Background: an optimization exercise with open tools, aiming at small area. Do not read the settings as production practice.
At most, simulation tests tie the RTL to the original design; equivalence was not proved.
Some runs may be left out. An edit can pass the tests and still lose a function that they never use.
The RTL of run 3 was laid out without a check of its function.

$ cat flow/config.mk
export PLATFORM = sky130hd
export DESIGN_NAME = dds_core
export DESIGN_NICKNAME = dds_core
export VERILOG_FILES = /design/flow/design.v
export SDC_FILE = /design/flow/constraint.sdc
export NUM_CORES = 4
export LEC_CHECK = 0
export ABC_AREA = 1
export CAP_MARGIN = 20
export CORE_MARGIN = 2
export CORE_UTILIZATION = 60
export SLEW_MARGIN = 20
$ cat flow/constraint.sdc
create_clock -name core_clock -period 80.0 [get_ports {clk}]
set_input_delay 16.0000 -clock core_clock [delete_from_list [all_inputs] [get_ports {clk}]]
set_output_delay 16.0000 -clock core_clock [all_outputs]
set_load 0.01 [all_outputs]
$ cat flow/design.v
module button(Fg_CLK,RESETn,ExtBTN,IntBTN);
    input Fg_CLK;
    input RESETn;
    input  ExtBTN;
    output reg IntBTN;
    reg D1;
    reg D2;
    reg D3;
    reg [8:0] counter;
    reg enable_counter;
    localparam [8:0] time_counter_limit = 300;
    wire counting = (counter < time_counter_limit) & enable_counter;
    always @(posedge Fg_CLK or negedge RESETn) begin
        if(~RESETn)begin
            D1 <= 0;
            D2 <= 0;
            D3 <= 0;
            IntBTN <= 0;
        end
        else begin
            D1 <= ExtBTN;
            D2 <= D1;
            D3 <= D2;
            if(~enable_counter) IntBTN <= (~D2 & D3 &(counter == 0));
        end
    end
    always @(posedge Fg_CLK or negedge RESETn) begin
        if(~RESETn)        counter <= 0;
        else if (counting) counter <= counter + 1'b1;
        else               counter <= 0;
    end
    always @(posedge Fg_CLK or negedge RESETn) begin
        if(~RESETn)         enable_counter <= 0;
        else if(IntBTN)     enable_counter <= 1;
        else if(~counting)  enable_counter <= 0;
    end
endmodule
module sampling_control(Fg_CLK,RESETn,IntBTN,Tick,Ready,Enable,Mode);
    input Fg_CLK;
    input RESETn;
    input IntBTN;
    input Tick;             
    output wire Ready;
    output reg Enable;
    output reg [2:0] Mode;  
    reg [13:0] counter_Enable;  
    reg reg_pulse;
    reg ready_done;
    assign Ready = Tick & ~ready_done;
    always @(posedge Fg_CLK or negedge RESETn)begin
        if(~RESETn)    ready_done <= 0;
        else if (Tick) ready_done <= 1;
    end
    always @(posedge Fg_CLK or negedge RESETn)begin
        if(~RESETn) Mode <= 0;
        else if (reg_pulse && Enable) Mode <= (Mode == 3'd4) ? 3'd0 : Mode + 1'b1;
    end
    reg last;
    always @(*) begin
        case (Mode)
            3'd1:    last = (counter_Enable == 14'd9);
            3'd2:    last = (counter_Enable == 14'd99);
            3'd3:    last = (counter_Enable == 14'd999);
            3'd4:    last = (counter_Enable == 14'd9999);
            default: last = 1'b1;
        endcase
    end
    always @(posedge Fg_CLK or negedge RESETn)begin
        if(~RESETn)begin
            Enable <= 1;
            counter_Enable <= 0;
        end
        else begin
            Enable <= last;
            counter_Enable <= last ? 14'd0 : counter_Enable + 1'b1;
        end
    end
    always @(posedge Fg_CLK or negedge RESETn)begin
        if(~RESETn)                   reg_pulse <= 0;
        else if (reg_pulse && Enable) reg_pulse <= 0;
        else if (IntBTN)              reg_pulse <= 1;
    end
endmodule
module rotary(Fg_CLK, RESETn, Rot_A, Rot_B, Rot_C, Address, FreqChng, Tick);
    input Fg_CLK;
    input RESETn;
    input Rot_A;
    input Rot_B;
    input Rot_C;
    output reg [10:0] Address;  
    output reg FreqChng;
    output wire Tick;           
    reg [10:0] count;  
    reg [1:0] step_exp;  
    reg [1:0] state;  
    reg A1, A2, A3, A_pulse;
    reg B1, B2, B3, B_pulse;
    reg [11:0] counter;
    wire counter_pulse = (counter == 12'd3000);
    assign Tick = (counter == 12'd80);
    wire [6:0] step = (step_exp == 2'd0) ? 7'd1 : (step_exp == 2'd1) ? 7'd10 : 7'd100;
    wire [11:0] cnt_minus = {1'b0, count} - {5'b0, step};
    wire [11:0] cnt_plus  = {1'b0, count} + {5'b0, step};
    always @(posedge Fg_CLK or negedge RESETn) begin
        if(~RESETn) begin
            A1 <= 0; A2 <= 0; A3 <= 0; A_pulse <= 0;
            B1 <= 0; B2 <= 0; B3 <= 0; B_pulse <= 0;
        end
        else begin
            A1 <= Rot_A; A2 <= A1; A3 <= A2; A_pulse <= (~A2 & A3);
            B1 <= Rot_B; B2 <= B1; B3 <= B2; B_pulse <= (~B2 & B3);
        end
    end
    always @(posedge Fg_CLK or negedge RESETn) begin
        if(~RESETn) begin
            state <= 2'b00;
            count <= 0;
        end
        else begin
            case (state)
                2'b10 : begin  
                    if (B_pulse) begin
                        state <= 2'b00;
                        if (~cnt_minus[11]) count <= cnt_minus[10:0];
                        else                count <= 0;
                    end
                end
                2'b00 : begin  
                    if (A_pulse) state <= 2'b10;
                    if (B_pulse) state <= 2'b01;
                end
                2'b01 : begin  
                    if (A_pulse) begin
                        state <= 2'b00;
                        if (cnt_plus <= 12'd1800) count <= cnt_plus[10:0];
                        else count <= 11'd1800;
                    end
                end
                default : state <= 2'b00;
            endcase
        end
    end
    always @(posedge Fg_CLK or negedge RESETn) begin
        if(~RESETn) step_exp <= 0;
        else if(Rot_C) begin
            if(step_exp < 2) step_exp <= step_exp + 1'b1;
            else step_exp <= 0;
        end
    end
    always @(posedge Fg_CLK or negedge RESETn) begin
        if(~RESETn)             counter <= 0;
        else if (counter_pulse) counter <= 0;
        else                    counter <= counter + 1'b1;
    end
    always @(posedge Fg_CLK or negedge RESETn) begin
        if      (~RESETn)       Address <= 0;
        else if (counter_pulse) Address <= count;
    end
    always @(posedge Fg_CLK or negedge RESETn) begin
        if(~RESETn) FreqChng <= 0;
        else        FreqChng <= (Address != count) & counter_pulse;
    end
endmodule
module oscillator (Fg_CLK, RESETn, Enable, Ready, rom_data, Mode, freqchange, out1, out2, delta, delta_neg);
    input Fg_CLK;
    input RESETn;
    input Enable;
    input Ready;
    input [47:0] rom_data;
    input [2:0] Mode;
    input freqchange;
    output reg [31:0] out1;
    output reg [31:0] out2;
    output reg [29:0] delta;       
    output wire delta_neg;         
    reg aval;
    reg [23:0] ad;
    reg update_wait;
    wire [31:0] x;
    rca #(32) SUB (.a(out1), .b(~out2), .ci(1'b1), .s(x));
    reg [30:0] magic;
    always @(*) begin
        case (Mode)
            3'd1:    magic = 31'h66666667;
            3'd2:    magic = 31'h51EB851F;
            3'd3:    magic = 31'h10624DD3;
            default: magic = 31'h68DB8BAD;
        endcase
    end
    wire [30:0] mA = Enable ? {1'b0, aval, aval, aval, aval, ad, 2'b00} : magic;
    wire [31:0] mB = Enable ? out1 : x;
    wire [62:29] P;
    booth_mul MUL (.A(mA), .B(mB), .E(~out2 & {32{Enable}}), .e0(Enable), .P(P));
    wire [31:0] out = P[60:29];
    wire sg = P[62];
    always @(*) begin
        case (Mode)
            3'd0:    delta = x[29:0];
            3'd1:    delta = {sg, P[62:34]};
            3'd2:    delta = {{4{sg}}, P[62:37]};
            3'd3:    delta = {{5{sg}}, P[62:38]};
            default: delta = {{11{sg}}, P[62:44]};
        endcase
    end
    assign delta_neg = (Mode != 3'd0) & x[31];
    wire zcross = (Mode == 3'd4) ? ((out1[31:23] == 9'd0) || (out1[31:23] == {9{1'b1}}))
                                 : ((out1[31:22] == 10'd0) || (out1[31:22] == {10{1'b1}}));
    wire dir = out2[31];
    wire do_update = zcross & update_wait;
    wire load = Ready | do_update;
    wire [27:0] init1 = {4'b0000, rom_data[47:24]};
    wire [27:0] ninit1;
    inc #(28) NEG (.a(~init1), .s(ninit1));
    always @(posedge Fg_CLK or negedge RESETn)begin
        if      (~RESETn) out1 <= 0;
        else if (load)    out1 <= {dir ? init1 : ninit1, 4'b0000};
        else if (Enable)  out1 <= out;
    end
    always @(posedge Fg_CLK or negedge RESETn)begin
        if      (~RESETn) out2 <= 0;
        else if (load)    out2 <= 32'h000000AB;
        else if (Enable)  out2 <= out1;
    end
    always @(posedge Fg_CLK or negedge RESETn)begin
        if      (~RESETn) begin aval <= 0; ad <= 0; end
        else if (load)    begin aval <= 1; ad <= rom_data[23:0]; end
    end
    always @(posedge Fg_CLK or negedge RESETn)begin
        if      (~RESETn)    update_wait <= 0;
        else if (freqchange) update_wait <= 1;
        else if (do_update)  update_wait <= 0;
    end
endmodule
module rca #(parameter W = 32) (input [W-1:0] a, input [W-1:0] b, input ci, output [W-1:0] s);
    wire [W:0] c;
    assign c[0] = ci;
    genvar i;
    generate for (i = 0; i < W; i = i + 1) begin : g
        assign s[i] = a[i] ^ b[i] ^ c[i];
        assign c[i+1] = (a[i] & b[i]) | (a[i] & c[i]) | (b[i] & c[i]);
    end endgenerate
endmodule
module inc #(parameter W = 28) (input [W-1:0] a, output [W-1:0] s);
    wire [W:0] c;
    assign c[0] = 1'b1;
    genvar i;
    generate for (i = 0; i < W; i = i + 1) begin : g
        assign s[i] = a[i] ^ c[i];
        assign c[i+1] = a[i] & c[i];
    end endgenerate
endmodule
module booth_mul(input [30:0] A, input [31:0] B, input [31:0] E, input e0, output [62:29] P);
    wire [32:0] Ax = {1'b0, A, 1'b0};
    wire one0 = Ax[1] ^ Ax[0];
    wire two0 = (Ax[2] & ~Ax[1] & ~Ax[0]) | (~Ax[2] & Ax[1] & Ax[0]);
    wire neg0 = Ax[2];
    wire n1 = (one0 & B[0]) ^ neg0;
    wire n2 = ((one0 & B[1]) | (two0 & B[0])) ^ neg0;
    wire n3 = ((one0 & B[2]) | (two0 & B[1])) ^ neg0;
    wire n4 = ((one0 & B[3]) | (two0 & B[2])) ^ neg0;
    wire n5 = ((one0 & B[4]) | (two0 & B[3])) ^ neg0;
    wire n6 = ((one0 & B[5]) | (two0 & B[4])) ^ neg0;
    wire n7 = ((one0 & B[6]) | (two0 & B[5])) ^ neg0;
    wire n8 = ((one0 & B[7]) | (two0 & B[6])) ^ neg0;
    wire n9 = ((one0 & B[8]) | (two0 & B[7])) ^ neg0;
    wire n10 = ((one0 & B[9]) | (two0 & B[8])) ^ neg0;
    wire n11 = ((one0 & B[10]) | (two0 & B[9])) ^ neg0;
    wire n12 = ((one0 & B[11]) | (two0 & B[10])) ^ neg0;
    wire n13 = ((one0 & B[12]) | (two0 & B[11])) ^ neg0;
    wire n14 = ((one0 & B[13]) | (two0 & B[12])) ^ neg0;
    wire n15 = ((one0 & B[14]) | (two0 & B[13])) ^ neg0;
    wire n16 = ((one0 & B[15]) | (two0 & B[14])) ^ neg0;
    wire n17 = ((one0 & B[16]) | (two0 & B[15])) ^ neg0;
    wire n18 = ((one0 & B[17]) | (two0 & B[16])) ^ neg0;
    wire n19 = ((one0 & B[18]) | (two0 & B[17])) ^ neg0;
    wire n20 = ((one0 & B[19]) | (two0 & B[18])) ^ neg0;
    wire n21 = ((one0 & B[20]) | (two0 & B[19])) ^ neg0;
    wire n22 = ((one0 & B[21]) | (two0 & B[20])) ^ neg0;
    wire n23 = ((one0 & B[22]) | (two0 & B[21])) ^ neg0;
    wire n24 = ((one0 & B[23]) | (two0 & B[22])) ^ neg0;
    wire n25 = ((one0 & B[24]) | (two0 & B[23])) ^ neg0;
    wire n26 = ((one0 & B[25]) | (two0 & B[24])) ^ neg0;
    wire n27 = ((one0 & B[26]) | (two0 & B[25])) ^ neg0;
    wire n28 = ((one0 & B[27]) | (two0 & B[26])) ^ neg0;
    wire n29 = ((one0 & B[28]) | (two0 & B[27])) ^ neg0;
    wire n30 = ((one0 & B[29]) | (two0 & B[28])) ^ neg0;
    wire n31 = ((one0 & B[30]) | (two0 & B[29])) ^ neg0;
    wire n32 = ((one0 & B[31]) | (two0 & B[30])) ^ neg0;
    wire n33 = ~(((one0 & B[31]) | (two0 & B[31])) ^ neg0);
    wire one1 = Ax[3] ^ Ax[2];
    wire two1 = (Ax[4] & ~Ax[3] & ~Ax[2]) | (~Ax[4] & Ax[3] & Ax[2]);
    wire neg1 = Ax[4];
    wire n34 = (one1 & B[0]) ^ neg1;
    wire n35 = ((one1 & B[1]) | (two1 & B[0])) ^ neg1;
    wire n36 = ((one1 & B[2]) | (two1 & B[1])) ^ neg1;
    wire n37 = ((one1 & B[3]) | (two1 & B[2])) ^ neg1;
    wire n38 = ((one1 & B[4]) | (two1 & B[3])) ^ neg1;
    wire n39 = ((one1 & B[5]) | (two1 & B[4])) ^ neg1;
    wire n40 = ((one1 & B[6]) | (two1 & B[5])) ^ neg1;
    wire n41 = ((one1 & B[7]) | (two1 & B[6])) ^ neg1;
    wire n42 = ((one1 & B[8]) | (two1 & B[7])) ^ neg1;
    wire n43 = ((one1 & B[9]) | (two1 & B[8])) ^ neg1;
    wire n44 = ((one1 & B[10]) | (two1 & B[9])) ^ neg1;
    wire n45 = ((one1 & B[11]) | (two1 & B[10])) ^ neg1;
    wire n46 = ((one1 & B[12]) | (two1 & B[11])) ^ neg1;
    wire n47 = ((one1 & B[13]) | (two1 & B[12])) ^ neg1;
    wire n48 = ((one1 & B[14]) | (two1 & B[13])) ^ neg1;
    wire n49 = ((one1 & B[15]) | (two1 & B[14])) ^ neg1;
    wire n50 = ((one1 & B[16]) | (two1 & B[15])) ^ neg1;
    wire n51 = ((one1 & B[17]) | (two1 & B[16])) ^ neg1;
    wire n52 = ((one1 & B[18]) | (two1 & B[17])) ^ neg1;
    wire n53 = ((one1 & B[19]) | (two1 & B[18])) ^ neg1;
    wire n54 = ((one1 & B[20]) | (two1 & B[19])) ^ neg1;
    wire n55 = ((one1 & B[21]) | (two1 & B[20])) ^ neg1;
    wire n56 = ((one1 & B[22]) | (two1 & B[21])) ^ neg1;
    wire n57 = ((one1 & B[23]) | (two1 & B[22])) ^ neg1;
    wire n58 = ((one1 & B[24]) | (two1 & B[23])) ^ neg1;
    wire n59 = ((one1 & B[25]) | (two1 & B[24])) ^ neg1;
    wire n60 = ((one1 & B[26]) | (two1 & B[25])) ^ neg1;
    wire n61 = ((one1 & B[27]) | (two1 & B[26])) ^ neg1;
    wire n62 = ((one1 & B[28]) | (two1 & B[27])) ^ neg1;
    wire n63 = ((one1 & B[29]) | (two1 & B[28])) ^ neg1;
    wire n64 = ((one1 & B[30]) | (two1 & B[29])) ^ neg1;
    wire n65 = ((one1 & B[31]) | (two1 & B[30])) ^ neg1;
    wire n66 = ~(((one1 & B[31]) | (two1 & B[31])) ^ neg1);
    wire one2 = Ax[5] ^ Ax[4];
    wire two2 = (Ax[6] & ~Ax[5] & ~Ax[4]) | (~Ax[6] & Ax[5] & Ax[4]);
    wire neg2 = Ax[6];
    wire n67 = (one2 & B[0]) ^ neg2;
    wire n68 = ((one2 & B[1]) | (two2 & B[0])) ^ neg2;
    wire n69 = ((one2 & B[2]) | (two2 & B[1])) ^ neg2;
    wire n70 = ((one2 & B[3]) | (two2 & B[2])) ^ neg2;
    wire n71 = ((one2 & B[4]) | (two2 & B[3])) ^ neg2;
    wire n72 = ((one2 & B[5]) | (two2 & B[4])) ^ neg2;
    wire n73 = ((one2 & B[6]) | (two2 & B[5])) ^ neg2;
    wire n74 = ((one2 & B[7]) | (two2 & B[6])) ^ neg2;
    wire n75 = ((one2 & B[8]) | (two2 & B[7])) ^ neg2;
    wire n76 = ((one2 & B[9]) | (two2 & B[8])) ^ neg2;
    wire n77 = ((one2 & B[10]) | (two2 & B[9])) ^ neg2;
    wire n78 = ((one2 & B[11]) | (two2 & B[10])) ^ neg2;
    wire n79 = ((one2 & B[12]) | (two2 & B[11])) ^ neg2;
    wire n80 = ((one2 & B[13]) | (two2 & B[12])) ^ neg2;
    wire n81 = ((one2 & B[14]) | (two2 & B[13])) ^ neg2;
    wire n82 = ((one2 & B[15]) | (two2 & B[14])) ^ neg2;
    wire n83 = ((one2 & B[16]) | (two2 & B[15])) ^ neg2;
    wire n84 = ((one2 & B[17]) | (two2 & B[16])) ^ neg2;
    wire n85 = ((one2 & B[18]) | (two2 & B[17])) ^ neg2;
    wire n86 = ((one2 & B[19]) | (two2 & B[18])) ^ neg2;
    wire n87 = ((one2 & B[20]) | (two2 & B[19])) ^ neg2;
    wire n88 = ((one2 & B[21]) | (two2 & B[20])) ^ neg2;
    wire n89 = ((one2 & B[22]) | (two2 & B[21])) ^ neg2;
    wire n90 = ((one2 & B[23]) | (two2 & B[22])) ^ neg2;
    wire n91 = ((one2 & B[24]) | (two2 & B[23])) ^ neg2;
    wire n92 = ((one2 & B[25]) | (two2 & B[24])) ^ neg2;
    wire n93 = ((one2 & B[26]) | (two2 & B[25])) ^ neg2;
    wire n94 = ((one2 & B[27]) | (two2 & B[26])) ^ neg2;
    wire n95 = ((one2 & B[28]) | (two2 & B[27])) ^ neg2;
    wire n96 = ((one2 & B[29]) | (two2 & B[28])) ^ neg2;
    wire n97 = ((one2 & B[30]) | (two2 & B[29])) ^ neg2;
    wire n98 = ((one2 & B[31]) | (two2 & B[30])) ^ neg2;
    wire n99 = ~(((one2 & B[31]) | (two2 & B[31])) ^ neg2);
    wire one3 = Ax[7] ^ Ax[6];
    wire two3 = (Ax[8] & ~Ax[7] & ~Ax[6]) | (~Ax[8] & Ax[7] & Ax[6]);
    wire neg3 = Ax[8];
    wire n100 = (one3 & B[0]) ^ neg3;
    wire n101 = ((one3 & B[1]) | (two3 & B[0])) ^ neg3;
    wire n102 = ((one3 & B[2]) | (two3 & B[1])) ^ neg3;
    wire n103 = ((one3 & B[3]) | (two3 & B[2])) ^ neg3;
    wire n104 = ((one3 & B[4]) | (two3 & B[3])) ^ neg3;
    wire n105 = ((one3 & B[5]) | (two3 & B[4])) ^ neg3;
    wire n106 = ((one3 & B[6]) | (two3 & B[5])) ^ neg3;
    wire n107 = ((one3 & B[7]) | (two3 & B[6])) ^ neg3;
    wire n108 = ((one3 & B[8]) | (two3 & B[7])) ^ neg3;
    wire n109 = ((one3 & B[9]) | (two3 & B[8])) ^ neg3;
    wire n110 = ((one3 & B[10]) | (two3 & B[9])) ^ neg3;
    wire n111 = ((one3 & B[11]) | (two3 & B[10])) ^ neg3;
    wire n112 = ((one3 & B[12]) | (two3 & B[11])) ^ neg3;
    wire n113 = ((one3 & B[13]) | (two3 & B[12])) ^ neg3;
    wire n114 = ((one3 & B[14]) | (two3 & B[13])) ^ neg3;
    wire n115 = ((one3 & B[15]) | (two3 & B[14])) ^ neg3;
    wire n116 = ((one3 & B[16]) | (two3 & B[15])) ^ neg3;
    wire n117 = ((one3 & B[17]) | (two3 & B[16])) ^ neg3;
    wire n118 = ((one3 & B[18]) | (two3 & B[17])) ^ neg3;
    wire n119 = ((one3 & B[19]) | (two3 & B[18])) ^ neg3;
    wire n120 = ((one3 & B[20]) | (two3 & B[19])) ^ neg3;
    wire n121 = ((one3 & B[21]) | (two3 & B[20])) ^ neg3;
    wire n122 = ((one3 & B[22]) | (two3 & B[21])) ^ neg3;
    wire n123 = ((one3 & B[23]) | (two3 & B[22])) ^ neg3;
    wire n124 = ((one3 & B[24]) | (two3 & B[23])) ^ neg3;
    wire n125 = ((one3 & B[25]) | (two3 & B[24])) ^ neg3;
    wire n126 = ((one3 & B[26]) | (two3 & B[25])) ^ neg3;
    wire n127 = ((one3 & B[27]) | (two3 & B[26])) ^ neg3;
    wire n128 = ((one3 & B[28]) | (two3 & B[27])) ^ neg3;
    wire n129 = ((one3 & B[29]) | (two3 & B[28])) ^ neg3;
    wire n130 = ((one3 & B[30]) | (two3 & B[29])) ^ neg3;
    wire n131 = ((one3 & B[31]) | (two3 & B[30])) ^ neg3;
    wire n132 = ~(((one3 & B[31]) | (two3 & B[31])) ^ neg3);
    wire one4 = Ax[9] ^ Ax[8];
    wire two4 = (Ax[10] & ~Ax[9] & ~Ax[8]) | (~Ax[10] & Ax[9] & Ax[8]);
    wire neg4 = Ax[10];
    wire n133 = (one4 & B[0]) ^ neg4;
    wire n134 = ((one4 & B[1]) | (two4 & B[0])) ^ neg4;
    wire n135 = ((one4 & B[2]) | (two4 & B[1])) ^ neg4;
    wire n136 = ((one4 & B[3]) | (two4 & B[2])) ^ neg4;
    wire n137 = ((one4 & B[4]) | (two4 & B[3])) ^ neg4;
    wire n138 = ((one4 & B[5]) | (two4 & B[4])) ^ neg4;
    wire n139 = ((one4 & B[6]) | (two4 & B[5])) ^ neg4;
    wire n140 = ((one4 & B[7]) | (two4 & B[6])) ^ neg4;
    wire n141 = ((one4 & B[8]) | (two4 & B[7])) ^ neg4;
    wire n142 = ((one4 & B[9]) | (two4 & B[8])) ^ neg4;
    wire n143 = ((one4 & B[10]) | (two4 & B[9])) ^ neg4;
    wire n144 = ((one4 & B[11]) | (two4 & B[10])) ^ neg4;
    wire n145 = ((one4 & B[12]) | (two4 & B[11])) ^ neg4;
    wire n146 = ((one4 & B[13]) | (two4 & B[12])) ^ neg4;
    wire n147 = ((one4 & B[14]) | (two4 & B[13])) ^ neg4;
    wire n148 = ((one4 & B[15]) | (two4 & B[14])) ^ neg4;
    wire n149 = ((one4 & B[16]) | (two4 & B[15])) ^ neg4;
    wire n150 = ((one4 & B[17]) | (two4 & B[16])) ^ neg4;
    wire n151 = ((one4 & B[18]) | (two4 & B[17])) ^ neg4;
    wire n152 = ((one4 & B[19]) | (two4 & B[18])) ^ neg4;
    wire n153 = ((one4 & B[20]) | (two4 & B[19])) ^ neg4;
    wire n154 = ((one4 & B[21]) | (two4 & B[20])) ^ neg4;
    wire n155 = ((one4 & B[22]) | (two4 & B[21])) ^ neg4;
    wire n156 = ((one4 & B[23]) | (two4 & B[22])) ^ neg4;
    wire n157 = ((one4 & B[24]) | (two4 & B[23])) ^ neg4;
    wire n158 = ((one4 & B[25]) | (two4 & B[24])) ^ neg4;
    wire n159 = ((one4 & B[26]) | (two4 & B[25])) ^ neg4;
    wire n160 = ((one4 & B[27]) | (two4 & B[26])) ^ neg4;
    wire n161 = ((one4 & B[28]) | (two4 & B[27])) ^ neg4;
    wire n162 = ((one4 & B[29]) | (two4 & B[28])) ^ neg4;
    wire n163 = ((one4 & B[30]) | (two4 & B[29])) ^ neg4;
    wire n164 = ((one4 & B[31]) | (two4 & B[30])) ^ neg4;
    wire n165 = ~(((one4 & B[31]) | (two4 & B[31])) ^ neg4);
    wire one5 = Ax[11] ^ Ax[10];
    wire two5 = (Ax[12] & ~Ax[11] & ~Ax[10]) | (~Ax[12] & Ax[11] & Ax[10]);
    wire neg5 = Ax[12];
    wire n166 = (one5 & B[0]) ^ neg5;
    wire n167 = ((one5 & B[1]) | (two5 & B[0])) ^ neg5;
    wire n168 = ((one5 & B[2]) | (two5 & B[1])) ^ neg5;
    wire n169 = ((one5 & B[3]) | (two5 & B[2])) ^ neg5;
    wire n170 = ((one5 & B[4]) | (two5 & B[3])) ^ neg5;
    wire n171 = ((one5 & B[5]) | (two5 & B[4])) ^ neg5;
    wire n172 = ((one5 & B[6]) | (two5 & B[5])) ^ neg5;
    wire n173 = ((one5 & B[7]) | (two5 & B[6])) ^ neg5;
    wire n174 = ((one5 & B[8]) | (two5 & B[7])) ^ neg5;
    wire n175 = ((one5 & B[9]) | (two5 & B[8])) ^ neg5;
    wire n176 = ((one5 & B[10]) | (two5 & B[9])) ^ neg5;
    wire n177 = ((one5 & B[11]) | (two5 & B[10])) ^ neg5;
    wire n178 = ((one5 & B[12]) | (two5 & B[11])) ^ neg5;
    wire n179 = ((one5 & B[13]) | (two5 & B[12])) ^ neg5;
    wire n180 = ((one5 & B[14]) | (two5 & B[13])) ^ neg5;
    wire n181 = ((one5 & B[15]) | (two5 & B[14])) ^ neg5;
    wire n182 = ((one5 & B[16]) | (two5 & B[15])) ^ neg5;
    wire n183 = ((one5 & B[17]) | (two5 & B[16])) ^ neg5;
    wire n184 = ((one5 & B[18]) | (two5 & B[17])) ^ neg5;
    wire n185 = ((one5 & B[19]) | (two5 & B[18])) ^ neg5;
    wire n186 = ((one5 & B[20]) | (two5 & B[19])) ^ neg5;
    wire n187 = ((one5 & B[21]) | (two5 & B[20])) ^ neg5;
    wire n188 = ((one5 & B[22]) | (two5 & B[21])) ^ neg5;
    wire n189 = ((one5 & B[23]) | (two5 & B[22])) ^ neg5;
    wire n190 = ((one5 & B[24]) | (two5 & B[23])) ^ neg5;
    wire n191 = ((one5 & B[25]) | (two5 & B[24])) ^ neg5;
    wire n192 = ((one5 & B[26]) | (two5 & B[25])) ^ neg5;
    wire n193 = ((one5 & B[27]) | (two5 & B[26])) ^ neg5;
    wire n194 = ((one5 & B[28]) | (two5 & B[27])) ^ neg5;
    wire n195 = ((one5 & B[29]) | (two5 & B[28])) ^ neg5;
    wire n196 = ((one5 & B[30]) | (two5 & B[29])) ^ neg5;
    wire n197 = ((one5 & B[31]) | (two5 & B[30])) ^ neg5;
    wire n198 = ~(((one5 & B[31]) | (two5 & B[31])) ^ neg5);
    wire one6 = Ax[13] ^ Ax[12];
    wire two6 = (Ax[14] & ~Ax[13] & ~Ax[12]) | (~Ax[14] & Ax[13] & Ax[12]);
    wire neg6 = Ax[14];
    wire n199 = (one6 & B[0]) ^ neg6;
    wire n200 = ((one6 & B[1]) | (two6 & B[0])) ^ neg6;
    wire n201 = ((one6 & B[2]) | (two6 & B[1])) ^ neg6;
    wire n202 = ((one6 & B[3]) | (two6 & B[2])) ^ neg6;
    wire n203 = ((one6 & B[4]) | (two6 & B[3])) ^ neg6;
    wire n204 = ((one6 & B[5]) | (two6 & B[4])) ^ neg6;
    wire n205 = ((one6 & B[6]) | (two6 & B[5])) ^ neg6;
    wire n206 = ((one6 & B[7]) | (two6 & B[6])) ^ neg6;
    wire n207 = ((one6 & B[8]) | (two6 & B[7])) ^ neg6;
    wire n208 = ((one6 & B[9]) | (two6 & B[8])) ^ neg6;
    wire n209 = ((one6 & B[10]) | (two6 & B[9])) ^ neg6;
    wire n210 = ((one6 & B[11]) | (two6 & B[10])) ^ neg6;
    wire n211 = ((one6 & B[12]) | (two6 & B[11])) ^ neg6;
    wire n212 = ((one6 & B[13]) | (two6 & B[12])) ^ neg6;
    wire n213 = ((one6 & B[14]) | (two6 & B[13])) ^ neg6;
    wire n214 = ((one6 & B[15]) | (two6 & B[14])) ^ neg6;
    wire n215 = ((one6 & B[16]) | (two6 & B[15])) ^ neg6;
    wire n216 = ((one6 & B[17]) | (two6 & B[16])) ^ neg6;
    wire n217 = ((one6 & B[18]) | (two6 & B[17])) ^ neg6;
    wire n218 = ((one6 & B[19]) | (two6 & B[18])) ^ neg6;
    wire n219 = ((one6 & B[20]) | (two6 & B[19])) ^ neg6;
    wire n220 = ((one6 & B[21]) | (two6 & B[20])) ^ neg6;
    wire n221 = ((one6 & B[22]) | (two6 & B[21])) ^ neg6;
    wire n222 = ((one6 & B[23]) | (two6 & B[22])) ^ neg6;
    wire n223 = ((one6 & B[24]) | (two6 & B[23])) ^ neg6;
    wire n224 = ((one6 & B[25]) | (two6 & B[24])) ^ neg6;
    wire n225 = ((one6 & B[26]) | (two6 & B[25])) ^ neg6;
    wire n226 = ((one6 & B[27]) | (two6 & B[26])) ^ neg6;
    wire n227 = ((one6 & B[28]) | (two6 & B[27])) ^ neg6;
    wire n228 = ((one6 & B[29]) | (two6 & B[28])) ^ neg6;
    wire n229 = ((one6 & B[30]) | (two6 & B[29])) ^ neg6;
    wire n230 = ((one6 & B[31]) | (two6 & B[30])) ^ neg6;
    wire n231 = ~(((one6 & B[31]) | (two6 & B[31])) ^ neg6);
    wire one7 = Ax[15] ^ Ax[14];
    wire two7 = (Ax[16] & ~Ax[15] & ~Ax[14]) | (~Ax[16] & Ax[15] & Ax[14]);
    wire neg7 = Ax[16];
    wire n232 = (one7 & B[0]) ^ neg7;
    wire n233 = ((one7 & B[1]) | (two7 & B[0])) ^ neg7;
    wire n234 = ((one7 & B[2]) | (two7 & B[1])) ^ neg7;
    wire n235 = ((one7 & B[3]) | (two7 & B[2])) ^ neg7;
    wire n236 = ((one7 & B[4]) | (two7 & B[3])) ^ neg7;
    wire n237 = ((one7 & B[5]) | (two7 & B[4])) ^ neg7;
    wire n238 = ((one7 & B[6]) | (two7 & B[5])) ^ neg7;
    wire n239 = ((one7 & B[7]) | (two7 & B[6])) ^ neg7;
    wire n240 = ((one7 & B[8]) | (two7 & B[7])) ^ neg7;
    wire n241 = ((one7 & B[9]) | (two7 & B[8])) ^ neg7;
    wire n242 = ((one7 & B[10]) | (two7 & B[9])) ^ neg7;
    wire n243 = ((one7 & B[11]) | (two7 & B[10])) ^ neg7;
    wire n244 = ((one7 & B[12]) | (two7 & B[11])) ^ neg7;
    wire n245 = ((one7 & B[13]) | (two7 & B[12])) ^ neg7;
    wire n246 = ((one7 & B[14]) | (two7 & B[13])) ^ neg7;
    wire n247 = ((one7 & B[15]) | (two7 & B[14])) ^ neg7;
    wire n248 = ((one7 & B[16]) | (two7 & B[15])) ^ neg7;
    wire n249 = ((one7 & B[17]) | (two7 & B[16])) ^ neg7;
    wire n250 = ((one7 & B[18]) | (two7 & B[17])) ^ neg7;
    wire n251 = ((one7 & B[19]) | (two7 & B[18])) ^ neg7;
    wire n252 = ((one7 & B[20]) | (two7 & B[19])) ^ neg7;
    wire n253 = ((one7 & B[21]) | (two7 & B[20])) ^ neg7;
    wire n254 = ((one7 & B[22]) | (two7 & B[21])) ^ neg7;
    wire n255 = ((one7 & B[23]) | (two7 & B[22])) ^ neg7;
    wire n256 = ((one7 & B[24]) | (two7 & B[23])) ^ neg7;
    wire n257 = ((one7 & B[25]) | (two7 & B[24])) ^ neg7;
    wire n258 = ((one7 & B[26]) | (two7 & B[25])) ^ neg7;
    wire n259 = ((one7 & B[27]) | (two7 & B[26])) ^ neg7;
    wire n260 = ((one7 & B[28]) | (two7 & B[27])) ^ neg7;
    wire n261 = ((one7 & B[29]) | (two7 & B[28])) ^ neg7;
    wire n262 = ((one7 & B[30]) | (two7 & B[29])) ^ neg7;
    wire n263 = ((one7 & B[31]) | (two7 & B[30])) ^ neg7;
    wire n264 = ~(((one7 & B[31]) | (two7 & B[31])) ^ neg7);
    wire one8 = Ax[17] ^ Ax[16];
    wire two8 = (Ax[18] & ~Ax[17] & ~Ax[16]) | (~Ax[18] & Ax[17] & Ax[16]);
    wire neg8 = Ax[18];
    wire n265 = (one8 & B[0]) ^ neg8;
    wire n266 = ((one8 & B[1]) | (two8 & B[0])) ^ neg8;
    wire n267 = ((one8 & B[2]) | (two8 & B[1])) ^ neg8;
    wire n268 = ((one8 & B[3]) | (two8 & B[2])) ^ neg8;
    wire n269 = ((one8 & B[4]) | (two8 & B[3])) ^ neg8;
    wire n270 = ((one8 & B[5]) | (two8 & B[4])) ^ neg8;
    wire n271 = ((one8 & B[6]) | (two8 & B[5])) ^ neg8;
    wire n272 = ((one8 & B[7]) | (two8 & B[6])) ^ neg8;
    wire n273 = ((one8 & B[8]) | (two8 & B[7])) ^ neg8;
    wire n274 = ((one8 & B[9]) | (two8 & B[8])) ^ neg8;
    wire n275 = ((one8 & B[10]) | (two8 & B[9])) ^ neg8;
    wire n276 = ((one8 & B[11]) | (two8 & B[10])) ^ neg8;
    wire n277 = ((one8 & B[12]) | (two8 & B[11])) ^ neg8;
    wire n278 = ((one8 & B[13]) | (two8 & B[12])) ^ neg8;
    wire n279 = ((one8 & B[14]) | (two8 & B[13])) ^ neg8;
    wire n280 = ((one8 & B[15]) | (two8 & B[14])) ^ neg8;
    wire n281 = ((one8 & B[16]) | (two8 & B[15])) ^ neg8;
    wire n282 = ((one8 & B[17]) | (two8 & B[16])) ^ neg8;
    wire n283 = ((one8 & B[18]) | (two8 & B[17])) ^ neg8;
    wire n284 = ((one8 & B[19]) | (two8 & B[18])) ^ neg8;
    wire n285 = ((one8 & B[20]) | (two8 & B[19])) ^ neg8;
    wire n286 = ((one8 & B[21]) | (two8 & B[20])) ^ neg8;
    wire n287 = ((one8 & B[22]) | (two8 & B[21])) ^ neg8;
    wire n288 = ((one8 & B[23]) | (two8 & B[22])) ^ neg8;
    wire n289 = ((one8 & B[24]) | (two8 & B[23])) ^ neg8;
    wire n290 = ((one8 & B[25]) | (two8 & B[24])) ^ neg8;
    wire n291 = ((one8 & B[26]) | (two8 & B[25])) ^ neg8;
    wire n292 = ((one8 & B[27]) | (two8 & B[26])) ^ neg8;
    wire n293 = ((one8 & B[28]) | (two8 & B[27])) ^ neg8;
    wire n294 = ((one8 & B[29]) | (two8 & B[28])) ^ neg8;
    wire n295 = ((one8 & B[30]) | (two8 & B[29])) ^ neg8;
    wire n296 = ((one8 & B[31]) | (two8 & B[30])) ^ neg8;
    wire n297 = ~(((one8 & B[31]) | (two8 & B[31])) ^ neg8);
    wire one9 = Ax[19] ^ Ax[18];
    wire two9 = (Ax[20] & ~Ax[19] & ~Ax[18]) | (~Ax[20] & Ax[19] & Ax[18]);
    wire neg9 = Ax[20];
    wire n298 = (one9 & B[0]) ^ neg9;
    wire n299 = ((one9 & B[1]) | (two9 & B[0])) ^ neg9;
    wire n300 = ((one9 & B[2]) | (two9 & B[1])) ^ neg9;
    wire n301 = ((one9 & B[3]) | (two9 & B[2])) ^ neg9;
    wire n302 = ((one9 & B[4]) | (two9 & B[3])) ^ neg9;
    wire n303 = ((one9 & B[5]) | (two9 & B[4])) ^ neg9;
    wire n304 = ((one9 & B[6]) | (two9 & B[5])) ^ neg9;
    wire n305 = ((one9 & B[7]) | (two9 & B[6])) ^ neg9;
    wire n306 = ((one9 & B[8]) | (two9 & B[7])) ^ neg9;
    wire n307 = ((one9 & B[9]) | (two9 & B[8])) ^ neg9;
    wire n308 = ((one9 & B[10]) | (two9 & B[9])) ^ neg9;
    wire n309 = ((one9 & B[11]) | (two9 & B[10])) ^ neg9;
    wire n310 = ((one9 & B[12]) | (two9 & B[11])) ^ neg9;
    wire n311 = ((one9 & B[13]) | (two9 & B[12])) ^ neg9;
    wire n312 = ((one9 & B[14]) | (two9 & B[13])) ^ neg9;
    wire n313 = ((one9 & B[15]) | (two9 & B[14])) ^ neg9;
    wire n314 = ((one9 & B[16]) | (two9 & B[15])) ^ neg9;
    wire n315 = ((one9 & B[17]) | (two9 & B[16])) ^ neg9;
    wire n316 = ((one9 & B[18]) | (two9 & B[17])) ^ neg9;
    wire n317 = ((one9 & B[19]) | (two9 & B[18])) ^ neg9;
    wire n318 = ((one9 & B[20]) | (two9 & B[19])) ^ neg9;
    wire n319 = ((one9 & B[21]) | (two9 & B[20])) ^ neg9;
    wire n320 = ((one9 & B[22]) | (two9 & B[21])) ^ neg9;
    wire n321 = ((one9 & B[23]) | (two9 & B[22])) ^ neg9;
    wire n322 = ((one9 & B[24]) | (two9 & B[23])) ^ neg9;
    wire n323 = ((one9 & B[25]) | (two9 & B[24])) ^ neg9;
    wire n324 = ((one9 & B[26]) | (two9 & B[25])) ^ neg9;
    wire n325 = ((one9 & B[27]) | (two9 & B[26])) ^ neg9;
    wire n326 = ((one9 & B[28]) | (two9 & B[27])) ^ neg9;
    wire n327 = ((one9 & B[29]) | (two9 & B[28])) ^ neg9;
    wire n328 = ((one9 & B[30]) | (two9 & B[29])) ^ neg9;
    wire n329 = ((one9 & B[31]) | (two9 & B[30])) ^ neg9;
    wire n330 = ~(((one9 & B[31]) | (two9 & B[31])) ^ neg9);
    wire one10 = Ax[21] ^ Ax[20];
    wire two10 = (Ax[22] & ~Ax[21] & ~Ax[20]) | (~Ax[22] & Ax[21] & Ax[20]);
    wire neg10 = Ax[22];
    wire n331 = (one10 & B[0]) ^ neg10;
    wire n332 = ((one10 & B[1]) | (two10 & B[0])) ^ neg10;
    wire n333 = ((one10 & B[2]) | (two10 & B[1])) ^ neg10;
    wire n334 = ((one10 & B[3]) | (two10 & B[2])) ^ neg10;
    wire n335 = ((one10 & B[4]) | (two10 & B[3])) ^ neg10;
    wire n336 = ((one10 & B[5]) | (two10 & B[4])) ^ neg10;
    wire n337 = ((one10 & B[6]) | (two10 & B[5])) ^ neg10;
    wire n338 = ((one10 & B[7]) | (two10 & B[6])) ^ neg10;
    wire n339 = ((one10 & B[8]) | (two10 & B[7])) ^ neg10;
    wire n340 = ((one10 & B[9]) | (two10 & B[8])) ^ neg10;
    wire n341 = ((one10 & B[10]) | (two10 & B[9])) ^ neg10;
    wire n342 = ((one10 & B[11]) | (two10 & B[10])) ^ neg10;
    wire n343 = ((one10 & B[12]) | (two10 & B[11])) ^ neg10;
    wire n344 = ((one10 & B[13]) | (two10 & B[12])) ^ neg10;
    wire n345 = ((one10 & B[14]) | (two10 & B[13])) ^ neg10;
    wire n346 = ((one10 & B[15]) | (two10 & B[14])) ^ neg10;
    wire n347 = ((one10 & B[16]) | (two10 & B[15])) ^ neg10;
    wire n348 = ((one10 & B[17]) | (two10 & B[16])) ^ neg10;
    wire n349 = ((one10 & B[18]) | (two10 & B[17])) ^ neg10;
    wire n350 = ((one10 & B[19]) | (two10 & B[18])) ^ neg10;
    wire n351 = ((one10 & B[20]) | (two10 & B[19])) ^ neg10;
    wire n352 = ((one10 & B[21]) | (two10 & B[20])) ^ neg10;
    wire n353 = ((one10 & B[22]) | (two10 & B[21])) ^ neg10;
    wire n354 = ((one10 & B[23]) | (two10 & B[22])) ^ neg10;
    wire n355 = ((one10 & B[24]) | (two10 & B[23])) ^ neg10;
    wire n356 = ((one10 & B[25]) | (two10 & B[24])) ^ neg10;
    wire n357 = ((one10 & B[26]) | (two10 & B[25])) ^ neg10;
    wire n358 = ((one10 & B[27]) | (two10 & B[26])) ^ neg10;
    wire n359 = ((one10 & B[28]) | (two10 & B[27])) ^ neg10;
    wire n360 = ((one10 & B[29]) | (two10 & B[28])) ^ neg10;
    wire n361 = ((one10 & B[30]) | (two10 & B[29])) ^ neg10;
    wire n362 = ((one10 & B[31]) | (two10 & B[30])) ^ neg10;
    wire n363 = ~(((one10 & B[31]) | (two10 & B[31])) ^ neg10);
    wire one11 = Ax[23] ^ Ax[22];
    wire two11 = (Ax[24] & ~Ax[23] & ~Ax[22]) | (~Ax[24] & Ax[23] & Ax[22]);
    wire neg11 = Ax[24];
    wire n364 = (one11 & B[0]) ^ neg11;
    wire n365 = ((one11 & B[1]) | (two11 & B[0])) ^ neg11;
    wire n366 = ((one11 & B[2]) | (two11 & B[1])) ^ neg11;
    wire n367 = ((one11 & B[3]) | (two11 & B[2])) ^ neg11;
    wire n368 = ((one11 & B[4]) | (two11 & B[3])) ^ neg11;
    wire n369 = ((one11 & B[5]) | (two11 & B[4])) ^ neg11;
    wire n370 = ((one11 & B[6]) | (two11 & B[5])) ^ neg11;
    wire n371 = ((one11 & B[7]) | (two11 & B[6])) ^ neg11;
    wire n372 = ((one11 & B[8]) | (two11 & B[7])) ^ neg11;
    wire n373 = ((one11 & B[9]) | (two11 & B[8])) ^ neg11;
    wire n374 = ((one11 & B[10]) | (two11 & B[9])) ^ neg11;
    wire n375 = ((one11 & B[11]) | (two11 & B[10])) ^ neg11;
    wire n376 = ((one11 & B[12]) | (two11 & B[11])) ^ neg11;
    wire n377 = ((one11 & B[13]) | (two11 & B[12])) ^ neg11;
    wire n378 = ((one11 & B[14]) | (two11 & B[13])) ^ neg11;
    wire n379 = ((one11 & B[15]) | (two11 & B[14])) ^ neg11;
    wire n380 = ((one11 & B[16]) | (two11 & B[15])) ^ neg11;
    wire n381 = ((one11 & B[17]) | (two11 & B[16])) ^ neg11;
    wire n382 = ((one11 & B[18]) | (two11 & B[17])) ^ neg11;
    wire n383 = ((one11 & B[19]) | (two11 & B[18])) ^ neg11;
    wire n384 = ((one11 & B[20]) | (two11 & B[19])) ^ neg11;
    wire n385 = ((one11 & B[21]) | (two11 & B[20])) ^ neg11;
    wire n386 = ((one11 & B[22]) | (two11 & B[21])) ^ neg11;
    wire n387 = ((one11 & B[23]) | (two11 & B[22])) ^ neg11;
    wire n388 = ((one11 & B[24]) | (two11 & B[23])) ^ neg11;
    wire n389 = ((one11 & B[25]) | (two11 & B[24])) ^ neg11;
    wire n390 = ((one11 & B[26]) | (two11 & B[25])) ^ neg11;
    wire n391 = ((one11 & B[27]) | (two11 & B[26])) ^ neg11;
    wire n392 = ((one11 & B[28]) | (two11 & B[27])) ^ neg11;
    wire n393 = ((one11 & B[29]) | (two11 & B[28])) ^ neg11;
    wire n394 = ((one11 & B[30]) | (two11 & B[29])) ^ neg11;
    wire n395 = ((one11 & B[31]) | (two11 & B[30])) ^ neg11;
    wire n396 = ~(((one11 & B[31]) | (two11 & B[31])) ^ neg11);
    wire one12 = Ax[25] ^ Ax[24];
    wire two12 = (Ax[26] & ~Ax[25] & ~Ax[24]) | (~Ax[26] & Ax[25] & Ax[24]);
    wire neg12 = Ax[26];
    wire n397 = (one12 & B[0]) ^ neg12;
    wire n398 = ((one12 & B[1]) | (two12 & B[0])) ^ neg12;
    wire n399 = ((one12 & B[2]) | (two12 & B[1])) ^ neg12;
    wire n400 = ((one12 & B[3]) | (two12 & B[2])) ^ neg12;
    wire n401 = ((one12 & B[4]) | (two12 & B[3])) ^ neg12;
    wire n402 = ((one12 & B[5]) | (two12 & B[4])) ^ neg12;
    wire n403 = ((one12 & B[6]) | (two12 & B[5])) ^ neg12;
    wire n404 = ((one12 & B[7]) | (two12 & B[6])) ^ neg12;
    wire n405 = ((one12 & B[8]) | (two12 & B[7])) ^ neg12;
    wire n406 = ((one12 & B[9]) | (two12 & B[8])) ^ neg12;
    wire n407 = ((one12 & B[10]) | (two12 & B[9])) ^ neg12;
    wire n408 = ((one12 & B[11]) | (two12 & B[10])) ^ neg12;
    wire n409 = ((one12 & B[12]) | (two12 & B[11])) ^ neg12;
    wire n410 = ((one12 & B[13]) | (two12 & B[12])) ^ neg12;
    wire n411 = ((one12 & B[14]) | (two12 & B[13])) ^ neg12;
    wire n412 = ((one12 & B[15]) | (two12 & B[14])) ^ neg12;
    wire n413 = ((one12 & B[16]) | (two12 & B[15])) ^ neg12;
    wire n414 = ((one12 & B[17]) | (two12 & B[16])) ^ neg12;
    wire n415 = ((one12 & B[18]) | (two12 & B[17])) ^ neg12;
    wire n416 = ((one12 & B[19]) | (two12 & B[18])) ^ neg12;
    wire n417 = ((one12 & B[20]) | (two12 & B[19])) ^ neg12;
    wire n418 = ((one12 & B[21]) | (two12 & B[20])) ^ neg12;
    wire n419 = ((one12 & B[22]) | (two12 & B[21])) ^ neg12;
    wire n420 = ((one12 & B[23]) | (two12 & B[22])) ^ neg12;
    wire n421 = ((one12 & B[24]) | (two12 & B[23])) ^ neg12;
    wire n422 = ((one12 & B[25]) | (two12 & B[24])) ^ neg12;
    wire n423 = ((one12 & B[26]) | (two12 & B[25])) ^ neg12;
    wire n424 = ((one12 & B[27]) | (two12 & B[26])) ^ neg12;
    wire n425 = ((one12 & B[28]) | (two12 & B[27])) ^ neg12;
    wire n426 = ((one12 & B[29]) | (two12 & B[28])) ^ neg12;
    wire n427 = ((one12 & B[30]) | (two12 & B[29])) ^ neg12;
    wire n428 = ((one12 & B[31]) | (two12 & B[30])) ^ neg12;
    wire n429 = ~(((one12 & B[31]) | (two12 & B[31])) ^ neg12);
    wire one13 = Ax[27] ^ Ax[26];
    wire two13 = (Ax[28] & ~Ax[27] & ~Ax[26]) | (~Ax[28] & Ax[27] & Ax[26]);
    wire neg13 = Ax[28];
    wire n430 = (one13 & B[0]) ^ neg13;
    wire n431 = ((one13 & B[1]) | (two13 & B[0])) ^ neg13;
    wire n432 = ((one13 & B[2]) | (two13 & B[1])) ^ neg13;
    wire n433 = ((one13 & B[3]) | (two13 & B[2])) ^ neg13;
    wire n434 = ((one13 & B[4]) | (two13 & B[3])) ^ neg13;
    wire n435 = ((one13 & B[5]) | (two13 & B[4])) ^ neg13;
    wire n436 = ((one13 & B[6]) | (two13 & B[5])) ^ neg13;
    wire n437 = ((one13 & B[7]) | (two13 & B[6])) ^ neg13;
    wire n438 = ((one13 & B[8]) | (two13 & B[7])) ^ neg13;
    wire n439 = ((one13 & B[9]) | (two13 & B[8])) ^ neg13;
    wire n440 = ((one13 & B[10]) | (two13 & B[9])) ^ neg13;
    wire n441 = ((one13 & B[11]) | (two13 & B[10])) ^ neg13;
    wire n442 = ((one13 & B[12]) | (two13 & B[11])) ^ neg13;
    wire n443 = ((one13 & B[13]) | (two13 & B[12])) ^ neg13;
    wire n444 = ((one13 & B[14]) | (two13 & B[13])) ^ neg13;
    wire n445 = ((one13 & B[15]) | (two13 & B[14])) ^ neg13;
    wire n446 = ((one13 & B[16]) | (two13 & B[15])) ^ neg13;
    wire n447 = ((one13 & B[17]) | (two13 & B[16])) ^ neg13;
    wire n448 = ((one13 & B[18]) | (two13 & B[17])) ^ neg13;
    wire n449 = ((one13 & B[19]) | (two13 & B[18])) ^ neg13;
    wire n450 = ((one13 & B[20]) | (two13 & B[19])) ^ neg13;
    wire n451 = ((one13 & B[21]) | (two13 & B[20])) ^ neg13;
    wire n452 = ((one13 & B[22]) | (two13 & B[21])) ^ neg13;
    wire n453 = ((one13 & B[23]) | (two13 & B[22])) ^ neg13;
    wire n454 = ((one13 & B[24]) | (two13 & B[23])) ^ neg13;
    wire n455 = ((one13 & B[25]) | (two13 & B[24])) ^ neg13;
    wire n456 = ((one13 & B[26]) | (two13 & B[25])) ^ neg13;
    wire n457 = ((one13 & B[27]) | (two13 & B[26])) ^ neg13;
    wire n458 = ((one13 & B[28]) | (two13 & B[27])) ^ neg13;
    wire n459 = ((one13 & B[29]) | (two13 & B[28])) ^ neg13;
    wire n460 = ((one13 & B[30]) | (two13 & B[29])) ^ neg13;
    wire n461 = ((one13 & B[31]) | (two13 & B[30])) ^ neg13;
    wire n462 = ~(((one13 & B[31]) | (two13 & B[31])) ^ neg13);
    wire one14 = Ax[29] ^ Ax[28];
    wire two14 = (Ax[30] & ~Ax[29] & ~Ax[28]) | (~Ax[30] & Ax[29] & Ax[28]);
    wire neg14 = Ax[30];
    wire n463 = (one14 & B[0]) ^ neg14;
    wire n464 = ((one14 & B[1]) | (two14 & B[0])) ^ neg14;
    wire n465 = ((one14 & B[2]) | (two14 & B[1])) ^ neg14;
    wire n466 = ((one14 & B[3]) | (two14 & B[2])) ^ neg14;
    wire n467 = ((one14 & B[4]) | (two14 & B[3])) ^ neg14;
    wire n468 = ((one14 & B[5]) | (two14 & B[4])) ^ neg14;
    wire n469 = ((one14 & B[6]) | (two14 & B[5])) ^ neg14;
    wire n470 = ((one14 & B[7]) | (two14 & B[6])) ^ neg14;
    wire n471 = ((one14 & B[8]) | (two14 & B[7])) ^ neg14;
    wire n472 = ((one14 & B[9]) | (two14 & B[8])) ^ neg14;
    wire n473 = ((one14 & B[10]) | (two14 & B[9])) ^ neg14;
    wire n474 = ((one14 & B[11]) | (two14 & B[10])) ^ neg14;
    wire n475 = ((one14 & B[12]) | (two14 & B[11])) ^ neg14;
    wire n476 = ((one14 & B[13]) | (two14 & B[12])) ^ neg14;
    wire n477 = ((one14 & B[14]) | (two14 & B[13])) ^ neg14;
    wire n478 = ((one14 & B[15]) | (two14 & B[14])) ^ neg14;
    wire n479 = ((one14 & B[16]) | (two14 & B[15])) ^ neg14;
    wire n480 = ((one14 & B[17]) | (two14 & B[16])) ^ neg14;
    wire n481 = ((one14 & B[18]) | (two14 & B[17])) ^ neg14;
    wire n482 = ((one14 & B[19]) | (two14 & B[18])) ^ neg14;
    wire n483 = ((one14 & B[20]) | (two14 & B[19])) ^ neg14;
    wire n484 = ((one14 & B[21]) | (two14 & B[20])) ^ neg14;
    wire n485 = ((one14 & B[22]) | (two14 & B[21])) ^ neg14;
    wire n486 = ((one14 & B[23]) | (two14 & B[22])) ^ neg14;
    wire n487 = ((one14 & B[24]) | (two14 & B[23])) ^ neg14;
    wire n488 = ((one14 & B[25]) | (two14 & B[24])) ^ neg14;
    wire n489 = ((one14 & B[26]) | (two14 & B[25])) ^ neg14;
    wire n490 = ((one14 & B[27]) | (two14 & B[26])) ^ neg14;
    wire n491 = ((one14 & B[28]) | (two14 & B[27])) ^ neg14;
    wire n492 = ((one14 & B[29]) | (two14 & B[28])) ^ neg14;
    wire n493 = ((one14 & B[30]) | (two14 & B[29])) ^ neg14;
    wire n494 = ((one14 & B[31]) | (two14 & B[30])) ^ neg14;
    wire n495 = ~(((one14 & B[31]) | (two14 & B[31])) ^ neg14);
    wire one15 = Ax[31] ^ Ax[30];
    wire two15 = (Ax[32] & ~Ax[31] & ~Ax[30]) | (~Ax[32] & Ax[31] & Ax[30]);
    wire neg15 = Ax[32];
    wire n496 = (one15 & B[0]) ^ neg15;
    wire n497 = ((one15 & B[1]) | (two15 & B[0])) ^ neg15;
    wire n498 = ((one15 & B[2]) | (two15 & B[1])) ^ neg15;
    wire n499 = ((one15 & B[3]) | (two15 & B[2])) ^ neg15;
    wire n500 = ((one15 & B[4]) | (two15 & B[3])) ^ neg15;
    wire n501 = ((one15 & B[5]) | (two15 & B[4])) ^ neg15;
    wire n502 = ((one15 & B[6]) | (two15 & B[5])) ^ neg15;
    wire n503 = ((one15 & B[7]) | (two15 & B[6])) ^ neg15;
    wire n504 = ((one15 & B[8]) | (two15 & B[7])) ^ neg15;
    wire n505 = ((one15 & B[9]) | (two15 & B[8])) ^ neg15;
    wire n506 = ((one15 & B[10]) | (two15 & B[9])) ^ neg15;
    wire n507 = ((one15 & B[11]) | (two15 & B[10])) ^ neg15;
    wire n508 = ((one15 & B[12]) | (two15 & B[11])) ^ neg15;
    wire n509 = ((one15 & B[13]) | (two15 & B[12])) ^ neg15;
    wire n510 = ((one15 & B[14]) | (two15 & B[13])) ^ neg15;
    wire n511 = ((one15 & B[15]) | (two15 & B[14])) ^ neg15;
    wire n512 = ((one15 & B[16]) | (two15 & B[15])) ^ neg15;
    wire n513 = ((one15 & B[17]) | (two15 & B[16])) ^ neg15;
    wire n514 = ((one15 & B[18]) | (two15 & B[17])) ^ neg15;
    wire n515 = ((one15 & B[19]) | (two15 & B[18])) ^ neg15;
    wire n516 = ((one15 & B[20]) | (two15 & B[19])) ^ neg15;
    wire n517 = ((one15 & B[21]) | (two15 & B[20])) ^ neg15;
    wire n518 = ((one15 & B[22]) | (two15 & B[21])) ^ neg15;
    wire n519 = ((one15 & B[23]) | (two15 & B[22])) ^ neg15;
    wire n520 = ((one15 & B[24]) | (two15 & B[23])) ^ neg15;
    wire n521 = ((one15 & B[25]) | (two15 & B[24])) ^ neg15;
    wire n522 = ((one15 & B[26]) | (two15 & B[25])) ^ neg15;
    wire n523 = ((one15 & B[27]) | (two15 & B[26])) ^ neg15;
    wire n524 = ((one15 & B[28]) | (two15 & B[27])) ^ neg15;
    wire n525 = ((one15 & B[29]) | (two15 & B[28])) ^ neg15;
    wire n526 = ((one15 & B[30]) | (two15 & B[29])) ^ neg15;
    wire n527 = ((one15 & B[31]) | (two15 & B[30])) ^ neg15;
    wire n528 = ~(((one15 & B[31]) | (two15 & B[31])) ^ neg15);
    wire n529 = ~n33;
    wire n530 = ~n65;
    wire n531 = ~n98;
    wire n532 = ~n131;
    wire n533 = ~n164;
    wire n534 = ~n197;
    wire n535 = ~n230;
    wire n536 = ~n263;
    wire n537 = ~n296;
    wire n538 = ~n329;
    wire n539 = ~n362;
    wire n540 = ~n395;
    wire n541 = ~n428;
    wire n542 = ~n461;
    wire n543 = ~n494;
    wire n544 = ~n527;
    wire n545 = n25 ^ n56;
    wire n546 = n25 & n56;
    wire n547 = n26 ^ n57;
    wire n548 = n26 & n57;
    wire n549 = n27 ^ n58 ^ n89;
    wire n550 = (n27 & n58) | (n27 & n89) | (n58 & n89);
    wire n551 = n120 ^ n151;
    wire n552 = n120 & n151;
    wire n553 = n28 ^ n59 ^ n90;
    wire n554 = (n28 & n59) | (n28 & n90) | (n59 & n90);
    wire n555 = n121 ^ n152;
    wire n556 = n121 & n152;
    wire n557 = n29 ^ n60 ^ n91;
    wire n558 = (n29 & n60) | (n29 & n91) | (n60 & n91);
    wire n559 = n122 ^ n153 ^ n184;
    wire n560 = (n122 & n153) | (n122 & n184) | (n153 & n184);
    wire n561 = n215 ^ n246;
    wire n562 = n215 & n246;
    wire n563 = n30 ^ n61 ^ n92;
    wire n564 = (n30 & n61) | (n30 & n92) | (n61 & n92);
    wire n565 = n123 ^ n154 ^ n185;
    wire n566 = (n123 & n154) | (n123 & n185) | (n154 & n185);
    wire n567 = n216 ^ n247 ^ n278;
    wire n568 = (n216 & n247) | (n216 & n278) | (n247 & n278);
    wire n569 = n309 ^ n340;
    wire n570 = n309 & n340;
    wire n571 = n31 ^ n62 ^ n93;
    wire n572 = (n31 & n62) | (n31 & n93) | (n62 & n93);
    wire n573 = n124 ^ n155 ^ n186;
    wire n574 = (n124 & n155) | (n124 & n186) | (n155 & n186);
    wire n575 = n217 ^ n248 ^ n279;
    wire n576 = (n217 & n248) | (n217 & n279) | (n248 & n279);
    wire n577 = n310 ^ n341 ^ n372;
    wire n578 = (n310 & n341) | (n310 & n372) | (n341 & n372);
    wire n579 = n403 ^ n434;
    wire n580 = n403 & n434;
    wire n581 = n32 ^ n63 ^ n94;
    wire n582 = (n32 & n63) | (n32 & n94) | (n63 & n94);
    wire n583 = n125 ^ n156 ^ n187;
    wire n584 = (n125 & n156) | (n125 & n187) | (n156 & n187);
    wire n585 = n218 ^ n249 ^ n280;
    wire n586 = (n218 & n249) | (n218 & n280) | (n249 & n280);
    wire n587 = n311 ^ n342 ^ n373;
    wire n588 = (n311 & n342) | (n311 & n373) | (n342 & n373);
    wire n589 = n404 ^ n435;
    wire n590 = n404 & n435;
    wire n591 = n64 ^ n95 ^ n126;
    wire n592 = (n64 & n95) | (n64 & n126) | (n95 & n126);
    wire n593 = n157 ^ n188 ^ n219;
    wire n594 = (n157 & n188) | (n157 & n219) | (n188 & n219);
    wire n595 = n250 ^ n281 ^ n312;
    wire n596 = (n250 & n281) | (n250 & n312) | (n281 & n312);
    wire n597 = n343 ^ n374 ^ n405;
    wire n598 = (n343 & n374) | (n343 & n405) | (n374 & n405);
    wire n599 = n436 ^ n467;
    wire n600 = n436 & n467;
    wire n601 = n96 ^ n127 ^ n158;
    wire n602 = (n96 & n127) | (n96 & n158) | (n127 & n158);
    wire n603 = n189 ^ n220 ^ n251;
    wire n604 = (n189 & n220) | (n189 & n251) | (n220 & n251);
    wire n605 = n282 ^ n313 ^ n344;
    wire n606 = (n282 & n313) | (n282 & n344) | (n313 & n344);
    wire n607 = n375 ^ n406 ^ n437;
    wire n608 = (n375 & n406) | (n375 & n437) | (n406 & n437);
    wire n609 = n468 ^ n499;
    wire n610 = n468 & n499;
    wire n611 = n66 ^ n97 ^ n128;
    wire n612 = (n66 & n97) | (n66 & n128) | (n97 & n128);
    wire n613 = n159 ^ n190 ^ n221;
    wire n614 = (n159 & n190) | (n159 & n221) | (n190 & n221);
    wire n615 = n252 ^ n283 ^ n314;
    wire n616 = (n252 & n283) | (n252 & n314) | (n283 & n314);
    wire n617 = n345 ^ n376 ^ n407;
    wire n618 = (n345 & n376) | (n345 & n407) | (n376 & n407);
    wire n619 = n438 ^ n469;
    wire n620 = n438 & n469;
    wire n621 = n129 ^ n160 ^ n191;
    wire n622 = (n129 & n160) | (n129 & n191) | (n160 & n191);
    wire n623 = n222 ^ n253 ^ n284;
    wire n624 = (n222 & n253) | (n222 & n284) | (n253 & n284);
    wire n625 = n315 ^ n346 ^ n377;
    wire n626 = (n315 & n346) | (n315 & n377) | (n346 & n377);
    wire n627 = n408 ^ n439;
    wire n628 = n408 & n439;
    wire n629 = n99 ^ n130 ^ n161;
    wire n630 = (n99 & n130) | (n99 & n161) | (n130 & n161);
    wire n631 = n192 ^ n223 ^ n254;
    wire n632 = (n192 & n223) | (n192 & n254) | (n223 & n254);
    wire n633 = n285 ^ n316 ^ n347;
    wire n634 = (n285 & n316) | (n285 & n347) | (n316 & n347);
    wire n635 = n378 ^ n409;
    wire n636 = n378 & n409;
    wire n637 = n162 ^ n193 ^ n224;
    wire n638 = (n162 & n193) | (n162 & n224) | (n193 & n224);
    wire n639 = n255 ^ n286 ^ n317;
    wire n640 = (n255 & n286) | (n255 & n317) | (n286 & n317);
    wire n641 = n348 ^ n379;
    wire n642 = n348 & n379;
    wire n643 = n132 ^ n163 ^ n194;
    wire n644 = (n132 & n163) | (n132 & n194) | (n163 & n194);
    wire n645 = n225 ^ n256 ^ n287;
    wire n646 = (n225 & n256) | (n225 & n287) | (n256 & n287);
    wire n647 = n318 ^ n349;
    wire n648 = n318 & n349;
    wire n649 = n195 ^ n226 ^ n257;
    wire n650 = (n195 & n226) | (n195 & n257) | (n226 & n257);
    wire n651 = n288 ^ n319;
    wire n652 = n288 & n319;
    wire n653 = n165 ^ n196 ^ n227;
    wire n654 = (n165 & n196) | (n165 & n227) | (n196 & n227);
    wire n655 = n258 ^ n289;
    wire n656 = n258 & n289;
    wire n657 = n228 ^ n259;
    wire n658 = n228 & n259;
    wire n659 = n198 ^ n229;
    wire n660 = n198 & n229;
    wire n661 = n17 ^ n48;
    wire n662 = n17 & n48;
    wire n663 = n18 ^ n49;
    wire n664 = n18 & n49;
    wire n665 = n19 ^ n50 ^ n81;
    wire n666 = (n19 & n50) | (n19 & n81) | (n50 & n81);
    wire n667 = n112 ^ n143;
    wire n668 = n112 & n143;
    wire n669 = n20 ^ n51 ^ n82;
    wire n670 = (n20 & n51) | (n20 & n82) | (n51 & n82);
    wire n671 = n113 ^ n144;
    wire n672 = n113 & n144;
    wire n673 = n21 ^ n52 ^ n83;
    wire n674 = (n21 & n52) | (n21 & n83) | (n52 & n83);
    wire n675 = n114 ^ n145 ^ n176;
    wire n676 = (n114 & n145) | (n114 & n176) | (n145 & n176);
    wire n677 = n207 ^ n238;
    wire n678 = n207 & n238;
    wire n679 = n22 ^ n53 ^ n84;
    wire n680 = (n22 & n53) | (n22 & n84) | (n53 & n84);
    wire n681 = n115 ^ n146 ^ n177;
    wire n682 = (n115 & n146) | (n115 & n177) | (n146 & n177);
    wire n683 = n208 ^ n239;
    wire n684 = n208 & n239;
    wire n685 = n23 ^ n54 ^ n85;
    wire n686 = (n23 & n54) | (n23 & n85) | (n54 & n85);
    wire n687 = n116 ^ n147 ^ n178;
    wire n688 = (n116 & n147) | (n116 & n178) | (n147 & n178);
    wire n689 = n209 ^ n240 ^ n271;
    wire n690 = (n209 & n240) | (n209 & n271) | (n240 & n271);
    wire n691 = n302 ^ n333;
    wire n692 = n302 & n333;
    wire n693 = n24 ^ n55 ^ n86;
    wire n694 = (n24 & n55) | (n24 & n86) | (n55 & n86);
    wire n695 = n117 ^ n148 ^ n179;
    wire n696 = (n117 & n148) | (n117 & n179) | (n148 & n179);
    wire n697 = n210 ^ n241 ^ n272;
    wire n698 = (n210 & n241) | (n210 & n272) | (n241 & n272);
    wire n699 = n303 ^ n334;
    wire n700 = n303 & n334;
    wire n701 = n545 ^ n87 ^ n118;
    wire n702 = (n545 & n87) | (n545 & n118) | (n87 & n118);
    wire n703 = n149 ^ n180 ^ n211;
    wire n704 = (n149 & n180) | (n149 & n211) | (n180 & n211);
    wire n705 = n242 ^ n273 ^ n304;
    wire n706 = (n242 & n273) | (n242 & n304) | (n273 & n304);
    wire n707 = n335 ^ n366 ^ n397;
    wire n708 = (n335 & n366) | (n335 & n397) | (n366 & n397);
    wire n709 = n546 ^ n547 ^ n88;
    wire n710 = (n546 & n547) | (n546 & n88) | (n547 & n88);
    wire n711 = n119 ^ n150 ^ n181;
    wire n712 = (n119 & n150) | (n119 & n181) | (n150 & n181);
    wire n713 = n212 ^ n243 ^ n274;
    wire n714 = (n212 & n243) | (n212 & n274) | (n243 & n274);
    wire n715 = n305 ^ n336 ^ n367;
    wire n716 = (n305 & n336) | (n305 & n367) | (n336 & n367);
    wire n717 = n548 ^ n549 ^ n551;
    wire n718 = (n548 & n549) | (n548 & n551) | (n549 & n551);
    wire n719 = n182 ^ n213 ^ n244;
    wire n720 = (n182 & n213) | (n182 & n244) | (n213 & n244);
    wire n721 = n275 ^ n306 ^ n337;
    wire n722 = (n275 & n306) | (n275 & n337) | (n306 & n337);
    wire n723 = n368 ^ n399 ^ n430;
    wire n724 = (n368 & n399) | (n368 & n430) | (n399 & n430);
    wire n725 = n550 ^ n552 ^ n553;
    wire n726 = (n550 & n552) | (n550 & n553) | (n552 & n553);
    wire n727 = n555 ^ n183 ^ n214;
    wire n728 = (n555 & n183) | (n555 & n214) | (n183 & n214);
    wire n729 = n245 ^ n276 ^ n307;
    wire n730 = (n245 & n276) | (n245 & n307) | (n276 & n307);
    wire n731 = n338 ^ n369 ^ n400;
    wire n732 = (n338 & n369) | (n338 & n400) | (n369 & n400);
    wire n733 = n554 ^ n556 ^ n557;
    wire n734 = (n554 & n556) | (n554 & n557) | (n556 & n557);
    wire n735 = n559 ^ n561 ^ n277;
    wire n736 = (n559 & n561) | (n559 & n277) | (n561 & n277);
    wire n737 = n308 ^ n339 ^ n370;
    wire n738 = (n308 & n339) | (n308 & n370) | (n339 & n370);
    wire n739 = n401 ^ n432 ^ n463;
    wire n740 = (n401 & n432) | (n401 & n463) | (n432 & n463);
    wire n741 = n558 ^ n560 ^ n562;
    wire n742 = (n558 & n560) | (n558 & n562) | (n560 & n562);
    wire n743 = n563 ^ n565 ^ n567;
    wire n744 = (n563 & n565) | (n563 & n567) | (n565 & n567);
    wire n745 = n569 ^ n371 ^ n402;
    wire n746 = (n569 & n371) | (n569 & n402) | (n371 & n402);
    wire n747 = n433 ^ n464 ^ E[0];
    wire n748 = (n433 & n464) | (n433 & E[0]) | (n464 & E[0]);
    wire n749 = n564 ^ n566 ^ n568;
    wire n750 = (n564 & n566) | (n564 & n568) | (n566 & n568);
    wire n751 = n570 ^ n571 ^ n573;
    wire n752 = (n570 & n571) | (n570 & n573) | (n571 & n573);
    wire n753 = n575 ^ n577 ^ n579;
    wire n754 = (n575 & n577) | (n575 & n579) | (n577 & n579);
    wire n755 = n465 ^ n496 ^ neg15;
    wire n756 = (n465 & n496) | (n465 & neg15) | (n496 & neg15);
    wire n757 = n572 ^ n574 ^ n576;
    wire n758 = (n572 & n574) | (n572 & n576) | (n574 & n576);
    wire n759 = n578 ^ n580 ^ n581;
    wire n760 = (n578 & n580) | (n578 & n581) | (n580 & n581);
    wire n761 = n583 ^ n585 ^ n587;
    wire n762 = (n583 & n585) | (n583 & n587) | (n585 & n587);
    wire n763 = n589 ^ n466 ^ n497;
    wire n764 = (n589 & n466) | (n589 & n497) | (n466 & n497);
    wire n765 = n582 ^ n584 ^ n586;
    wire n766 = (n582 & n584) | (n582 & n586) | (n584 & n586);
    wire n767 = n588 ^ n590 ^ n591;
    wire n768 = (n588 & n590) | (n588 & n591) | (n590 & n591);
    wire n769 = n593 ^ n595 ^ n597;
    wire n770 = (n593 & n595) | (n593 & n597) | (n595 & n597);
    wire n771 = n599 ^ n498 ^ E[3];
    wire n772 = (n599 & n498) | (n599 & E[3]) | (n498 & E[3]);
    wire n773 = n592 ^ n594 ^ n596;
    wire n774 = (n592 & n594) | (n592 & n596) | (n594 & n596);
    wire n775 = n598 ^ n600 ^ n601;
    wire n776 = (n598 & n600) | (n598 & n601) | (n600 & n601);
    wire n777 = n603 ^ n605 ^ n607;
    wire n778 = (n603 & n605) | (n603 & n607) | (n605 & n607);
    wire n779 = n609 ^ E[4] ^ n33;
    wire n780 = (n609 & E[4]) | (n609 & n33) | (E[4] & n33);
    wire n781 = n602 ^ n604 ^ n606;
    wire n782 = (n602 & n604) | (n602 & n606) | (n604 & n606);
    wire n783 = n608 ^ n610 ^ n611;
    wire n784 = (n608 & n610) | (n608 & n611) | (n610 & n611);
    wire n785 = n613 ^ n615 ^ n617;
    wire n786 = (n613 & n615) | (n613 & n617) | (n615 & n617);
    wire n787 = n619 ^ n500 ^ E[5];
    wire n788 = (n619 & n500) | (n619 & E[5]) | (n500 & E[5]);
    wire n789 = n612 ^ n614 ^ n616;
    wire n790 = (n612 & n614) | (n612 & n616) | (n614 & n616);
    wire n791 = n618 ^ n620 ^ n621;
    wire n792 = (n618 & n620) | (n618 & n621) | (n620 & n621);
    wire n793 = n623 ^ n625 ^ n627;
    wire n794 = (n623 & n625) | (n623 & n627) | (n625 & n627);
    wire n795 = n470 ^ n501 ^ E[6];
    wire n796 = (n470 & n501) | (n470 & E[6]) | (n501 & E[6]);
    wire n797 = n622 ^ n624 ^ n626;
    wire n798 = (n622 & n624) | (n622 & n626) | (n624 & n626);
    wire n799 = n628 ^ n629 ^ n631;
    wire n800 = (n628 & n629) | (n628 & n631) | (n629 & n631);
    wire n801 = n633 ^ n635 ^ n440;
    wire n802 = (n633 & n635) | (n633 & n440) | (n635 & n440);
    wire n803 = n471 ^ n502 ^ E[7];
    wire n804 = (n471 & n502) | (n471 & E[7]) | (n502 & E[7]);
    wire n805 = n630 ^ n632 ^ n634;
    wire n806 = (n630 & n632) | (n630 & n634) | (n632 & n634);
    wire n807 = n636 ^ n637 ^ n639;
    wire n808 = (n636 & n637) | (n636 & n639) | (n637 & n639);
    wire n809 = n641 ^ n410 ^ n441;
    wire n810 = (n641 & n410) | (n641 & n441) | (n410 & n441);
    wire n811 = n472 ^ n503 ^ E[8];
    wire n812 = (n472 & n503) | (n472 & E[8]) | (n503 & E[8]);
    wire n813 = n638 ^ n640 ^ n642;
    wire n814 = (n638 & n640) | (n638 & n642) | (n640 & n642);
    wire n815 = n643 ^ n645 ^ n647;
    wire n816 = (n643 & n645) | (n643 & n647) | (n645 & n647);
    wire n817 = n380 ^ n411 ^ n442;
    wire n818 = (n380 & n411) | (n380 & n442) | (n411 & n442);
    wire n819 = n473 ^ n504 ^ E[9];
    wire n820 = (n473 & n504) | (n473 & E[9]) | (n504 & E[9]);
    wire n821 = n644 ^ n646 ^ n648;
    wire n822 = (n644 & n646) | (n644 & n648) | (n646 & n648);
    wire n823 = n649 ^ n651 ^ n350;
    wire n824 = (n649 & n651) | (n649 & n350) | (n651 & n350);
    wire n825 = n381 ^ n412 ^ n443;
    wire n826 = (n381 & n412) | (n381 & n443) | (n412 & n443);
    wire n827 = n474 ^ n505 ^ E[10];
    wire n828 = (n474 & n505) | (n474 & E[10]) | (n505 & E[10]);
    wire n829 = n650 ^ n652 ^ n653;
    wire n830 = (n650 & n652) | (n650 & n653) | (n652 & n653);
    wire n831 = n655 ^ n320 ^ n351;
    wire n832 = (n655 & n320) | (n655 & n351) | (n320 & n351);
    wire n833 = n382 ^ n413 ^ n444;
    wire n834 = (n382 & n413) | (n382 & n444) | (n413 & n444);
    wire n835 = n475 ^ n506 ^ E[11];
    wire n836 = (n475 & n506) | (n475 & E[11]) | (n506 & E[11]);
    wire n837 = n654 ^ n656 ^ n657;
    wire n838 = (n654 & n656) | (n654 & n657) | (n656 & n657);
    wire n839 = n290 ^ n321 ^ n352;
    wire n840 = (n290 & n321) | (n290 & n352) | (n321 & n352);
    wire n841 = n383 ^ n414 ^ n445;
    wire n842 = (n383 & n414) | (n383 & n445) | (n414 & n445);
    wire n843 = n476 ^ n507 ^ E[12];
    wire n844 = (n476 & n507) | (n476 & E[12]) | (n507 & E[12]);
    wire n845 = n658 ^ n659 ^ n260;
    wire n846 = (n658 & n659) | (n658 & n260) | (n659 & n260);
    wire n847 = n291 ^ n322 ^ n353;
    wire n848 = (n291 & n322) | (n291 & n353) | (n322 & n353);
    wire n849 = n384 ^ n415 ^ n446;
    wire n850 = (n384 & n415) | (n384 & n446) | (n415 & n446);
    wire n851 = n477 ^ n508 ^ E[13];
    wire n852 = (n477 & n508) | (n477 & E[13]) | (n508 & E[13]);
    wire n853 = n660 ^ n261 ^ n292;
    wire n854 = (n660 & n261) | (n660 & n292) | (n261 & n292);
    wire n855 = n323 ^ n354 ^ n385;
    wire n856 = (n323 & n354) | (n323 & n385) | (n354 & n385);
    wire n857 = n416 ^ n447 ^ n478;
    wire n858 = (n416 & n447) | (n416 & n478) | (n447 & n478);
    wire n859 = n509 ^ E[14];
    wire n860 = n509 & E[14];
    wire n861 = n231 ^ n262 ^ n293;
    wire n862 = (n231 & n262) | (n231 & n293) | (n262 & n293);
    wire n863 = n324 ^ n355 ^ n386;
    wire n864 = (n324 & n355) | (n324 & n386) | (n355 & n386);
    wire n865 = n417 ^ n448 ^ n479;
    wire n866 = (n417 & n448) | (n417 & n479) | (n448 & n479);
    wire n867 = n510 ^ E[15];
    wire n868 = n510 & E[15];
    wire n869 = n294 ^ n325 ^ n356;
    wire n870 = (n294 & n325) | (n294 & n356) | (n325 & n356);
    wire n871 = n387 ^ n418 ^ n449;
    wire n872 = (n387 & n418) | (n387 & n449) | (n418 & n449);
    wire n873 = n480 ^ n511;
    wire n874 = n480 & n511;
    wire n875 = n264 ^ n295 ^ n326;
    wire n876 = (n264 & n295) | (n264 & n326) | (n295 & n326);
    wire n877 = n357 ^ n388 ^ n419;
    wire n878 = (n357 & n388) | (n357 & n419) | (n388 & n419);
    wire n879 = n450 ^ n481;
    wire n880 = n450 & n481;
    wire n881 = n327 ^ n358 ^ n389;
    wire n882 = (n327 & n358) | (n327 & n389) | (n358 & n389);
    wire n883 = n420 ^ n451;
    wire n884 = n420 & n451;
    wire n885 = n297 ^ n328 ^ n359;
    wire n886 = (n297 & n328) | (n297 & n359) | (n328 & n359);
    wire n887 = n390 ^ n421;
    wire n888 = n390 & n421;
    wire n889 = n360 ^ n391;
    wire n890 = n360 & n391;
    wire n891 = n330 ^ n361;
    wire n892 = n330 & n361;
    wire n893 = n11 ^ n42;
    wire n894 = n11 & n42;
    wire n895 = n12 ^ n43;
    wire n896 = n12 & n43;
    wire n897 = n13 ^ n44 ^ n75;
    wire n898 = (n13 & n44) | (n13 & n75) | (n44 & n75);
    wire n899 = n106 ^ n137;
    wire n900 = n106 & n137;
    wire n901 = n14 ^ n45 ^ n76;
    wire n902 = (n14 & n45) | (n14 & n76) | (n45 & n76);
    wire n903 = n107 ^ n138;
    wire n904 = n107 & n138;
    wire n905 = n15 ^ n46 ^ n77;
    wire n906 = (n15 & n46) | (n15 & n77) | (n46 & n77);
    wire n907 = n108 ^ n139 ^ n170;
    wire n908 = (n108 & n139) | (n108 & n170) | (n139 & n170);
    wire n909 = n201 ^ n232;
    wire n910 = n201 & n232;
    wire n911 = n16 ^ n47 ^ n78;
    wire n912 = (n16 & n47) | (n16 & n78) | (n47 & n78);
    wire n913 = n109 ^ n140 ^ n171;
    wire n914 = (n109 & n140) | (n109 & n171) | (n140 & n171);
    wire n915 = n202 ^ n233;
    wire n916 = n202 & n233;
    wire n917 = n661 ^ n79 ^ n110;
    wire n918 = (n661 & n79) | (n661 & n110) | (n79 & n110);
    wire n919 = n141 ^ n172 ^ n203;
    wire n920 = (n141 & n172) | (n141 & n203) | (n172 & n203);
    wire n921 = n234 ^ n265 ^ neg8;
    wire n922 = (n234 & n265) | (n234 & neg8) | (n265 & neg8);
    wire n923 = n662 ^ n663 ^ n80;
    wire n924 = (n662 & n663) | (n662 & n80) | (n663 & n80);
    wire n925 = n111 ^ n142 ^ n173;
    wire n926 = (n111 & n142) | (n111 & n173) | (n142 & n173);
    wire n927 = n204 ^ n235 ^ n266;
    wire n928 = (n204 & n235) | (n204 & n266) | (n235 & n266);
    wire n929 = n664 ^ n665 ^ n667;
    wire n930 = (n664 & n665) | (n664 & n667) | (n665 & n667);
    wire n931 = n174 ^ n205 ^ n236;
    wire n932 = (n174 & n205) | (n174 & n236) | (n205 & n236);
    wire n933 = n267 ^ n298 ^ neg9;
    wire n934 = (n267 & n298) | (n267 & neg9) | (n298 & neg9);
    wire n935 = n666 ^ n668 ^ n669;
    wire n936 = (n666 & n668) | (n666 & n669) | (n668 & n669);
    wire n937 = n671 ^ n175 ^ n206;
    wire n938 = (n671 & n175) | (n671 & n206) | (n175 & n206);
    wire n939 = n237 ^ n268 ^ n299;
    wire n940 = (n237 & n268) | (n237 & n299) | (n268 & n299);
    wire n941 = n670 ^ n672 ^ n673;
    wire n942 = (n670 & n672) | (n670 & n673) | (n672 & n673);
    wire n943 = n675 ^ n677 ^ n269;
    wire n944 = (n675 & n677) | (n675 & n269) | (n677 & n269);
    wire n945 = n300 ^ n331 ^ neg10;
    wire n946 = (n300 & n331) | (n300 & neg10) | (n331 & neg10);
    wire n947 = n674 ^ n676 ^ n678;
    wire n948 = (n674 & n676) | (n674 & n678) | (n676 & n678);
    wire n949 = n679 ^ n681 ^ n683;
    wire n950 = (n679 & n681) | (n679 & n683) | (n681 & n683);
    wire n951 = n270 ^ n301 ^ n332;
    wire n952 = (n270 & n301) | (n270 & n332) | (n301 & n332);
    wire n953 = n680 ^ n682 ^ n684;
    wire n954 = (n680 & n682) | (n680 & n684) | (n682 & n684);
    wire n955 = n685 ^ n687 ^ n689;
    wire n956 = (n685 & n687) | (n685 & n689) | (n687 & n689);
    wire n957 = n691 ^ n364 ^ neg11;
    wire n958 = (n691 & n364) | (n691 & neg11) | (n364 & neg11);
    wire n959 = n686 ^ n688 ^ n690;
    wire n960 = (n686 & n688) | (n686 & n690) | (n688 & n690);
    wire n961 = n692 ^ n693 ^ n695;
    wire n962 = (n692 & n693) | (n692 & n695) | (n693 & n695);
    wire n963 = n697 ^ n699 ^ n365;
    wire n964 = (n697 & n699) | (n697 & n365) | (n699 & n365);
    wire n965 = n694 ^ n696 ^ n698;
    wire n966 = (n694 & n696) | (n694 & n698) | (n696 & n698);
    wire n967 = n700 ^ n701 ^ n703;
    wire n968 = (n700 & n701) | (n700 & n703) | (n701 & n703);
    wire n969 = n705 ^ n707 ^ neg12;
    wire n970 = (n705 & n707) | (n705 & neg12) | (n707 & neg12);
    wire n971 = n702 ^ n704 ^ n706;
    wire n972 = (n702 & n704) | (n702 & n706) | (n704 & n706);
    wire n973 = n708 ^ n709 ^ n711;
    wire n974 = (n708 & n709) | (n708 & n711) | (n709 & n711);
    wire n975 = n713 ^ n715 ^ n398;
    wire n976 = (n713 & n715) | (n713 & n398) | (n715 & n398);
    wire n977 = n710 ^ n712 ^ n714;
    wire n978 = (n710 & n712) | (n710 & n714) | (n712 & n714);
    wire n979 = n716 ^ n717 ^ n719;
    wire n980 = (n716 & n717) | (n716 & n719) | (n717 & n719);
    wire n981 = n721 ^ n723 ^ neg13;
    wire n982 = (n721 & n723) | (n721 & neg13) | (n723 & neg13);
    wire n983 = n718 ^ n720 ^ n722;
    wire n984 = (n718 & n720) | (n718 & n722) | (n720 & n722);
    wire n985 = n724 ^ n725 ^ n727;
    wire n986 = (n724 & n725) | (n724 & n727) | (n725 & n727);
    wire n987 = n729 ^ n731 ^ n431;
    wire n988 = (n729 & n731) | (n729 & n431) | (n731 & n431);
    wire n989 = n726 ^ n728 ^ n730;
    wire n990 = (n726 & n728) | (n726 & n730) | (n728 & n730);
    wire n991 = n732 ^ n733 ^ n735;
    wire n992 = (n732 & n733) | (n732 & n735) | (n733 & n735);
    wire n993 = n737 ^ n739 ^ neg14;
    wire n994 = (n737 & n739) | (n737 & neg14) | (n739 & neg14);
    wire n995 = n734 ^ n736 ^ n738;
    wire n996 = (n734 & n736) | (n734 & n738) | (n736 & n738);
    wire n997 = n740 ^ n741 ^ n743;
    wire n998 = (n740 & n741) | (n740 & n743) | (n741 & n743);
    wire n999 = n745 ^ n747 ^ e0;
    wire n1000 = (n745 & n747) | (n745 & e0) | (n747 & e0);
    wire n1001 = n742 ^ n744 ^ n746;
    wire n1002 = (n742 & n744) | (n742 & n746) | (n744 & n746);
    wire n1003 = n748 ^ n749 ^ n751;
    wire n1004 = (n748 & n749) | (n748 & n751) | (n749 & n751);
    wire n1005 = n753 ^ n755 ^ E[1];
    wire n1006 = (n753 & n755) | (n753 & E[1]) | (n755 & E[1]);
    wire n1007 = n750 ^ n752 ^ n754;
    wire n1008 = (n750 & n752) | (n750 & n754) | (n752 & n754);
    wire n1009 = n756 ^ n757 ^ n759;
    wire n1010 = (n756 & n757) | (n756 & n759) | (n757 & n759);
    wire n1011 = n761 ^ n763 ^ E[2];
    wire n1012 = (n761 & n763) | (n761 & E[2]) | (n763 & E[2]);
    wire n1013 = n758 ^ n760 ^ n762;
    wire n1014 = (n758 & n760) | (n758 & n762) | (n760 & n762);
    wire n1015 = n764 ^ n765 ^ n767;
    wire n1016 = (n764 & n765) | (n764 & n767) | (n765 & n767);
    wire n1017 = n769 ^ n771 ^ n529;
    wire n1018 = (n769 & n771) | (n769 & n529) | (n771 & n529);
    wire n1019 = n766 ^ n768 ^ n770;
    wire n1020 = (n766 & n768) | (n766 & n770) | (n768 & n770);
    wire n1021 = n772 ^ n773 ^ n775;
    wire n1022 = (n772 & n773) | (n772 & n775) | (n773 & n775);
    wire n1023 = n777 ^ n779 ^ n530;
    wire n1024 = (n777 & n779) | (n777 & n530) | (n779 & n530);
    wire n1025 = n774 ^ n776 ^ n778;
    wire n1026 = (n774 & n776) | (n774 & n778) | (n776 & n778);
    wire n1027 = n780 ^ n781 ^ n783;
    wire n1028 = (n780 & n781) | (n780 & n783) | (n781 & n783);
    wire n1029 = n785 ^ n787 ^ n65;
    wire n1030 = (n785 & n787) | (n785 & n65) | (n787 & n65);
    wire n1031 = n782 ^ n784 ^ n786;
    wire n1032 = (n782 & n784) | (n782 & n786) | (n784 & n786);
    wire n1033 = n788 ^ n789 ^ n791;
    wire n1034 = (n788 & n789) | (n788 & n791) | (n789 & n791);
    wire n1035 = n793 ^ n795 ^ n531;
    wire n1036 = (n793 & n795) | (n793 & n531) | (n795 & n531);
    wire n1037 = n790 ^ n792 ^ n794;
    wire n1038 = (n790 & n792) | (n790 & n794) | (n792 & n794);
    wire n1039 = n796 ^ n797 ^ n799;
    wire n1040 = (n796 & n797) | (n796 & n799) | (n797 & n799);
    wire n1041 = n801 ^ n803 ^ n98;
    wire n1042 = (n801 & n803) | (n801 & n98) | (n803 & n98);
    wire n1043 = n798 ^ n800 ^ n802;
    wire n1044 = (n798 & n800) | (n798 & n802) | (n800 & n802);
    wire n1045 = n804 ^ n805 ^ n807;
    wire n1046 = (n804 & n805) | (n804 & n807) | (n805 & n807);
    wire n1047 = n809 ^ n811 ^ n532;
    wire n1048 = (n809 & n811) | (n809 & n532) | (n811 & n532);
    wire n1049 = n806 ^ n808 ^ n810;
    wire n1050 = (n806 & n808) | (n806 & n810) | (n808 & n810);
    wire n1051 = n812 ^ n813 ^ n815;
    wire n1052 = (n812 & n813) | (n812 & n815) | (n813 & n815);
    wire n1053 = n817 ^ n819 ^ n131;
    wire n1054 = (n817 & n819) | (n817 & n131) | (n819 & n131);
    wire n1055 = n814 ^ n816 ^ n818;
    wire n1056 = (n814 & n816) | (n814 & n818) | (n816 & n818);
    wire n1057 = n820 ^ n821 ^ n823;
    wire n1058 = (n820 & n821) | (n820 & n823) | (n821 & n823);
    wire n1059 = n825 ^ n827 ^ n533;
    wire n1060 = (n825 & n827) | (n825 & n533) | (n827 & n533);
    wire n1061 = n822 ^ n824 ^ n826;
    wire n1062 = (n822 & n824) | (n822 & n826) | (n824 & n826);
    wire n1063 = n828 ^ n829 ^ n831;
    wire n1064 = (n828 & n829) | (n828 & n831) | (n829 & n831);
    wire n1065 = n833 ^ n835 ^ n164;
    wire n1066 = (n833 & n835) | (n833 & n164) | (n835 & n164);
    wire n1067 = n830 ^ n832 ^ n834;
    wire n1068 = (n830 & n832) | (n830 & n834) | (n832 & n834);
    wire n1069 = n836 ^ n837 ^ n839;
    wire n1070 = (n836 & n837) | (n836 & n839) | (n837 & n839);
    wire n1071 = n841 ^ n843 ^ n534;
    wire n1072 = (n841 & n843) | (n841 & n534) | (n843 & n534);
    wire n1073 = n838 ^ n840 ^ n842;
    wire n1074 = (n838 & n840) | (n838 & n842) | (n840 & n842);
    wire n1075 = n844 ^ n845 ^ n847;
    wire n1076 = (n844 & n845) | (n844 & n847) | (n845 & n847);
    wire n1077 = n849 ^ n851 ^ n197;
    wire n1078 = (n849 & n851) | (n849 & n197) | (n851 & n197);
    wire n1079 = n846 ^ n848 ^ n850;
    wire n1080 = (n846 & n848) | (n846 & n850) | (n848 & n850);
    wire n1081 = n852 ^ n853 ^ n855;
    wire n1082 = (n852 & n853) | (n852 & n855) | (n853 & n855);
    wire n1083 = n857 ^ n859 ^ n535;
    wire n1084 = (n857 & n859) | (n857 & n535) | (n859 & n535);
    wire n1085 = n854 ^ n856 ^ n858;
    wire n1086 = (n854 & n856) | (n854 & n858) | (n856 & n858);
    wire n1087 = n860 ^ n861 ^ n863;
    wire n1088 = (n860 & n861) | (n860 & n863) | (n861 & n863);
    wire n1089 = n865 ^ n867 ^ n230;
    wire n1090 = (n865 & n867) | (n865 & n230) | (n867 & n230);
    wire n1091 = n862 ^ n864 ^ n866;
    wire n1092 = (n862 & n864) | (n862 & n866) | (n864 & n866);
    wire n1093 = n868 ^ n869 ^ n871;
    wire n1094 = (n868 & n869) | (n868 & n871) | (n869 & n871);
    wire n1095 = n873 ^ E[16] ^ n536;
    wire n1096 = (n873 & E[16]) | (n873 & n536) | (E[16] & n536);
    wire n1097 = n870 ^ n872 ^ n874;
    wire n1098 = (n870 & n872) | (n870 & n874) | (n872 & n874);
    wire n1099 = n875 ^ n877 ^ n879;
    wire n1100 = (n875 & n877) | (n875 & n879) | (n877 & n879);
    wire n1101 = n512 ^ E[17] ^ n263;
    wire n1102 = (n512 & E[17]) | (n512 & n263) | (E[17] & n263);
    wire n1103 = n876 ^ n878 ^ n880;
    wire n1104 = (n876 & n878) | (n876 & n880) | (n878 & n880);
    wire n1105 = n881 ^ n883 ^ n482;
    wire n1106 = (n881 & n883) | (n881 & n482) | (n883 & n482);
    wire n1107 = n513 ^ E[18] ^ n537;
    wire n1108 = (n513 & E[18]) | (n513 & n537) | (E[18] & n537);
    wire n1109 = n882 ^ n884 ^ n885;
    wire n1110 = (n882 & n884) | (n882 & n885) | (n884 & n885);
    wire n1111 = n887 ^ n452 ^ n483;
    wire n1112 = (n887 & n452) | (n887 & n483) | (n452 & n483);
    wire n1113 = n514 ^ E[19] ^ n296;
    wire n1114 = (n514 & E[19]) | (n514 & n296) | (E[19] & n296);
    wire n1115 = n886 ^ n888 ^ n889;
    wire n1116 = (n886 & n888) | (n886 & n889) | (n888 & n889);
    wire n1117 = n422 ^ n453 ^ n484;
    wire n1118 = (n422 & n453) | (n422 & n484) | (n453 & n484);
    wire n1119 = n515 ^ E[20] ^ n538;
    wire n1120 = (n515 & E[20]) | (n515 & n538) | (E[20] & n538);
    wire n1121 = n890 ^ n891 ^ n392;
    wire n1122 = (n890 & n891) | (n890 & n392) | (n891 & n392);
    wire n1123 = n423 ^ n454 ^ n485;
    wire n1124 = (n423 & n454) | (n423 & n485) | (n454 & n485);
    wire n1125 = n516 ^ E[21] ^ n329;
    wire n1126 = (n516 & E[21]) | (n516 & n329) | (E[21] & n329);
    wire n1127 = n892 ^ n393 ^ n424;
    wire n1128 = (n892 & n393) | (n892 & n424) | (n393 & n424);
    wire n1129 = n455 ^ n486 ^ n517;
    wire n1130 = (n455 & n486) | (n455 & n517) | (n486 & n517);
    wire n1131 = E[22] ^ n539;
    wire n1132 = E[22] & n539;
    wire n1133 = n363 ^ n394 ^ n425;
    wire n1134 = (n363 & n394) | (n363 & n425) | (n394 & n425);
    wire n1135 = n456 ^ n487 ^ n518;
    wire n1136 = (n456 & n487) | (n456 & n518) | (n487 & n518);
    wire n1137 = E[23] ^ n362;
    wire n1138 = E[23] & n362;
    wire n1139 = n426 ^ n457 ^ n488;
    wire n1140 = (n426 & n457) | (n426 & n488) | (n457 & n488);
    wire n1141 = n519 ^ E[24];
    wire n1142 = n519 & E[24];
    wire n1143 = n396 ^ n427 ^ n458;
    wire n1144 = (n396 & n427) | (n396 & n458) | (n427 & n458);
    wire n1145 = n489 ^ n520;
    wire n1146 = n489 & n520;
    wire n1147 = n459 ^ n490;
    wire n1148 = n459 & n490;
    wire n1149 = n429 ^ n460;
    wire n1150 = n429 & n460;
    wire n1151 = n7 ^ n38;
    wire n1152 = n7 & n38;
    wire n1153 = n8 ^ n39;
    wire n1154 = n8 & n39;
    wire n1155 = n9 ^ n40 ^ n71;
    wire n1156 = (n9 & n40) | (n9 & n71) | (n40 & n71);
    wire n1157 = n102 ^ n133;
    wire n1158 = n102 & n133;
    wire n1159 = n10 ^ n41 ^ n72;
    wire n1160 = (n10 & n41) | (n10 & n72) | (n41 & n72);
    wire n1161 = n103 ^ n134;
    wire n1162 = n103 & n134;
    wire n1163 = n893 ^ n73 ^ n104;
    wire n1164 = (n893 & n73) | (n893 & n104) | (n73 & n104);
    wire n1165 = n135 ^ n166 ^ neg5;
    wire n1166 = (n135 & n166) | (n135 & neg5) | (n166 & neg5);
    wire n1167 = n894 ^ n895 ^ n74;
    wire n1168 = (n894 & n895) | (n894 & n74) | (n895 & n74);
    wire n1169 = n105 ^ n136 ^ n167;
    wire n1170 = (n105 & n136) | (n105 & n167) | (n136 & n167);
    wire n1171 = n896 ^ n897 ^ n899;
    wire n1172 = (n896 & n897) | (n896 & n899) | (n897 & n899);
    wire n1173 = n168 ^ n199 ^ neg6;
    wire n1174 = (n168 & n199) | (n168 & neg6) | (n199 & neg6);
    wire n1175 = n898 ^ n900 ^ n901;
    wire n1176 = (n898 & n900) | (n898 & n901) | (n900 & n901);
    wire n1177 = n903 ^ n169 ^ n200;
    wire n1178 = (n903 & n169) | (n903 & n200) | (n169 & n200);
    wire n1179 = n902 ^ n904 ^ n905;
    wire n1180 = (n902 & n904) | (n902 & n905) | (n904 & n905);
    wire n1181 = n907 ^ n909 ^ neg7;
    wire n1182 = (n907 & n909) | (n907 & neg7) | (n909 & neg7);
    wire n1183 = n906 ^ n908 ^ n910;
    wire n1184 = (n906 & n908) | (n906 & n910) | (n908 & n910);
    wire n1185 = n911 ^ n913 ^ n915;
    wire n1186 = (n911 & n913) | (n911 & n915) | (n913 & n915);
    wire n1187 = n912 ^ n914 ^ n916;
    wire n1188 = (n912 & n914) | (n912 & n916) | (n914 & n916);
    wire n1189 = n917 ^ n919 ^ n921;
    wire n1190 = (n917 & n919) | (n917 & n921) | (n919 & n921);
    wire n1191 = n918 ^ n920 ^ n922;
    wire n1192 = (n918 & n920) | (n918 & n922) | (n920 & n922);
    wire n1193 = n923 ^ n925 ^ n927;
    wire n1194 = (n923 & n925) | (n923 & n927) | (n925 & n927);
    wire n1195 = n924 ^ n926 ^ n928;
    wire n1196 = (n924 & n926) | (n924 & n928) | (n926 & n928);
    wire n1197 = n929 ^ n931 ^ n933;
    wire n1198 = (n929 & n931) | (n929 & n933) | (n931 & n933);
    wire n1199 = n930 ^ n932 ^ n934;
    wire n1200 = (n930 & n932) | (n930 & n934) | (n932 & n934);
    wire n1201 = n935 ^ n937 ^ n939;
    wire n1202 = (n935 & n937) | (n935 & n939) | (n937 & n939);
    wire n1203 = n936 ^ n938 ^ n940;
    wire n1204 = (n936 & n938) | (n936 & n940) | (n938 & n940);
    wire n1205 = n941 ^ n943 ^ n945;
    wire n1206 = (n941 & n943) | (n941 & n945) | (n943 & n945);
    wire n1207 = n942 ^ n944 ^ n946;
    wire n1208 = (n942 & n944) | (n942 & n946) | (n944 & n946);
    wire n1209 = n947 ^ n949 ^ n951;
    wire n1210 = (n947 & n949) | (n947 & n951) | (n949 & n951);
    wire n1211 = n948 ^ n950 ^ n952;
    wire n1212 = (n948 & n950) | (n948 & n952) | (n950 & n952);
    wire n1213 = n953 ^ n955 ^ n957;
    wire n1214 = (n953 & n955) | (n953 & n957) | (n955 & n957);
    wire n1215 = n954 ^ n956 ^ n958;
    wire n1216 = (n954 & n956) | (n954 & n958) | (n956 & n958);
    wire n1217 = n959 ^ n961 ^ n963;
    wire n1218 = (n959 & n961) | (n959 & n963) | (n961 & n963);
    wire n1219 = n960 ^ n962 ^ n964;
    wire n1220 = (n960 & n962) | (n960 & n964) | (n962 & n964);
    wire n1221 = n965 ^ n967 ^ n969;
    wire n1222 = (n965 & n967) | (n965 & n969) | (n967 & n969);
    wire n1223 = n966 ^ n968 ^ n970;
    wire n1224 = (n966 & n968) | (n966 & n970) | (n968 & n970);
    wire n1225 = n971 ^ n973 ^ n975;
    wire n1226 = (n971 & n973) | (n971 & n975) | (n973 & n975);
    wire n1227 = n972 ^ n974 ^ n976;
    wire n1228 = (n972 & n974) | (n972 & n976) | (n974 & n976);
    wire n1229 = n977 ^ n979 ^ n981;
    wire n1230 = (n977 & n979) | (n977 & n981) | (n979 & n981);
    wire n1231 = n978 ^ n980 ^ n982;
    wire n1232 = (n978 & n980) | (n978 & n982) | (n980 & n982);
    wire n1233 = n983 ^ n985 ^ n987;
    wire n1234 = (n983 & n985) | (n983 & n987) | (n985 & n987);
    wire n1235 = n984 ^ n986 ^ n988;
    wire n1236 = (n984 & n986) | (n984 & n988) | (n986 & n988);
    wire n1237 = n989 ^ n991 ^ n993;
    wire n1238 = (n989 & n991) | (n989 & n993) | (n991 & n993);
    wire n1239 = n990 ^ n992 ^ n994;
    wire n1240 = (n990 & n992) | (n990 & n994) | (n992 & n994);
    wire n1241 = n995 ^ n997 ^ n999;
    wire n1242 = (n995 & n997) | (n995 & n999) | (n997 & n999);
    wire n1243 = n996 ^ n998 ^ n1000;
    wire n1244 = (n996 & n998) | (n996 & n1000) | (n998 & n1000);
    wire n1245 = n1001 ^ n1003 ^ n1005;
    wire n1246 = (n1001 & n1003) | (n1001 & n1005) | (n1003 & n1005);
    wire n1247 = n1002 ^ n1004 ^ n1006;
    wire n1248 = (n1002 & n1004) | (n1002 & n1006) | (n1004 & n1006);
    wire n1249 = n1007 ^ n1009 ^ n1011;
    wire n1250 = (n1007 & n1009) | (n1007 & n1011) | (n1009 & n1011);
    wire n1251 = n1008 ^ n1010 ^ n1012;
    wire n1252 = (n1008 & n1010) | (n1008 & n1012) | (n1010 & n1012);
    wire n1253 = n1013 ^ n1015 ^ n1017;
    wire n1254 = (n1013 & n1015) | (n1013 & n1017) | (n1015 & n1017);
    wire n1255 = n1014 ^ n1016 ^ n1018;
    wire n1256 = (n1014 & n1016) | (n1014 & n1018) | (n1016 & n1018);
    wire n1257 = n1019 ^ n1021 ^ n1023;
    wire n1258 = (n1019 & n1021) | (n1019 & n1023) | (n1021 & n1023);
    wire n1259 = n1020 ^ n1022 ^ n1024;
    wire n1260 = (n1020 & n1022) | (n1020 & n1024) | (n1022 & n1024);
    wire n1261 = n1025 ^ n1027 ^ n1029;
    wire n1262 = (n1025 & n1027) | (n1025 & n1029) | (n1027 & n1029);
    wire n1263 = n1026 ^ n1028 ^ n1030;
    wire n1264 = (n1026 & n1028) | (n1026 & n1030) | (n1028 & n1030);
    wire n1265 = n1031 ^ n1033 ^ n1035;
    wire n1266 = (n1031 & n1033) | (n1031 & n1035) | (n1033 & n1035);
    wire n1267 = n1032 ^ n1034 ^ n1036;
    wire n1268 = (n1032 & n1034) | (n1032 & n1036) | (n1034 & n1036);
    wire n1269 = n1037 ^ n1039 ^ n1041;
    wire n1270 = (n1037 & n1039) | (n1037 & n1041) | (n1039 & n1041);
    wire n1271 = n1038 ^ n1040 ^ n1042;
    wire n1272 = (n1038 & n1040) | (n1038 & n1042) | (n1040 & n1042);
    wire n1273 = n1043 ^ n1045 ^ n1047;
    wire n1274 = (n1043 & n1045) | (n1043 & n1047) | (n1045 & n1047);
    wire n1275 = n1044 ^ n1046 ^ n1048;
    wire n1276 = (n1044 & n1046) | (n1044 & n1048) | (n1046 & n1048);
    wire n1277 = n1049 ^ n1051 ^ n1053;
    wire n1278 = (n1049 & n1051) | (n1049 & n1053) | (n1051 & n1053);
    wire n1279 = n1050 ^ n1052 ^ n1054;
    wire n1280 = (n1050 & n1052) | (n1050 & n1054) | (n1052 & n1054);
    wire n1281 = n1055 ^ n1057 ^ n1059;
    wire n1282 = (n1055 & n1057) | (n1055 & n1059) | (n1057 & n1059);
    wire n1283 = n1056 ^ n1058 ^ n1060;
    wire n1284 = (n1056 & n1058) | (n1056 & n1060) | (n1058 & n1060);
    wire n1285 = n1061 ^ n1063 ^ n1065;
    wire n1286 = (n1061 & n1063) | (n1061 & n1065) | (n1063 & n1065);
    wire n1287 = n1062 ^ n1064 ^ n1066;
    wire n1288 = (n1062 & n1064) | (n1062 & n1066) | (n1064 & n1066);
    wire n1289 = n1067 ^ n1069 ^ n1071;
    wire n1290 = (n1067 & n1069) | (n1067 & n1071) | (n1069 & n1071);
    wire n1291 = n1068 ^ n1070 ^ n1072;
    wire n1292 = (n1068 & n1070) | (n1068 & n1072) | (n1070 & n1072);
    wire n1293 = n1073 ^ n1075 ^ n1077;
    wire n1294 = (n1073 & n1075) | (n1073 & n1077) | (n1075 & n1077);
    wire n1295 = n1074 ^ n1076 ^ n1078;
    wire n1296 = (n1074 & n1076) | (n1074 & n1078) | (n1076 & n1078);
    wire n1297 = n1079 ^ n1081 ^ n1083;
    wire n1298 = (n1079 & n1081) | (n1079 & n1083) | (n1081 & n1083);
    wire n1299 = n1080 ^ n1082 ^ n1084;
    wire n1300 = (n1080 & n1082) | (n1080 & n1084) | (n1082 & n1084);
    wire n1301 = n1085 ^ n1087 ^ n1089;
    wire n1302 = (n1085 & n1087) | (n1085 & n1089) | (n1087 & n1089);
    wire n1303 = n1086 ^ n1088 ^ n1090;
    wire n1304 = (n1086 & n1088) | (n1086 & n1090) | (n1088 & n1090);
    wire n1305 = n1091 ^ n1093 ^ n1095;
    wire n1306 = (n1091 & n1093) | (n1091 & n1095) | (n1093 & n1095);
    wire n1307 = n1092 ^ n1094 ^ n1096;
    wire n1308 = (n1092 & n1094) | (n1092 & n1096) | (n1094 & n1096);
    wire n1309 = n1097 ^ n1099 ^ n1101;
    wire n1310 = (n1097 & n1099) | (n1097 & n1101) | (n1099 & n1101);
    wire n1311 = n1098 ^ n1100 ^ n1102;
    wire n1312 = (n1098 & n1100) | (n1098 & n1102) | (n1100 & n1102);
    wire n1313 = n1103 ^ n1105 ^ n1107;
    wire n1314 = (n1103 & n1105) | (n1103 & n1107) | (n1105 & n1107);
    wire n1315 = n1104 ^ n1106 ^ n1108;
    wire n1316 = (n1104 & n1106) | (n1104 & n1108) | (n1106 & n1108);
    wire n1317 = n1109 ^ n1111 ^ n1113;
    wire n1318 = (n1109 & n1111) | (n1109 & n1113) | (n1111 & n1113);
    wire n1319 = n1110 ^ n1112 ^ n1114;
    wire n1320 = (n1110 & n1112) | (n1110 & n1114) | (n1112 & n1114);
    wire n1321 = n1115 ^ n1117 ^ n1119;
    wire n1322 = (n1115 & n1117) | (n1115 & n1119) | (n1117 & n1119);
    wire n1323 = n1116 ^ n1118 ^ n1120;
    wire n1324 = (n1116 & n1118) | (n1116 & n1120) | (n1118 & n1120);
    wire n1325 = n1121 ^ n1123 ^ n1125;
    wire n1326 = (n1121 & n1123) | (n1121 & n1125) | (n1123 & n1125);
    wire n1327 = n1122 ^ n1124 ^ n1126;
    wire n1328 = (n1122 & n1124) | (n1122 & n1126) | (n1124 & n1126);
    wire n1329 = n1127 ^ n1129 ^ n1131;
    wire n1330 = (n1127 & n1129) | (n1127 & n1131) | (n1129 & n1131);
    wire n1331 = n1128 ^ n1130 ^ n1132;
    wire n1332 = (n1128 & n1130) | (n1128 & n1132) | (n1130 & n1132);
    wire n1333 = n1133 ^ n1135 ^ n1137;
    wire n1334 = (n1133 & n1135) | (n1133 & n1137) | (n1135 & n1137);
    wire n1335 = n1134 ^ n1136 ^ n1138;
    wire n1336 = (n1134 & n1136) | (n1134 & n1138) | (n1136 & n1138);
    wire n1337 = n1139 ^ n1141 ^ n540;
    wire n1338 = (n1139 & n1141) | (n1139 & n540) | (n1141 & n540);
    wire n1339 = n1140 ^ n1142 ^ n1143;
    wire n1340 = (n1140 & n1142) | (n1140 & n1143) | (n1142 & n1143);
    wire n1341 = n1145 ^ E[25] ^ n395;
    wire n1342 = (n1145 & E[25]) | (n1145 & n395) | (E[25] & n395);
    wire n1343 = n1144 ^ n1146 ^ n1147;
    wire n1344 = (n1144 & n1146) | (n1144 & n1147) | (n1146 & n1147);
    wire n1345 = n521 ^ E[26] ^ n541;
    wire n1346 = (n521 & E[26]) | (n521 & n541) | (E[26] & n541);
    wire n1347 = n1148 ^ n1149 ^ n491;
    wire n1348 = (n1148 & n1149) | (n1148 & n491) | (n1149 & n491);
    wire n1349 = n522 ^ E[27] ^ n428;
    wire n1350 = (n522 & E[27]) | (n522 & n428) | (E[27] & n428);
    wire n1351 = n1150 ^ n492 ^ n523;
    wire n1352 = (n1150 & n492) | (n1150 & n523) | (n492 & n523);
    wire n1353 = E[28] ^ n542;
    wire n1354 = E[28] & n542;
    wire n1355 = n462 ^ n493 ^ n524;
    wire n1356 = (n462 & n493) | (n462 & n524) | (n493 & n524);
    wire n1357 = E[29] ^ n461;
    wire n1358 = E[29] & n461;
    wire n1359 = n525 ^ E[30];
    wire n1360 = n525 & E[30];
    wire n1361 = n495 ^ n526;
    wire n1362 = n495 & n526;
    wire n1363 = n5 ^ n36;
    wire n1364 = n5 & n36;
    wire n1365 = n6 ^ n37;
    wire n1366 = n6 & n37;
    wire n1367 = n1151 ^ n69 ^ n100;
    wire n1368 = (n1151 & n69) | (n1151 & n100) | (n69 & n100);
    wire n1369 = n1152 ^ n1153 ^ n70;
    wire n1370 = (n1152 & n1153) | (n1152 & n70) | (n1153 & n70);
    wire n1371 = n1154 ^ n1155 ^ n1157;
    wire n1372 = (n1154 & n1155) | (n1154 & n1157) | (n1155 & n1157);
    wire n1373 = n1156 ^ n1158 ^ n1159;
    wire n1374 = (n1156 & n1158) | (n1156 & n1159) | (n1158 & n1159);
    wire n1375 = n1160 ^ n1162 ^ n1163;
    wire n1376 = (n1160 & n1162) | (n1160 & n1163) | (n1162 & n1163);
    wire n1377 = n1164 ^ n1166 ^ n1167;
    wire n1378 = (n1164 & n1166) | (n1164 & n1167) | (n1166 & n1167);
    wire n1379 = n1168 ^ n1170 ^ n1171;
    wire n1380 = (n1168 & n1170) | (n1168 & n1171) | (n1170 & n1171);
    wire n1381 = n1172 ^ n1174 ^ n1175;
    wire n1382 = (n1172 & n1174) | (n1172 & n1175) | (n1174 & n1175);
    wire n1383 = n1176 ^ n1178 ^ n1179;
    wire n1384 = (n1176 & n1178) | (n1176 & n1179) | (n1178 & n1179);
    wire n1385 = n1180 ^ n1182 ^ n1183;
    wire n1386 = (n1180 & n1182) | (n1180 & n1183) | (n1182 & n1183);
    wire n1387 = n1184 ^ n1186 ^ n1187;
    wire n1388 = (n1184 & n1186) | (n1184 & n1187) | (n1186 & n1187);
    wire n1389 = n1188 ^ n1190 ^ n1191;
    wire n1390 = (n1188 & n1190) | (n1188 & n1191) | (n1190 & n1191);
    wire n1391 = n1192 ^ n1194 ^ n1195;
    wire n1392 = (n1192 & n1194) | (n1192 & n1195) | (n1194 & n1195);
    wire n1393 = n1196 ^ n1198 ^ n1199;
    wire n1394 = (n1196 & n1198) | (n1196 & n1199) | (n1198 & n1199);
    wire n1395 = n1200 ^ n1202 ^ n1203;
    wire n1396 = (n1200 & n1202) | (n1200 & n1203) | (n1202 & n1203);
    wire n1397 = n1204 ^ n1206 ^ n1207;
    wire n1398 = (n1204 & n1206) | (n1204 & n1207) | (n1206 & n1207);
    wire n1399 = n1208 ^ n1210 ^ n1211;
    wire n1400 = (n1208 & n1210) | (n1208 & n1211) | (n1210 & n1211);
    wire n1401 = n1212 ^ n1214 ^ n1215;
    wire n1402 = (n1212 & n1214) | (n1212 & n1215) | (n1214 & n1215);
    wire n1403 = n1216 ^ n1218 ^ n1219;
    wire n1404 = (n1216 & n1218) | (n1216 & n1219) | (n1218 & n1219);
    wire n1405 = n1220 ^ n1222 ^ n1223;
    wire n1406 = (n1220 & n1222) | (n1220 & n1223) | (n1222 & n1223);
    wire n1407 = n1224 ^ n1226 ^ n1227;
    wire n1408 = (n1224 & n1226) | (n1224 & n1227) | (n1226 & n1227);
    wire n1409 = n1228 ^ n1230 ^ n1231;
    wire n1410 = (n1228 & n1230) | (n1228 & n1231) | (n1230 & n1231);
    wire n1411 = n1232 ^ n1234 ^ n1235;
    wire n1412 = (n1232 & n1234) | (n1232 & n1235) | (n1234 & n1235);
    wire n1413 = n1236 ^ n1238 ^ n1239;
    wire n1414 = (n1236 & n1238) | (n1236 & n1239) | (n1238 & n1239);
    wire n1415 = n1240 ^ n1242 ^ n1243;
    wire n1416 = (n1240 & n1242) | (n1240 & n1243) | (n1242 & n1243);
    wire n1417 = n1244 ^ n1246 ^ n1247;
    wire n1418 = (n1244 & n1246) | (n1244 & n1247) | (n1246 & n1247);
    wire n1419 = n1248 ^ n1250 ^ n1251;
    wire n1420 = (n1248 & n1250) | (n1248 & n1251) | (n1250 & n1251);
    wire n1421 = n1252 ^ n1254 ^ n1255;
    wire n1422 = (n1252 & n1254) | (n1252 & n1255) | (n1254 & n1255);
    wire n1423 = n1256 ^ n1258 ^ n1259;
    wire n1424 = (n1256 & n1258) | (n1256 & n1259) | (n1258 & n1259);
    wire n1425 = n1260 ^ n1262 ^ n1263;
    wire n1426 = (n1260 & n1262) | (n1260 & n1263) | (n1262 & n1263);
    wire n1427 = n1264 ^ n1266 ^ n1267;
    wire n1428 = (n1264 & n1266) | (n1264 & n1267) | (n1266 & n1267);
    wire n1429 = n1268 ^ n1270 ^ n1271;
    wire n1430 = (n1268 & n1270) | (n1268 & n1271) | (n1270 & n1271);
    wire n1431 = n1272 ^ n1274 ^ n1275;
    wire n1432 = (n1272 & n1274) | (n1272 & n1275) | (n1274 & n1275);
    wire n1433 = n1276 ^ n1278 ^ n1279;
    wire n1434 = (n1276 & n1278) | (n1276 & n1279) | (n1278 & n1279);
    wire n1435 = n1280 ^ n1282 ^ n1283;
    wire n1436 = (n1280 & n1282) | (n1280 & n1283) | (n1282 & n1283);
    wire n1437 = n1284 ^ n1286 ^ n1287;
    wire n1438 = (n1284 & n1286) | (n1284 & n1287) | (n1286 & n1287);
    wire n1439 = n1288 ^ n1290 ^ n1291;
    wire n1440 = (n1288 & n1290) | (n1288 & n1291) | (n1290 & n1291);
    wire n1441 = n1292 ^ n1294 ^ n1295;
    wire n1442 = (n1292 & n1294) | (n1292 & n1295) | (n1294 & n1295);
    wire n1443 = n1296 ^ n1298 ^ n1299;
    wire n1444 = (n1296 & n1298) | (n1296 & n1299) | (n1298 & n1299);
    wire n1445 = n1300 ^ n1302 ^ n1303;
    wire n1446 = (n1300 & n1302) | (n1300 & n1303) | (n1302 & n1303);
    wire n1447 = n1304 ^ n1306 ^ n1307;
    wire n1448 = (n1304 & n1306) | (n1304 & n1307) | (n1306 & n1307);
    wire n1449 = n1308 ^ n1310 ^ n1311;
    wire n1450 = (n1308 & n1310) | (n1308 & n1311) | (n1310 & n1311);
    wire n1451 = n1312 ^ n1314 ^ n1315;
    wire n1452 = (n1312 & n1314) | (n1312 & n1315) | (n1314 & n1315);
    wire n1453 = n1316 ^ n1318 ^ n1319;
    wire n1454 = (n1316 & n1318) | (n1316 & n1319) | (n1318 & n1319);
    wire n1455 = n1320 ^ n1322 ^ n1323;
    wire n1456 = (n1320 & n1322) | (n1320 & n1323) | (n1322 & n1323);
    wire n1457 = n1324 ^ n1326 ^ n1327;
    wire n1458 = (n1324 & n1326) | (n1324 & n1327) | (n1326 & n1327);
    wire n1459 = n1328 ^ n1330 ^ n1331;
    wire n1460 = (n1328 & n1330) | (n1328 & n1331) | (n1330 & n1331);
    wire n1461 = n1332 ^ n1334 ^ n1335;
    wire n1462 = (n1332 & n1334) | (n1332 & n1335) | (n1334 & n1335);
    wire n1463 = n1336 ^ n1338 ^ n1339;
    wire n1464 = (n1336 & n1338) | (n1336 & n1339) | (n1338 & n1339);
    wire n1465 = n1340 ^ n1342 ^ n1343;
    wire n1466 = (n1340 & n1342) | (n1340 & n1343) | (n1342 & n1343);
    wire n1467 = n1344 ^ n1346 ^ n1347;
    wire n1468 = (n1344 & n1346) | (n1344 & n1347) | (n1346 & n1347);
    wire n1469 = n1348 ^ n1350 ^ n1351;
    wire n1470 = (n1348 & n1350) | (n1348 & n1351) | (n1350 & n1351);
    wire n1471 = n1352 ^ n1354 ^ n1355;
    wire n1472 = (n1352 & n1354) | (n1352 & n1355) | (n1354 & n1355);
    wire n1473 = n1356 ^ n1358 ^ n1359;
    wire n1474 = (n1356 & n1358) | (n1356 & n1359) | (n1358 & n1359);
    wire n1475 = n1360 ^ n1361 ^ E[31];
    wire n1476 = (n1360 & n1361) | (n1360 & E[31]) | (n1361 & E[31]);
    wire n1477 = n3 ^ n34;
    wire n1478 = n3 & n34;
    wire n1479 = n4 ^ n35;
    wire n1480 = n4 & n35;
    wire n1481 = n1363 ^ n67 ^ neg2;
    wire n1482 = (n1363 & n67) | (n1363 & neg2) | (n67 & neg2);
    wire n1483 = n1364 ^ n1365 ^ n68;
    wire n1484 = (n1364 & n1365) | (n1364 & n68) | (n1365 & n68);
    wire n1485 = n1366 ^ n1367 ^ neg3;
    wire n1486 = (n1366 & n1367) | (n1366 & neg3) | (n1367 & neg3);
    wire n1487 = n1368 ^ n1369 ^ n101;
    wire n1488 = (n1368 & n1369) | (n1368 & n101) | (n1369 & n101);
    wire n1489 = n1370 ^ n1371 ^ neg4;
    wire n1490 = (n1370 & n1371) | (n1370 & neg4) | (n1371 & neg4);
    wire n1491 = n1372 ^ n1373 ^ n1161;
    wire n1492 = (n1372 & n1373) | (n1372 & n1161) | (n1373 & n1161);
    wire n1493 = n1374 ^ n1375 ^ n1165;
    wire n1494 = (n1374 & n1375) | (n1374 & n1165) | (n1375 & n1165);
    wire n1495 = n1376 ^ n1377 ^ n1169;
    wire n1496 = (n1376 & n1377) | (n1376 & n1169) | (n1377 & n1169);
    wire n1497 = n1378 ^ n1379 ^ n1173;
    wire n1498 = (n1378 & n1379) | (n1378 & n1173) | (n1379 & n1173);
    wire n1499 = n1380 ^ n1381 ^ n1177;
    wire n1500 = (n1380 & n1381) | (n1380 & n1177) | (n1381 & n1177);
    wire n1501 = n1382 ^ n1383 ^ n1181;
    wire n1502 = (n1382 & n1383) | (n1382 & n1181) | (n1383 & n1181);
    wire n1503 = n1384 ^ n1385 ^ n1185;
    wire n1504 = (n1384 & n1385) | (n1384 & n1185) | (n1385 & n1185);
    wire n1505 = n1386 ^ n1387 ^ n1189;
    wire n1506 = (n1386 & n1387) | (n1386 & n1189) | (n1387 & n1189);
    wire n1507 = n1388 ^ n1389 ^ n1193;
    wire n1508 = (n1388 & n1389) | (n1388 & n1193) | (n1389 & n1193);
    wire n1509 = n1390 ^ n1391 ^ n1197;
    wire n1510 = (n1390 & n1391) | (n1390 & n1197) | (n1391 & n1197);
    wire n1511 = n1392 ^ n1393 ^ n1201;
    wire n1512 = (n1392 & n1393) | (n1392 & n1201) | (n1393 & n1201);
    wire n1513 = n1394 ^ n1395 ^ n1205;
    wire n1514 = (n1394 & n1395) | (n1394 & n1205) | (n1395 & n1205);
    wire n1515 = n1396 ^ n1397 ^ n1209;
    wire n1516 = (n1396 & n1397) | (n1396 & n1209) | (n1397 & n1209);
    wire n1517 = n1398 ^ n1399 ^ n1213;
    wire n1518 = (n1398 & n1399) | (n1398 & n1213) | (n1399 & n1213);
    wire n1519 = n1400 ^ n1401 ^ n1217;
    wire n1520 = (n1400 & n1401) | (n1400 & n1217) | (n1401 & n1217);
    wire n1521 = n1402 ^ n1403 ^ n1221;
    wire n1522 = (n1402 & n1403) | (n1402 & n1221) | (n1403 & n1221);
    wire n1523 = n1404 ^ n1405 ^ n1225;
    wire n1524 = (n1404 & n1405) | (n1404 & n1225) | (n1405 & n1225);
    wire n1525 = n1406 ^ n1407 ^ n1229;
    wire n1526 = (n1406 & n1407) | (n1406 & n1229) | (n1407 & n1229);
    wire n1527 = n1408 ^ n1409 ^ n1233;
    wire n1528 = (n1408 & n1409) | (n1408 & n1233) | (n1409 & n1233);
    wire n1529 = n1410 ^ n1411 ^ n1237;
    wire n1530 = (n1410 & n1411) | (n1410 & n1237) | (n1411 & n1237);
    wire n1531 = n1412 ^ n1413 ^ n1241;
    wire n1532 = (n1412 & n1413) | (n1412 & n1241) | (n1413 & n1241);
    wire n1533 = n1414 ^ n1415 ^ n1245;
    wire n1534 = (n1414 & n1415) | (n1414 & n1245) | (n1415 & n1245);
    wire n1535 = n1416 ^ n1417 ^ n1249;
    wire n1536 = (n1416 & n1417) | (n1416 & n1249) | (n1417 & n1249);
    wire n1537 = n1418 ^ n1419 ^ n1253;
    wire n1538 = (n1418 & n1419) | (n1418 & n1253) | (n1419 & n1253);
    wire n1539 = n1420 ^ n1421 ^ n1257;
    wire n1540 = (n1420 & n1421) | (n1420 & n1257) | (n1421 & n1257);
    wire n1541 = n1422 ^ n1423 ^ n1261;
    wire n1542 = (n1422 & n1423) | (n1422 & n1261) | (n1423 & n1261);
    wire n1543 = n1424 ^ n1425 ^ n1265;
    wire n1544 = (n1424 & n1425) | (n1424 & n1265) | (n1425 & n1265);
    wire n1545 = n1426 ^ n1427 ^ n1269;
    wire n1546 = (n1426 & n1427) | (n1426 & n1269) | (n1427 & n1269);
    wire n1547 = n1428 ^ n1429 ^ n1273;
    wire n1548 = (n1428 & n1429) | (n1428 & n1273) | (n1429 & n1273);
    wire n1549 = n1430 ^ n1431 ^ n1277;
    wire n1550 = (n1430 & n1431) | (n1430 & n1277) | (n1431 & n1277);
    wire n1551 = n1432 ^ n1433 ^ n1281;
    wire n1552 = (n1432 & n1433) | (n1432 & n1281) | (n1433 & n1281);
    wire n1553 = n1434 ^ n1435 ^ n1285;
    wire n1554 = (n1434 & n1435) | (n1434 & n1285) | (n1435 & n1285);
    wire n1555 = n1436 ^ n1437 ^ n1289;
    wire n1556 = (n1436 & n1437) | (n1436 & n1289) | (n1437 & n1289);
    wire n1557 = n1438 ^ n1439 ^ n1293;
    wire n1558 = (n1438 & n1439) | (n1438 & n1293) | (n1439 & n1293);
    wire n1559 = n1440 ^ n1441 ^ n1297;
    wire n1560 = (n1440 & n1441) | (n1440 & n1297) | (n1441 & n1297);
    wire n1561 = n1442 ^ n1443 ^ n1301;
    wire n1562 = (n1442 & n1443) | (n1442 & n1301) | (n1443 & n1301);
    wire n1563 = n1444 ^ n1445 ^ n1305;
    wire n1564 = (n1444 & n1445) | (n1444 & n1305) | (n1445 & n1305);
    wire n1565 = n1446 ^ n1447 ^ n1309;
    wire n1566 = (n1446 & n1447) | (n1446 & n1309) | (n1447 & n1309);
    wire n1567 = n1448 ^ n1449 ^ n1313;
    wire n1568 = (n1448 & n1449) | (n1448 & n1313) | (n1449 & n1313);
    wire n1569 = n1450 ^ n1451 ^ n1317;
    wire n1570 = (n1450 & n1451) | (n1450 & n1317) | (n1451 & n1317);
    wire n1571 = n1452 ^ n1453 ^ n1321;
    wire n1572 = (n1452 & n1453) | (n1452 & n1321) | (n1453 & n1321);
    wire n1573 = n1454 ^ n1455 ^ n1325;
    wire n1574 = (n1454 & n1455) | (n1454 & n1325) | (n1455 & n1325);
    wire n1575 = n1456 ^ n1457 ^ n1329;
    wire n1576 = (n1456 & n1457) | (n1456 & n1329) | (n1457 & n1329);
    wire n1577 = n1458 ^ n1459 ^ n1333;
    wire n1578 = (n1458 & n1459) | (n1458 & n1333) | (n1459 & n1333);
    wire n1579 = n1460 ^ n1461 ^ n1337;
    wire n1580 = (n1460 & n1461) | (n1460 & n1337) | (n1461 & n1337);
    wire n1581 = n1462 ^ n1463 ^ n1341;
    wire n1582 = (n1462 & n1463) | (n1462 & n1341) | (n1463 & n1341);
    wire n1583 = n1464 ^ n1465 ^ n1345;
    wire n1584 = (n1464 & n1465) | (n1464 & n1345) | (n1465 & n1345);
    wire n1585 = n1466 ^ n1467 ^ n1349;
    wire n1586 = (n1466 & n1467) | (n1466 & n1349) | (n1467 & n1349);
    wire n1587 = n1468 ^ n1469 ^ n1353;
    wire n1588 = (n1468 & n1469) | (n1468 & n1353) | (n1469 & n1353);
    wire n1589 = n1470 ^ n1471 ^ n1357;
    wire n1590 = (n1470 & n1471) | (n1470 & n1357) | (n1471 & n1357);
    wire n1591 = n1472 ^ n1473 ^ n543;
    wire n1592 = (n1472 & n1473) | (n1472 & n543) | (n1473 & n543);
    wire n1593 = n1474 ^ n1475 ^ n494;
    wire n1594 = (n1474 & n1475) | (n1474 & n494) | (n1475 & n494);
    wire n1595 = n1476 ^ n1362 ^ n544;
    wire n1596 = (n1476 & n1362) | (n1476 & n544) | (n1362 & n544);
    wire n1597 = n528 ^ n527;
    wire n1598 = n528 & n527;
    wire n1599 = n1 ^ neg0;
    wire n1600 = n1 & neg0;
    wire n1601 = n2 ^ n1600;
    wire n1602 = n2 & n1600;
    wire n1603 = n1477 ^ neg1 ^ n1602;
    wire n1604 = (n1477 & neg1) | (n1477 & n1602) | (neg1 & n1602);
    wire n1605 = n1478 ^ n1479 ^ n1604;
    wire n1606 = (n1478 & n1479) | (n1478 & n1604) | (n1479 & n1604);
    wire n1607 = n1480 ^ n1481 ^ n1606;
    wire n1608 = (n1480 & n1481) | (n1480 & n1606) | (n1481 & n1606);
    wire n1609 = n1482 ^ n1483 ^ n1608;
    wire n1610 = (n1482 & n1483) | (n1482 & n1608) | (n1483 & n1608);
    wire n1611 = n1484 ^ n1485 ^ n1610;
    wire n1612 = (n1484 & n1485) | (n1484 & n1610) | (n1485 & n1610);
    wire n1613 = n1486 ^ n1487 ^ n1612;
    wire n1614 = (n1486 & n1487) | (n1486 & n1612) | (n1487 & n1612);
    wire n1615 = n1488 ^ n1489 ^ n1614;
    wire n1616 = (n1488 & n1489) | (n1488 & n1614) | (n1489 & n1614);
    wire n1617 = n1490 ^ n1491 ^ n1616;
    wire n1618 = (n1490 & n1491) | (n1490 & n1616) | (n1491 & n1616);
    wire n1619 = n1492 ^ n1493 ^ n1618;
    wire n1620 = (n1492 & n1493) | (n1492 & n1618) | (n1493 & n1618);
    wire n1621 = n1494 ^ n1495 ^ n1620;
    wire n1622 = (n1494 & n1495) | (n1494 & n1620) | (n1495 & n1620);
    wire n1623 = n1496 ^ n1497 ^ n1622;
    wire n1624 = (n1496 & n1497) | (n1496 & n1622) | (n1497 & n1622);
    wire n1625 = n1498 ^ n1499 ^ n1624;
    wire n1626 = (n1498 & n1499) | (n1498 & n1624) | (n1499 & n1624);
    wire n1627 = n1500 ^ n1501 ^ n1626;
    wire n1628 = (n1500 & n1501) | (n1500 & n1626) | (n1501 & n1626);
    wire n1629 = n1502 ^ n1503 ^ n1628;
    wire n1630 = (n1502 & n1503) | (n1502 & n1628) | (n1503 & n1628);
    wire n1631 = n1504 ^ n1505 ^ n1630;
    wire n1632 = (n1504 & n1505) | (n1504 & n1630) | (n1505 & n1630);
    wire n1633 = n1506 ^ n1507 ^ n1632;
    wire n1634 = (n1506 & n1507) | (n1506 & n1632) | (n1507 & n1632);
    wire n1635 = n1508 ^ n1509 ^ n1634;
    wire n1636 = (n1508 & n1509) | (n1508 & n1634) | (n1509 & n1634);
    wire n1637 = n1510 ^ n1511 ^ n1636;
    wire n1638 = (n1510 & n1511) | (n1510 & n1636) | (n1511 & n1636);
    wire n1639 = n1512 ^ n1513 ^ n1638;
    wire n1640 = (n1512 & n1513) | (n1512 & n1638) | (n1513 & n1638);
    wire n1641 = n1514 ^ n1515 ^ n1640;
    wire n1642 = (n1514 & n1515) | (n1514 & n1640) | (n1515 & n1640);
    wire n1643 = n1516 ^ n1517 ^ n1642;
    wire n1644 = (n1516 & n1517) | (n1516 & n1642) | (n1517 & n1642);
    wire n1645 = n1518 ^ n1519 ^ n1644;
    wire n1646 = (n1518 & n1519) | (n1518 & n1644) | (n1519 & n1644);
    wire n1647 = n1520 ^ n1521 ^ n1646;
    wire n1648 = (n1520 & n1521) | (n1520 & n1646) | (n1521 & n1646);
    wire n1649 = n1522 ^ n1523 ^ n1648;
    wire n1650 = (n1522 & n1523) | (n1522 & n1648) | (n1523 & n1648);
    wire n1651 = n1524 ^ n1525 ^ n1650;
    wire n1652 = (n1524 & n1525) | (n1524 & n1650) | (n1525 & n1650);
    wire n1653 = n1526 ^ n1527 ^ n1652;
    wire n1654 = (n1526 & n1527) | (n1526 & n1652) | (n1527 & n1652);
    wire n1655 = n1528 ^ n1529 ^ n1654;
    wire n1656 = (n1528 & n1529) | (n1528 & n1654) | (n1529 & n1654);
    wire n1657 = n1530 ^ n1531 ^ n1656;
    wire n1658 = (n1530 & n1531) | (n1530 & n1656) | (n1531 & n1656);
    wire n1659 = n1532 ^ n1533 ^ n1658;
    wire n1660 = (n1532 & n1533) | (n1532 & n1658) | (n1533 & n1658);
    wire n1661 = n1534 ^ n1535 ^ n1660;
    wire n1662 = (n1534 & n1535) | (n1534 & n1660) | (n1535 & n1660);
    wire n1663 = n1536 ^ n1537 ^ n1662;
    wire n1664 = (n1536 & n1537) | (n1536 & n1662) | (n1537 & n1662);
    wire n1665 = n1538 ^ n1539 ^ n1664;
    wire n1666 = (n1538 & n1539) | (n1538 & n1664) | (n1539 & n1664);
    wire n1667 = n1540 ^ n1541 ^ n1666;
    wire n1668 = (n1540 & n1541) | (n1540 & n1666) | (n1541 & n1666);
    wire n1669 = n1542 ^ n1543 ^ n1668;
    wire n1670 = (n1542 & n1543) | (n1542 & n1668) | (n1543 & n1668);
    wire n1671 = n1544 ^ n1545 ^ n1670;
    wire n1672 = (n1544 & n1545) | (n1544 & n1670) | (n1545 & n1670);
    wire n1673 = n1546 ^ n1547 ^ n1672;
    wire n1674 = (n1546 & n1547) | (n1546 & n1672) | (n1547 & n1672);
    wire n1675 = n1548 ^ n1549 ^ n1674;
    wire n1676 = (n1548 & n1549) | (n1548 & n1674) | (n1549 & n1674);
    wire n1677 = n1550 ^ n1551 ^ n1676;
    wire n1678 = (n1550 & n1551) | (n1550 & n1676) | (n1551 & n1676);
    wire n1679 = n1552 ^ n1553 ^ n1678;
    wire n1680 = (n1552 & n1553) | (n1552 & n1678) | (n1553 & n1678);
    wire n1681 = n1554 ^ n1555 ^ n1680;
    wire n1682 = (n1554 & n1555) | (n1554 & n1680) | (n1555 & n1680);
    wire n1683 = n1556 ^ n1557 ^ n1682;
    wire n1684 = (n1556 & n1557) | (n1556 & n1682) | (n1557 & n1682);
    wire n1685 = n1558 ^ n1559 ^ n1684;
    wire n1686 = (n1558 & n1559) | (n1558 & n1684) | (n1559 & n1684);
    wire n1687 = n1560 ^ n1561 ^ n1686;
    wire n1688 = (n1560 & n1561) | (n1560 & n1686) | (n1561 & n1686);
    wire n1689 = n1562 ^ n1563 ^ n1688;
    wire n1690 = (n1562 & n1563) | (n1562 & n1688) | (n1563 & n1688);
    wire n1691 = n1564 ^ n1565 ^ n1690;
    wire n1692 = (n1564 & n1565) | (n1564 & n1690) | (n1565 & n1690);
    wire n1693 = n1566 ^ n1567 ^ n1692;
    wire n1694 = (n1566 & n1567) | (n1566 & n1692) | (n1567 & n1692);
    wire n1695 = n1568 ^ n1569 ^ n1694;
    wire n1696 = (n1568 & n1569) | (n1568 & n1694) | (n1569 & n1694);
    wire n1697 = n1570 ^ n1571 ^ n1696;
    wire n1698 = (n1570 & n1571) | (n1570 & n1696) | (n1571 & n1696);
    wire n1699 = n1572 ^ n1573 ^ n1698;
    wire n1700 = (n1572 & n1573) | (n1572 & n1698) | (n1573 & n1698);
    wire n1701 = n1574 ^ n1575 ^ n1700;
    wire n1702 = (n1574 & n1575) | (n1574 & n1700) | (n1575 & n1700);
    wire n1703 = n1576 ^ n1577 ^ n1702;
    wire n1704 = (n1576 & n1577) | (n1576 & n1702) | (n1577 & n1702);
    wire n1705 = n1578 ^ n1579 ^ n1704;
    wire n1706 = (n1578 & n1579) | (n1578 & n1704) | (n1579 & n1704);
    wire n1707 = n1580 ^ n1581 ^ n1706;
    wire n1708 = (n1580 & n1581) | (n1580 & n1706) | (n1581 & n1706);
    wire n1709 = n1582 ^ n1583 ^ n1708;
    wire n1710 = (n1582 & n1583) | (n1582 & n1708) | (n1583 & n1708);
    wire n1711 = n1584 ^ n1585 ^ n1710;
    wire n1712 = (n1584 & n1585) | (n1584 & n1710) | (n1585 & n1710);
    wire n1713 = n1586 ^ n1587 ^ n1712;
    wire n1714 = (n1586 & n1587) | (n1586 & n1712) | (n1587 & n1712);
    wire n1715 = n1588 ^ n1589 ^ n1714;
    wire n1716 = (n1588 & n1589) | (n1588 & n1714) | (n1589 & n1714);
    wire n1717 = n1590 ^ n1591 ^ n1716;
    wire n1718 = (n1590 & n1591) | (n1590 & n1716) | (n1591 & n1716);
    wire n1719 = n1592 ^ n1593 ^ n1718;
    wire n1720 = (n1592 & n1593) | (n1592 & n1718) | (n1593 & n1718);
    wire n1721 = n1594 ^ n1595 ^ n1720;
    wire n1722 = (n1594 & n1595) | (n1594 & n1720) | (n1595 & n1720);
    wire n1723 = n1596 ^ n1597 ^ n1722;
    assign P[29] = n1657;
    assign P[30] = n1659;
    assign P[31] = n1661;
    assign P[32] = n1663;
    assign P[33] = n1665;
    assign P[34] = n1667;
    assign P[35] = n1669;
    assign P[36] = n1671;
    assign P[37] = n1673;
    assign P[38] = n1675;
    assign P[39] = n1677;
    assign P[40] = n1679;
    assign P[41] = n1681;
    assign P[42] = n1683;
    assign P[43] = n1685;
    assign P[44] = n1687;
    assign P[45] = n1689;
    assign P[46] = n1691;
    assign P[47] = n1693;
    assign P[48] = n1695;
    assign P[49] = n1697;
    assign P[50] = n1699;
    assign P[51] = n1701;
    assign P[52] = n1703;
    assign P[53] = n1705;
    assign P[54] = n1707;
    assign P[55] = n1709;
    assign P[56] = n1711;
    assign P[57] = n1713;
    assign P[58] = n1715;
    assign P[59] = n1717;
    assign P[60] = n1719;
    assign P[61] = n1721;
    assign P[62] = n1723;
endmodule
module interpolator(Fg_CLK, RESETn, out2, delta, delta_neg, Enable, osc_out);
    input Fg_CLK;
    input RESETn;
    input [31:0] out2;
    input [29:0] delta;
    input delta_neg;
    input Enable;
    output wire [11:0] osc_out;  
    reg Enable_delay;
    reg [29:0] delta_y;
    reg delta_y_neg;
    reg [29:0] interpOut_buffer;
    reg [11:0] interpOut;
    assign osc_out = {~interpOut[11], interpOut[10:0]};
    wire [29:0] acc;
    rca #(30) ACC (.a(interpOut_buffer), .b(delta_y), .ci(delta_y_neg), .s(acc));
    always@(posedge Fg_CLK or negedge RESETn)begin
        if(~RESETn) begin
            Enable_delay <= 0;
            delta_y <= 0;
            delta_y_neg <= 0;
        end
        else begin
            Enable_delay <= Enable;
            delta_y <= delta;
            delta_y_neg <= delta_neg;
        end
    end
    always @(posedge Fg_CLK or negedge RESETn)begin
        if(~RESETn) begin
            interpOut_buffer <= 0;
            interpOut <= 0;
        end
        else begin
            interpOut <= interpOut_buffer[29:18];
            if (Enable_delay) interpOut_buffer <= out2[29:0];
            else              interpOut_buffer <= acc;
        end
    end
endmodule
module dds_core(
    input  wire        clk,
    input  wire        rst_n,
    input  wire        btn_mode,
    input  wire        rot_a,
    input  wire        rot_b,
    input  wire        btn_step,
    output wire [10:0] rom_addr,
    input  wire [47:0] rom_data,
    output wire [11:0] dac_out
);
    wire wire_rot_c;
    wire wire_btn_simp;
    wire wire_ready;
    wire wire_enable;
    wire wire_tick;
    wire [2:0] wire_mode;
    wire wire_feqchange;
    wire [31:0] wire_out1;
    wire [31:0] wire_out2;
    wire [29:0] wire_delta;
    wire wire_delta_neg;
    button MODE_BTN_module(
        .Fg_CLK(clk), .RESETn(rst_n), .ExtBTN(btn_mode), .IntBTN(wire_btn_simp));
    sampling_control SAMP_module(
        .Fg_CLK(clk), .RESETn(rst_n), .IntBTN(wire_btn_simp), .Tick(wire_tick),
        .Ready(wire_ready), .Enable(wire_enable), .Mode(wire_mode));
    button STEP_BTN_module(
        .Fg_CLK(clk), .RESETn(rst_n), .ExtBTN(btn_step), .IntBTN(wire_rot_c));
    rotary ROTARY_module (
        .Fg_CLK(clk), .RESETn(rst_n), .Rot_B(rot_a), .Rot_A(rot_b), .Rot_C(wire_rot_c),
        .Address(rom_addr), .FreqChng(wire_feqchange), .Tick(wire_tick));
    oscillator OSC_module(
        .Fg_CLK(clk), .RESETn(rst_n), .Enable(wire_enable), .Ready(wire_ready),
        .rom_data(rom_data), .Mode(wire_mode), .freqchange(wire_feqchange),
        .out1(wire_out1), .out2(wire_out2), .delta(wire_delta), .delta_neg(wire_delta_neg));
    interpolator INTERPOLATOR_module(
        .Fg_CLK(clk), .RESETn(rst_n), .out2(wire_out2), .delta(wire_delta),
        .delta_neg(wire_delta_neg), .Enable(wire_enable), .osc_out(dac_out));
endmodule
$ cat flow/run.sh
#!/bin/bash
# synth_recipe.tcl (not shown) runs the flow's synth.tcl, then flattens the netlist and writes it again
# the make line also repeats each setting of config.mk as NAME=value (left out here)
make -C /OpenROAD-flow-scripts/flow DESIGN_CONFIG=/design/flow/config.mk WORK_HOME=/design/flow/orfs CLKGATE_MAP_FILE= SYNTH_SCRIPT=/design/flow/synth_recipe.tcl finish
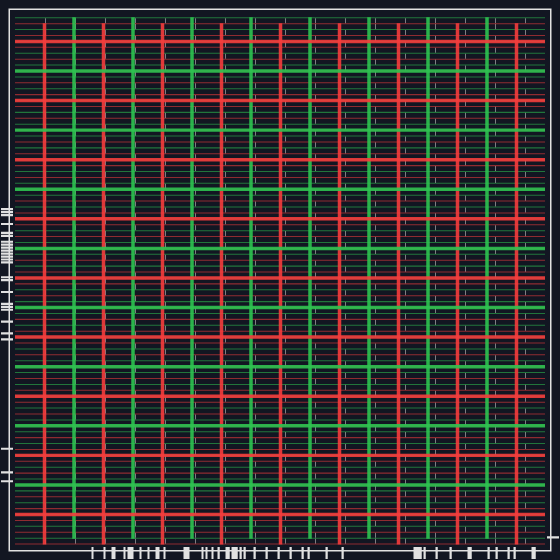
run_1/pdn.png
Pins as bars on the die edge. Tap cells in gray.
green -> VDD
red -> VSS
met1 rails = 90
met5 straps = 17

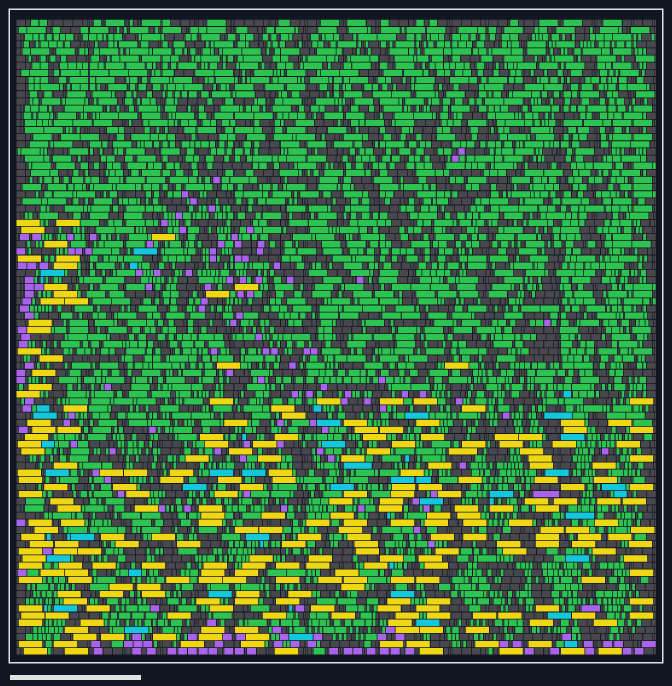
run_1/cell_classes.png
Scale bar: 50 um. Fill, decap, tap and diode cells in gray.
green -> all other logic  # cells 3528
cyan -> clock drivers and dummy loads  # cells 51
purple -> other buffers and delay cells  # cells 172
yellow -> flip-flops  # cells 259
Non-Filler Cell Area, Final: 38300 sq um
area of the core: 59000 sq um
Seq/total area: 17.0%
count of standard-cell rows: 89

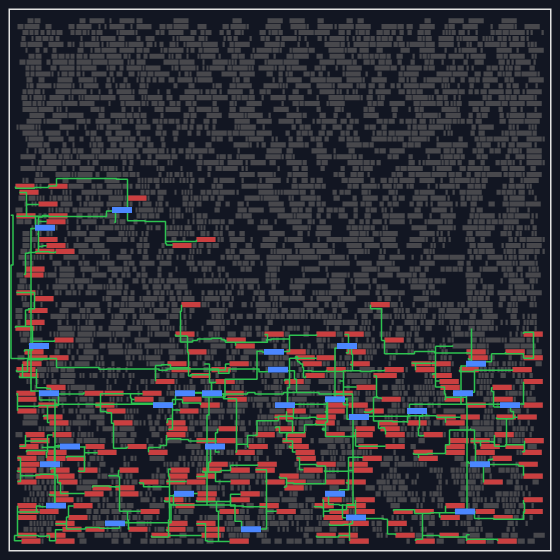
run_1/clock_map.png
green -> clock wires  # length 3760 um
red -> flip-flops  # count 259
blue -> cells driving clock nets  # count 28
routed clock nets = 29

==> summary.txt, run 1 <==
uppermost layer routed=met4; Total Wirelength=133 mm; sequential cell area in the final layout=6490 sq um; drt first pass iters=6; path class of the lowest-slack min-delay path=flip-flop to flip-flop; multi-input combinational area share=66.5%; multi-input logic cell count=between 2000 and 3000; portion of netlist area occupied by mux cells=less than 1%; total of flip-flops plus latches after synthesis=259; Syn Area/Cell=8.75 sq um; area of combinational cells with multiple inputs=roughly 25000 sq um; count of plain and timing-repair buffers=roughly 170; invs w/o clock=between 700 and 800; Filler cells=5039; share of Yosys cell area claimed by the top area cell type=between 30% and 40%; dominant cells by area after synthesis=fa_1 (31%), dfrtp_1 (18%), xor2_1 (10%); slew of the pin with the lowest slew margin=1.23 ns; sum of overflow across all layers after global routing=0; global-route met1 utilization=around 56%; Hold Path Cell Cnt=0; total via count after detailed routing=31300; predominant post-synthesis flop cell=dfrtp_1; cell count after synthesis=between 4000 and 5000; start point of the worst hold path=STEP_BTN_module.D1$_DFF_PN0_; startpoint types=flip-flop; global-route wire length before repair=around 200 mm; total CTS buffers=28; result of the run=finished clean; Top Family by Delay on Critical Path=adder cells; proportion of cell area spent on the clock network=~2.5%; crit path kind=flip-flop to flip-flop; metal1 wirelength=~47 mm; adder-cell area share of the yosys netlist=34.7%; most common cell after layout, fill and taps aside=inv_1; simple-gate share of the synthesized area=8.32%; post-route clock period utilization=just under 40%; post-synth top area cell=fa_1; Die Outline Area=~60000 sq um; detailed route wirelength on metal2=56.5 mm; sink count of the clock tree=between 200 and 300; Max Slew Vio Count=0; CTS tree=yes; combined buffer and inverter count along the critical path=9; sort of element at the end of the critical path=flip-flop; Min Clock Period, post-route=approximately 31 ns; RR Startpoint=OSC_module.out1[0]$_DFFE_PN0P_; met3 layer usage reported by global route=between 10% and 20%; delay of the slowest cell on the worst path=approximately 0.55 ns; most used cells in the layout excluding fill and tap cells=inv_1 (752), fa_1 (552), o22ai_1 (498); Finished Core Util=64.8%; hold buffers post-CTS=0; Sum Neg Setup Slack=0 ns; count of clock buffers in the final design=39; seq_cells=between 200 and 300; average wire length per cell after detail routing=between 20 and 30 um; async set-reset flop share out of synthesis=100%; initial standard-cell utilization of the core=60.7%; unrepaired setup endpoints after global routing=false; data arrival time of the critical path=between 30 and 40 ns
==> inputs of run 2 (changes only) <==
--- a/flow/config.mk
+++ b/flow/config.mk
@@ -7,6 +7,7 @@
 export LEC_CHECK = 0
 export ABC_AREA = 1
-export CAP_MARGIN = 20
+export CAP_MARGIN = 0
 export CORE_MARGIN = 2
 export CORE_UTILIZATION = 60
-export SLEW_MARGIN = 20
+export CTS_BUF_LIST = sky130_fd_sc_hd__clkbuf_4
+export SLEW_MARGIN = 0
==> run 2 against run 1 <==
  * Still clean on timing, DRC and antenna
  * Global-route usage rose by 0.11 points
  * Area after synthesis unchanged
  * Cell area decreased by 0.29%
  * Non-clock buffer count decreased by 1
  * Die area unchanged
  * Via count increased by 1.1%
==> summary.txt, run 2 <==
global-route wire length before repair=200 mm (about the same); layout-stage area growth over the synthesis result=6.48%; global-route met1 utilization=56.9% (+0.78 points); number of nets still failing antenna checks after routing=0; RR Startpoint=OSC_module.out1[0]$_DFFE_PN0P_; Finished Core Util=64.6% (-0.19 points); sort of element at the end of the critical path=flip-flop; Sum Neg Setup Slack=0 ns (unchanged); worst setup timing slack at the placement stage=a little under 50 ns; adder-cell area share of the yosys netlist=34.7% (unchanged); multi-input logic cell count=2755 (unchanged); Non-Filler Cell Area, Final=38200 sq um (-0.29%); startpoint types=flip-flop; Filler cells=5082 (+0.85%); sink count of the clock tree=259 (unchanged); invs w/o clock=773 (unchanged); count of clock buffers in the final design=96 (+150%); post-synth top area cell=fa_1; Syn Area/Cell=8.75 sq um (unchanged); count of different cell masters after synthesis=59; number of antenna violations at the first check in global routing=3; proportion of cell area spent on the clock network=2.29% (-0.20 points); met3 layer usage reported by global route=13.8% (-0.73 points); delay of the slowest cell on the worst path=0.55 ns (about the same); combined buffer and inverter count along the critical path=9 (unchanged); predominant post-synthesis flop cell=dfrtp_1; share of Yosys cell area claimed by the top area cell type=30.8% (unchanged); Seq/total area=17.0% (+0.049 points); most common cell after layout, fill and taps aside=inv_1; dominant cells by area after synthesis=fa_1 (31%), dfrtp_1 (18%), xor2_1 (10%); CTS tree=yes; area of the core=59000 sq um (unchanged); Top Family by Delay on Critical Path=adder cells; hold buffers post-CTS=0 (unchanged); seq_cells=259 (unchanged); drt first pass iters=7 (+1); area of combinational cells with multiple inputs=25400 sq um (about the same); crit path kind=flip-flop to flip-flop; simple-gate share of the synthesized area=8.32% (unchanged); post-route clock period utilization=39.3% (-0.064 points); average wire length per cell after detail routing=27.5 um (-1.3%); total CTS buffers=69 (+150%); metal1 wirelength=47.8 mm (+0.97%); result of the run=finished clean; Min Clock Period, post-route=31.43 ns (-0.0515 ns); sum of overflow across all layers after global routing=0 (unchanged); clock slew at the register clock pins of the worst setup and hold paths=0.08 ns; max_slew headroom=between 10% and 20%; detailed route wirelength on metal2=56.4 mm (-0.17%); initial standard-cell utilization of the core=60.7% (unchanged); start point of the worst hold path=STEP_BTN_module.D1$_DFF_PN0_; path class of the lowest-slack min-delay path=flip-flop to flip-flop; clock skew=just under 0.07 ns; multi-input combinational area share=66.6% (+0.18 points); Setup Viol. Count Final=0; Final non-clock buffer share=under 10%; number of buffers inserted to repair setup after CTS=0; Max FO, Critical Path=31; count of standard-cell rows=89 (unchanged); unrepaired setup endpoints after global routing=false; WL met3=between 15 and 20 mm; portion of netlist area occupied by mux cells=0.0594% (unchanged); Die Outline Area=61700 sq um (unchanged); count of plain and timing-repair buffers=171 (-0.58%); total of flip-flops plus latches after synthesis=259 (unchanged); Maximum Capacitance Violations=0; most used cells in the layout excluding fill and tap cells=inv_1 (752), fa_1 (552), o22ai_1 (498); Max Slew Vio Count=0 (unchanged); data arrival time of the critical path=32.11 ns (+0.12 ns); estimated wirelength of the detail-placed design=between 90 and 100 mm; largest family of logic cells by synthesized area=adder cells; total via count after detailed routing=31600 (+1.1%); Antenna diodes=1; async set-reset flop share out of synthesis=100% (unchanged); Hold Path Cell Cnt=0 (unchanged); Worst Slack Setup Final=around 49 ns; cell count after synthesis=4096 (unchanged); slew of the pin with the lowest slew margin=1.22 ns (-0.00865 ns); sequential cell area in the final layout=6490 sq um (unchanged)
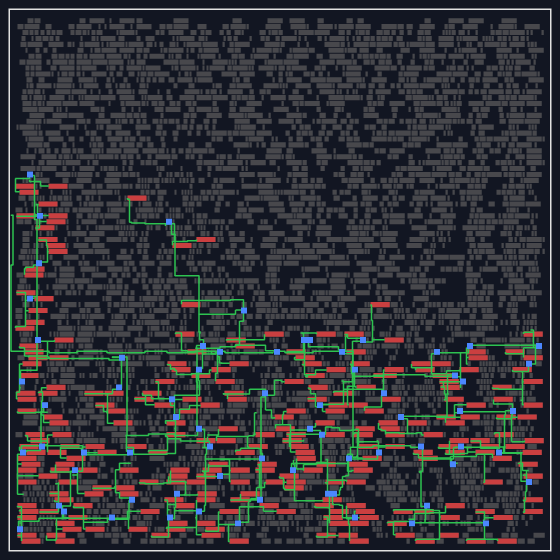
run_2/clock_map.png
blue -> cells driving clock nets  # count 69
red -> flip-flops  # count 259
green -> clock wires  # length 4150 um
routed clock nets = 70

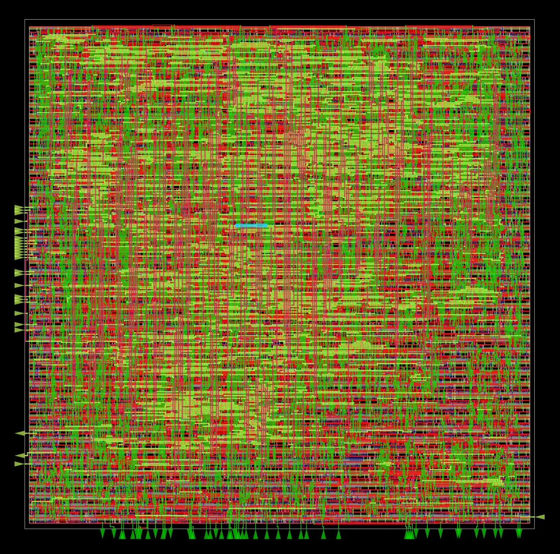
run_2/final_routing.png
Total Wirelength: 134 mm
global-route total usage across every layer: 44.3%
uppermost layer routed: met5

--- run 3 (changed files replaced; the others as in run 2) ---
==> flow/design.v <==
module button(Fg_CLK,RESETn,ExtBTN,IntBTN);
    input Fg_CLK;
    input RESETn;
    input  ExtBTN;
    output reg IntBTN;
    reg D1;
    reg D2;
    reg D3;
    reg [25:0] counter;
    reg enable_counter;
      parameter [25:0] time_counter_limit = 300 ;  
always @(posedge Fg_CLK or negedge RESETn) begin
    if(~RESETn)begin
            D1 <= 0;
            D2 <= 0;
            D3 <= 0;
            IntBTN <= 0;
    end
    else begin
        D1 <= ExtBTN;
        D2 <= D1;
        D3 <= D2;
        if(~enable_counter) IntBTN <= (~D2 & D3 &(counter == 0));
    end
end
always @(posedge Fg_CLK or negedge RESETn) begin
    if(~RESETn)begin
        counter <= 0;
    end
    else if(counter < time_counter_limit && (enable_counter == 1))begin
        counter <= counter + 1;
    end
    else begin  
        counter <= 0;
    end
end
always @(posedge Fg_CLK or negedge RESETn) begin
    if(~RESETn)begin
        enable_counter <= 0 ;
    end
    else if(IntBTN)begin
        enable_counter <= 1;
    end
    else if(~(counter < time_counter_limit && (enable_counter == 1)))begin
        enable_counter <= 0;
    end
end
endmodule
module sampling_control(Fg_CLK,RESETn,IntBTN,Ready,Enable,Mode);
    input Fg_CLK;
    input RESETn;
    input IntBTN;
    output reg Ready;
    output reg Enable;
    output reg [3:0] Mode;  
    reg [14:0] counter_Enable;
    reg [6:0] counter_Ready;
    reg reg_pulse; 
    function automatic signed [31:0] pow10(input [3:0] e);
        case (e)
            4'd0: pow10 = 32'h00000001;
            4'd1: pow10 = 32'h0000000A;
            4'd2: pow10 = 32'h00000064;
            4'd3: pow10 = 32'h000003E8;
            4'd4: pow10 = 32'h00002710;
            4'd5: pow10 = 32'h000186A0;
            4'd6: pow10 = 32'h000F4240;
            4'd7: pow10 = 32'h00989680;
            4'd8: pow10 = 32'h05F5E100;
            4'd9: pow10 = 32'h3B9ACA00;
            4'd10: pow10 = 32'h540BE400;
            4'd11: pow10 = 32'h4876E800;
            4'd12: pow10 = 32'hD4A51000;
            4'd13: pow10 = 32'h4E72A000;
            4'd14: pow10 = 32'h107A4000;
            4'd15: pow10 = 32'hA4C68000;
            default: pow10 = 32'h00000001;
        endcase
    endfunction
    always @(posedge Fg_CLK or negedge RESETn)begin 
        if(~RESETn)begin
            Mode <= 0;
        end
        else if (reg_pulse && Enable)begin
            if(Mode < 4 )begin
                Mode <= Mode +1;
            end
            else begin
                Mode <= 0;
            end
        end
    end
    always @(posedge Fg_CLK or negedge RESETn)begin 
        if(~RESETn)begin
            Enable <= 1;
            counter_Enable <= 0;
        end
        else begin
            counter_Enable <= counter_Enable + 1;
            if(counter_Enable >= pow10(Mode)-1) begin
                Enable <= 1;
                counter_Enable <= 0;
            end
            else begin
                Enable <= 0;
            end
        end
    end
    always @(posedge Fg_CLK or negedge RESETn)begin
        if(~RESETn)counter_Ready <= 0;
        else if (counter_Ready < 80) counter_Ready <= counter_Ready + 1;
    end
    always @(posedge Fg_CLK or negedge RESETn)begin
        if(~RESETn) Ready <= 0;
        else if(counter_Ready == 79) Ready <= 1;
        else Ready <= 0;
    end
    always @(posedge Fg_CLK or negedge RESETn)begin
        if(~RESETn)begin
            reg_pulse <= 0;
        end
        else if (reg_pulse && Enable)begin
            reg_pulse <= 0;
        end
        else if (IntBTN) begin
            reg_pulse <= 1;
        end
    end
endmodule
module rotary(Fg_CLK, RESETn, Rot_A, Rot_B, Rot_C, Address, FreqChng);
    input Fg_CLK;
    input RESETn;
    input Rot_A;
    input Rot_B;
    input Rot_C;
    output reg [10:0] Address;  
    output reg FreqChng;
    reg [11:0] count;  
    reg [1:0] step_exp;  
    reg [1:0] state;  
    reg A1;
    reg A2;
    reg A3;
    reg A_pulse;
    reg B1;
    reg B2;
    reg B3;
    reg B_pulse;
    reg [21:0] counter;
    reg counter_pulse;
      parameter counter_100ms = 3000; 
    function automatic signed [31:0] pow10(input [1:0] e);
        case (e)
            2'd0: pow10 = 32'h00000001;
            2'd1: pow10 = 32'h0000000A;
            2'd2: pow10 = 32'h00000064;
            2'd3: pow10 = 32'h000003E8;
            default: pow10 = 32'h00000001;
        endcase
    endfunction
    always @(posedge Fg_CLK or negedge RESETn) begin
        if(~RESETn) begin
            A1 <= 0;
            A2 <= 0;
            A3 <= 0;
            A_pulse <= 0;
        end
        else begin 
            A1 <= Rot_A;
            A2 <= A1;
            A3 <= A2;
            A_pulse <= (~A2 & A3);
        end
    end 
    always @(posedge Fg_CLK or negedge RESETn) begin
        if(~RESETn) begin
            B1 <= 0;
            B2 <= 0;
            B3 <= 0;
            B_pulse <= 0;
        end
        else begin 
            B1 <= Rot_B;
            B2 <= B1;
            B3 <= B2;
            B_pulse <= (~B2 & B3);
        end
    end 
    always @(posedge Fg_CLK or negedge RESETn) begin
        if(~RESETn) begin
            state <= 2'b00;
            count <= 0;
        end
        else begin
            case (state)
                2'b10 : begin  
                    if (B_pulse) begin 
                        state <= 2'b00;
                        if ($signed(count - pow10(step_exp)) >= 0) count <= count - pow10(step_exp);
                        else                                    count <= 0;
                    end
                end
                2'b00 : begin  
                    if (A_pulse) state <= 2'b10;
                    if (B_pulse) state <= 2'b01;
                end
                2'b01 : begin  
                    if (A_pulse) begin 
                        state <= 2'b00;
                        if (count + pow10(step_exp) <= 1800) count <= count + pow10(step_exp);
                        else count <= 1800; 
                    end
                end
                default : state <= 2'b00;
            endcase
        end
    end
    always @(posedge Fg_CLK or negedge RESETn) begin
        if(~RESETn) step_exp <= 0;
        else if(Rot_C) begin 
            if(step_exp < 2) step_exp <= step_exp + 1;
            else step_exp <= 0;
        end
    end
    always @(posedge Fg_CLK or negedge RESETn) begin
        if(~RESETn) begin 
            counter <= 0;
            counter_pulse <= 0;
        end
        else begin
            counter <= counter + 1; 
            if      (counter == counter_100ms -1)   counter_pulse <= 1;
            else if (counter >= counter_100ms) begin
                counter <= 0;
                counter_pulse <= 0; 
            end
        end
    end
    always @(posedge Fg_CLK or negedge RESETn) begin
        if      (~RESETn)       Address <= 0; 
        else if (counter_pulse) Address <= count[10:0];
    end
    always @(posedge Fg_CLK or negedge RESETn) begin
        if(~RESETn)                                     FreqChng <= 0;
        else if ((Address != count[10:0]) & counter_pulse )   FreqChng <= 1;
        else                                            FreqChng <= 0;
    end
endmodule
module oscillator (Fg_CLK, RESETn, Enable, Ready, init1, init2, Mode, freqchange, out1, out2);
    input Fg_CLK;
    input RESETn;
    input Enable;
    input Ready;
    input [31:0] init1; 
    input [31:0] init2; 
    input [3:0]Mode;
    input freqchange;
    output reg [31:0] out1;
    output reg [31:0] out2;
    reg [31:0] a;
    reg [31:0] b;
    reg [63:0] c;
    reg [31:0] out;
    reg [31:0] out1_a;
    reg zcross;
    reg dir;
    reg do_update;
    reg update_wait;
    always @(*)begin  
        c       <=  $signed(a)*$signed(out1);
        out1_a  <=  c[60:29];
    end
    always @(*)begin  
        out     <= out1_a-out2;
    end
    always @(posedge Fg_CLK or negedge RESETn)begin  
        if      (~RESETn)   out1 <= 0;
        else if (Ready | do_update)     begin
            if (dir) out1 <= init1;
            else     out1 <= ~init1 + 1;
        end
        else if (Enable)    out1 <= out;
    end
    always @(posedge Fg_CLK or negedge RESETn)begin  
        if      (~RESETn)   out2 <= 0;
        else if (Ready | do_update)     out2 <= 32'h000000AB;
        else if (Enable)    out2 <= out1;
    end
    always @(posedge Fg_CLK or negedge RESETn)begin  
        if      (~RESETn)   a <= 0;
        else if (Ready | do_update)     a <= init2;
    end
    always @(*)begin 
            if (Mode == 4) begin  
            if((out1 [31:23] == 9'd0)||(out1 [31:23] == {9{1'b1}})) zcross <= 1;
            else zcross <= 0;
        end
        else begin  
            if((out1 [31:22] == 10'd0)||(out1 [31:22] == {10{1'b1}})) zcross <= 1;
            else zcross <= 0;
        end
    end
    always @(*)begin 
        if (out2[31]) dir <= 1;  
        else          dir <= 0;  
    end
    always @(posedge Fg_CLK or negedge RESETn)begin 
        if      (~RESETn)    update_wait <= 0;
        else if (freqchange) update_wait <= 1;
        else if (do_update)     update_wait <= 0;
    end
    always @(*)begin  
        if(zcross & update_wait) do_update <= 1;
        else do_update <= 0;
    end
endmodule
module interpolator(Fg_CLK, RESETn, out1, out2, Mode, Enable, osc_out);
    input Fg_CLK;
    input RESETn;
    input [31:0] out1;
    input [31:0] out2;
    input [3:0] Mode;
    input Enable;
    output wire [11:0] osc_out;  
    reg Enable_delay;
    reg [31:0] delta_y;
    reg [31:0] interpOut_buffer;
    reg [31:0] delta_y_buffer;
    reg [11:0] interpOut;  
    assign osc_out =  {~interpOut[11], interpOut[10:0]};  
    function automatic signed [31:0] pow10(input [3:0] e);
        case (e)
            4'd0: pow10 = 32'h00000001;
            4'd1: pow10 = 32'h0000000A;
            4'd2: pow10 = 32'h00000064;
            4'd3: pow10 = 32'h000003E8;
            4'd4: pow10 = 32'h00002710;
            4'd5: pow10 = 32'h000186A0;
            4'd6: pow10 = 32'h000F4240;
            4'd7: pow10 = 32'h00989680;
            4'd8: pow10 = 32'h05F5E100;
            4'd9: pow10 = 32'h3B9ACA00;
            4'd10: pow10 = 32'h540BE400;
            4'd11: pow10 = 32'h4876E800;
            4'd12: pow10 = 32'hD4A51000;
            4'd13: pow10 = 32'h4E72A000;
            4'd14: pow10 = 32'h107A4000;
            4'd15: pow10 = 32'hA4C68000;
            default: pow10 = 32'h00000001;
        endcase
    endfunction
    always @(*)begin  
        delta_y_buffer <=  $signed(out1-out2)/$signed(pow10(Mode));
    end
    always@(posedge Fg_CLK or negedge RESETn)begin
        if(~RESETn) Enable_delay <= 0;
        else        Enable_delay <= Enable;
    end
    always@(posedge Fg_CLK or negedge RESETn)begin
        if(~RESETn) delta_y <= 0;
        else        delta_y <= delta_y_buffer; 
    end
    always @(posedge Fg_CLK or negedge RESETn)begin
        if(~RESETn) begin
            interpOut_buffer <= 0;  
            interpOut <= 0;
        end
        else if (Enable_delay) begin
            interpOut_buffer <= out2;
            interpOut <= interpOut_buffer[29:18];
        end
        else begin
            interpOut_buffer <= interpOut_buffer + delta_y;
            interpOut <= interpOut_buffer[29:18]; 
        end
    end
endmodule
module dds_core(
    input  wire        clk,
    input  wire        rst_n,
    input  wire        btn_mode,
    input  wire        rot_a,
    input  wire        rot_b,
    input  wire        btn_step,
    output wire [10:0] rom_addr,
    input  wire [47:0] rom_data,
    output wire [11:0] dac_out
);
    wire wire_rot_c;
    wire [10:0] wire_address;
    wire wire_btn_simp;
    wire wire_ready;
    wire wire_enable;
    wire [3:0] wire_mode;
    wire wire_feqchange;
    wire [31:0] wire_cos2x;
    wire [31:0] wire_sin1x;
    wire [31:0] wire_out1;
    wire [31:0] wire_out2;
    button MODE_BTN_module(
        .Fg_CLK(clk),
        .RESETn(rst_n),
        .ExtBTN(btn_mode),
        .IntBTN(wire_btn_simp)
    );
    sampling_control SAMP_module(
        .Fg_CLK(clk),
        .RESETn(rst_n),
        .IntBTN(wire_btn_simp),
        .Ready(wire_ready),
        .Enable(wire_enable),
        .Mode(wire_mode)
    );
    button STEP_BTN_module(
        .Fg_CLK(clk),
        .RESETn(rst_n),
        .ExtBTN(btn_step),
        .IntBTN(wire_rot_c)
    );
    rotary ROTARY_module (
        .Fg_CLK (clk),
        .RESETn (rst_n),
        .Rot_B  (rot_a),
        .Rot_A  (rot_b),
        .Rot_C  (wire_rot_c),
        .Address    (wire_address),
        .FreqChng   (wire_feqchange)
    );
    assign rom_addr = wire_address;
    assign wire_sin1x = {4'b0000  , rom_data[47:24], 4'b0000};
    assign wire_cos2x = {6'b001111, rom_data[23: 0], 2'b00  };
    oscillator OSC_module(
        .Fg_CLK(clk),
        .RESETn(rst_n),
        .Enable(wire_enable),
        .Ready(wire_ready),
        .init1(wire_sin1x),
        .init2(wire_cos2x),
        .Mode(wire_mode),
        .freqchange(wire_feqchange),
        .out1(wire_out1),
        .out2(wire_out2)
    );
    interpolator INTERPOLATOR_module(
        .Fg_CLK(clk),
        .RESETn(rst_n),
        .out1(wire_out1),
        .out2(wire_out2),
        .Mode(wire_mode),
        .Enable(wire_enable),
        .osc_out(dac_out)
    );
endmodule
==> flow/config.mk <==
export PLATFORM = sky130hd
export DESIGN_NAME = dds_core
export DESIGN_NICKNAME = dds_core
export VERILOG_FILES = /design/flow/design.v
export SDC_FILE = /design/flow/constraint.sdc
export NUM_CORES = 4
export LEC_CHECK = 0
export CAP_MARGIN = 20
export CORE_MARGIN = 2
export CORE_UTILIZATION = 40
export SLEW_MARGIN = 20
==> run 3 against run 2 <==
  * Still clean on timing, DRC and antenna
  * Area after synthesis rose by 110%
  * Routed wire length rose by 100%
  * Setup slack got worse by 45 ns
  * Largest cell class unchanged
==> summary.txt, run 3 <==
Final non-clock buffer share=4.68% (+0.77 points); number of nets still failing antenna checks after routing=0 (unchanged); library cell with the highest instance count after synthesis=nand2_1; Max FO, Critical Path=31 (unchanged); count of clock buffers in the final design=51 (-47%); post-synth top area cell=fa_1; area of the core=190000 sq um (+220%); starting DRC count in detailed routing=~5700; NumNets Final=~11000; worst hold endpoint=STEP_BTN_module.D2$_DFF_PN0_; area-dominant cell class after layout=multi-input gates; required arrival time at the worst endpoint=80.47 ns; combined buffer and inverter count along the critical path=32 (+23); Sum Neg Setup Slack=0 ns (unchanged); global-route total usage across every layer=27.3% (-17 points); slew of the pin with the lowest slew margin=1.18 ns (-0.0414 ns); sink count of the clock tree=313 (+21%); clock skew=0.0334 ns (-0.0347 ns); area of combinational cells with multiple inputs=64400 sq um (+150%); Final Hold Violating Endpoints=0; DRC violation count after routing=0; most common cell after layout, fill and taps aside=nand2_1; launch point of the critical path=OSC_module.out2[14]$_DFFE_PN0P_; total via count after detailed routing=69500 (+120%); number of well-tap cells placed=2511; Maximum Capacitance Violations=0 (unchanged); final weighted congestion of routability-driven global placement=0.975; Setup Viol. Count Final=0 (unchanged); data arrival time of the critical path=76.88 ns (+44.77 ns); async set-reset flop share out of synthesis=100% (unchanged); crit path max-delay cell type=or4bb_4; result of the run=finished clean; Antenna diodes=4 (+3); average wire length per cell after detail routing=22.0 um (-20%); sequential cell area in the final layout=7840 sq um (+21%); number of antenna violations at the first check in global routing=5 (+2); global-route wire length before repair=413 mm (+110%); startpoint types=flip-flop; worst setup timing slack at the placement stage=-2.33 ns (-50.99 ns); share of Yosys cell area claimed by the top area cell type=24.5% (-6.4 points); global-route met1 utilization=35.3% (-22 points); drt first pass iters=6 (-1); post-CTS sizing=36; count of different cell masters after synthesis=104 (+76%); portion of netlist area occupied by mux cells=2.20% (+2.1 points); number of cells on the worst reg-to-reg path=approximately 360; layout-stage area growth over the synthesis result=11.2%; instance area at placement=a little over 80000 sq um; Port Buffers=76; max_slew headroom=20.6% (+2.2 points); initial standard-cell utilization of the core=40.2% (-20 points); number of H-tree levels=2; number of enable flip-flop cells after synthesis=0; largest family of logic cells by synthesized area=adder cells; pin count of the biggest net entering global routing=between 100 and 150; estimated wirelength of the detail-placed design=205 mm (+120%); worst setup slack for register-to-register paths=about 3.6 ns; cell count after synthesis=9369 (+130%); sum of overflow across all layers after global routing=0 (unchanged); number of buffers on the longest clock path=3; proportion of cell area spent on the clock network=1.62% (-0.66 points); dominant cells by area after synthesis=fa_1 (24%), ha_1 (14%), dfrtp_1 (10%); number of global-route vias before repair=between 70000 and 80000; number of buffers inserted to repair setup after CTS=6 (+6); Min Clock Period, post-route=76.41 ns (+44.98 ns); ratio of routed vias to standard cells=between 5 and 6; clock latency on the worst-skew pair=roughly 0.62 ns; cell depth of the worst setup path=approximately 360; RR Startpoint=OSC_module.out2[14]$_DFFE_PN0P_; filler-free cell count of the finished design=approximately 12000; predominant post-synthesis flop cell=dfrtp_1; sort of element at the end of the critical path=flip-flop; path class of the lowest-slack min-delay path=flip-flop to flip-flop; uppermost layer routed=met4; clock slew at the register clock pins of the worst setup and hold paths=0.06 ns (-0.02 ns); start point of the worst hold path=STEP_BTN_module.D1$_DFF_PN0_; most used cells in the layout excluding fill and tap cells=nand2_1 (1229), inv_1 (1124), fa_1 (933); worst hold-check slack=between 0.3 and 0.4 ns; total of flip-flops plus latches after synthesis=313 (+21%); crit path kind=flip-flop to flip-flop; count of plain and timing-repair buffers=495 (+190%); Die Outline Area=195000 sq um (+220%); invs w/o clock=1130 (+46%); post-route clock period utilization=95.5% (+56 points); adder-cell area share of the yosys netlist=38.3% (+3.6 points); WL met3=18.8 mm (+4.5%); total CTS buffers=39 (-43%); Seq/total area=9.22% (-7.8 points); Max Slew Vio Count=0 (unchanged); CTS tree=yes; delay of the slowest cell on the worst path=0.54 ns (about the same); simple-gate share of the synthesized area=18.8% (+10 points); compound-gate portion of the synthesized area=between 10% and 20%; seq_cells=313 (+21%); met2 Use GR=approximately 45%; number of placed instances, taps included=12000; Filler cells=18700 (+270%); multi-input logic cell count=7586 (+180%); Top Family by Delay on Critical Path=compound AO/OA/AOI/OAI gates; largest registers in the final layout=OSC_module.out1: 32 flops, OSC_module.out2: 32 flops; Syn Area/Cell=8.16 sq um (-6.7%); Hold Path Cell Cnt=0 (unchanged); Netlist Area Pre-Place=~76000 sq um; busiest metal layer after global routing=met2; critical register-to-register path endpoint=INTERPOLATOR_module.delta_y[21]$_DFF_PN0_; multi-input combinational area share=75.8% (+9.1 points); Warnings, synthesis=5; hold buffers post-CTS=0 (unchanged); fraction of final layout cells with drive strength greater than 1=under 10%; Worst Slack Setup Final=3.59 ns (-44.98 ns); met3 layer usage reported by global route=3.54% (-10 points); Worst Setup EP=INTERPOLATOR_module.delta_y[21]$_DFF_PN0_; cell at the root of the clock tree=clkbuf_16
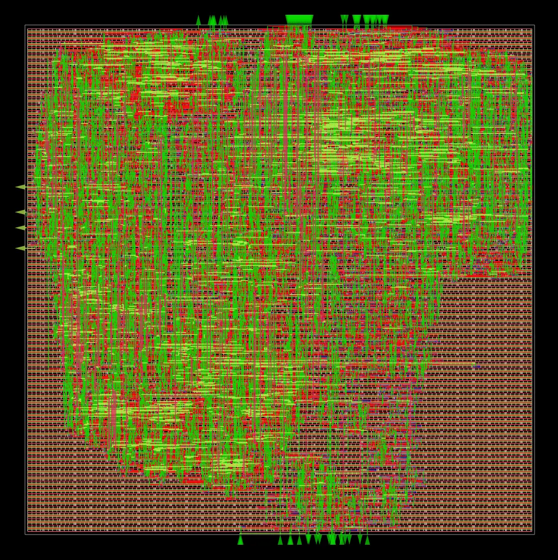
run_3/final_routing.png
detailed route wirelength on metal2: 125 mm
Total Wirelength: 266 mm
metal1 wirelength: 109 mm

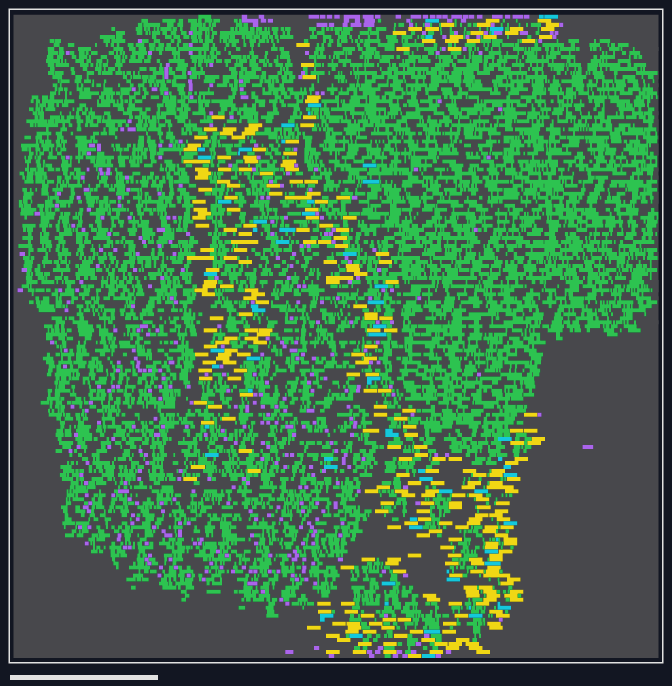
run_3/cell_classes.png
Scale bar: 100 um. Fill, decap, tap and diode cells in gray.
cyan -> clock drivers and dummy loads  # cells 71
green -> all other logic  # cells 8716
yellow -> flip-flops  # cells 313
purple -> other buffers and delay cells  # cells 495
Non-Filler Cell Area, Final: 85000 sq um
count of standard-cell rows: 160
Finished Core Util: 44.7%

## Run 4: large edit since run 3, in outline
flow/design.v: 453 -> 2009 lines; modules unchanged: 0
  fadd: new, 4 lines
  hadd: new, 4 lines
  dds_core: edited, 76 -> 2001 lines
  removed: button, sampling_control, rotary, oscillator, interpolator
==> module hadd as of run 4 <==
module hadd(input a, input b, output s, output co);
    assign s = a ^ b;
    assign co = a & b;
endmodule
==> module fadd as of run 4 <==
module fadd(input a, input b, input c, output s, output co);
    assign s = a ^ b ^ c;
    assign co = (a & b) | (a & c) | (b & c);
endmodule
--- a/flow/config.mk
+++ b/flow/config.mk
@@ -6,6 +6,9 @@
 export NUM_CORES = 4
 export LEC_CHECK = 0
-export CAP_MARGIN = 20
+export ABC_AREA = 1
+export CAP_MARGIN = 0
 export CORE_MARGIN = 2
-export CORE_UTILIZATION = 40
-export SLEW_MARGIN = 20
+export CORE_UTILIZATION = 75
+export CTS_BUF_LIST = sky130_fd_sc_hd__clkbuf_2
+export SLEW_MARGIN = 0
+export SYNTH_HIERARCHICAL = 1
==> run 4 against run 3 <==
  * Clock skew increased by 0.078 ns
  * Sequential cell count is 54 lower
  * Fmax grew 150%
  * Critical path depth is 288 lower
  * Global-route usage increased by 24 points
  * Routed wire length shrank 56%
  * Cell area is 58% lower
  * Highest routed layer is now met5
  * Worst hold slack gained 0.0015 ns
  * Sequential share of layout area up 8.9 points
  * Via count shrank 56%
  * Setup slack better by 45 ns
==> summary.txt, run 4 <==
result of the run=finished clean; Port Buffers=76 (unchanged); post-route clock period utilization=38.8% (-57 points); drt first pass iters=15 (+9); simple-gate share of the synthesized area=8.64% (-10 points); ratio of routed vias to standard cells=7.27 (+27%); launch point of the critical path=Enable$_DFF_PN1_; area of the core=45200 sq um (-76%); post-CTS sizing=0 (-100%); seq_cells=259 (-17%); total CTS buffers=67 (+72%); Seq/total area=18.1% (+8.9 points); most common cell after layout, fill and taps aside=fa_1; met2 Use GR=73.2% (+28 points); Max FO, Critical Path=53 (+71%); DRC violation count after routing=0 (unchanged); adder-cell area share of the yosys netlist=37.1% (-1.2 points); startpoint types=flip-flop; estimated wirelength of the detail-placed design=77.7 mm (-62%); Syn Area/Cell=9.54 sq um (+17%); Hold Path Cell Cnt=0 (unchanged); share of Yosys cell area claimed by the top area cell type=33.0% (+8.6 points); instance area at placement=35200 sq um (-57%); proportion of cell area spent on the clock network=1.68% (+0.059 points); Max Slew Vio Count=0 (unchanged); worst hold-check slack=0.349 ns (+0.00146 ns); area of combinational cells with multiple inputs=25300 sq um (-61%); invs w/o clock=312 (-72%); Final Hold Violating Endpoints=0 (unchanged); number of cells on the worst reg-to-reg path=75 (-79%); combined buffer and inverter count along the critical path=2 (-94%); number of nets still failing antenna checks after routing=0 (unchanged); count of plain and timing-repair buffers=168 (-66%); portion of netlist area occupied by mux cells=0.988% (-1.2 points); sink count of the clock tree=259 (-17%); multi-input logic cell count=2708 (-64%); sum of overflow across all layers after global routing=0 (unchanged); Worst Slack Setup Final=48.97 ns (+45.38 ns); Die Outline Area=47300 sq um (-76%); slew of the pin with the lowest slew margin=1.39 ns (+0.212 ns); start point of the worst hold path=A1$_DFF_PN0_; post-synth top area cell=fa_1; NumNets Final=4247 (-63%); sort of element at the end of the critical path=flip-flop; most used cells in the layout excluding fill and tap cells=fa_1 (564), o22ai_1 (499), xor2_1 (471); critical register-to-register path endpoint=delta_y[27]$_DFF_PN0_; CTS tree=yes; cell at the root of the clock tree=clkbuf_2; required arrival time at the worst endpoint=80.99 ns (+0.52 ns); compound-gate portion of the synthesized area=14.8% (-1.9 points); hold buffers post-CTS=0 (unchanged); number of well-tap cells placed=600 (-76%); Worst Setup EP=delta_y[27]$_DFF_PN0_; largest family of logic cells by synthesized area=adder cells; initial standard-cell utilization of the core=75.7% (+35 points); number of global-route vias before repair=32400 (-54%); count of standard-cell rows=78 (-51%); Netlist Area Pre-Place=34200 sq um (-55%); uppermost layer routed=met5; async set-reset flop share out of synthesis=100% (unchanged); predominant post-synthesis flop cell=dfrtp_1; Sum Neg Setup Slack=0 ns (unchanged); delay of the slowest cell on the worst path=1.01 ns (+0.47 ns); total of flip-flops plus latches after synthesis=259 (-17%); met3 layer usage reported by global route=25.6% (+22 points); Top Family by Delay on Critical Path=adder cells; number of buffers on the longest clock path=3 (unchanged); clock slew at the register clock pins of the worst setup and hold paths=0.12 ns (+0.06 ns); crit path max-delay cell type=fa_1; pin count of the biggest net entering global routing=125 (-5.3%); Min Clock Period, post-route=31.03 ns (-45.38 ns); Finished Core Util=79.3% (+35 points); Final non-clock buffer share=4.07% (-0.61 points); multi-input combinational area share=70.8% (-5.0 points); Total Wirelength=118 mm (-56%); max_slew headroom=6.06% (-15 points); worst setup timing slack at the placement stage=49.14 ns (+51.48 ns); RR Startpoint=Enable$_DFF_PN1_; global-route met1 utilization=61.2% (+26 points); count of clock buffers in the final design=91 (+78%); number of antenna violations at the first check in global routing=4 (-1); total via count after detailed routing=30300 (-56%); detailed route wirelength on metal2=49.2 mm (-61%); clock latency on the worst-skew pair=1.10 ns (+0.48 ns); worst setup slack for register-to-register paths=48.97 ns (+45.38 ns); busiest metal layer after global routing=met2; filler-free cell count of the finished design=4170 (-66%); library cell with the highest instance count after synthesis=fa_1; Non-Filler Cell Area, Final=35800 sq um (-58%); Maximum Capacitance Violations=0 (unchanged); sequential cell area in the final layout=6490 sq um (-17%); metal1 wirelength=37.7 mm (-65%); clock skew=0.111 ns (+0.0780 ns); Setup Viol. Count Final=0 (unchanged); average wire length per cell after detail routing=28.2 um (+28%); cell count after synthesis=3585 (-62%); largest registers in the final layout=out1: 32 flops, out2: 32 flops
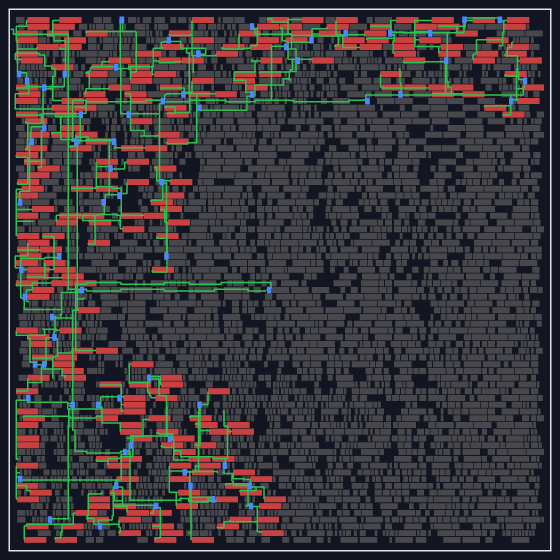
run_4/clock_map.png
red -> flip-flops  # count 259
blue -> cells driving clock nets  # count 67
green -> clock wires  # length 3970 um
routed clock nets = 68

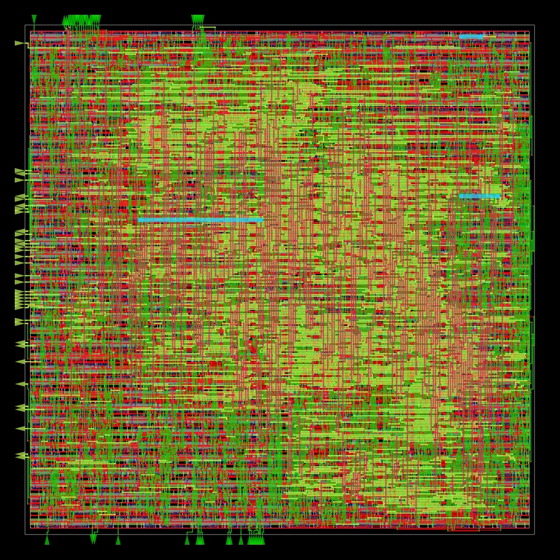
run_4/final_routing.png
WL met3: 20.0 mm
global-route total usage across every layer: 51.7%

==> inputs of run 5 (changes only) <==
--- a/flow/config.mk
+++ b/flow/config.mk
@@ -9,6 +9,6 @@
 export CAP_MARGIN = 0
 export CORE_MARGIN = 2
-export CORE_UTILIZATION = 75
-export CTS_BUF_LIST = sky130_fd_sc_hd__clkbuf_2
+export CORE_UTILIZATION = 60
+export CTS_BUF_LIST = sky130_fd_sc_hd__clkbuf_4
 export SLEW_MARGIN = 0
 export SYNTH_HIERARCHICAL = 1
==> run 5 against run 4 <==
  * Critical path type unchanged
  * Sequential cell count stayed put
  * Non-clock buffer count is 7 higher
  * Fmax is 0.30% lower
  * Highest routed layer is now met4
  * Register-to-register slack worse by 0.09 ns
  * Die area is 25% higher
  * Synthesized cell count stayed put
  * Via count is 4.0% lower
  * Final cell count is 4.2% higher
  * Critical path depth stayed put
==> summary.txt, run 5 <==
Die Outline Area=58900 sq um (+25%); total of flip-flops plus latches after synthesis=259 (unchanged); post-route clock period utilization=38.9% (+0.12 points); Max FO, Critical Path=30 (-43%); initial standard-cell utilization of the core=60.7% (-15 points); worst setup slack for register-to-register paths=48.88 ns (-0.09 ns); number of well-tap cells placed=756 (+26%); estimated wirelength of the detail-placed design=81.8 mm (+5.3%); WL met3=15.7 mm (-21%); slew of the pin with the lowest slew margin=1.18 ns (-0.214 ns); Netlist Area Pre-Place=34200 sq um (unchanged); cell at the root of the clock tree=clkbuf_4; total CTS buffers=75 (+12%); clock slew at the register clock pins of the worst setup and hold paths=0.06 ns (-0.06 ns); multi-input combinational area share=69.6% (-1.1 points); area of combinational cells with multiple inputs=25300 sq um (about the same); average wire length per cell after detail routing=27.8 um (-1.5%); metal1 wirelength=42.7 mm (+13%); worst setup timing slack at the placement stage=48.97 ns (-0.169 ns); invs w/o clock=312 (unchanged); Sum Neg Setup Slack=0 ns (unchanged); Hold Path Cell Cnt=0 (unchanged); drt first pass iters=14 (-1); met2 Use GR=63.7% (-9.5 points); pin count of the biggest net entering global routing=115 (-8.0%); global-route total usage across every layer=41.8% (-9.8 points); number of global-route vias before repair=31000 (-4.3%); Worst Slack Setup Final=48.88 ns (-0.0932 ns); uppermost layer routed=met4; number of nets still failing antenna checks after routing=0 (unchanged); filler-free cell count of the finished design=4344 (+4.2%); delay of the slowest cell on the worst path=1.02 ns (about the same); Top Family by Delay on Critical Path=adder cells; most common cell after layout, fill and taps aside=fa_1; sink count of the clock tree=259 (unchanged); predominant post-synthesis flop cell=dfrtp_1; start point of the worst hold path=sb_D1$_DFF_PN0_; async set-reset flop share out of synthesis=100% (unchanged); launch point of the critical path=Enable$_DFF_PN1_; Setup Viol. Count Final=0 (unchanged); number of antenna violations at the first check in global routing=3 (-1); ratio of routed vias to standard cells=6.70 (-7.8%); clock skew=0.0760 ns (-0.0355 ns); busiest metal layer after global routing=met2; Total Wirelength=121 mm (+2.6%); RR Startpoint=Enable$_DFF_PN1_; result of the run=finished clean; total via count after detailed routing=29100 (-4.0%); detailed route wirelength on metal2=53.8 mm (+9.4%); DRC violation count after routing=0 (unchanged); number of buffers on the longest clock path=3 (unchanged); instance area at placement=35500 sq um (+0.69%); compound-gate portion of the synthesized area=14.8% (unchanged); combined buffer and inverter count along the critical path=2 (unchanged); Syn Area/Cell=9.54 sq um (unchanged); startpoint types=flip-flop; Min Clock Period, post-route=31.12 ns (+0.0932 ns); Max Slew Vio Count=0 (unchanged); sort of element at the end of the critical path=flip-flop; crit path max-delay cell type=fa_1; seq_cells=259 (unchanged); max_slew headroom=20.5% (+14 points); clock latency on the worst-skew pair=0.81 ns (-0.29 ns); critical register-to-register path endpoint=delta_y[25]$_DFF_PN0_; post-CTS sizing=0 (unchanged); NumNets Final=4262 (+0.35%); Final Hold Violating Endpoints=0 (unchanged); global-route met1 utilization=52.2% (-9.0 points); cell count after synthesis=3585 (unchanged)
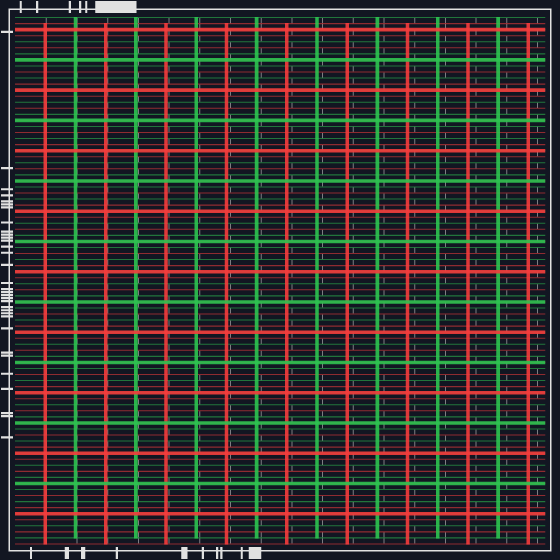
run_5/pdn.png
Pins as bars on the die edge. Tap cells in gray.
green -> VDD
red -> VSS
rows = 87
met4 straps = 17
overall die width: 243 um
vertical extent of the die: 243 um
area of the core: 56400 sq um

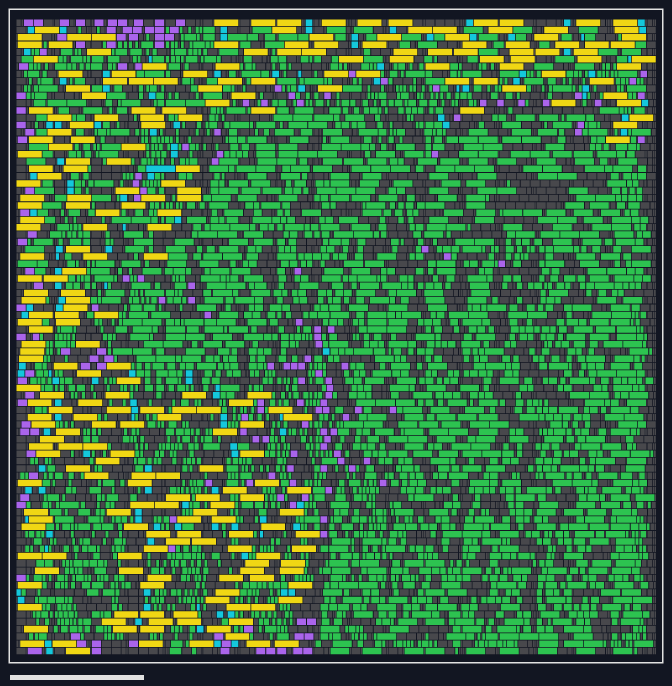
run_5/cell_classes.png
Scale bar: 50 um. Fill, decap, tap and diode cells in gray.
cyan -> clock drivers and dummy loads  # cells 131
yellow -> flip-flops  # cells 259
purple -> other buffers and delay cells  # cells 175
green -> all other logic  # cells 3020
Seq/total area: 17.8%
Non-Filler Cell Area, Final: 36400 sq um
count of standard-cell rows: 87
Finished Core Util: 64.6%

==> inputs of run 6 (changes only) <==
--- a/flow/design.v
+++ b/flow/design.v
@@ -18,16 +18,16 @@
     output wire [11:0] dac_out
 );
-    localparam [8:0] time_counter_limit = 300;
+    localparam [8:0] L0 = 9'h001, L300 = 9'h0e9;
     reg       mb_D1, mb_D2, mb_D3, mb_IntBTN, mb_enable_counter;
     reg [8:0] mb_counter;
-    wire      mb_counting = (mb_counter < time_counter_limit) & mb_enable_counter;
+    wire      mb_counting = (mb_counter != L300) & mb_enable_counter;
     always @(posedge clk or negedge rst_n) begin
         if (~rst_n) begin
             mb_D1 <= 0; mb_D2 <= 0; mb_D3 <= 0; mb_IntBTN <= 0;
-            mb_counter <= 0; mb_enable_counter <= 0;
+            mb_counter <= L0; mb_enable_counter <= 0;
         end else begin
             mb_D1 <= btn_mode; mb_D2 <= mb_D1; mb_D3 <= mb_D2;
-            if (~mb_enable_counter) mb_IntBTN <= ~mb_D2 & mb_D3 & (mb_counter == 0);
-            mb_counter <= mb_counting ? mb_counter + 1'b1 : 9'd0;
+            if (~mb_enable_counter) mb_IntBTN <= ~mb_D2 & mb_D3 & (mb_counter == L0);
+            mb_counter <= mb_counting ? {mb_counter[7:0], mb_counter[8] ^ mb_counter[4]} : L0;
             if (mb_IntBTN)          mb_enable_counter <= 1;
             else if (~mb_counting)  mb_enable_counter <= 0;
@@ -36,13 +36,13 @@
     reg       sb_D1, sb_D2, sb_D3, sb_IntBTN, sb_enable_counter;
     reg [8:0] sb_counter;
-    wire      sb_counting = (sb_counter < time_counter_limit) & sb_enable_counter;
+    wire      sb_counting = (sb_counter != L300) & sb_enable_counter;
     always @(posedge clk or negedge rst_n) begin
         if (~rst_n) begin
             sb_D1 <= 0; sb_D2 <= 0; sb_D3 <= 0; sb_IntBTN <= 0;
-            sb_counter <= 0; sb_enable_counter <= 0;
+            sb_counter <= L0; sb_enable_counter <= 0;
         end else begin
             sb_D1 <= btn_step; sb_D2 <= sb_D1; sb_D3 <= sb_D2;
-            if (~sb_enable_counter) sb_IntBTN <= ~sb_D2 & sb_D3 & (sb_counter == 0);
-            sb_counter <= sb_counting ? sb_counter + 1'b1 : 9'd0;
+            if (~sb_enable_counter) sb_IntBTN <= ~sb_D2 & sb_D3 & (sb_counter == L0);
+            sb_counter <= sb_counting ? {sb_counter[7:0], sb_counter[8] ^ sb_counter[4]} : L0;
             if (sb_IntBTN)          sb_enable_counter <= 1;
             else if (~sb_counting)  sb_enable_counter <= 0;
@@ -56,11 +56,16 @@
     reg        A1, A2, A3, A_pulse;
     reg        B1, B2, B3, B_pulse;
-    reg [11:0] counter;      
-    wire       counter_pulse = (counter == 12'd3000);
-    wire       tick80 = (counter == 12'd80);
+    reg [11:0] counter;
+    wire       counter_pulse = (counter == 12'hb35);
+    wire       tick80 = (counter == 12'h3ba);
     assign rom_addr = Address;
-    wire [6:0]  step = (step_exp == 2'd0) ? 7'd1 : (step_exp == 2'd1) ? 7'd10 : 7'd100;
-    wire [11:0] cnt_minus = {1'b0, count} - {5'b0, step};
-    wire [11:0] cnt_plus  = {1'b0, count} + {5'b0, step};
+    wire        minus  = state[1];
+    wire [6:0]  step   = (step_exp == 2'd0) ? 7'd1 : (step_exp == 2'd1) ? 7'd10 : 7'd100;
+    wire [11:0] addend = minus ? ~{5'b0, step} : {5'b0, step};
+    wire [11:0] r      = {1'b0, count} + addend + {11'd0, minus};
+    wire        under  = minus & r[11];                
+    wire        over   = ~minus & (r > 12'd1800);
+    wire [10:0] nxt    = under ? 11'd0 : over ? 11'd1800 : r[10:0];
+    wire        fire   = minus ? B_pulse : A_pulse;    
     always @(posedge clk or negedge rst_n) begin
         if (~rst_n) begin
@@ -68,29 +73,23 @@
             B1 <= 0; B2 <= 0; B3 <= 0; B_pulse <= 0;
             state <= 2'b00; count <= 0; step_exp <= 0;
-            counter <= 0; Address <= 0; FreqChng <= 0;
+            counter <= 12'h001; Address <= 0; FreqChng <= 0;
         end else begin
             A1 <= rot_b; A2 <= A1; A3 <= A2; A_pulse <= ~A2 & A3;
             B1 <= rot_a; B2 <= B1; B3 <= B2; B_pulse <= ~B2 & B3;
             case (state)
-                2'b10: begin  
-                    if (B_pulse) begin
-                        state <= 2'b00;
-                        count <= cnt_minus[11] ? 11'd0 : cnt_minus[10:0];
-                    end
-                end
                 2'b00: begin  
                     if (A_pulse) state <= 2'b10;
                     if (B_pulse) state <= 2'b01;
                 end
-                2'b01: begin  
-                    if (A_pulse) begin
+                2'b10, 2'b01: begin  
+                    if (fire) begin
                         state <= 2'b00;
-                        count <= (cnt_plus <= 12'd1800) ? cnt_plus[10:0] : 11'd1800;
+                        count <= nxt;
                     end
                 end
                 default: state <= 2'b00;
             endcase
-            if (sb_IntBTN) step_exp <= (step_exp < 2) ? step_exp + 1'b1 : 2'd0;
-            counter <= counter_pulse ? 12'd0 : counter + 1'b1;
+            if (sb_IntBTN) step_exp <= step_exp[1] ? 2'd0 : step_exp + 1'b1;
+            counter <= counter_pulse ? 12'h001 : {counter[10:0], counter[11] ^ counter[10] ^ counter[9] ^ counter[3]};
             if (counter_pulse) Address <= count;
             FreqChng <= (Address != count) & counter_pulse;
@@ -99,5 +98,5 @@
     reg        Enable;
     reg [2:0]  Mode;
-    reg [13:0] counter_Enable;   
+    reg [13:0] counter_Enable;
     reg        reg_pulse;
     reg        ready_done;
@@ -106,8 +105,8 @@
     always @(*) begin
         case (Mode)
-            3'd1:    last = (counter_Enable == 14'd9);
-            3'd2:    last = (counter_Enable == 14'd99);
-            3'd3:    last = (counter_Enable == 14'd999);
-            3'd4:    last = (counter_Enable == 14'd9999);
+            3'd1:    last = (counter_Enable == 14'h02aa);
+            3'd2:    last = (counter_Enable == 14'h07e6);
+            3'd3:    last = (counter_Enable == 14'h2e6d);
+            3'd4:    last = (counter_Enable == 14'h22df);
             default: last = 1'b1;
         endcase
@@ -115,8 +114,8 @@
     always @(posedge clk or negedge rst_n) begin
         if (~rst_n) begin
-            Enable <= 1; counter_Enable <= 0; Mode <= 0; reg_pulse <= 0; ready_done <= 0;
+            Enable <= 1; counter_Enable <= 14'h0001; Mode <= 0; reg_pulse <= 0; ready_done <= 0;
         end else begin
             Enable <= last;
-            counter_Enable <= last ? 14'd0 : counter_Enable + 1'b1;
+            counter_Enable <= last ? 14'h0001 : {counter_Enable[12:0], counter_Enable[13] ^ counter_Enable[12] ^ counter_Enable[11] ^ counter_Enable[1]};
             if (reg_pulse && Enable) Mode <= (Mode == 3'd4) ? 3'd0 : Mode + 1'b1;
             if (reg_pulse && Enable) reg_pulse <= 0;
@@ -127,5 +126,4 @@
     reg [31:0] out1;
     reg [31:0] out2;
-    reg        aval;             
     reg [23:0] ad;
     reg        update_wait;
@@ -147,5 +145,5 @@
         endcase
     end
-    wire [30:0] mA = Enable ? {1'b0, aval, aval, aval, aval, ad, 2'b00} : magic;
+    wire [30:0] mA = Enable ? {5'b01111, ad, 2'b00} : magic;
     wire [31:0] mB = x;
     wire [31:0] mE = ~out2 & {32{Enable}};
@@ -1972,5 +1970,5 @@
     always @(posedge clk or negedge rst_n) begin
         if (~rst_n) begin
-            out1 <= 0; out2 <= 0; aval <= 0; ad <= 0; update_wait <= 0;
+            out1 <= 0; out2 <= 0; ad <= 0; update_wait <= 0;
         end else begin
             if (load)        out1 <= {dir ? init1 : ninit1, 4'b0000};
@@ -1978,5 +1976,5 @@
             if (load)        out2 <= 32'h000000AB;
             else if (Enable) out2 <= out1;
-            if (load) begin aval <= 1; ad <= rom_data[23:0]; end
+            if (load)        ad <= rom_data[23:0];
             if (FreqChng)       update_wait <= 1;
             else if (do_update) update_wait <= 0;
==> run 6 against run 5 <==
  * Cell area is 2.4% lower
  * Global-route usage is 0.75 points higher
  * Final cell count is 3.8% lower
  * Routed wire length is 0.94% lower
  * Utilization is 0.073 points lower
  * Sequential share of layout area is 0.38 points higher
  * Synthesized cell count is 3.6% lower
  * Non-clock buffer count is 8 lower
  * Still clean on timing, DRC and antenna
  * Die area is 2.1% lower
==> summary.txt, run 6 <==
Syn Area/Cell=9.69 sq um (+1.5%); pin count of the biggest net entering global routing=124 (+7.8%); startpoint types=flip-flop; invs w/o clock=288 (-7.7%); overall die width=240 um (-1.1%); total of flip-flops plus latches after synthesis=258 (-0.39%); clock latency on the worst-skew pair=0.75 ns (-0.06 ns); estimated wirelength of the detail-placed design=79.2 mm (-3.1%); number of global-route vias before repair=29800 (-3.9%); global-route met1 utilization=55.7% (+3.6 points); drt first pass iters=8 (-6); initial standard-cell utilization of the core=60.7% (+0.094 points); result of the run=finished clean; seq_cells=258 (-0.39%); combined buffer and inverter count along the critical path=2 (unchanged); most common cell after layout, fill and taps aside=fa_1; post-route clock period utilization=38.9% (about the same); area of combinational cells with multiple inputs=24700 sq um (-2.4%); total CTS buffers=69 (-8.0%); start point of the worst hold path=mb_D1$_DFF_PN0_; RR Startpoint=Enable$_DFF_PN1_; clock slew at the register clock pins of the worst setup and hold paths=0.07 ns (about the same); sort of element at the end of the critical path=flip-flop; Max Slew Vio Count=0 (unchanged); Die Outline Area=57700 sq um (-2.1%); Max FO, Critical Path=56 (+87%); post-CTS sizing=0 (unchanged); Sum Neg Setup Slack=0 ns (unchanged); clock skew=0.0578 ns (-0.0181 ns); sink count of the clock tree=258 (-0.39%); filler-free cell count of the finished design=4177 (-3.8%); async set-reset flop share out of synthesis=100% (unchanged); Worst Slack Setup Final=48.88 ns (+0.00100 ns); number of nets still failing antenna checks after routing=0 (unchanged); launch point of the critical path=Enable$_DFF_PN1_; NumNets Final=4106 (-3.7%); number of well-tap cells placed=748 (-1.1%); metal1 wirelength=43.7 mm (+2.5%); Hold Path Cell Cnt=0 (unchanged); worst hold endpoint=mb_D2$_DFF_PN0_; number of antenna violations at the first check in global routing=1 (-2); compound-gate portion of the synthesized area=14.7% (-0.11 points); cell at the root of the clock tree=clkbuf_4; vertical extent of the die=240 um (-1.1%); Min Clock Period, post-route=31.12 ns (-0.00100 ns); number of buffers on the longest clock path=3 (unchanged); Netlist Area Pre-Place=33500 sq um (-2.1%); ratio of routed vias to standard cells=6.76 (+0.90%); Seq/total area=18.2% (+0.38 points); area of the core=55100 sq um (-2.3%); crit path max-delay cell type=dfstp_4; met2 Use GR=61.7% (-2.1 points); critical register-to-register path endpoint=delta_y[26]$_DFF_PN0_; slew of the pin with the lowest slew margin=1.02 ns (-0.164 ns); multi-input combinational area share=69.6% (about the same); count of standard-cell rows=86 (-1.1%); average wire length per cell after detail routing=28.6 um (+3.0%); cell count after synthesis=3455 (-3.6%); Final Hold Violating Endpoints=0 (unchanged)
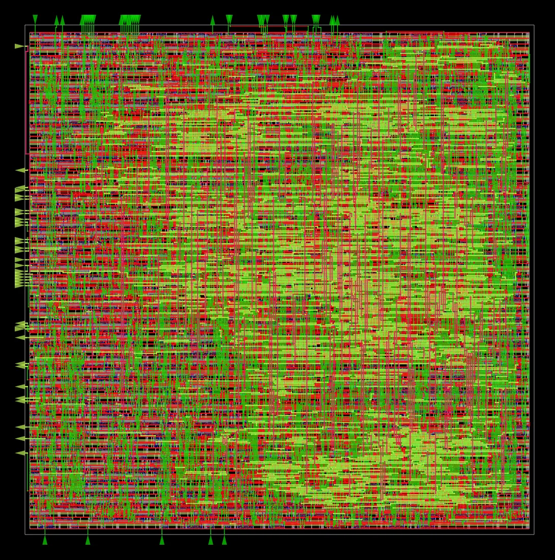
run_6/final_routing.png
global-route total usage across every layer: 42.6%
Total Wirelength: 120 mm
total via count after detailed routing: 28200
uppermost layer routed: met4
WL met3: 17.8 mm

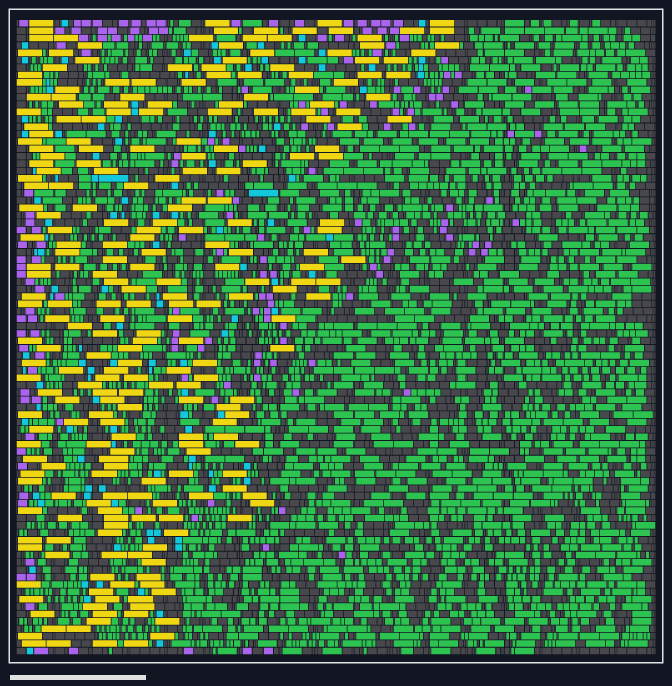
run_6/cell_classes.png
Scale bar: 50 um. Fill, decap, tap and diode cells in gray.
cyan -> clock drivers and dummy loads  # cells 118
green -> all other logic  # cells 2885
yellow -> flip-flops  # cells 258
purple -> other buffers and delay cells  # cells 167

==> inputs of run 7 (changes only) <==
--- a/flow/design.v
+++ b/flow/design.v
@@ -1961,16 +1961,16 @@
     wire do_update = zcross & update_wait;
     wire load = Ready | do_update;
-    wire [27:0] init1 = {4'b0000, rom_data[47:24]};
-    wire [27:0] ninit1;
-    wire [28:0] nc;
-    assign nc[0] = 1'b1;
-    generate for (gi = 0; gi < 28; gi = gi + 1) begin : gneg
-        hadd u(.a(~init1[gi]), .b(nc[gi]), .s(ninit1[gi]), .co(nc[gi+1]));
+    wire [23:0] rs = rom_data[47:24];
+    wire [24:0] low;             
+    assign low[0] = 1'b0;
+    generate for (gi = 0; gi < 24; gi = gi + 1) begin : gneg
+        assign low[gi+1] = low[gi] | rs[gi];
     end endgenerate
+    wire [27:0] init1 = {4'b0000, rs} ^ ({{4{low[24]}}, low[23:0]} & {28{~dir}});
     always @(posedge clk or negedge rst_n) begin
         if (~rst_n) begin
             out1 <= 0; out2 <= 0; ad <= 0; update_wait <= 0;
         end else begin
-            if (load)        out1 <= {dir ? init1 : ninit1, 4'b0000};
+            if (load)        out1 <= {init1, 4'b0000};
             else if (Enable) out1 <= out;
             if (load)        out2 <= 32'h000000AB;
==> flow/flow/run.sh (new file) <==
#!/bin/bash
# Layout flow: the standard ORFS flow (standard.sh, standard synthesis
# unchanged) with two changes to how the layout is made:
#  - the port buffers that ORFS inserts at placement are buf_1 cells;
#  - clock tree synthesis uses clkbuf_8 buffers (sink clusters of up to 14) and
#    inserts no dummy loads;
# The full make output goes to flow_make.log in this folder; ORFS writes each
# step's log under orfs/logs/.
set -euo pipefail
export BUFFER_PORTS_ARGS="-buffer_cell sky130_fd_sc_hd__buf_1"
export CTS_ARGS="-sink_clustering_enable -repair_clock_nets -dont_use_dummy_load -buf_list sky130_fd_sc_hd__clkbuf_8 -sink_clustering_size 14 -sink_clustering_max_diameter 60"
bash standard.sh > flow_make.log 2>&1
==> flow/standard.sh (new file) <==
#!/bin/bash
# synth_recipe.tcl (not shown) runs the flow's synth.tcl, then flattens the netlist and writes it again
# the make line also repeats each setting of config.mk as NAME=value (left out here)
make -C /OpenROAD-flow-scripts/flow DESIGN_CONFIG=/design/flow/config.mk WORK_HOME=/design/flow/orfs CLKGATE_MAP_FILE= SYNTH_SCRIPT=/design/flow/synth_recipe.tcl "${@:-finish}"
--- a/flow/config.mk
+++ b/flow/config.mk
@@ -9,6 +9,5 @@
 export CAP_MARGIN = 0
 export CORE_MARGIN = 2
-export CORE_UTILIZATION = 60
-export CTS_BUF_LIST = sky130_fd_sc_hd__clkbuf_4
+export CORE_UTILIZATION = 70
 export SLEW_MARGIN = 0
 export SYNTH_HIERARCHICAL = 1
removed: flow/run.sh
==> run 7 against run 6 <==
  * Now fails the layout checks on capacitance limit, slew limit
  * Clock-buffer cell count is 70 lower
  * Routed wire length grew 0.84%
  * Final cell count shrank 5.3%
  * First-iteration DRC count grew 22%
  * Global-route usage grew 7.1 points
  * Utilization up 8.8 points
  * Area after synthesis shrank 0.35%
  * Non-clock buffer count is 2 lower
  * Critical path type unchanged
  * Critical endpoint is now delta_y[29]$_DFF_PN0_
  * Largest cell class unchanged
  * Highest routed layer is now met5
==> summary.txt, run 7 <==
Setup Viol. Count Final=0; combined buffer and inverter count along the critical path=4 (+2); Hold Path Cell Cnt=0 (unchanged); most used cells in the layout excluding fill and tap cells=fa_1 (563), o22ai_1 (524), xor2_1 (485); count of standard-cell rows=79 (-8.1%); overall die width=222 um (-7.5%); multi-input combinational area share=71.7% (+2.1 points); required arrival time at the worst endpoint=a little over 80 ns; number of nets still failing antenna checks after routing=0 (unchanged); portion of netlist area occupied by mux cells=roughly 1.0%; pin count of the biggest net entering global routing=82 (-34%); number of enable flip-flop cells after synthesis=0; Filler cells=3470; seq_cells=258 (unchanged); async set-reset flop share out of synthesis=100% (unchanged); met2 Use GR=72.2% (+11 points); cell at the root of the clock tree=clkbuf_8; worst hold endpoint=mb_D2$_DFF_PN0_; adder-cell area share of the yosys netlist=roughly 37%; number of cells on the worst reg-to-reg path=80; number of placed instances, taps included=~3900; number of global-route vias before repair=30700 (+3.1%); xor and xnor area share after synthesis=between 10% and 20%; starting DRC count in detailed routing=about 4600; Worst Slack Setup Final=48.09 ns (-0.789 ns); area of combinational cells with multiple inputs=24600 sq um (-0.63%); post-route clock period utilization=39.9% (+0.99 points); proportion of synthesized chip area in sequential cells=around a fifth; critical register-to-register path endpoint=delta_y[29]$_DFF_PN0_; clock latency on the worst-skew pair=0.66 ns (-0.09 ns); share of Yosys cell area claimed by the top area cell type=roughly a third; global-route wire length before repair=roughly 180 mm; Top Family by Delay on Critical Path=adder cells; number of antenna violations at the first check in global routing=2 (+1); slew of the pin with the lowest slew margin=1.49 ns (+0.476 ns); count of plain and timing-repair buffers=around 170; Total Wirelength=121 mm (+0.84%); start point of the worst hold path=mb_D1$_DFF_PN0_; NumNets Final=4045 (-1.5%); number of buffers inserted to repair setup after CTS=0; Failing Checks=capacitance limit, slew limit; count of different cell masters after synthesis=50; cell depth of the worst setup path=80; clock slew at the register clock pins of the worst setup and hold paths=0.08 ns (about the same); Achievable Freq=31.3 MHz; Maximum Capacitance Violations=1; area-dominant cell class after layout=multi-input gates; Final Hold Violating Endpoints=0 (unchanged); simple-gate share of the synthesized area=7.22%; unrepaired setup endpoints after global routing=false; detailed route wirelength on metal2=50.9 mm; post-synth top area cell=fa_1; worst setup timing slack at the placement stage=48.14 ns; drt first pass iters=9 (+1); number of H-tree levels=1; met3 layer usage reported by global route=between 10% and 20%; number of well-tap cells placed=607 (-19%); sink count of the clock tree=258 (unchanged); Sum Neg Setup Slack=0 ns (unchanged); Seq/total area=18.9% (+0.68 points); Max FO, Critical Path=53 (-5.4%); post-CTS sizing=0 (unchanged); most common cell after layout, fill and taps aside=fa_1; Max Slew Vio Count=1 (+1); Die Outline Area=49400 sq um (-14%); global-route met1 utilization=61.5% (+5.8 points); vertical extent of the die=222 um (-7.5%); crit path max-delay cell type=dfstp_4; total of flip-flops plus latches after synthesis=258 (unchanged); result of the run=complete, but fails checks; total CTS buffers=26 (-62%); DRC violation count after routing=0; hold buffers post-CTS=0; final weighted congestion of routability-driven global placement=1.01; Worst Setup EP=delta_y[29]$_DFF_PN0_; multi-input logic cell count=around 2600; largest registers in the final layout=out1: 32 flops, out2: 32 flops; filler-free cell count of the finished design=3955 (-5.3%); dominant cells by area after synthesis=fa_1 (34%), dfrtp_1 (19%), xor2_1 (13%); Warnings, synthesis=7; number of buffers on the longest clock path=3 (unchanged); Syn Area/Cell=9.61 sq um (-0.75%); invs w/o clock=303 (+5.2%); data arrival time of the critical path=32.39 ns; max_slew headroom=-0.541%; launch point of the critical path=Enable$_DFF_PN1_; area of the core=46800 sq um (-15%); Antenna diodes=2; instance area at placement=around 34000 sq um; path class of the lowest-slack min-delay path=flip-flop to flip-flop; layout-stage area growth over the synthesis result=2.71%; Finished Core Util=73.3%; Port Buffers=76; predominant post-synthesis flop cell=dfrtp_1; compound-gate portion of the synthesized area=15.3% (+0.62 points); CTS tree=yes; library cell with the highest instance count after synthesis=fa_1; worst hold-check slack=between 0.3 and 0.4 ns; cell count after synthesis=3469 (+0.41%); Min Clock Period, post-route=31.91 ns (+0.789 ns); initial standard-cell utilization of the core=71.3% (+11 points); ratio of routed vias to standard cells=7.38 (+9.2%); uppermost layer routed=met5; crit path kind=flip-flop to flip-flop; worst setup slack for register-to-register paths=slightly below 50 ns; delay of the slowest cell on the worst path=1.04 ns; RR Startpoint=Enable$_DFF_PN1_; sort of element at the end of the critical path=flip-flop; library cell appearing most often on the critical path=fa_1; sum of overflow across all layers after global routing=0; largest family of logic cells by synthesized area=adder cells; estimated wirelength of the detail-placed design=77.5 mm (-2.2%); Non-Filler Cell Area, Final=~34000 sq um; startpoint types=flip-flop; Netlist Area Pre-Place=33400 sq um (-0.35%); sequential cell area in the final layout=around 6500 sq um; I/O pin cnt=77; clock skew=0.139 ns (+0.0807 ns)
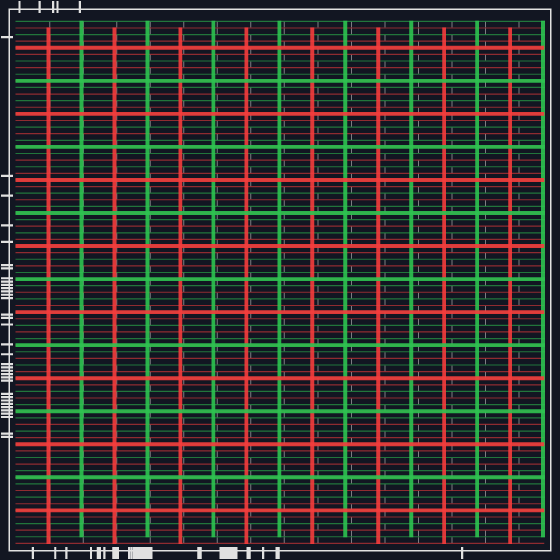
run_7/pdn.png
Pins as bars on the die edge. Tap cells in gray.
red -> VSS
green -> VDD
met1 rails = 80
tap cells = 607
met4 straps = 16
signal pins = 77

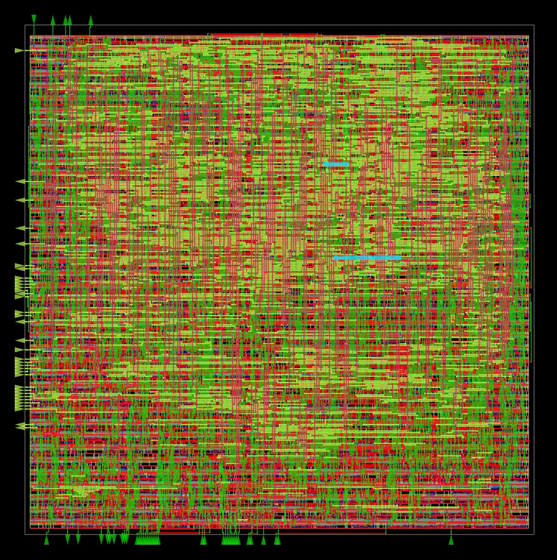
run_7/final_routing.png
WL met3: 18.8 mm
total via count after detailed routing: 29200
metal1 wirelength: 39.6 mm
average wire length per cell after detail routing: 30.5 um
global-route total usage across every layer: 49.7%

==> inputs of run 8 (changes only) <==
--- a/flow/config.mk
+++ b/flow/config.mk
@@ -9,5 +9,5 @@
 export CAP_MARGIN = 0
 export CORE_MARGIN = 2
-export CORE_UTILIZATION = 70
+export CORE_UTILIZATION = 78
 export SLEW_MARGIN = 0
 export SYNTH_HIERARCHICAL = 1
==> run 8 against run 7 <==
  * Now clean on timing, DRC and antenna
  * Worst hold slack improved by 0.012 ns
  * Clock-buffer cell count unchanged
  * Synthesized cell count unchanged
  * Largest cell class unchanged
  * Non-clock buffer count decreased by 1
  * Global-route usage increased by 5.7 points
  * Sequential share of layout area about the same
  * Die area decreased by 10%
  * Critical path depth unchanged
==> summary.txt, run 8 <==
Max Slew Vio Count=0 (-1); total CTS buffers=26 (unchanged); clock slew at the register clock pins of the worst setup and hold paths=0.09 ns (about the same); area of combinational cells with multiple inputs=24600 sq um (unchanged); Seq/total area=18.9% (+0.046 points); result of the run=finished clean; total of flip-flops plus latches after synthesis=258 (unchanged); number of enable flip-flop cells after synthesis=0 (unchanged); Worst Slack Setup Final=48.34 ns (+0.245 ns); met2 Use GR=78.3% (+6.0 points); Top Family by Delay on Critical Path=adder cells; CTS tree=yes; initial standard-cell utilization of the core=79.3% (+8.0 points); area-dominant cell class after layout=multi-input gates; combined buffer and inverter count along the critical path=4 (unchanged); crit path kind=flip-flop to flip-flop; detailed route wirelength on metal2=49.1 mm (-3.5%); library cell with the highest instance count after synthesis=fa_1; Syn Area/Cell=9.61 sq um (unchanged); xor and xnor area share after synthesis=13.2% (unchanged); launch point of the critical path=Enable$_DFF_PN1_; number of placed instances, taps included=3858 (-1.8%); Final non-clock buffer share=roughly 2.8%; Sum Neg Setup Slack=0 ns (unchanged); count of different cell masters after synthesis=50 (unchanged); overall die width=211 um (-5.2%); compound-gate portion of the synthesized area=15.3% (unchanged); worst setup slack for register-to-register paths=48.34 ns (+0.24 ns); post-synth top area cell=fa_1; sum of overflow across all layers after global routing=0 (unchanged); startpoint types=flip-flop; number of buffers inserted to repair setup after CTS=0 (unchanged); number of well-tap cells placed=539 (-11%); Netlist Area Pre-Place=33400 sq um (unchanged); number of nets still failing antenna checks after routing=0 (unchanged); fraction of final layout cells with drive strength greater than 1=approximately 6.3%; Finished Core Util=81.3% (+8.0 points); post-route clock period utilization=39.6% (-0.31 points); Non-Filler Cell Area, Final=34200 sq um (-0.24%); critical register-to-register path endpoint=delta_y[26]$_DFF_PN0_; Final Hold Violating Endpoints=0 (unchanged); multi-input combinational area share=71.9% (+0.17 points); dominant cells by area after synthesis=fa_1 (34%), dfrtp_1 (19%), xor2_1 (13%); slew of the pin with the lowest slew margin=1.22 ns (-0.277 ns); number of global-route vias before repair=31600 (+2.7%); estimated wirelength of the detail-placed design=77.3 mm (-0.23%); Setup Viol. Count Final=0 (unchanged); filler-free cell count of the finished design=3890 (-1.6%); simple-gate share of the synthesized area=7.22% (unchanged); async set-reset flop share out of synthesis=100% (unchanged); area of the core=42000 sq um (-10%); Filler cells=2669 (-23%); seq_cells=258 (unchanged); library cell appearing most often on the critical path=fa_1; NumNets Final=4044 (-0.025%); drt first pass iters=17 (+8); worst hold-check slack=0.354 ns (+0.0120 ns); multi-input logic cell count=2594 (unchanged); sequential cell area in the final layout=6470 sq um (unchanged); path class of the lowest-slack min-delay path=flip-flop to flip-flop; hold buffers post-CTS=0 (unchanged); vertical extent of the die=211 um (-5.2%); start point of the worst hold path=B1$_DFF_PN0_; Min Clock Period, post-route=31.66 ns (-0.245 ns); met3 layer usage reported by global route=26.5% (+7.8 points); largest family of logic cells by synthesized area=adder cells; Die Outline Area=44400 sq um (-10%); Max FO, Critical Path=42 (-21%); uppermost layer routed=met5; cell depth of the worst setup path=80 (unchanged); required arrival time at the worst endpoint=80.48 ns (about the same); unrepaired setup endpoints after global routing=false; cell at the root of the clock tree=clkbuf_8; cell count after synthesis=3469 (unchanged); sink count of the clock tree=258 (unchanged); max_slew headroom=19.0% (+19 points); Worst Setup EP=delta_y[26]$_DFF_PN0_; instance area at placement=33800 sq um (-0.27%); RR Startpoint=Enable$_DFF_PN1_; adder-cell area share of the yosys netlist=36.8% (unchanged); final weighted congestion of routability-driven global placement=0.994 (-1.9%); Antenna diodes=6 (+4); ratio of routed vias to standard cells=7.70 (+4.3%); pin count of the biggest net entering global routing=83 (+1.2%); starting DRC count in detailed routing=5544 (+20%); proportion of synthesized chip area in sequential cells=19.4% (unchanged); count of standard-cell rows=75 (-5.1%); Warnings, synthesis=7 (unchanged); layout-stage area growth over the synthesis result=2.46%; global-route met1 utilization=65.8% (+4.3 points); predominant post-synthesis flop cell=dfrtp_1; metal1 wirelength=36.7 mm (-7.4%); WL met3=20.8 mm (+10%); share of Yosys cell area claimed by the top area cell type=33.8% (unchanged); delay of the slowest cell on the worst path=0.94 ns (-0.10 ns); number of buffers on the longest clock path=3 (unchanged); largest registers in the final layout=out1: 32 flops, out2: 32 flops; most common cell after layout, fill and taps aside=fa_1; number of cells on the worst reg-to-reg path=80 (unchanged); DRC violation count after routing=0 (unchanged); Hold Path Cell Cnt=0 (unchanged); clock skew=0.135 ns (-0.00367 ns); sort of element at the end of the critical path=flip-flop; invs w/o clock=303 (unchanged); number of H-tree levels=1 (unchanged); number of antenna violations at the first check in global routing=9 (+7); portion of netlist area occupied by mux cells=1.01% (unchanged); Port Buffers=76 (unchanged); most used cells in the layout excluding fill and tap cells=fa_1 (563), o22ai_1 (524), xor2_1 (485); clock latency on the worst-skew pair=0.66 ns (about the same); worst setup timing slack at the placement stage=48.51 ns (+0.370 ns); count of plain and timing-repair buffers=164 (-0.61%); data arrival time of the critical path=32.14 ns (-0.25 ns); global-route wire length before repair=182 mm (-0.31%); I/O pin cnt=77 (unchanged); Achievable Freq=31.6 MHz (+0.77%); Maximum Capacitance Violations=0 (-1); worst hold endpoint=B2$_DFF_PN0_
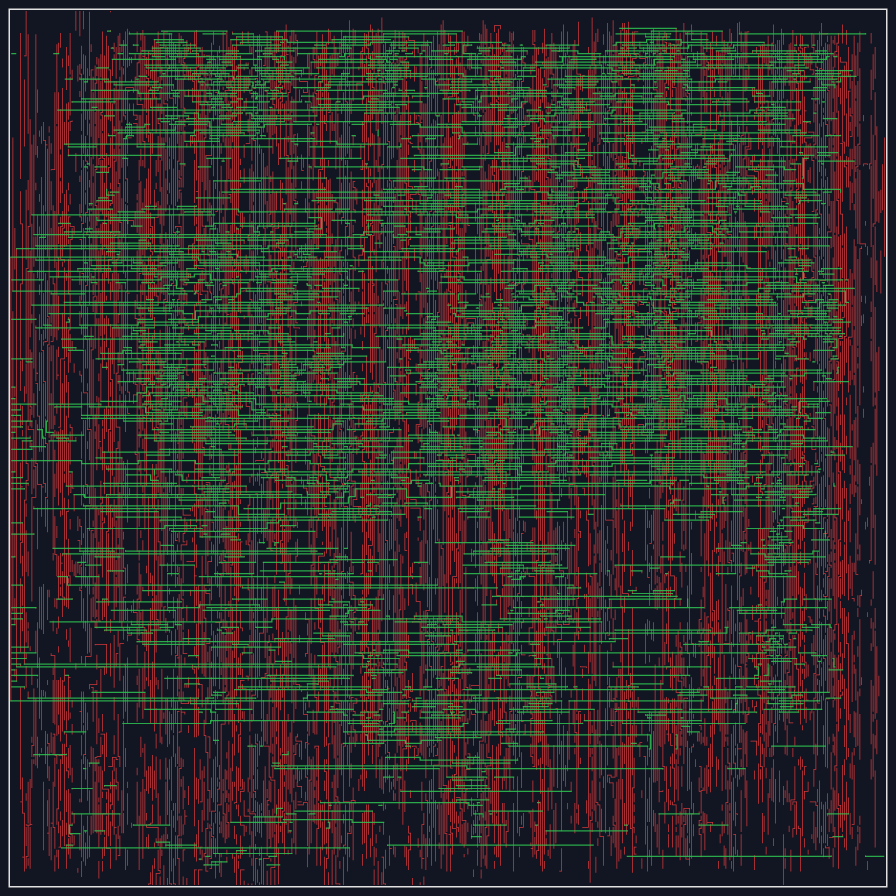
run_8/metal_stack.png
Only two layers are drawn.
red -> met2  # wire length 49.1 mm
green -> met3  # wire length 20.8 mm
global-route total usage across every layer: 55.4%
total via count after detailed routing: 30000
Total Wirelength: 120 mm
average wire length per cell after detail routing: 30.8 um

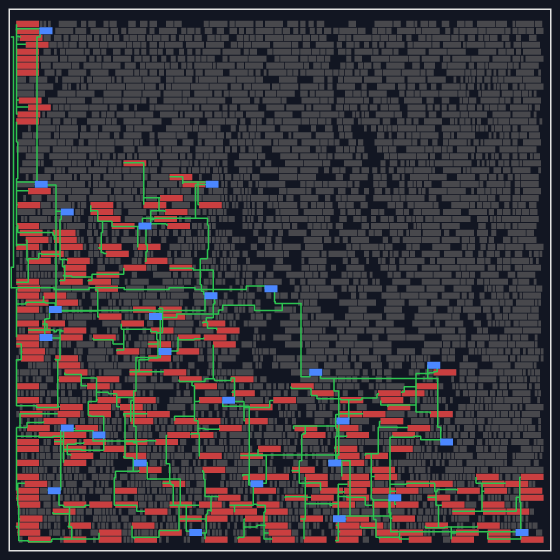
run_8/clock_map.png
blue -> cells driving clock nets  # count 26
green -> clock wires  # length 3290 um
red -> flip-flops  # count 258
routed clock nets = 27

==> inputs of run 9 (changes only) <==
--- a/flow/config.mk
+++ b/flow/config.mk
@@ -9,5 +9,5 @@
 export CAP_MARGIN = 0
 export CORE_MARGIN = 2
-export CORE_UTILIZATION = 78
+export CORE_UTILIZATION = 60
 export SLEW_MARGIN = 0
 export SYNTH_HIERARCHICAL = 1
==> run 9 against run 8 <==
  * Synthesized cell count is the same
  * Register-to-register slack better by 0.30 ns
  * Sequential cell count unchanged
  * Global-route usage fell by 12 points
  * Die area is 29% higher
  * Clock skew is 0.015 ns lower
==> summary.txt, run 9 <==
result of the run=finished clean; max_slew headroom=17.1% (-1.8 points); Non-Filler Cell Area, Final=34500 sq um (+0.91%); largest family of logic cells by synthesized area=adder cells; required arrival time at the worst endpoint=80.40 ns (-0.08 ns); average wire length per cell after detail routing=29.2 um (-5.0%); vertical extent of the die=240 um (+14%); met2 Use GR=64.9% (-13 points); Seq/total area=18.8% (-0.17 points); Die Outline Area=57500 sq um (+29%); overall die width=240 um (+14%); metal1 wirelength=43.8 mm (+19%); Setup Viol. Count Final=0 (unchanged); clock skew=0.120 ns (-0.0149 ns); Finished Core Util=62.7% (-19 points); predominant post-synthesis flop cell=dfrtp_1; number of H-tree levels=1 (unchanged); Antenna diodes=0 (-6); post-synth top area cell=fa_1; cell at the root of the clock tree=clkbuf_8; clock slew at the register clock pins of the worst setup and hold paths=0.10 ns (about the same); cell count after synthesis=3469 (unchanged); layout-stage area growth over the synthesis result=3.40%; area of combinational cells with multiple inputs=24600 sq um (about the same); Hold Path Cell Cnt=0 (unchanged); initial standard-cell utilization of the core=60.7% (-19 points); global-route wire length before repair=182 mm (+0.26%); ratio of routed vias to standard cells=6.76 (-12%); dominant cells by area after synthesis=fa_1 (34%), dfrtp_1 (19%), xor2_1 (13%); number of nets still failing antenna checks after routing=0 (unchanged); clock latency on the worst-skew pair=0.65 ns (about the same); worst setup slack for register-to-register paths=48.64 ns (+0.30 ns); library cell with the highest instance count after synthesis=fa_1; async set-reset flop share out of synthesis=100% (unchanged); filler-free cell count of the finished design=4102 (+5.4%); hold buffers post-CTS=0 (unchanged); seq_cells=258 (unchanged); uppermost layer routed=met4; count of different cell masters after synthesis=50 (unchanged); proportion of synthesized chip area in sequential cells=19.4% (unchanged); Syn Area/Cell=9.61 sq um (unchanged); pin count of the biggest net entering global routing=76 (-8.4%); xor and xnor area share after synthesis=13.2% (unchanged); number of placed instances, taps included=4077 (+5.7%); Achievable Freq=31.9 MHz (+0.97%); Max FO, Critical Path=34 (-19%); cell depth of the worst setup path=81 (+1.3%); number of buffers on the longest clock path=3 (unchanged); Max Slew Vio Count=0 (unchanged); fraction of final layout cells with drive strength greater than 1=6.59% (+0.31 points); Top Family by Delay on Critical Path=adder cells; unrepaired setup endpoints after global routing=false; number of well-tap cells placed=748 (+39%); number of antenna violations at the first check in global routing=1 (-8); startpoint types=flip-flop; DRC violation count after routing=0 (unchanged); invs w/o clock=303 (unchanged); post-route clock period utilization=39.2% (-0.38 points); worst hold-check slack=0.342 ns (-0.0116 ns); most used cells in the layout excluding fill and tap cells=fa_1 (563), o22ai_1 (524), xor2_1 (485); total of flip-flops plus latches after synthesis=258 (unchanged); sequential cell area in the final layout=6470 sq um (unchanged)
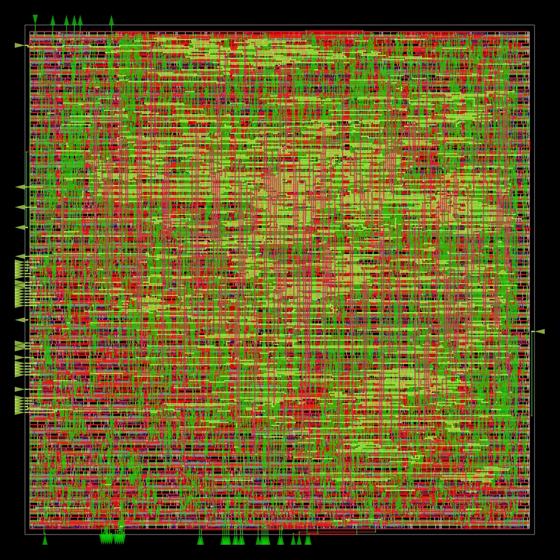
run_9/final_routing.png
total via count after detailed routing: 27700
global-route total usage across every layer: 43.0%
WL met3: 14.2 mm
Total Wirelength: 120 mm

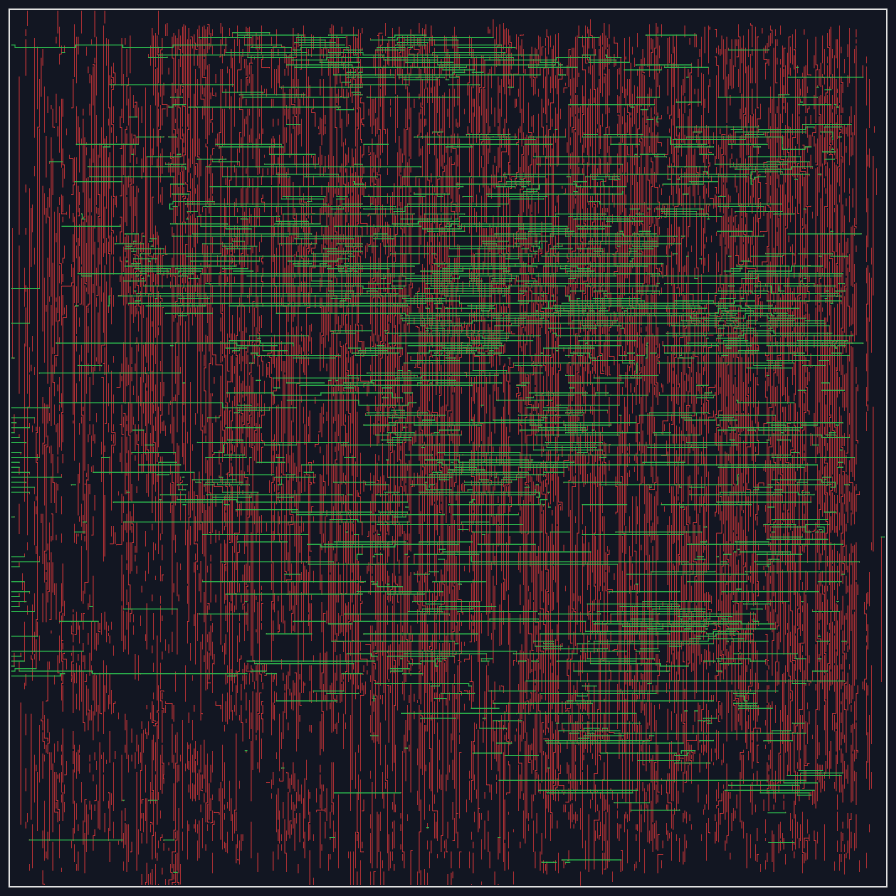
run_9/metal_stack.png
Only two layers are drawn.
red -> met2  # wire length 53.1 mm
green -> met3  # wire length 14200 um

==> inputs of run 10 (changes only) <==
==> flow/flow/run.sh (replaced) <==
#!/bin/bash
# Layout flow: the standard ORFS flow (standard.sh, standard synthesis
# unchanged) with three changes to how the layout is made:
#  - the port buffers that ORFS inserts at placement are buf_1 cells;
#  - clock tree synthesis uses clkbuf_8 buffers (sink clusters of up to 14) and
#    inserts no dummy loads;
#  - timing-driven global placement does not keep the resizer's buffering
#    (the design has over 40 ns of setup slack); repair_design after
#    placement still fixes every slew, capacitance and fanout violation
#    (with the default 20% slew and capacitance margins).
# The full make output goes to flow_make.log in this folder; ORFS writes each
# step's log under orfs/logs/.
set -euo pipefail
export BUFFER_PORTS_ARGS="-buffer_cell sky130_fd_sc_hd__buf_1"
export CTS_ARGS="-sink_clustering_enable -repair_clock_nets -dont_use_dummy_load -buf_list sky130_fd_sc_hd__clkbuf_8 -sink_clustering_size 14 -sink_clustering_max_diameter 60"
export GPL_KEEP_OVERFLOW=0
bash standard.sh > flow_make.log 2>&1
--- a/flow/config.mk
+++ b/flow/config.mk
@@ -7,7 +7,7 @@
 export LEC_CHECK = 0
 export ABC_AREA = 1
-export CAP_MARGIN = 0
+export CAP_MARGIN = 20
 export CORE_MARGIN = 2
 export CORE_UTILIZATION = 60
-export SLEW_MARGIN = 0
+export SLEW_MARGIN = 20
 export SYNTH_HIERARCHICAL = 1
==> run 10 against run 9 <==
  * Still clean
  * Utilization grew 1.4 points
  * Die area is the same
  * Sequential cell count is the same
  * First-iteration DRC count grew 5.9%
  * Sequential share of layout area shrank 0.42 points
  * Global-route usage shrank 0.50 points
  * Non-clock buffer count shrank 40
  * Fmax shrank 5.7%
  * Area after synthesis is the same
  * Critical endpoint is now delta_y[29]$_DFF_PN0_
  * Highest routed layer unchanged
==> summary.txt, run 10 <==
global-route wire length before repair=181 mm (-0.96%); dominant cells by area after synthesis=fa_1 (34%), dfrtp_1 (19%), xor2_1 (13%); sort of element at the end of the critical path=flip-flop; Min Clock Period, post-route=between 30 and 40 ns; Port Buffers=76; Final Hold Violating Endpoints=0; Non-Filler Cell Area, Final=35300 sq um (+2.3%); sum of overflow across all layers after global routing=0; Seq/total area=18.3% (-0.42 points); starting DRC count in detailed routing=between 3000 and 4000; required arrival time at the worst endpoint=80.38 ns (-0.02 ns); start point of the worst hold path=mb_D1$_DFF_PN0_; pin count of the biggest net entering global routing=90 (+18%); startpoint types=flip-flop; count of clock buffers in the final design=25; invs w/o clock=303 (unchanged); count of plain and timing-repair buffers=about 130; Worst Slack Setup Final=between 40 and 50 ns; compound-gate portion of the synthesized area=between 10% and 20%; met2 Use GR=64.3% (-0.68 points); proportion of cell area spent on the clock network=less than 1%; cell count after synthesis=3469 (unchanged); sink count of the clock tree=between 200 and 300; clock latency on the worst-skew pair=0.64 ns (about the same); ratio of routed vias to standard cells=6.86 (+1.5%); crit path kind=flip-flop to flip-flop; combined buffer and inverter count along the critical path=3; multi-input logic cell count=2594; CTS tree=yes; worst setup timing slack at the placement stage=about 47 ns; clock slew at the register clock pins of the worst setup and hold paths=0.09 ns (about the same); max_slew headroom=17.6% (+0.51 points); Maximum Capacitance Violations=0; cell depth of the worst setup path=79 (-2.5%); RR Startpoint=Enable$_DFF_PN1_; Die Outline Area=57500 sq um (unchanged); global-route met1 utilization=around 54%; adder-cell area share of the yosys netlist=roughly 37%; Sum Neg Setup Slack=0 ns; worst setup slack for register-to-register paths=46.75 ns (-1.89 ns); Syn Area/Cell=9.61 sq um (unchanged); most common cell after layout, fill and taps aside=fa_1; drt first pass iters=7; busiest metal layer after global routing=met2; Warnings, synthesis=7; Setup Viol. Count Final=0 (unchanged); predominant post-synthesis flop cell=dfrtp_1; worst hold endpoint=mb_D2$_DFF_PN0_; path class of the lowest-slack min-delay path=flip-flop to flip-flop; initial standard-cell utilization of the core=60.7% (unchanged); portion of netlist area occupied by mux cells=~1%; post-CTS sizing=0; clock skew=0.107 ns (-0.0126 ns); slew of the pin with the lowest slew margin=1.23 ns; Top Family by Delay on Critical Path=adder cells; share of Yosys cell area claimed by the top area cell type=between 30% and 40%; instance area at placement=34900 sq um; Antenna diodes=1 (+1); number of antenna violations at the first check in global routing=1 (unchanged); seq_cells=258 (unchanged); filler-free cell count of the finished design=4063 (-0.95%); fraction of final layout cells with drive strength greater than 1=7.09% (+0.50 points); uppermost layer routed=met4; delay of the slowest cell on the worst path=approximately 1.1 ns; result of the run=finished clean; total of flip-flops plus latches after synthesis=258 (unchanged); number of placed instances, taps included=4036 (-1.0%); cell at the root of the clock tree=clkbuf_8; Worst Setup EP=delta_y[29]$_DFF_PN0_; most used cells in the layout excluding fill and tap cells=fa_1 (563), o22ai_1 (523), xor2_1 (485); vertical extent of the die=240 um (unchanged); number of buffers inserted to repair setup after CTS=0; number of H-tree levels=1 (unchanged); library cell appearing most often on the critical path=fa_1; final weighted congestion of routability-driven global placement=about 0.95; number of global-route vias before repair=29600; post-synth top area cell=fa_1; Filler cells=4486; library cell with the highest instance count after synthesis=fa_1; number of well-tap cells placed=748 (unchanged); async set-reset flop share out of synthesis=100% (unchanged); multi-input combinational area share=a little over two thirds; Max Slew Vio Count=0 (unchanged); largest registers in the final layout=out1: 32 flops, out2: 32 flops; cell types with the highest counts after synthesis=fa_1 (563), o22ai_1 (524), xor2_1 (485); Hold Path Cell Cnt=0 (unchanged); layout-stage area growth over the synthesis result=5.79%; sequential cell area in the final layout=6470 sq um (about the same); worst hold-check slack=0.346 ns (+0.00324 ns); critical register-to-register path endpoint=delta_y[29]$_DFF_PN0_; average wire length per cell after detail routing=29.3 um (+0.21%); estimated wirelength of the detail-placed design=between 80 and 90 mm; met3 layer usage reported by global route=between 10% and 20%; number of buffers on the longest clock path=3 (unchanged); count of different cell masters after synthesis=50 (unchanged); launch point of the critical path=Enable$_DFF_PN1_; metal1 wirelength=43.2 mm (-1.2%); Max FO, Critical Path=89 (+160%); hold buffers post-CTS=0 (unchanged); proportion of synthesized chip area in sequential cells=19.4% (unchanged); area of combinational cells with multiple inputs=24700 sq um (+0.42%); post-route clock period utilization=41.6% (+2.4 points); total CTS buffers=25; Final non-clock buffer share=4.81%; NumNets Final=between 4000 and 5000; simple-gate share of the synthesized area=about 7.2%; Netlist Area Pre-Place=roughly 33000 sq um; xor and xnor area share after synthesis=13.2% (unchanged); overall die width=240 um (unchanged); I/O pin cnt=just under 80; unrepaired setup endpoints after global routing=false; area-dominant cell class after layout=multi-input gates; number of enable flip-flop cells after synthesis=0; data arrival time of the critical path=about 34 ns; Achievable Freq=30.1 MHz (-5.7%); WL met3=13.6 mm (-3.9%); number of nets still failing antenna checks after routing=0 (unchanged); crit path max-delay cell type=dfstp_4; DRC violation count after routing=0 (unchanged); number of cells on the worst reg-to-reg path=79; total via count after detailed routing=27900 (+0.49%); largest family of logic cells by synthesized area=adder cells
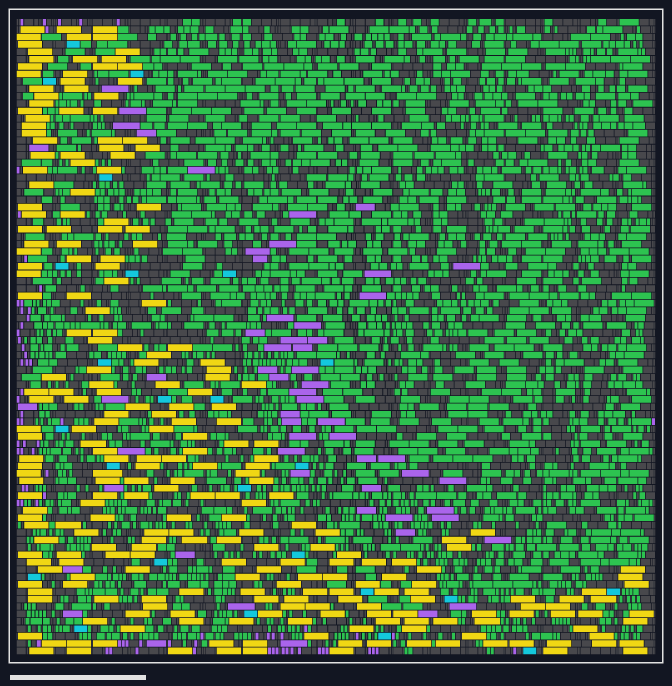
run_10/cell_classes.png
Scale bar: 50 um. Fill, decap, tap and diode cells in gray.
green -> all other logic  # cells 2897
purple -> other buffers and delay cells  # cells 134
yellow -> flip-flops  # cells 258
cyan -> cells driving clock nets  # cells 25
Finished Core Util: 64.2%
area of the core: 55000 sq um
count of standard-cell rows: 86

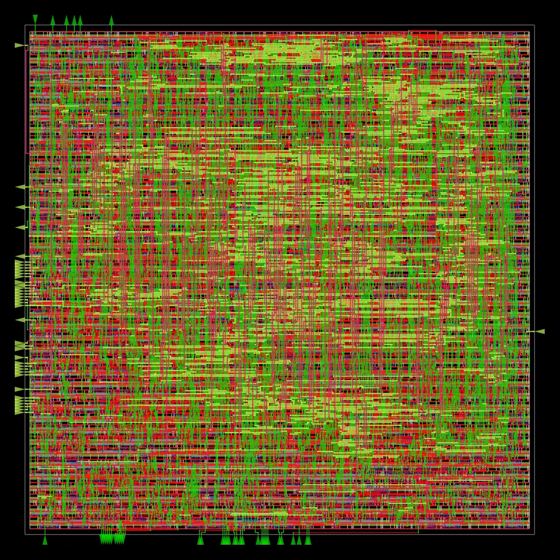
run_10/final_routing.png
global-route total usage across every layer: 42.5%
detailed route wirelength on metal2: 52.6 mm
Total Wirelength: 119 mm


==> notes/layouts.md <==
Pictures saved along the way, in no particular order.

Cells colored by class.
Scale bar: 50 um. Fill, decap, tap and diode cells in gray.
panel A
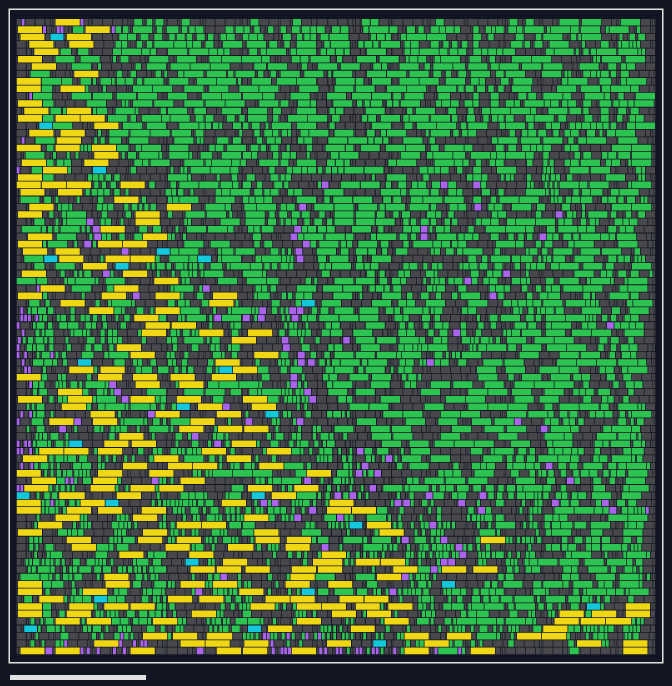
panel B
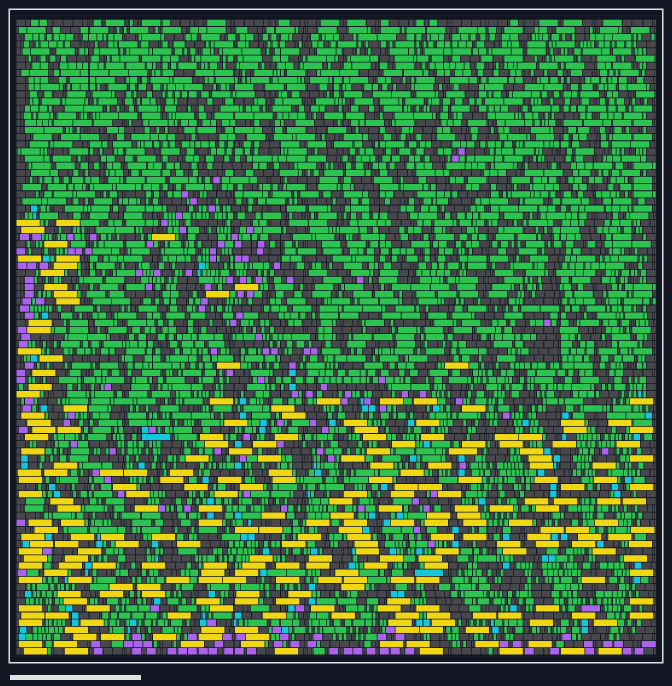
panel C
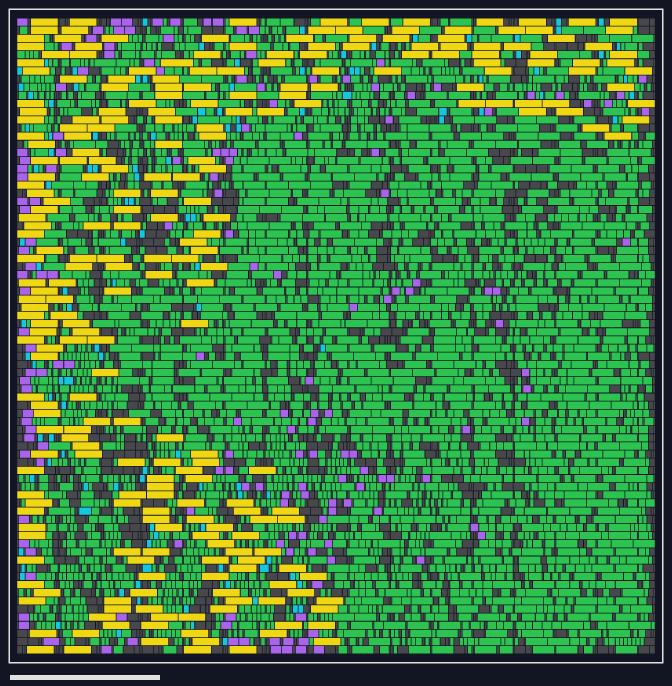
panel D
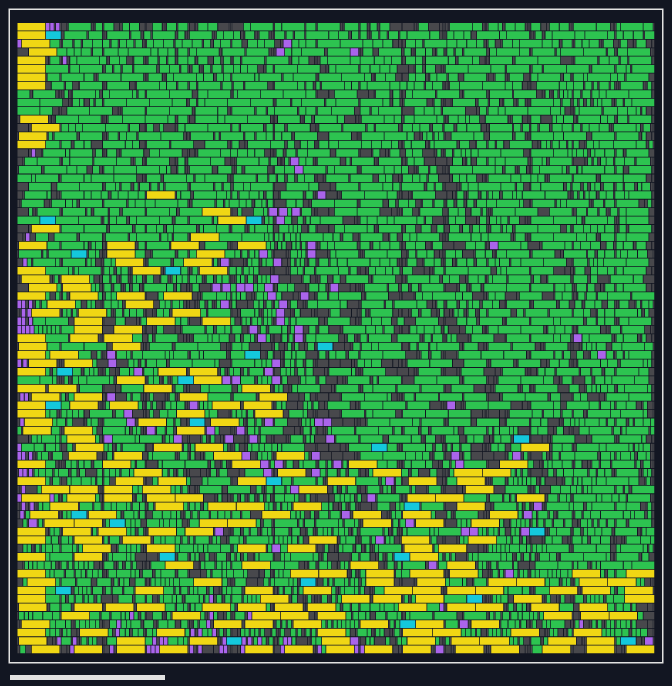
- most cells: panel B
Panel B is run 2.
Panel D is run 8.
Panel A is run 9.
Panel C is run 4.

Key to panel D:
green -> all other logic  # cells 2897
purple -> other buffers and delay cells  # cells 164
cyan -> cells driving clock nets  # cells 26
yellow -> flip-flops  # cells 258


==> layout pictures side by side <==
Clock wires, drivers and flops.
Plate I
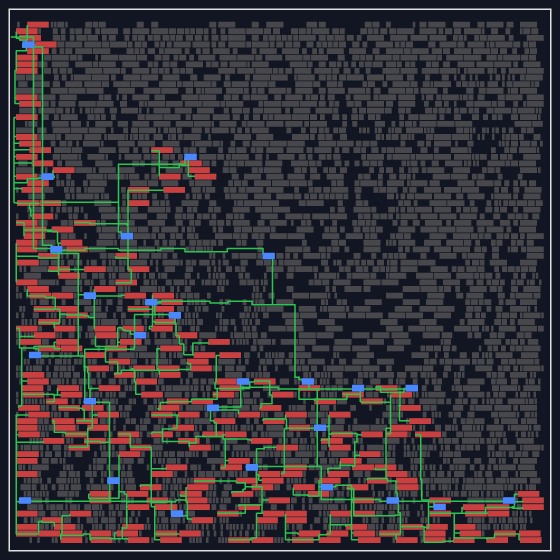
Plate II
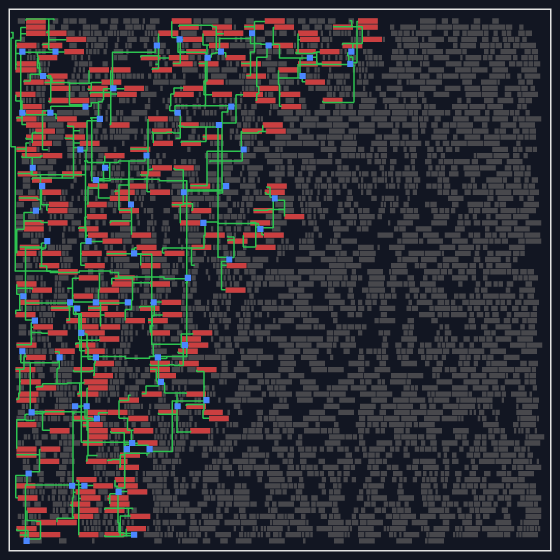
Plate III
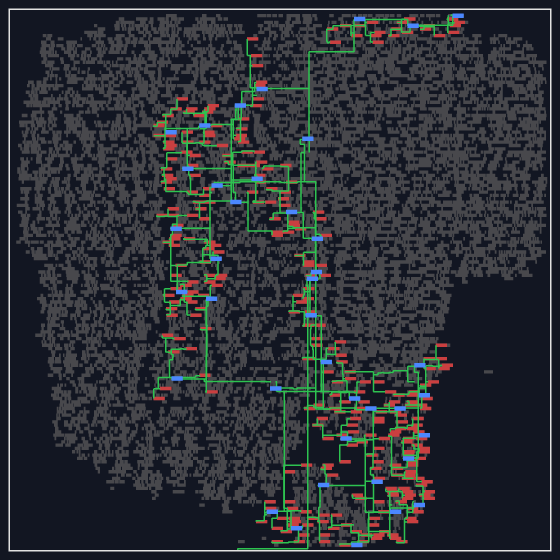
Plate IV
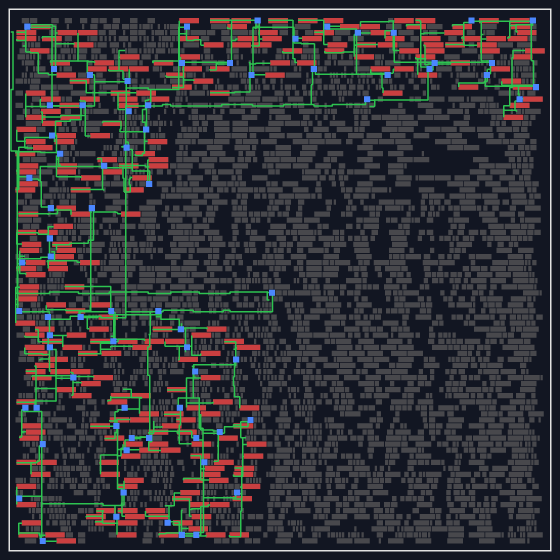
run 3: Plate III
run 5: Plate IV
run 6: Plate II
run 7: Plate I

Key to Plate I:
blue -> cells driving clock nets  # count 26
red -> flip-flops  # count 258
green -> clock wires  # length 3230 um
routed clock nets = 27

-- afterwards: timing with drivers on the ports --
Ports are ideal in the flow. The routed layouts listed here were re-timed in OpenROAD.
Step 1 assumes that a clkbuf_16 drives the clock port and a buf_2 every other input.
Step 2 moves the port delays by t, midway between the first and last clock arrival at a register: inputs arrive t later, outputs are due t later. That takes back most of the time a late clock gives input paths.
a / b / c = no drivers / after step 1 / after step 2; a / b = the first two.
run	shift t [ns]	setup WS [ns]	worst setup path at the end
run 1	0.621	48.523 / 48.523 / 48.523	register to register
run 2	0.764	48.574 / 48.574 / 48.574	register to register
run 3	0.671	3.590 / 3.590 / 3.590	register to register
run 4	1.099	48.974 / 48.974 / 48.974	register to register
run 5	0.832	48.881 / 48.881 / 48.881	register to register
run 6	0.770	48.882 / 48.882 / 48.882	register to register
run 7	0.648	48.093 / 48.093 / 48.093	register to register
run 8	0.655	48.338 / 48.338 / 48.338	register to register
run 9	0.644	48.641 / 48.641 / 48.641	register to register
run 10	0.644	46.750 / 46.750 / 46.750	register to register
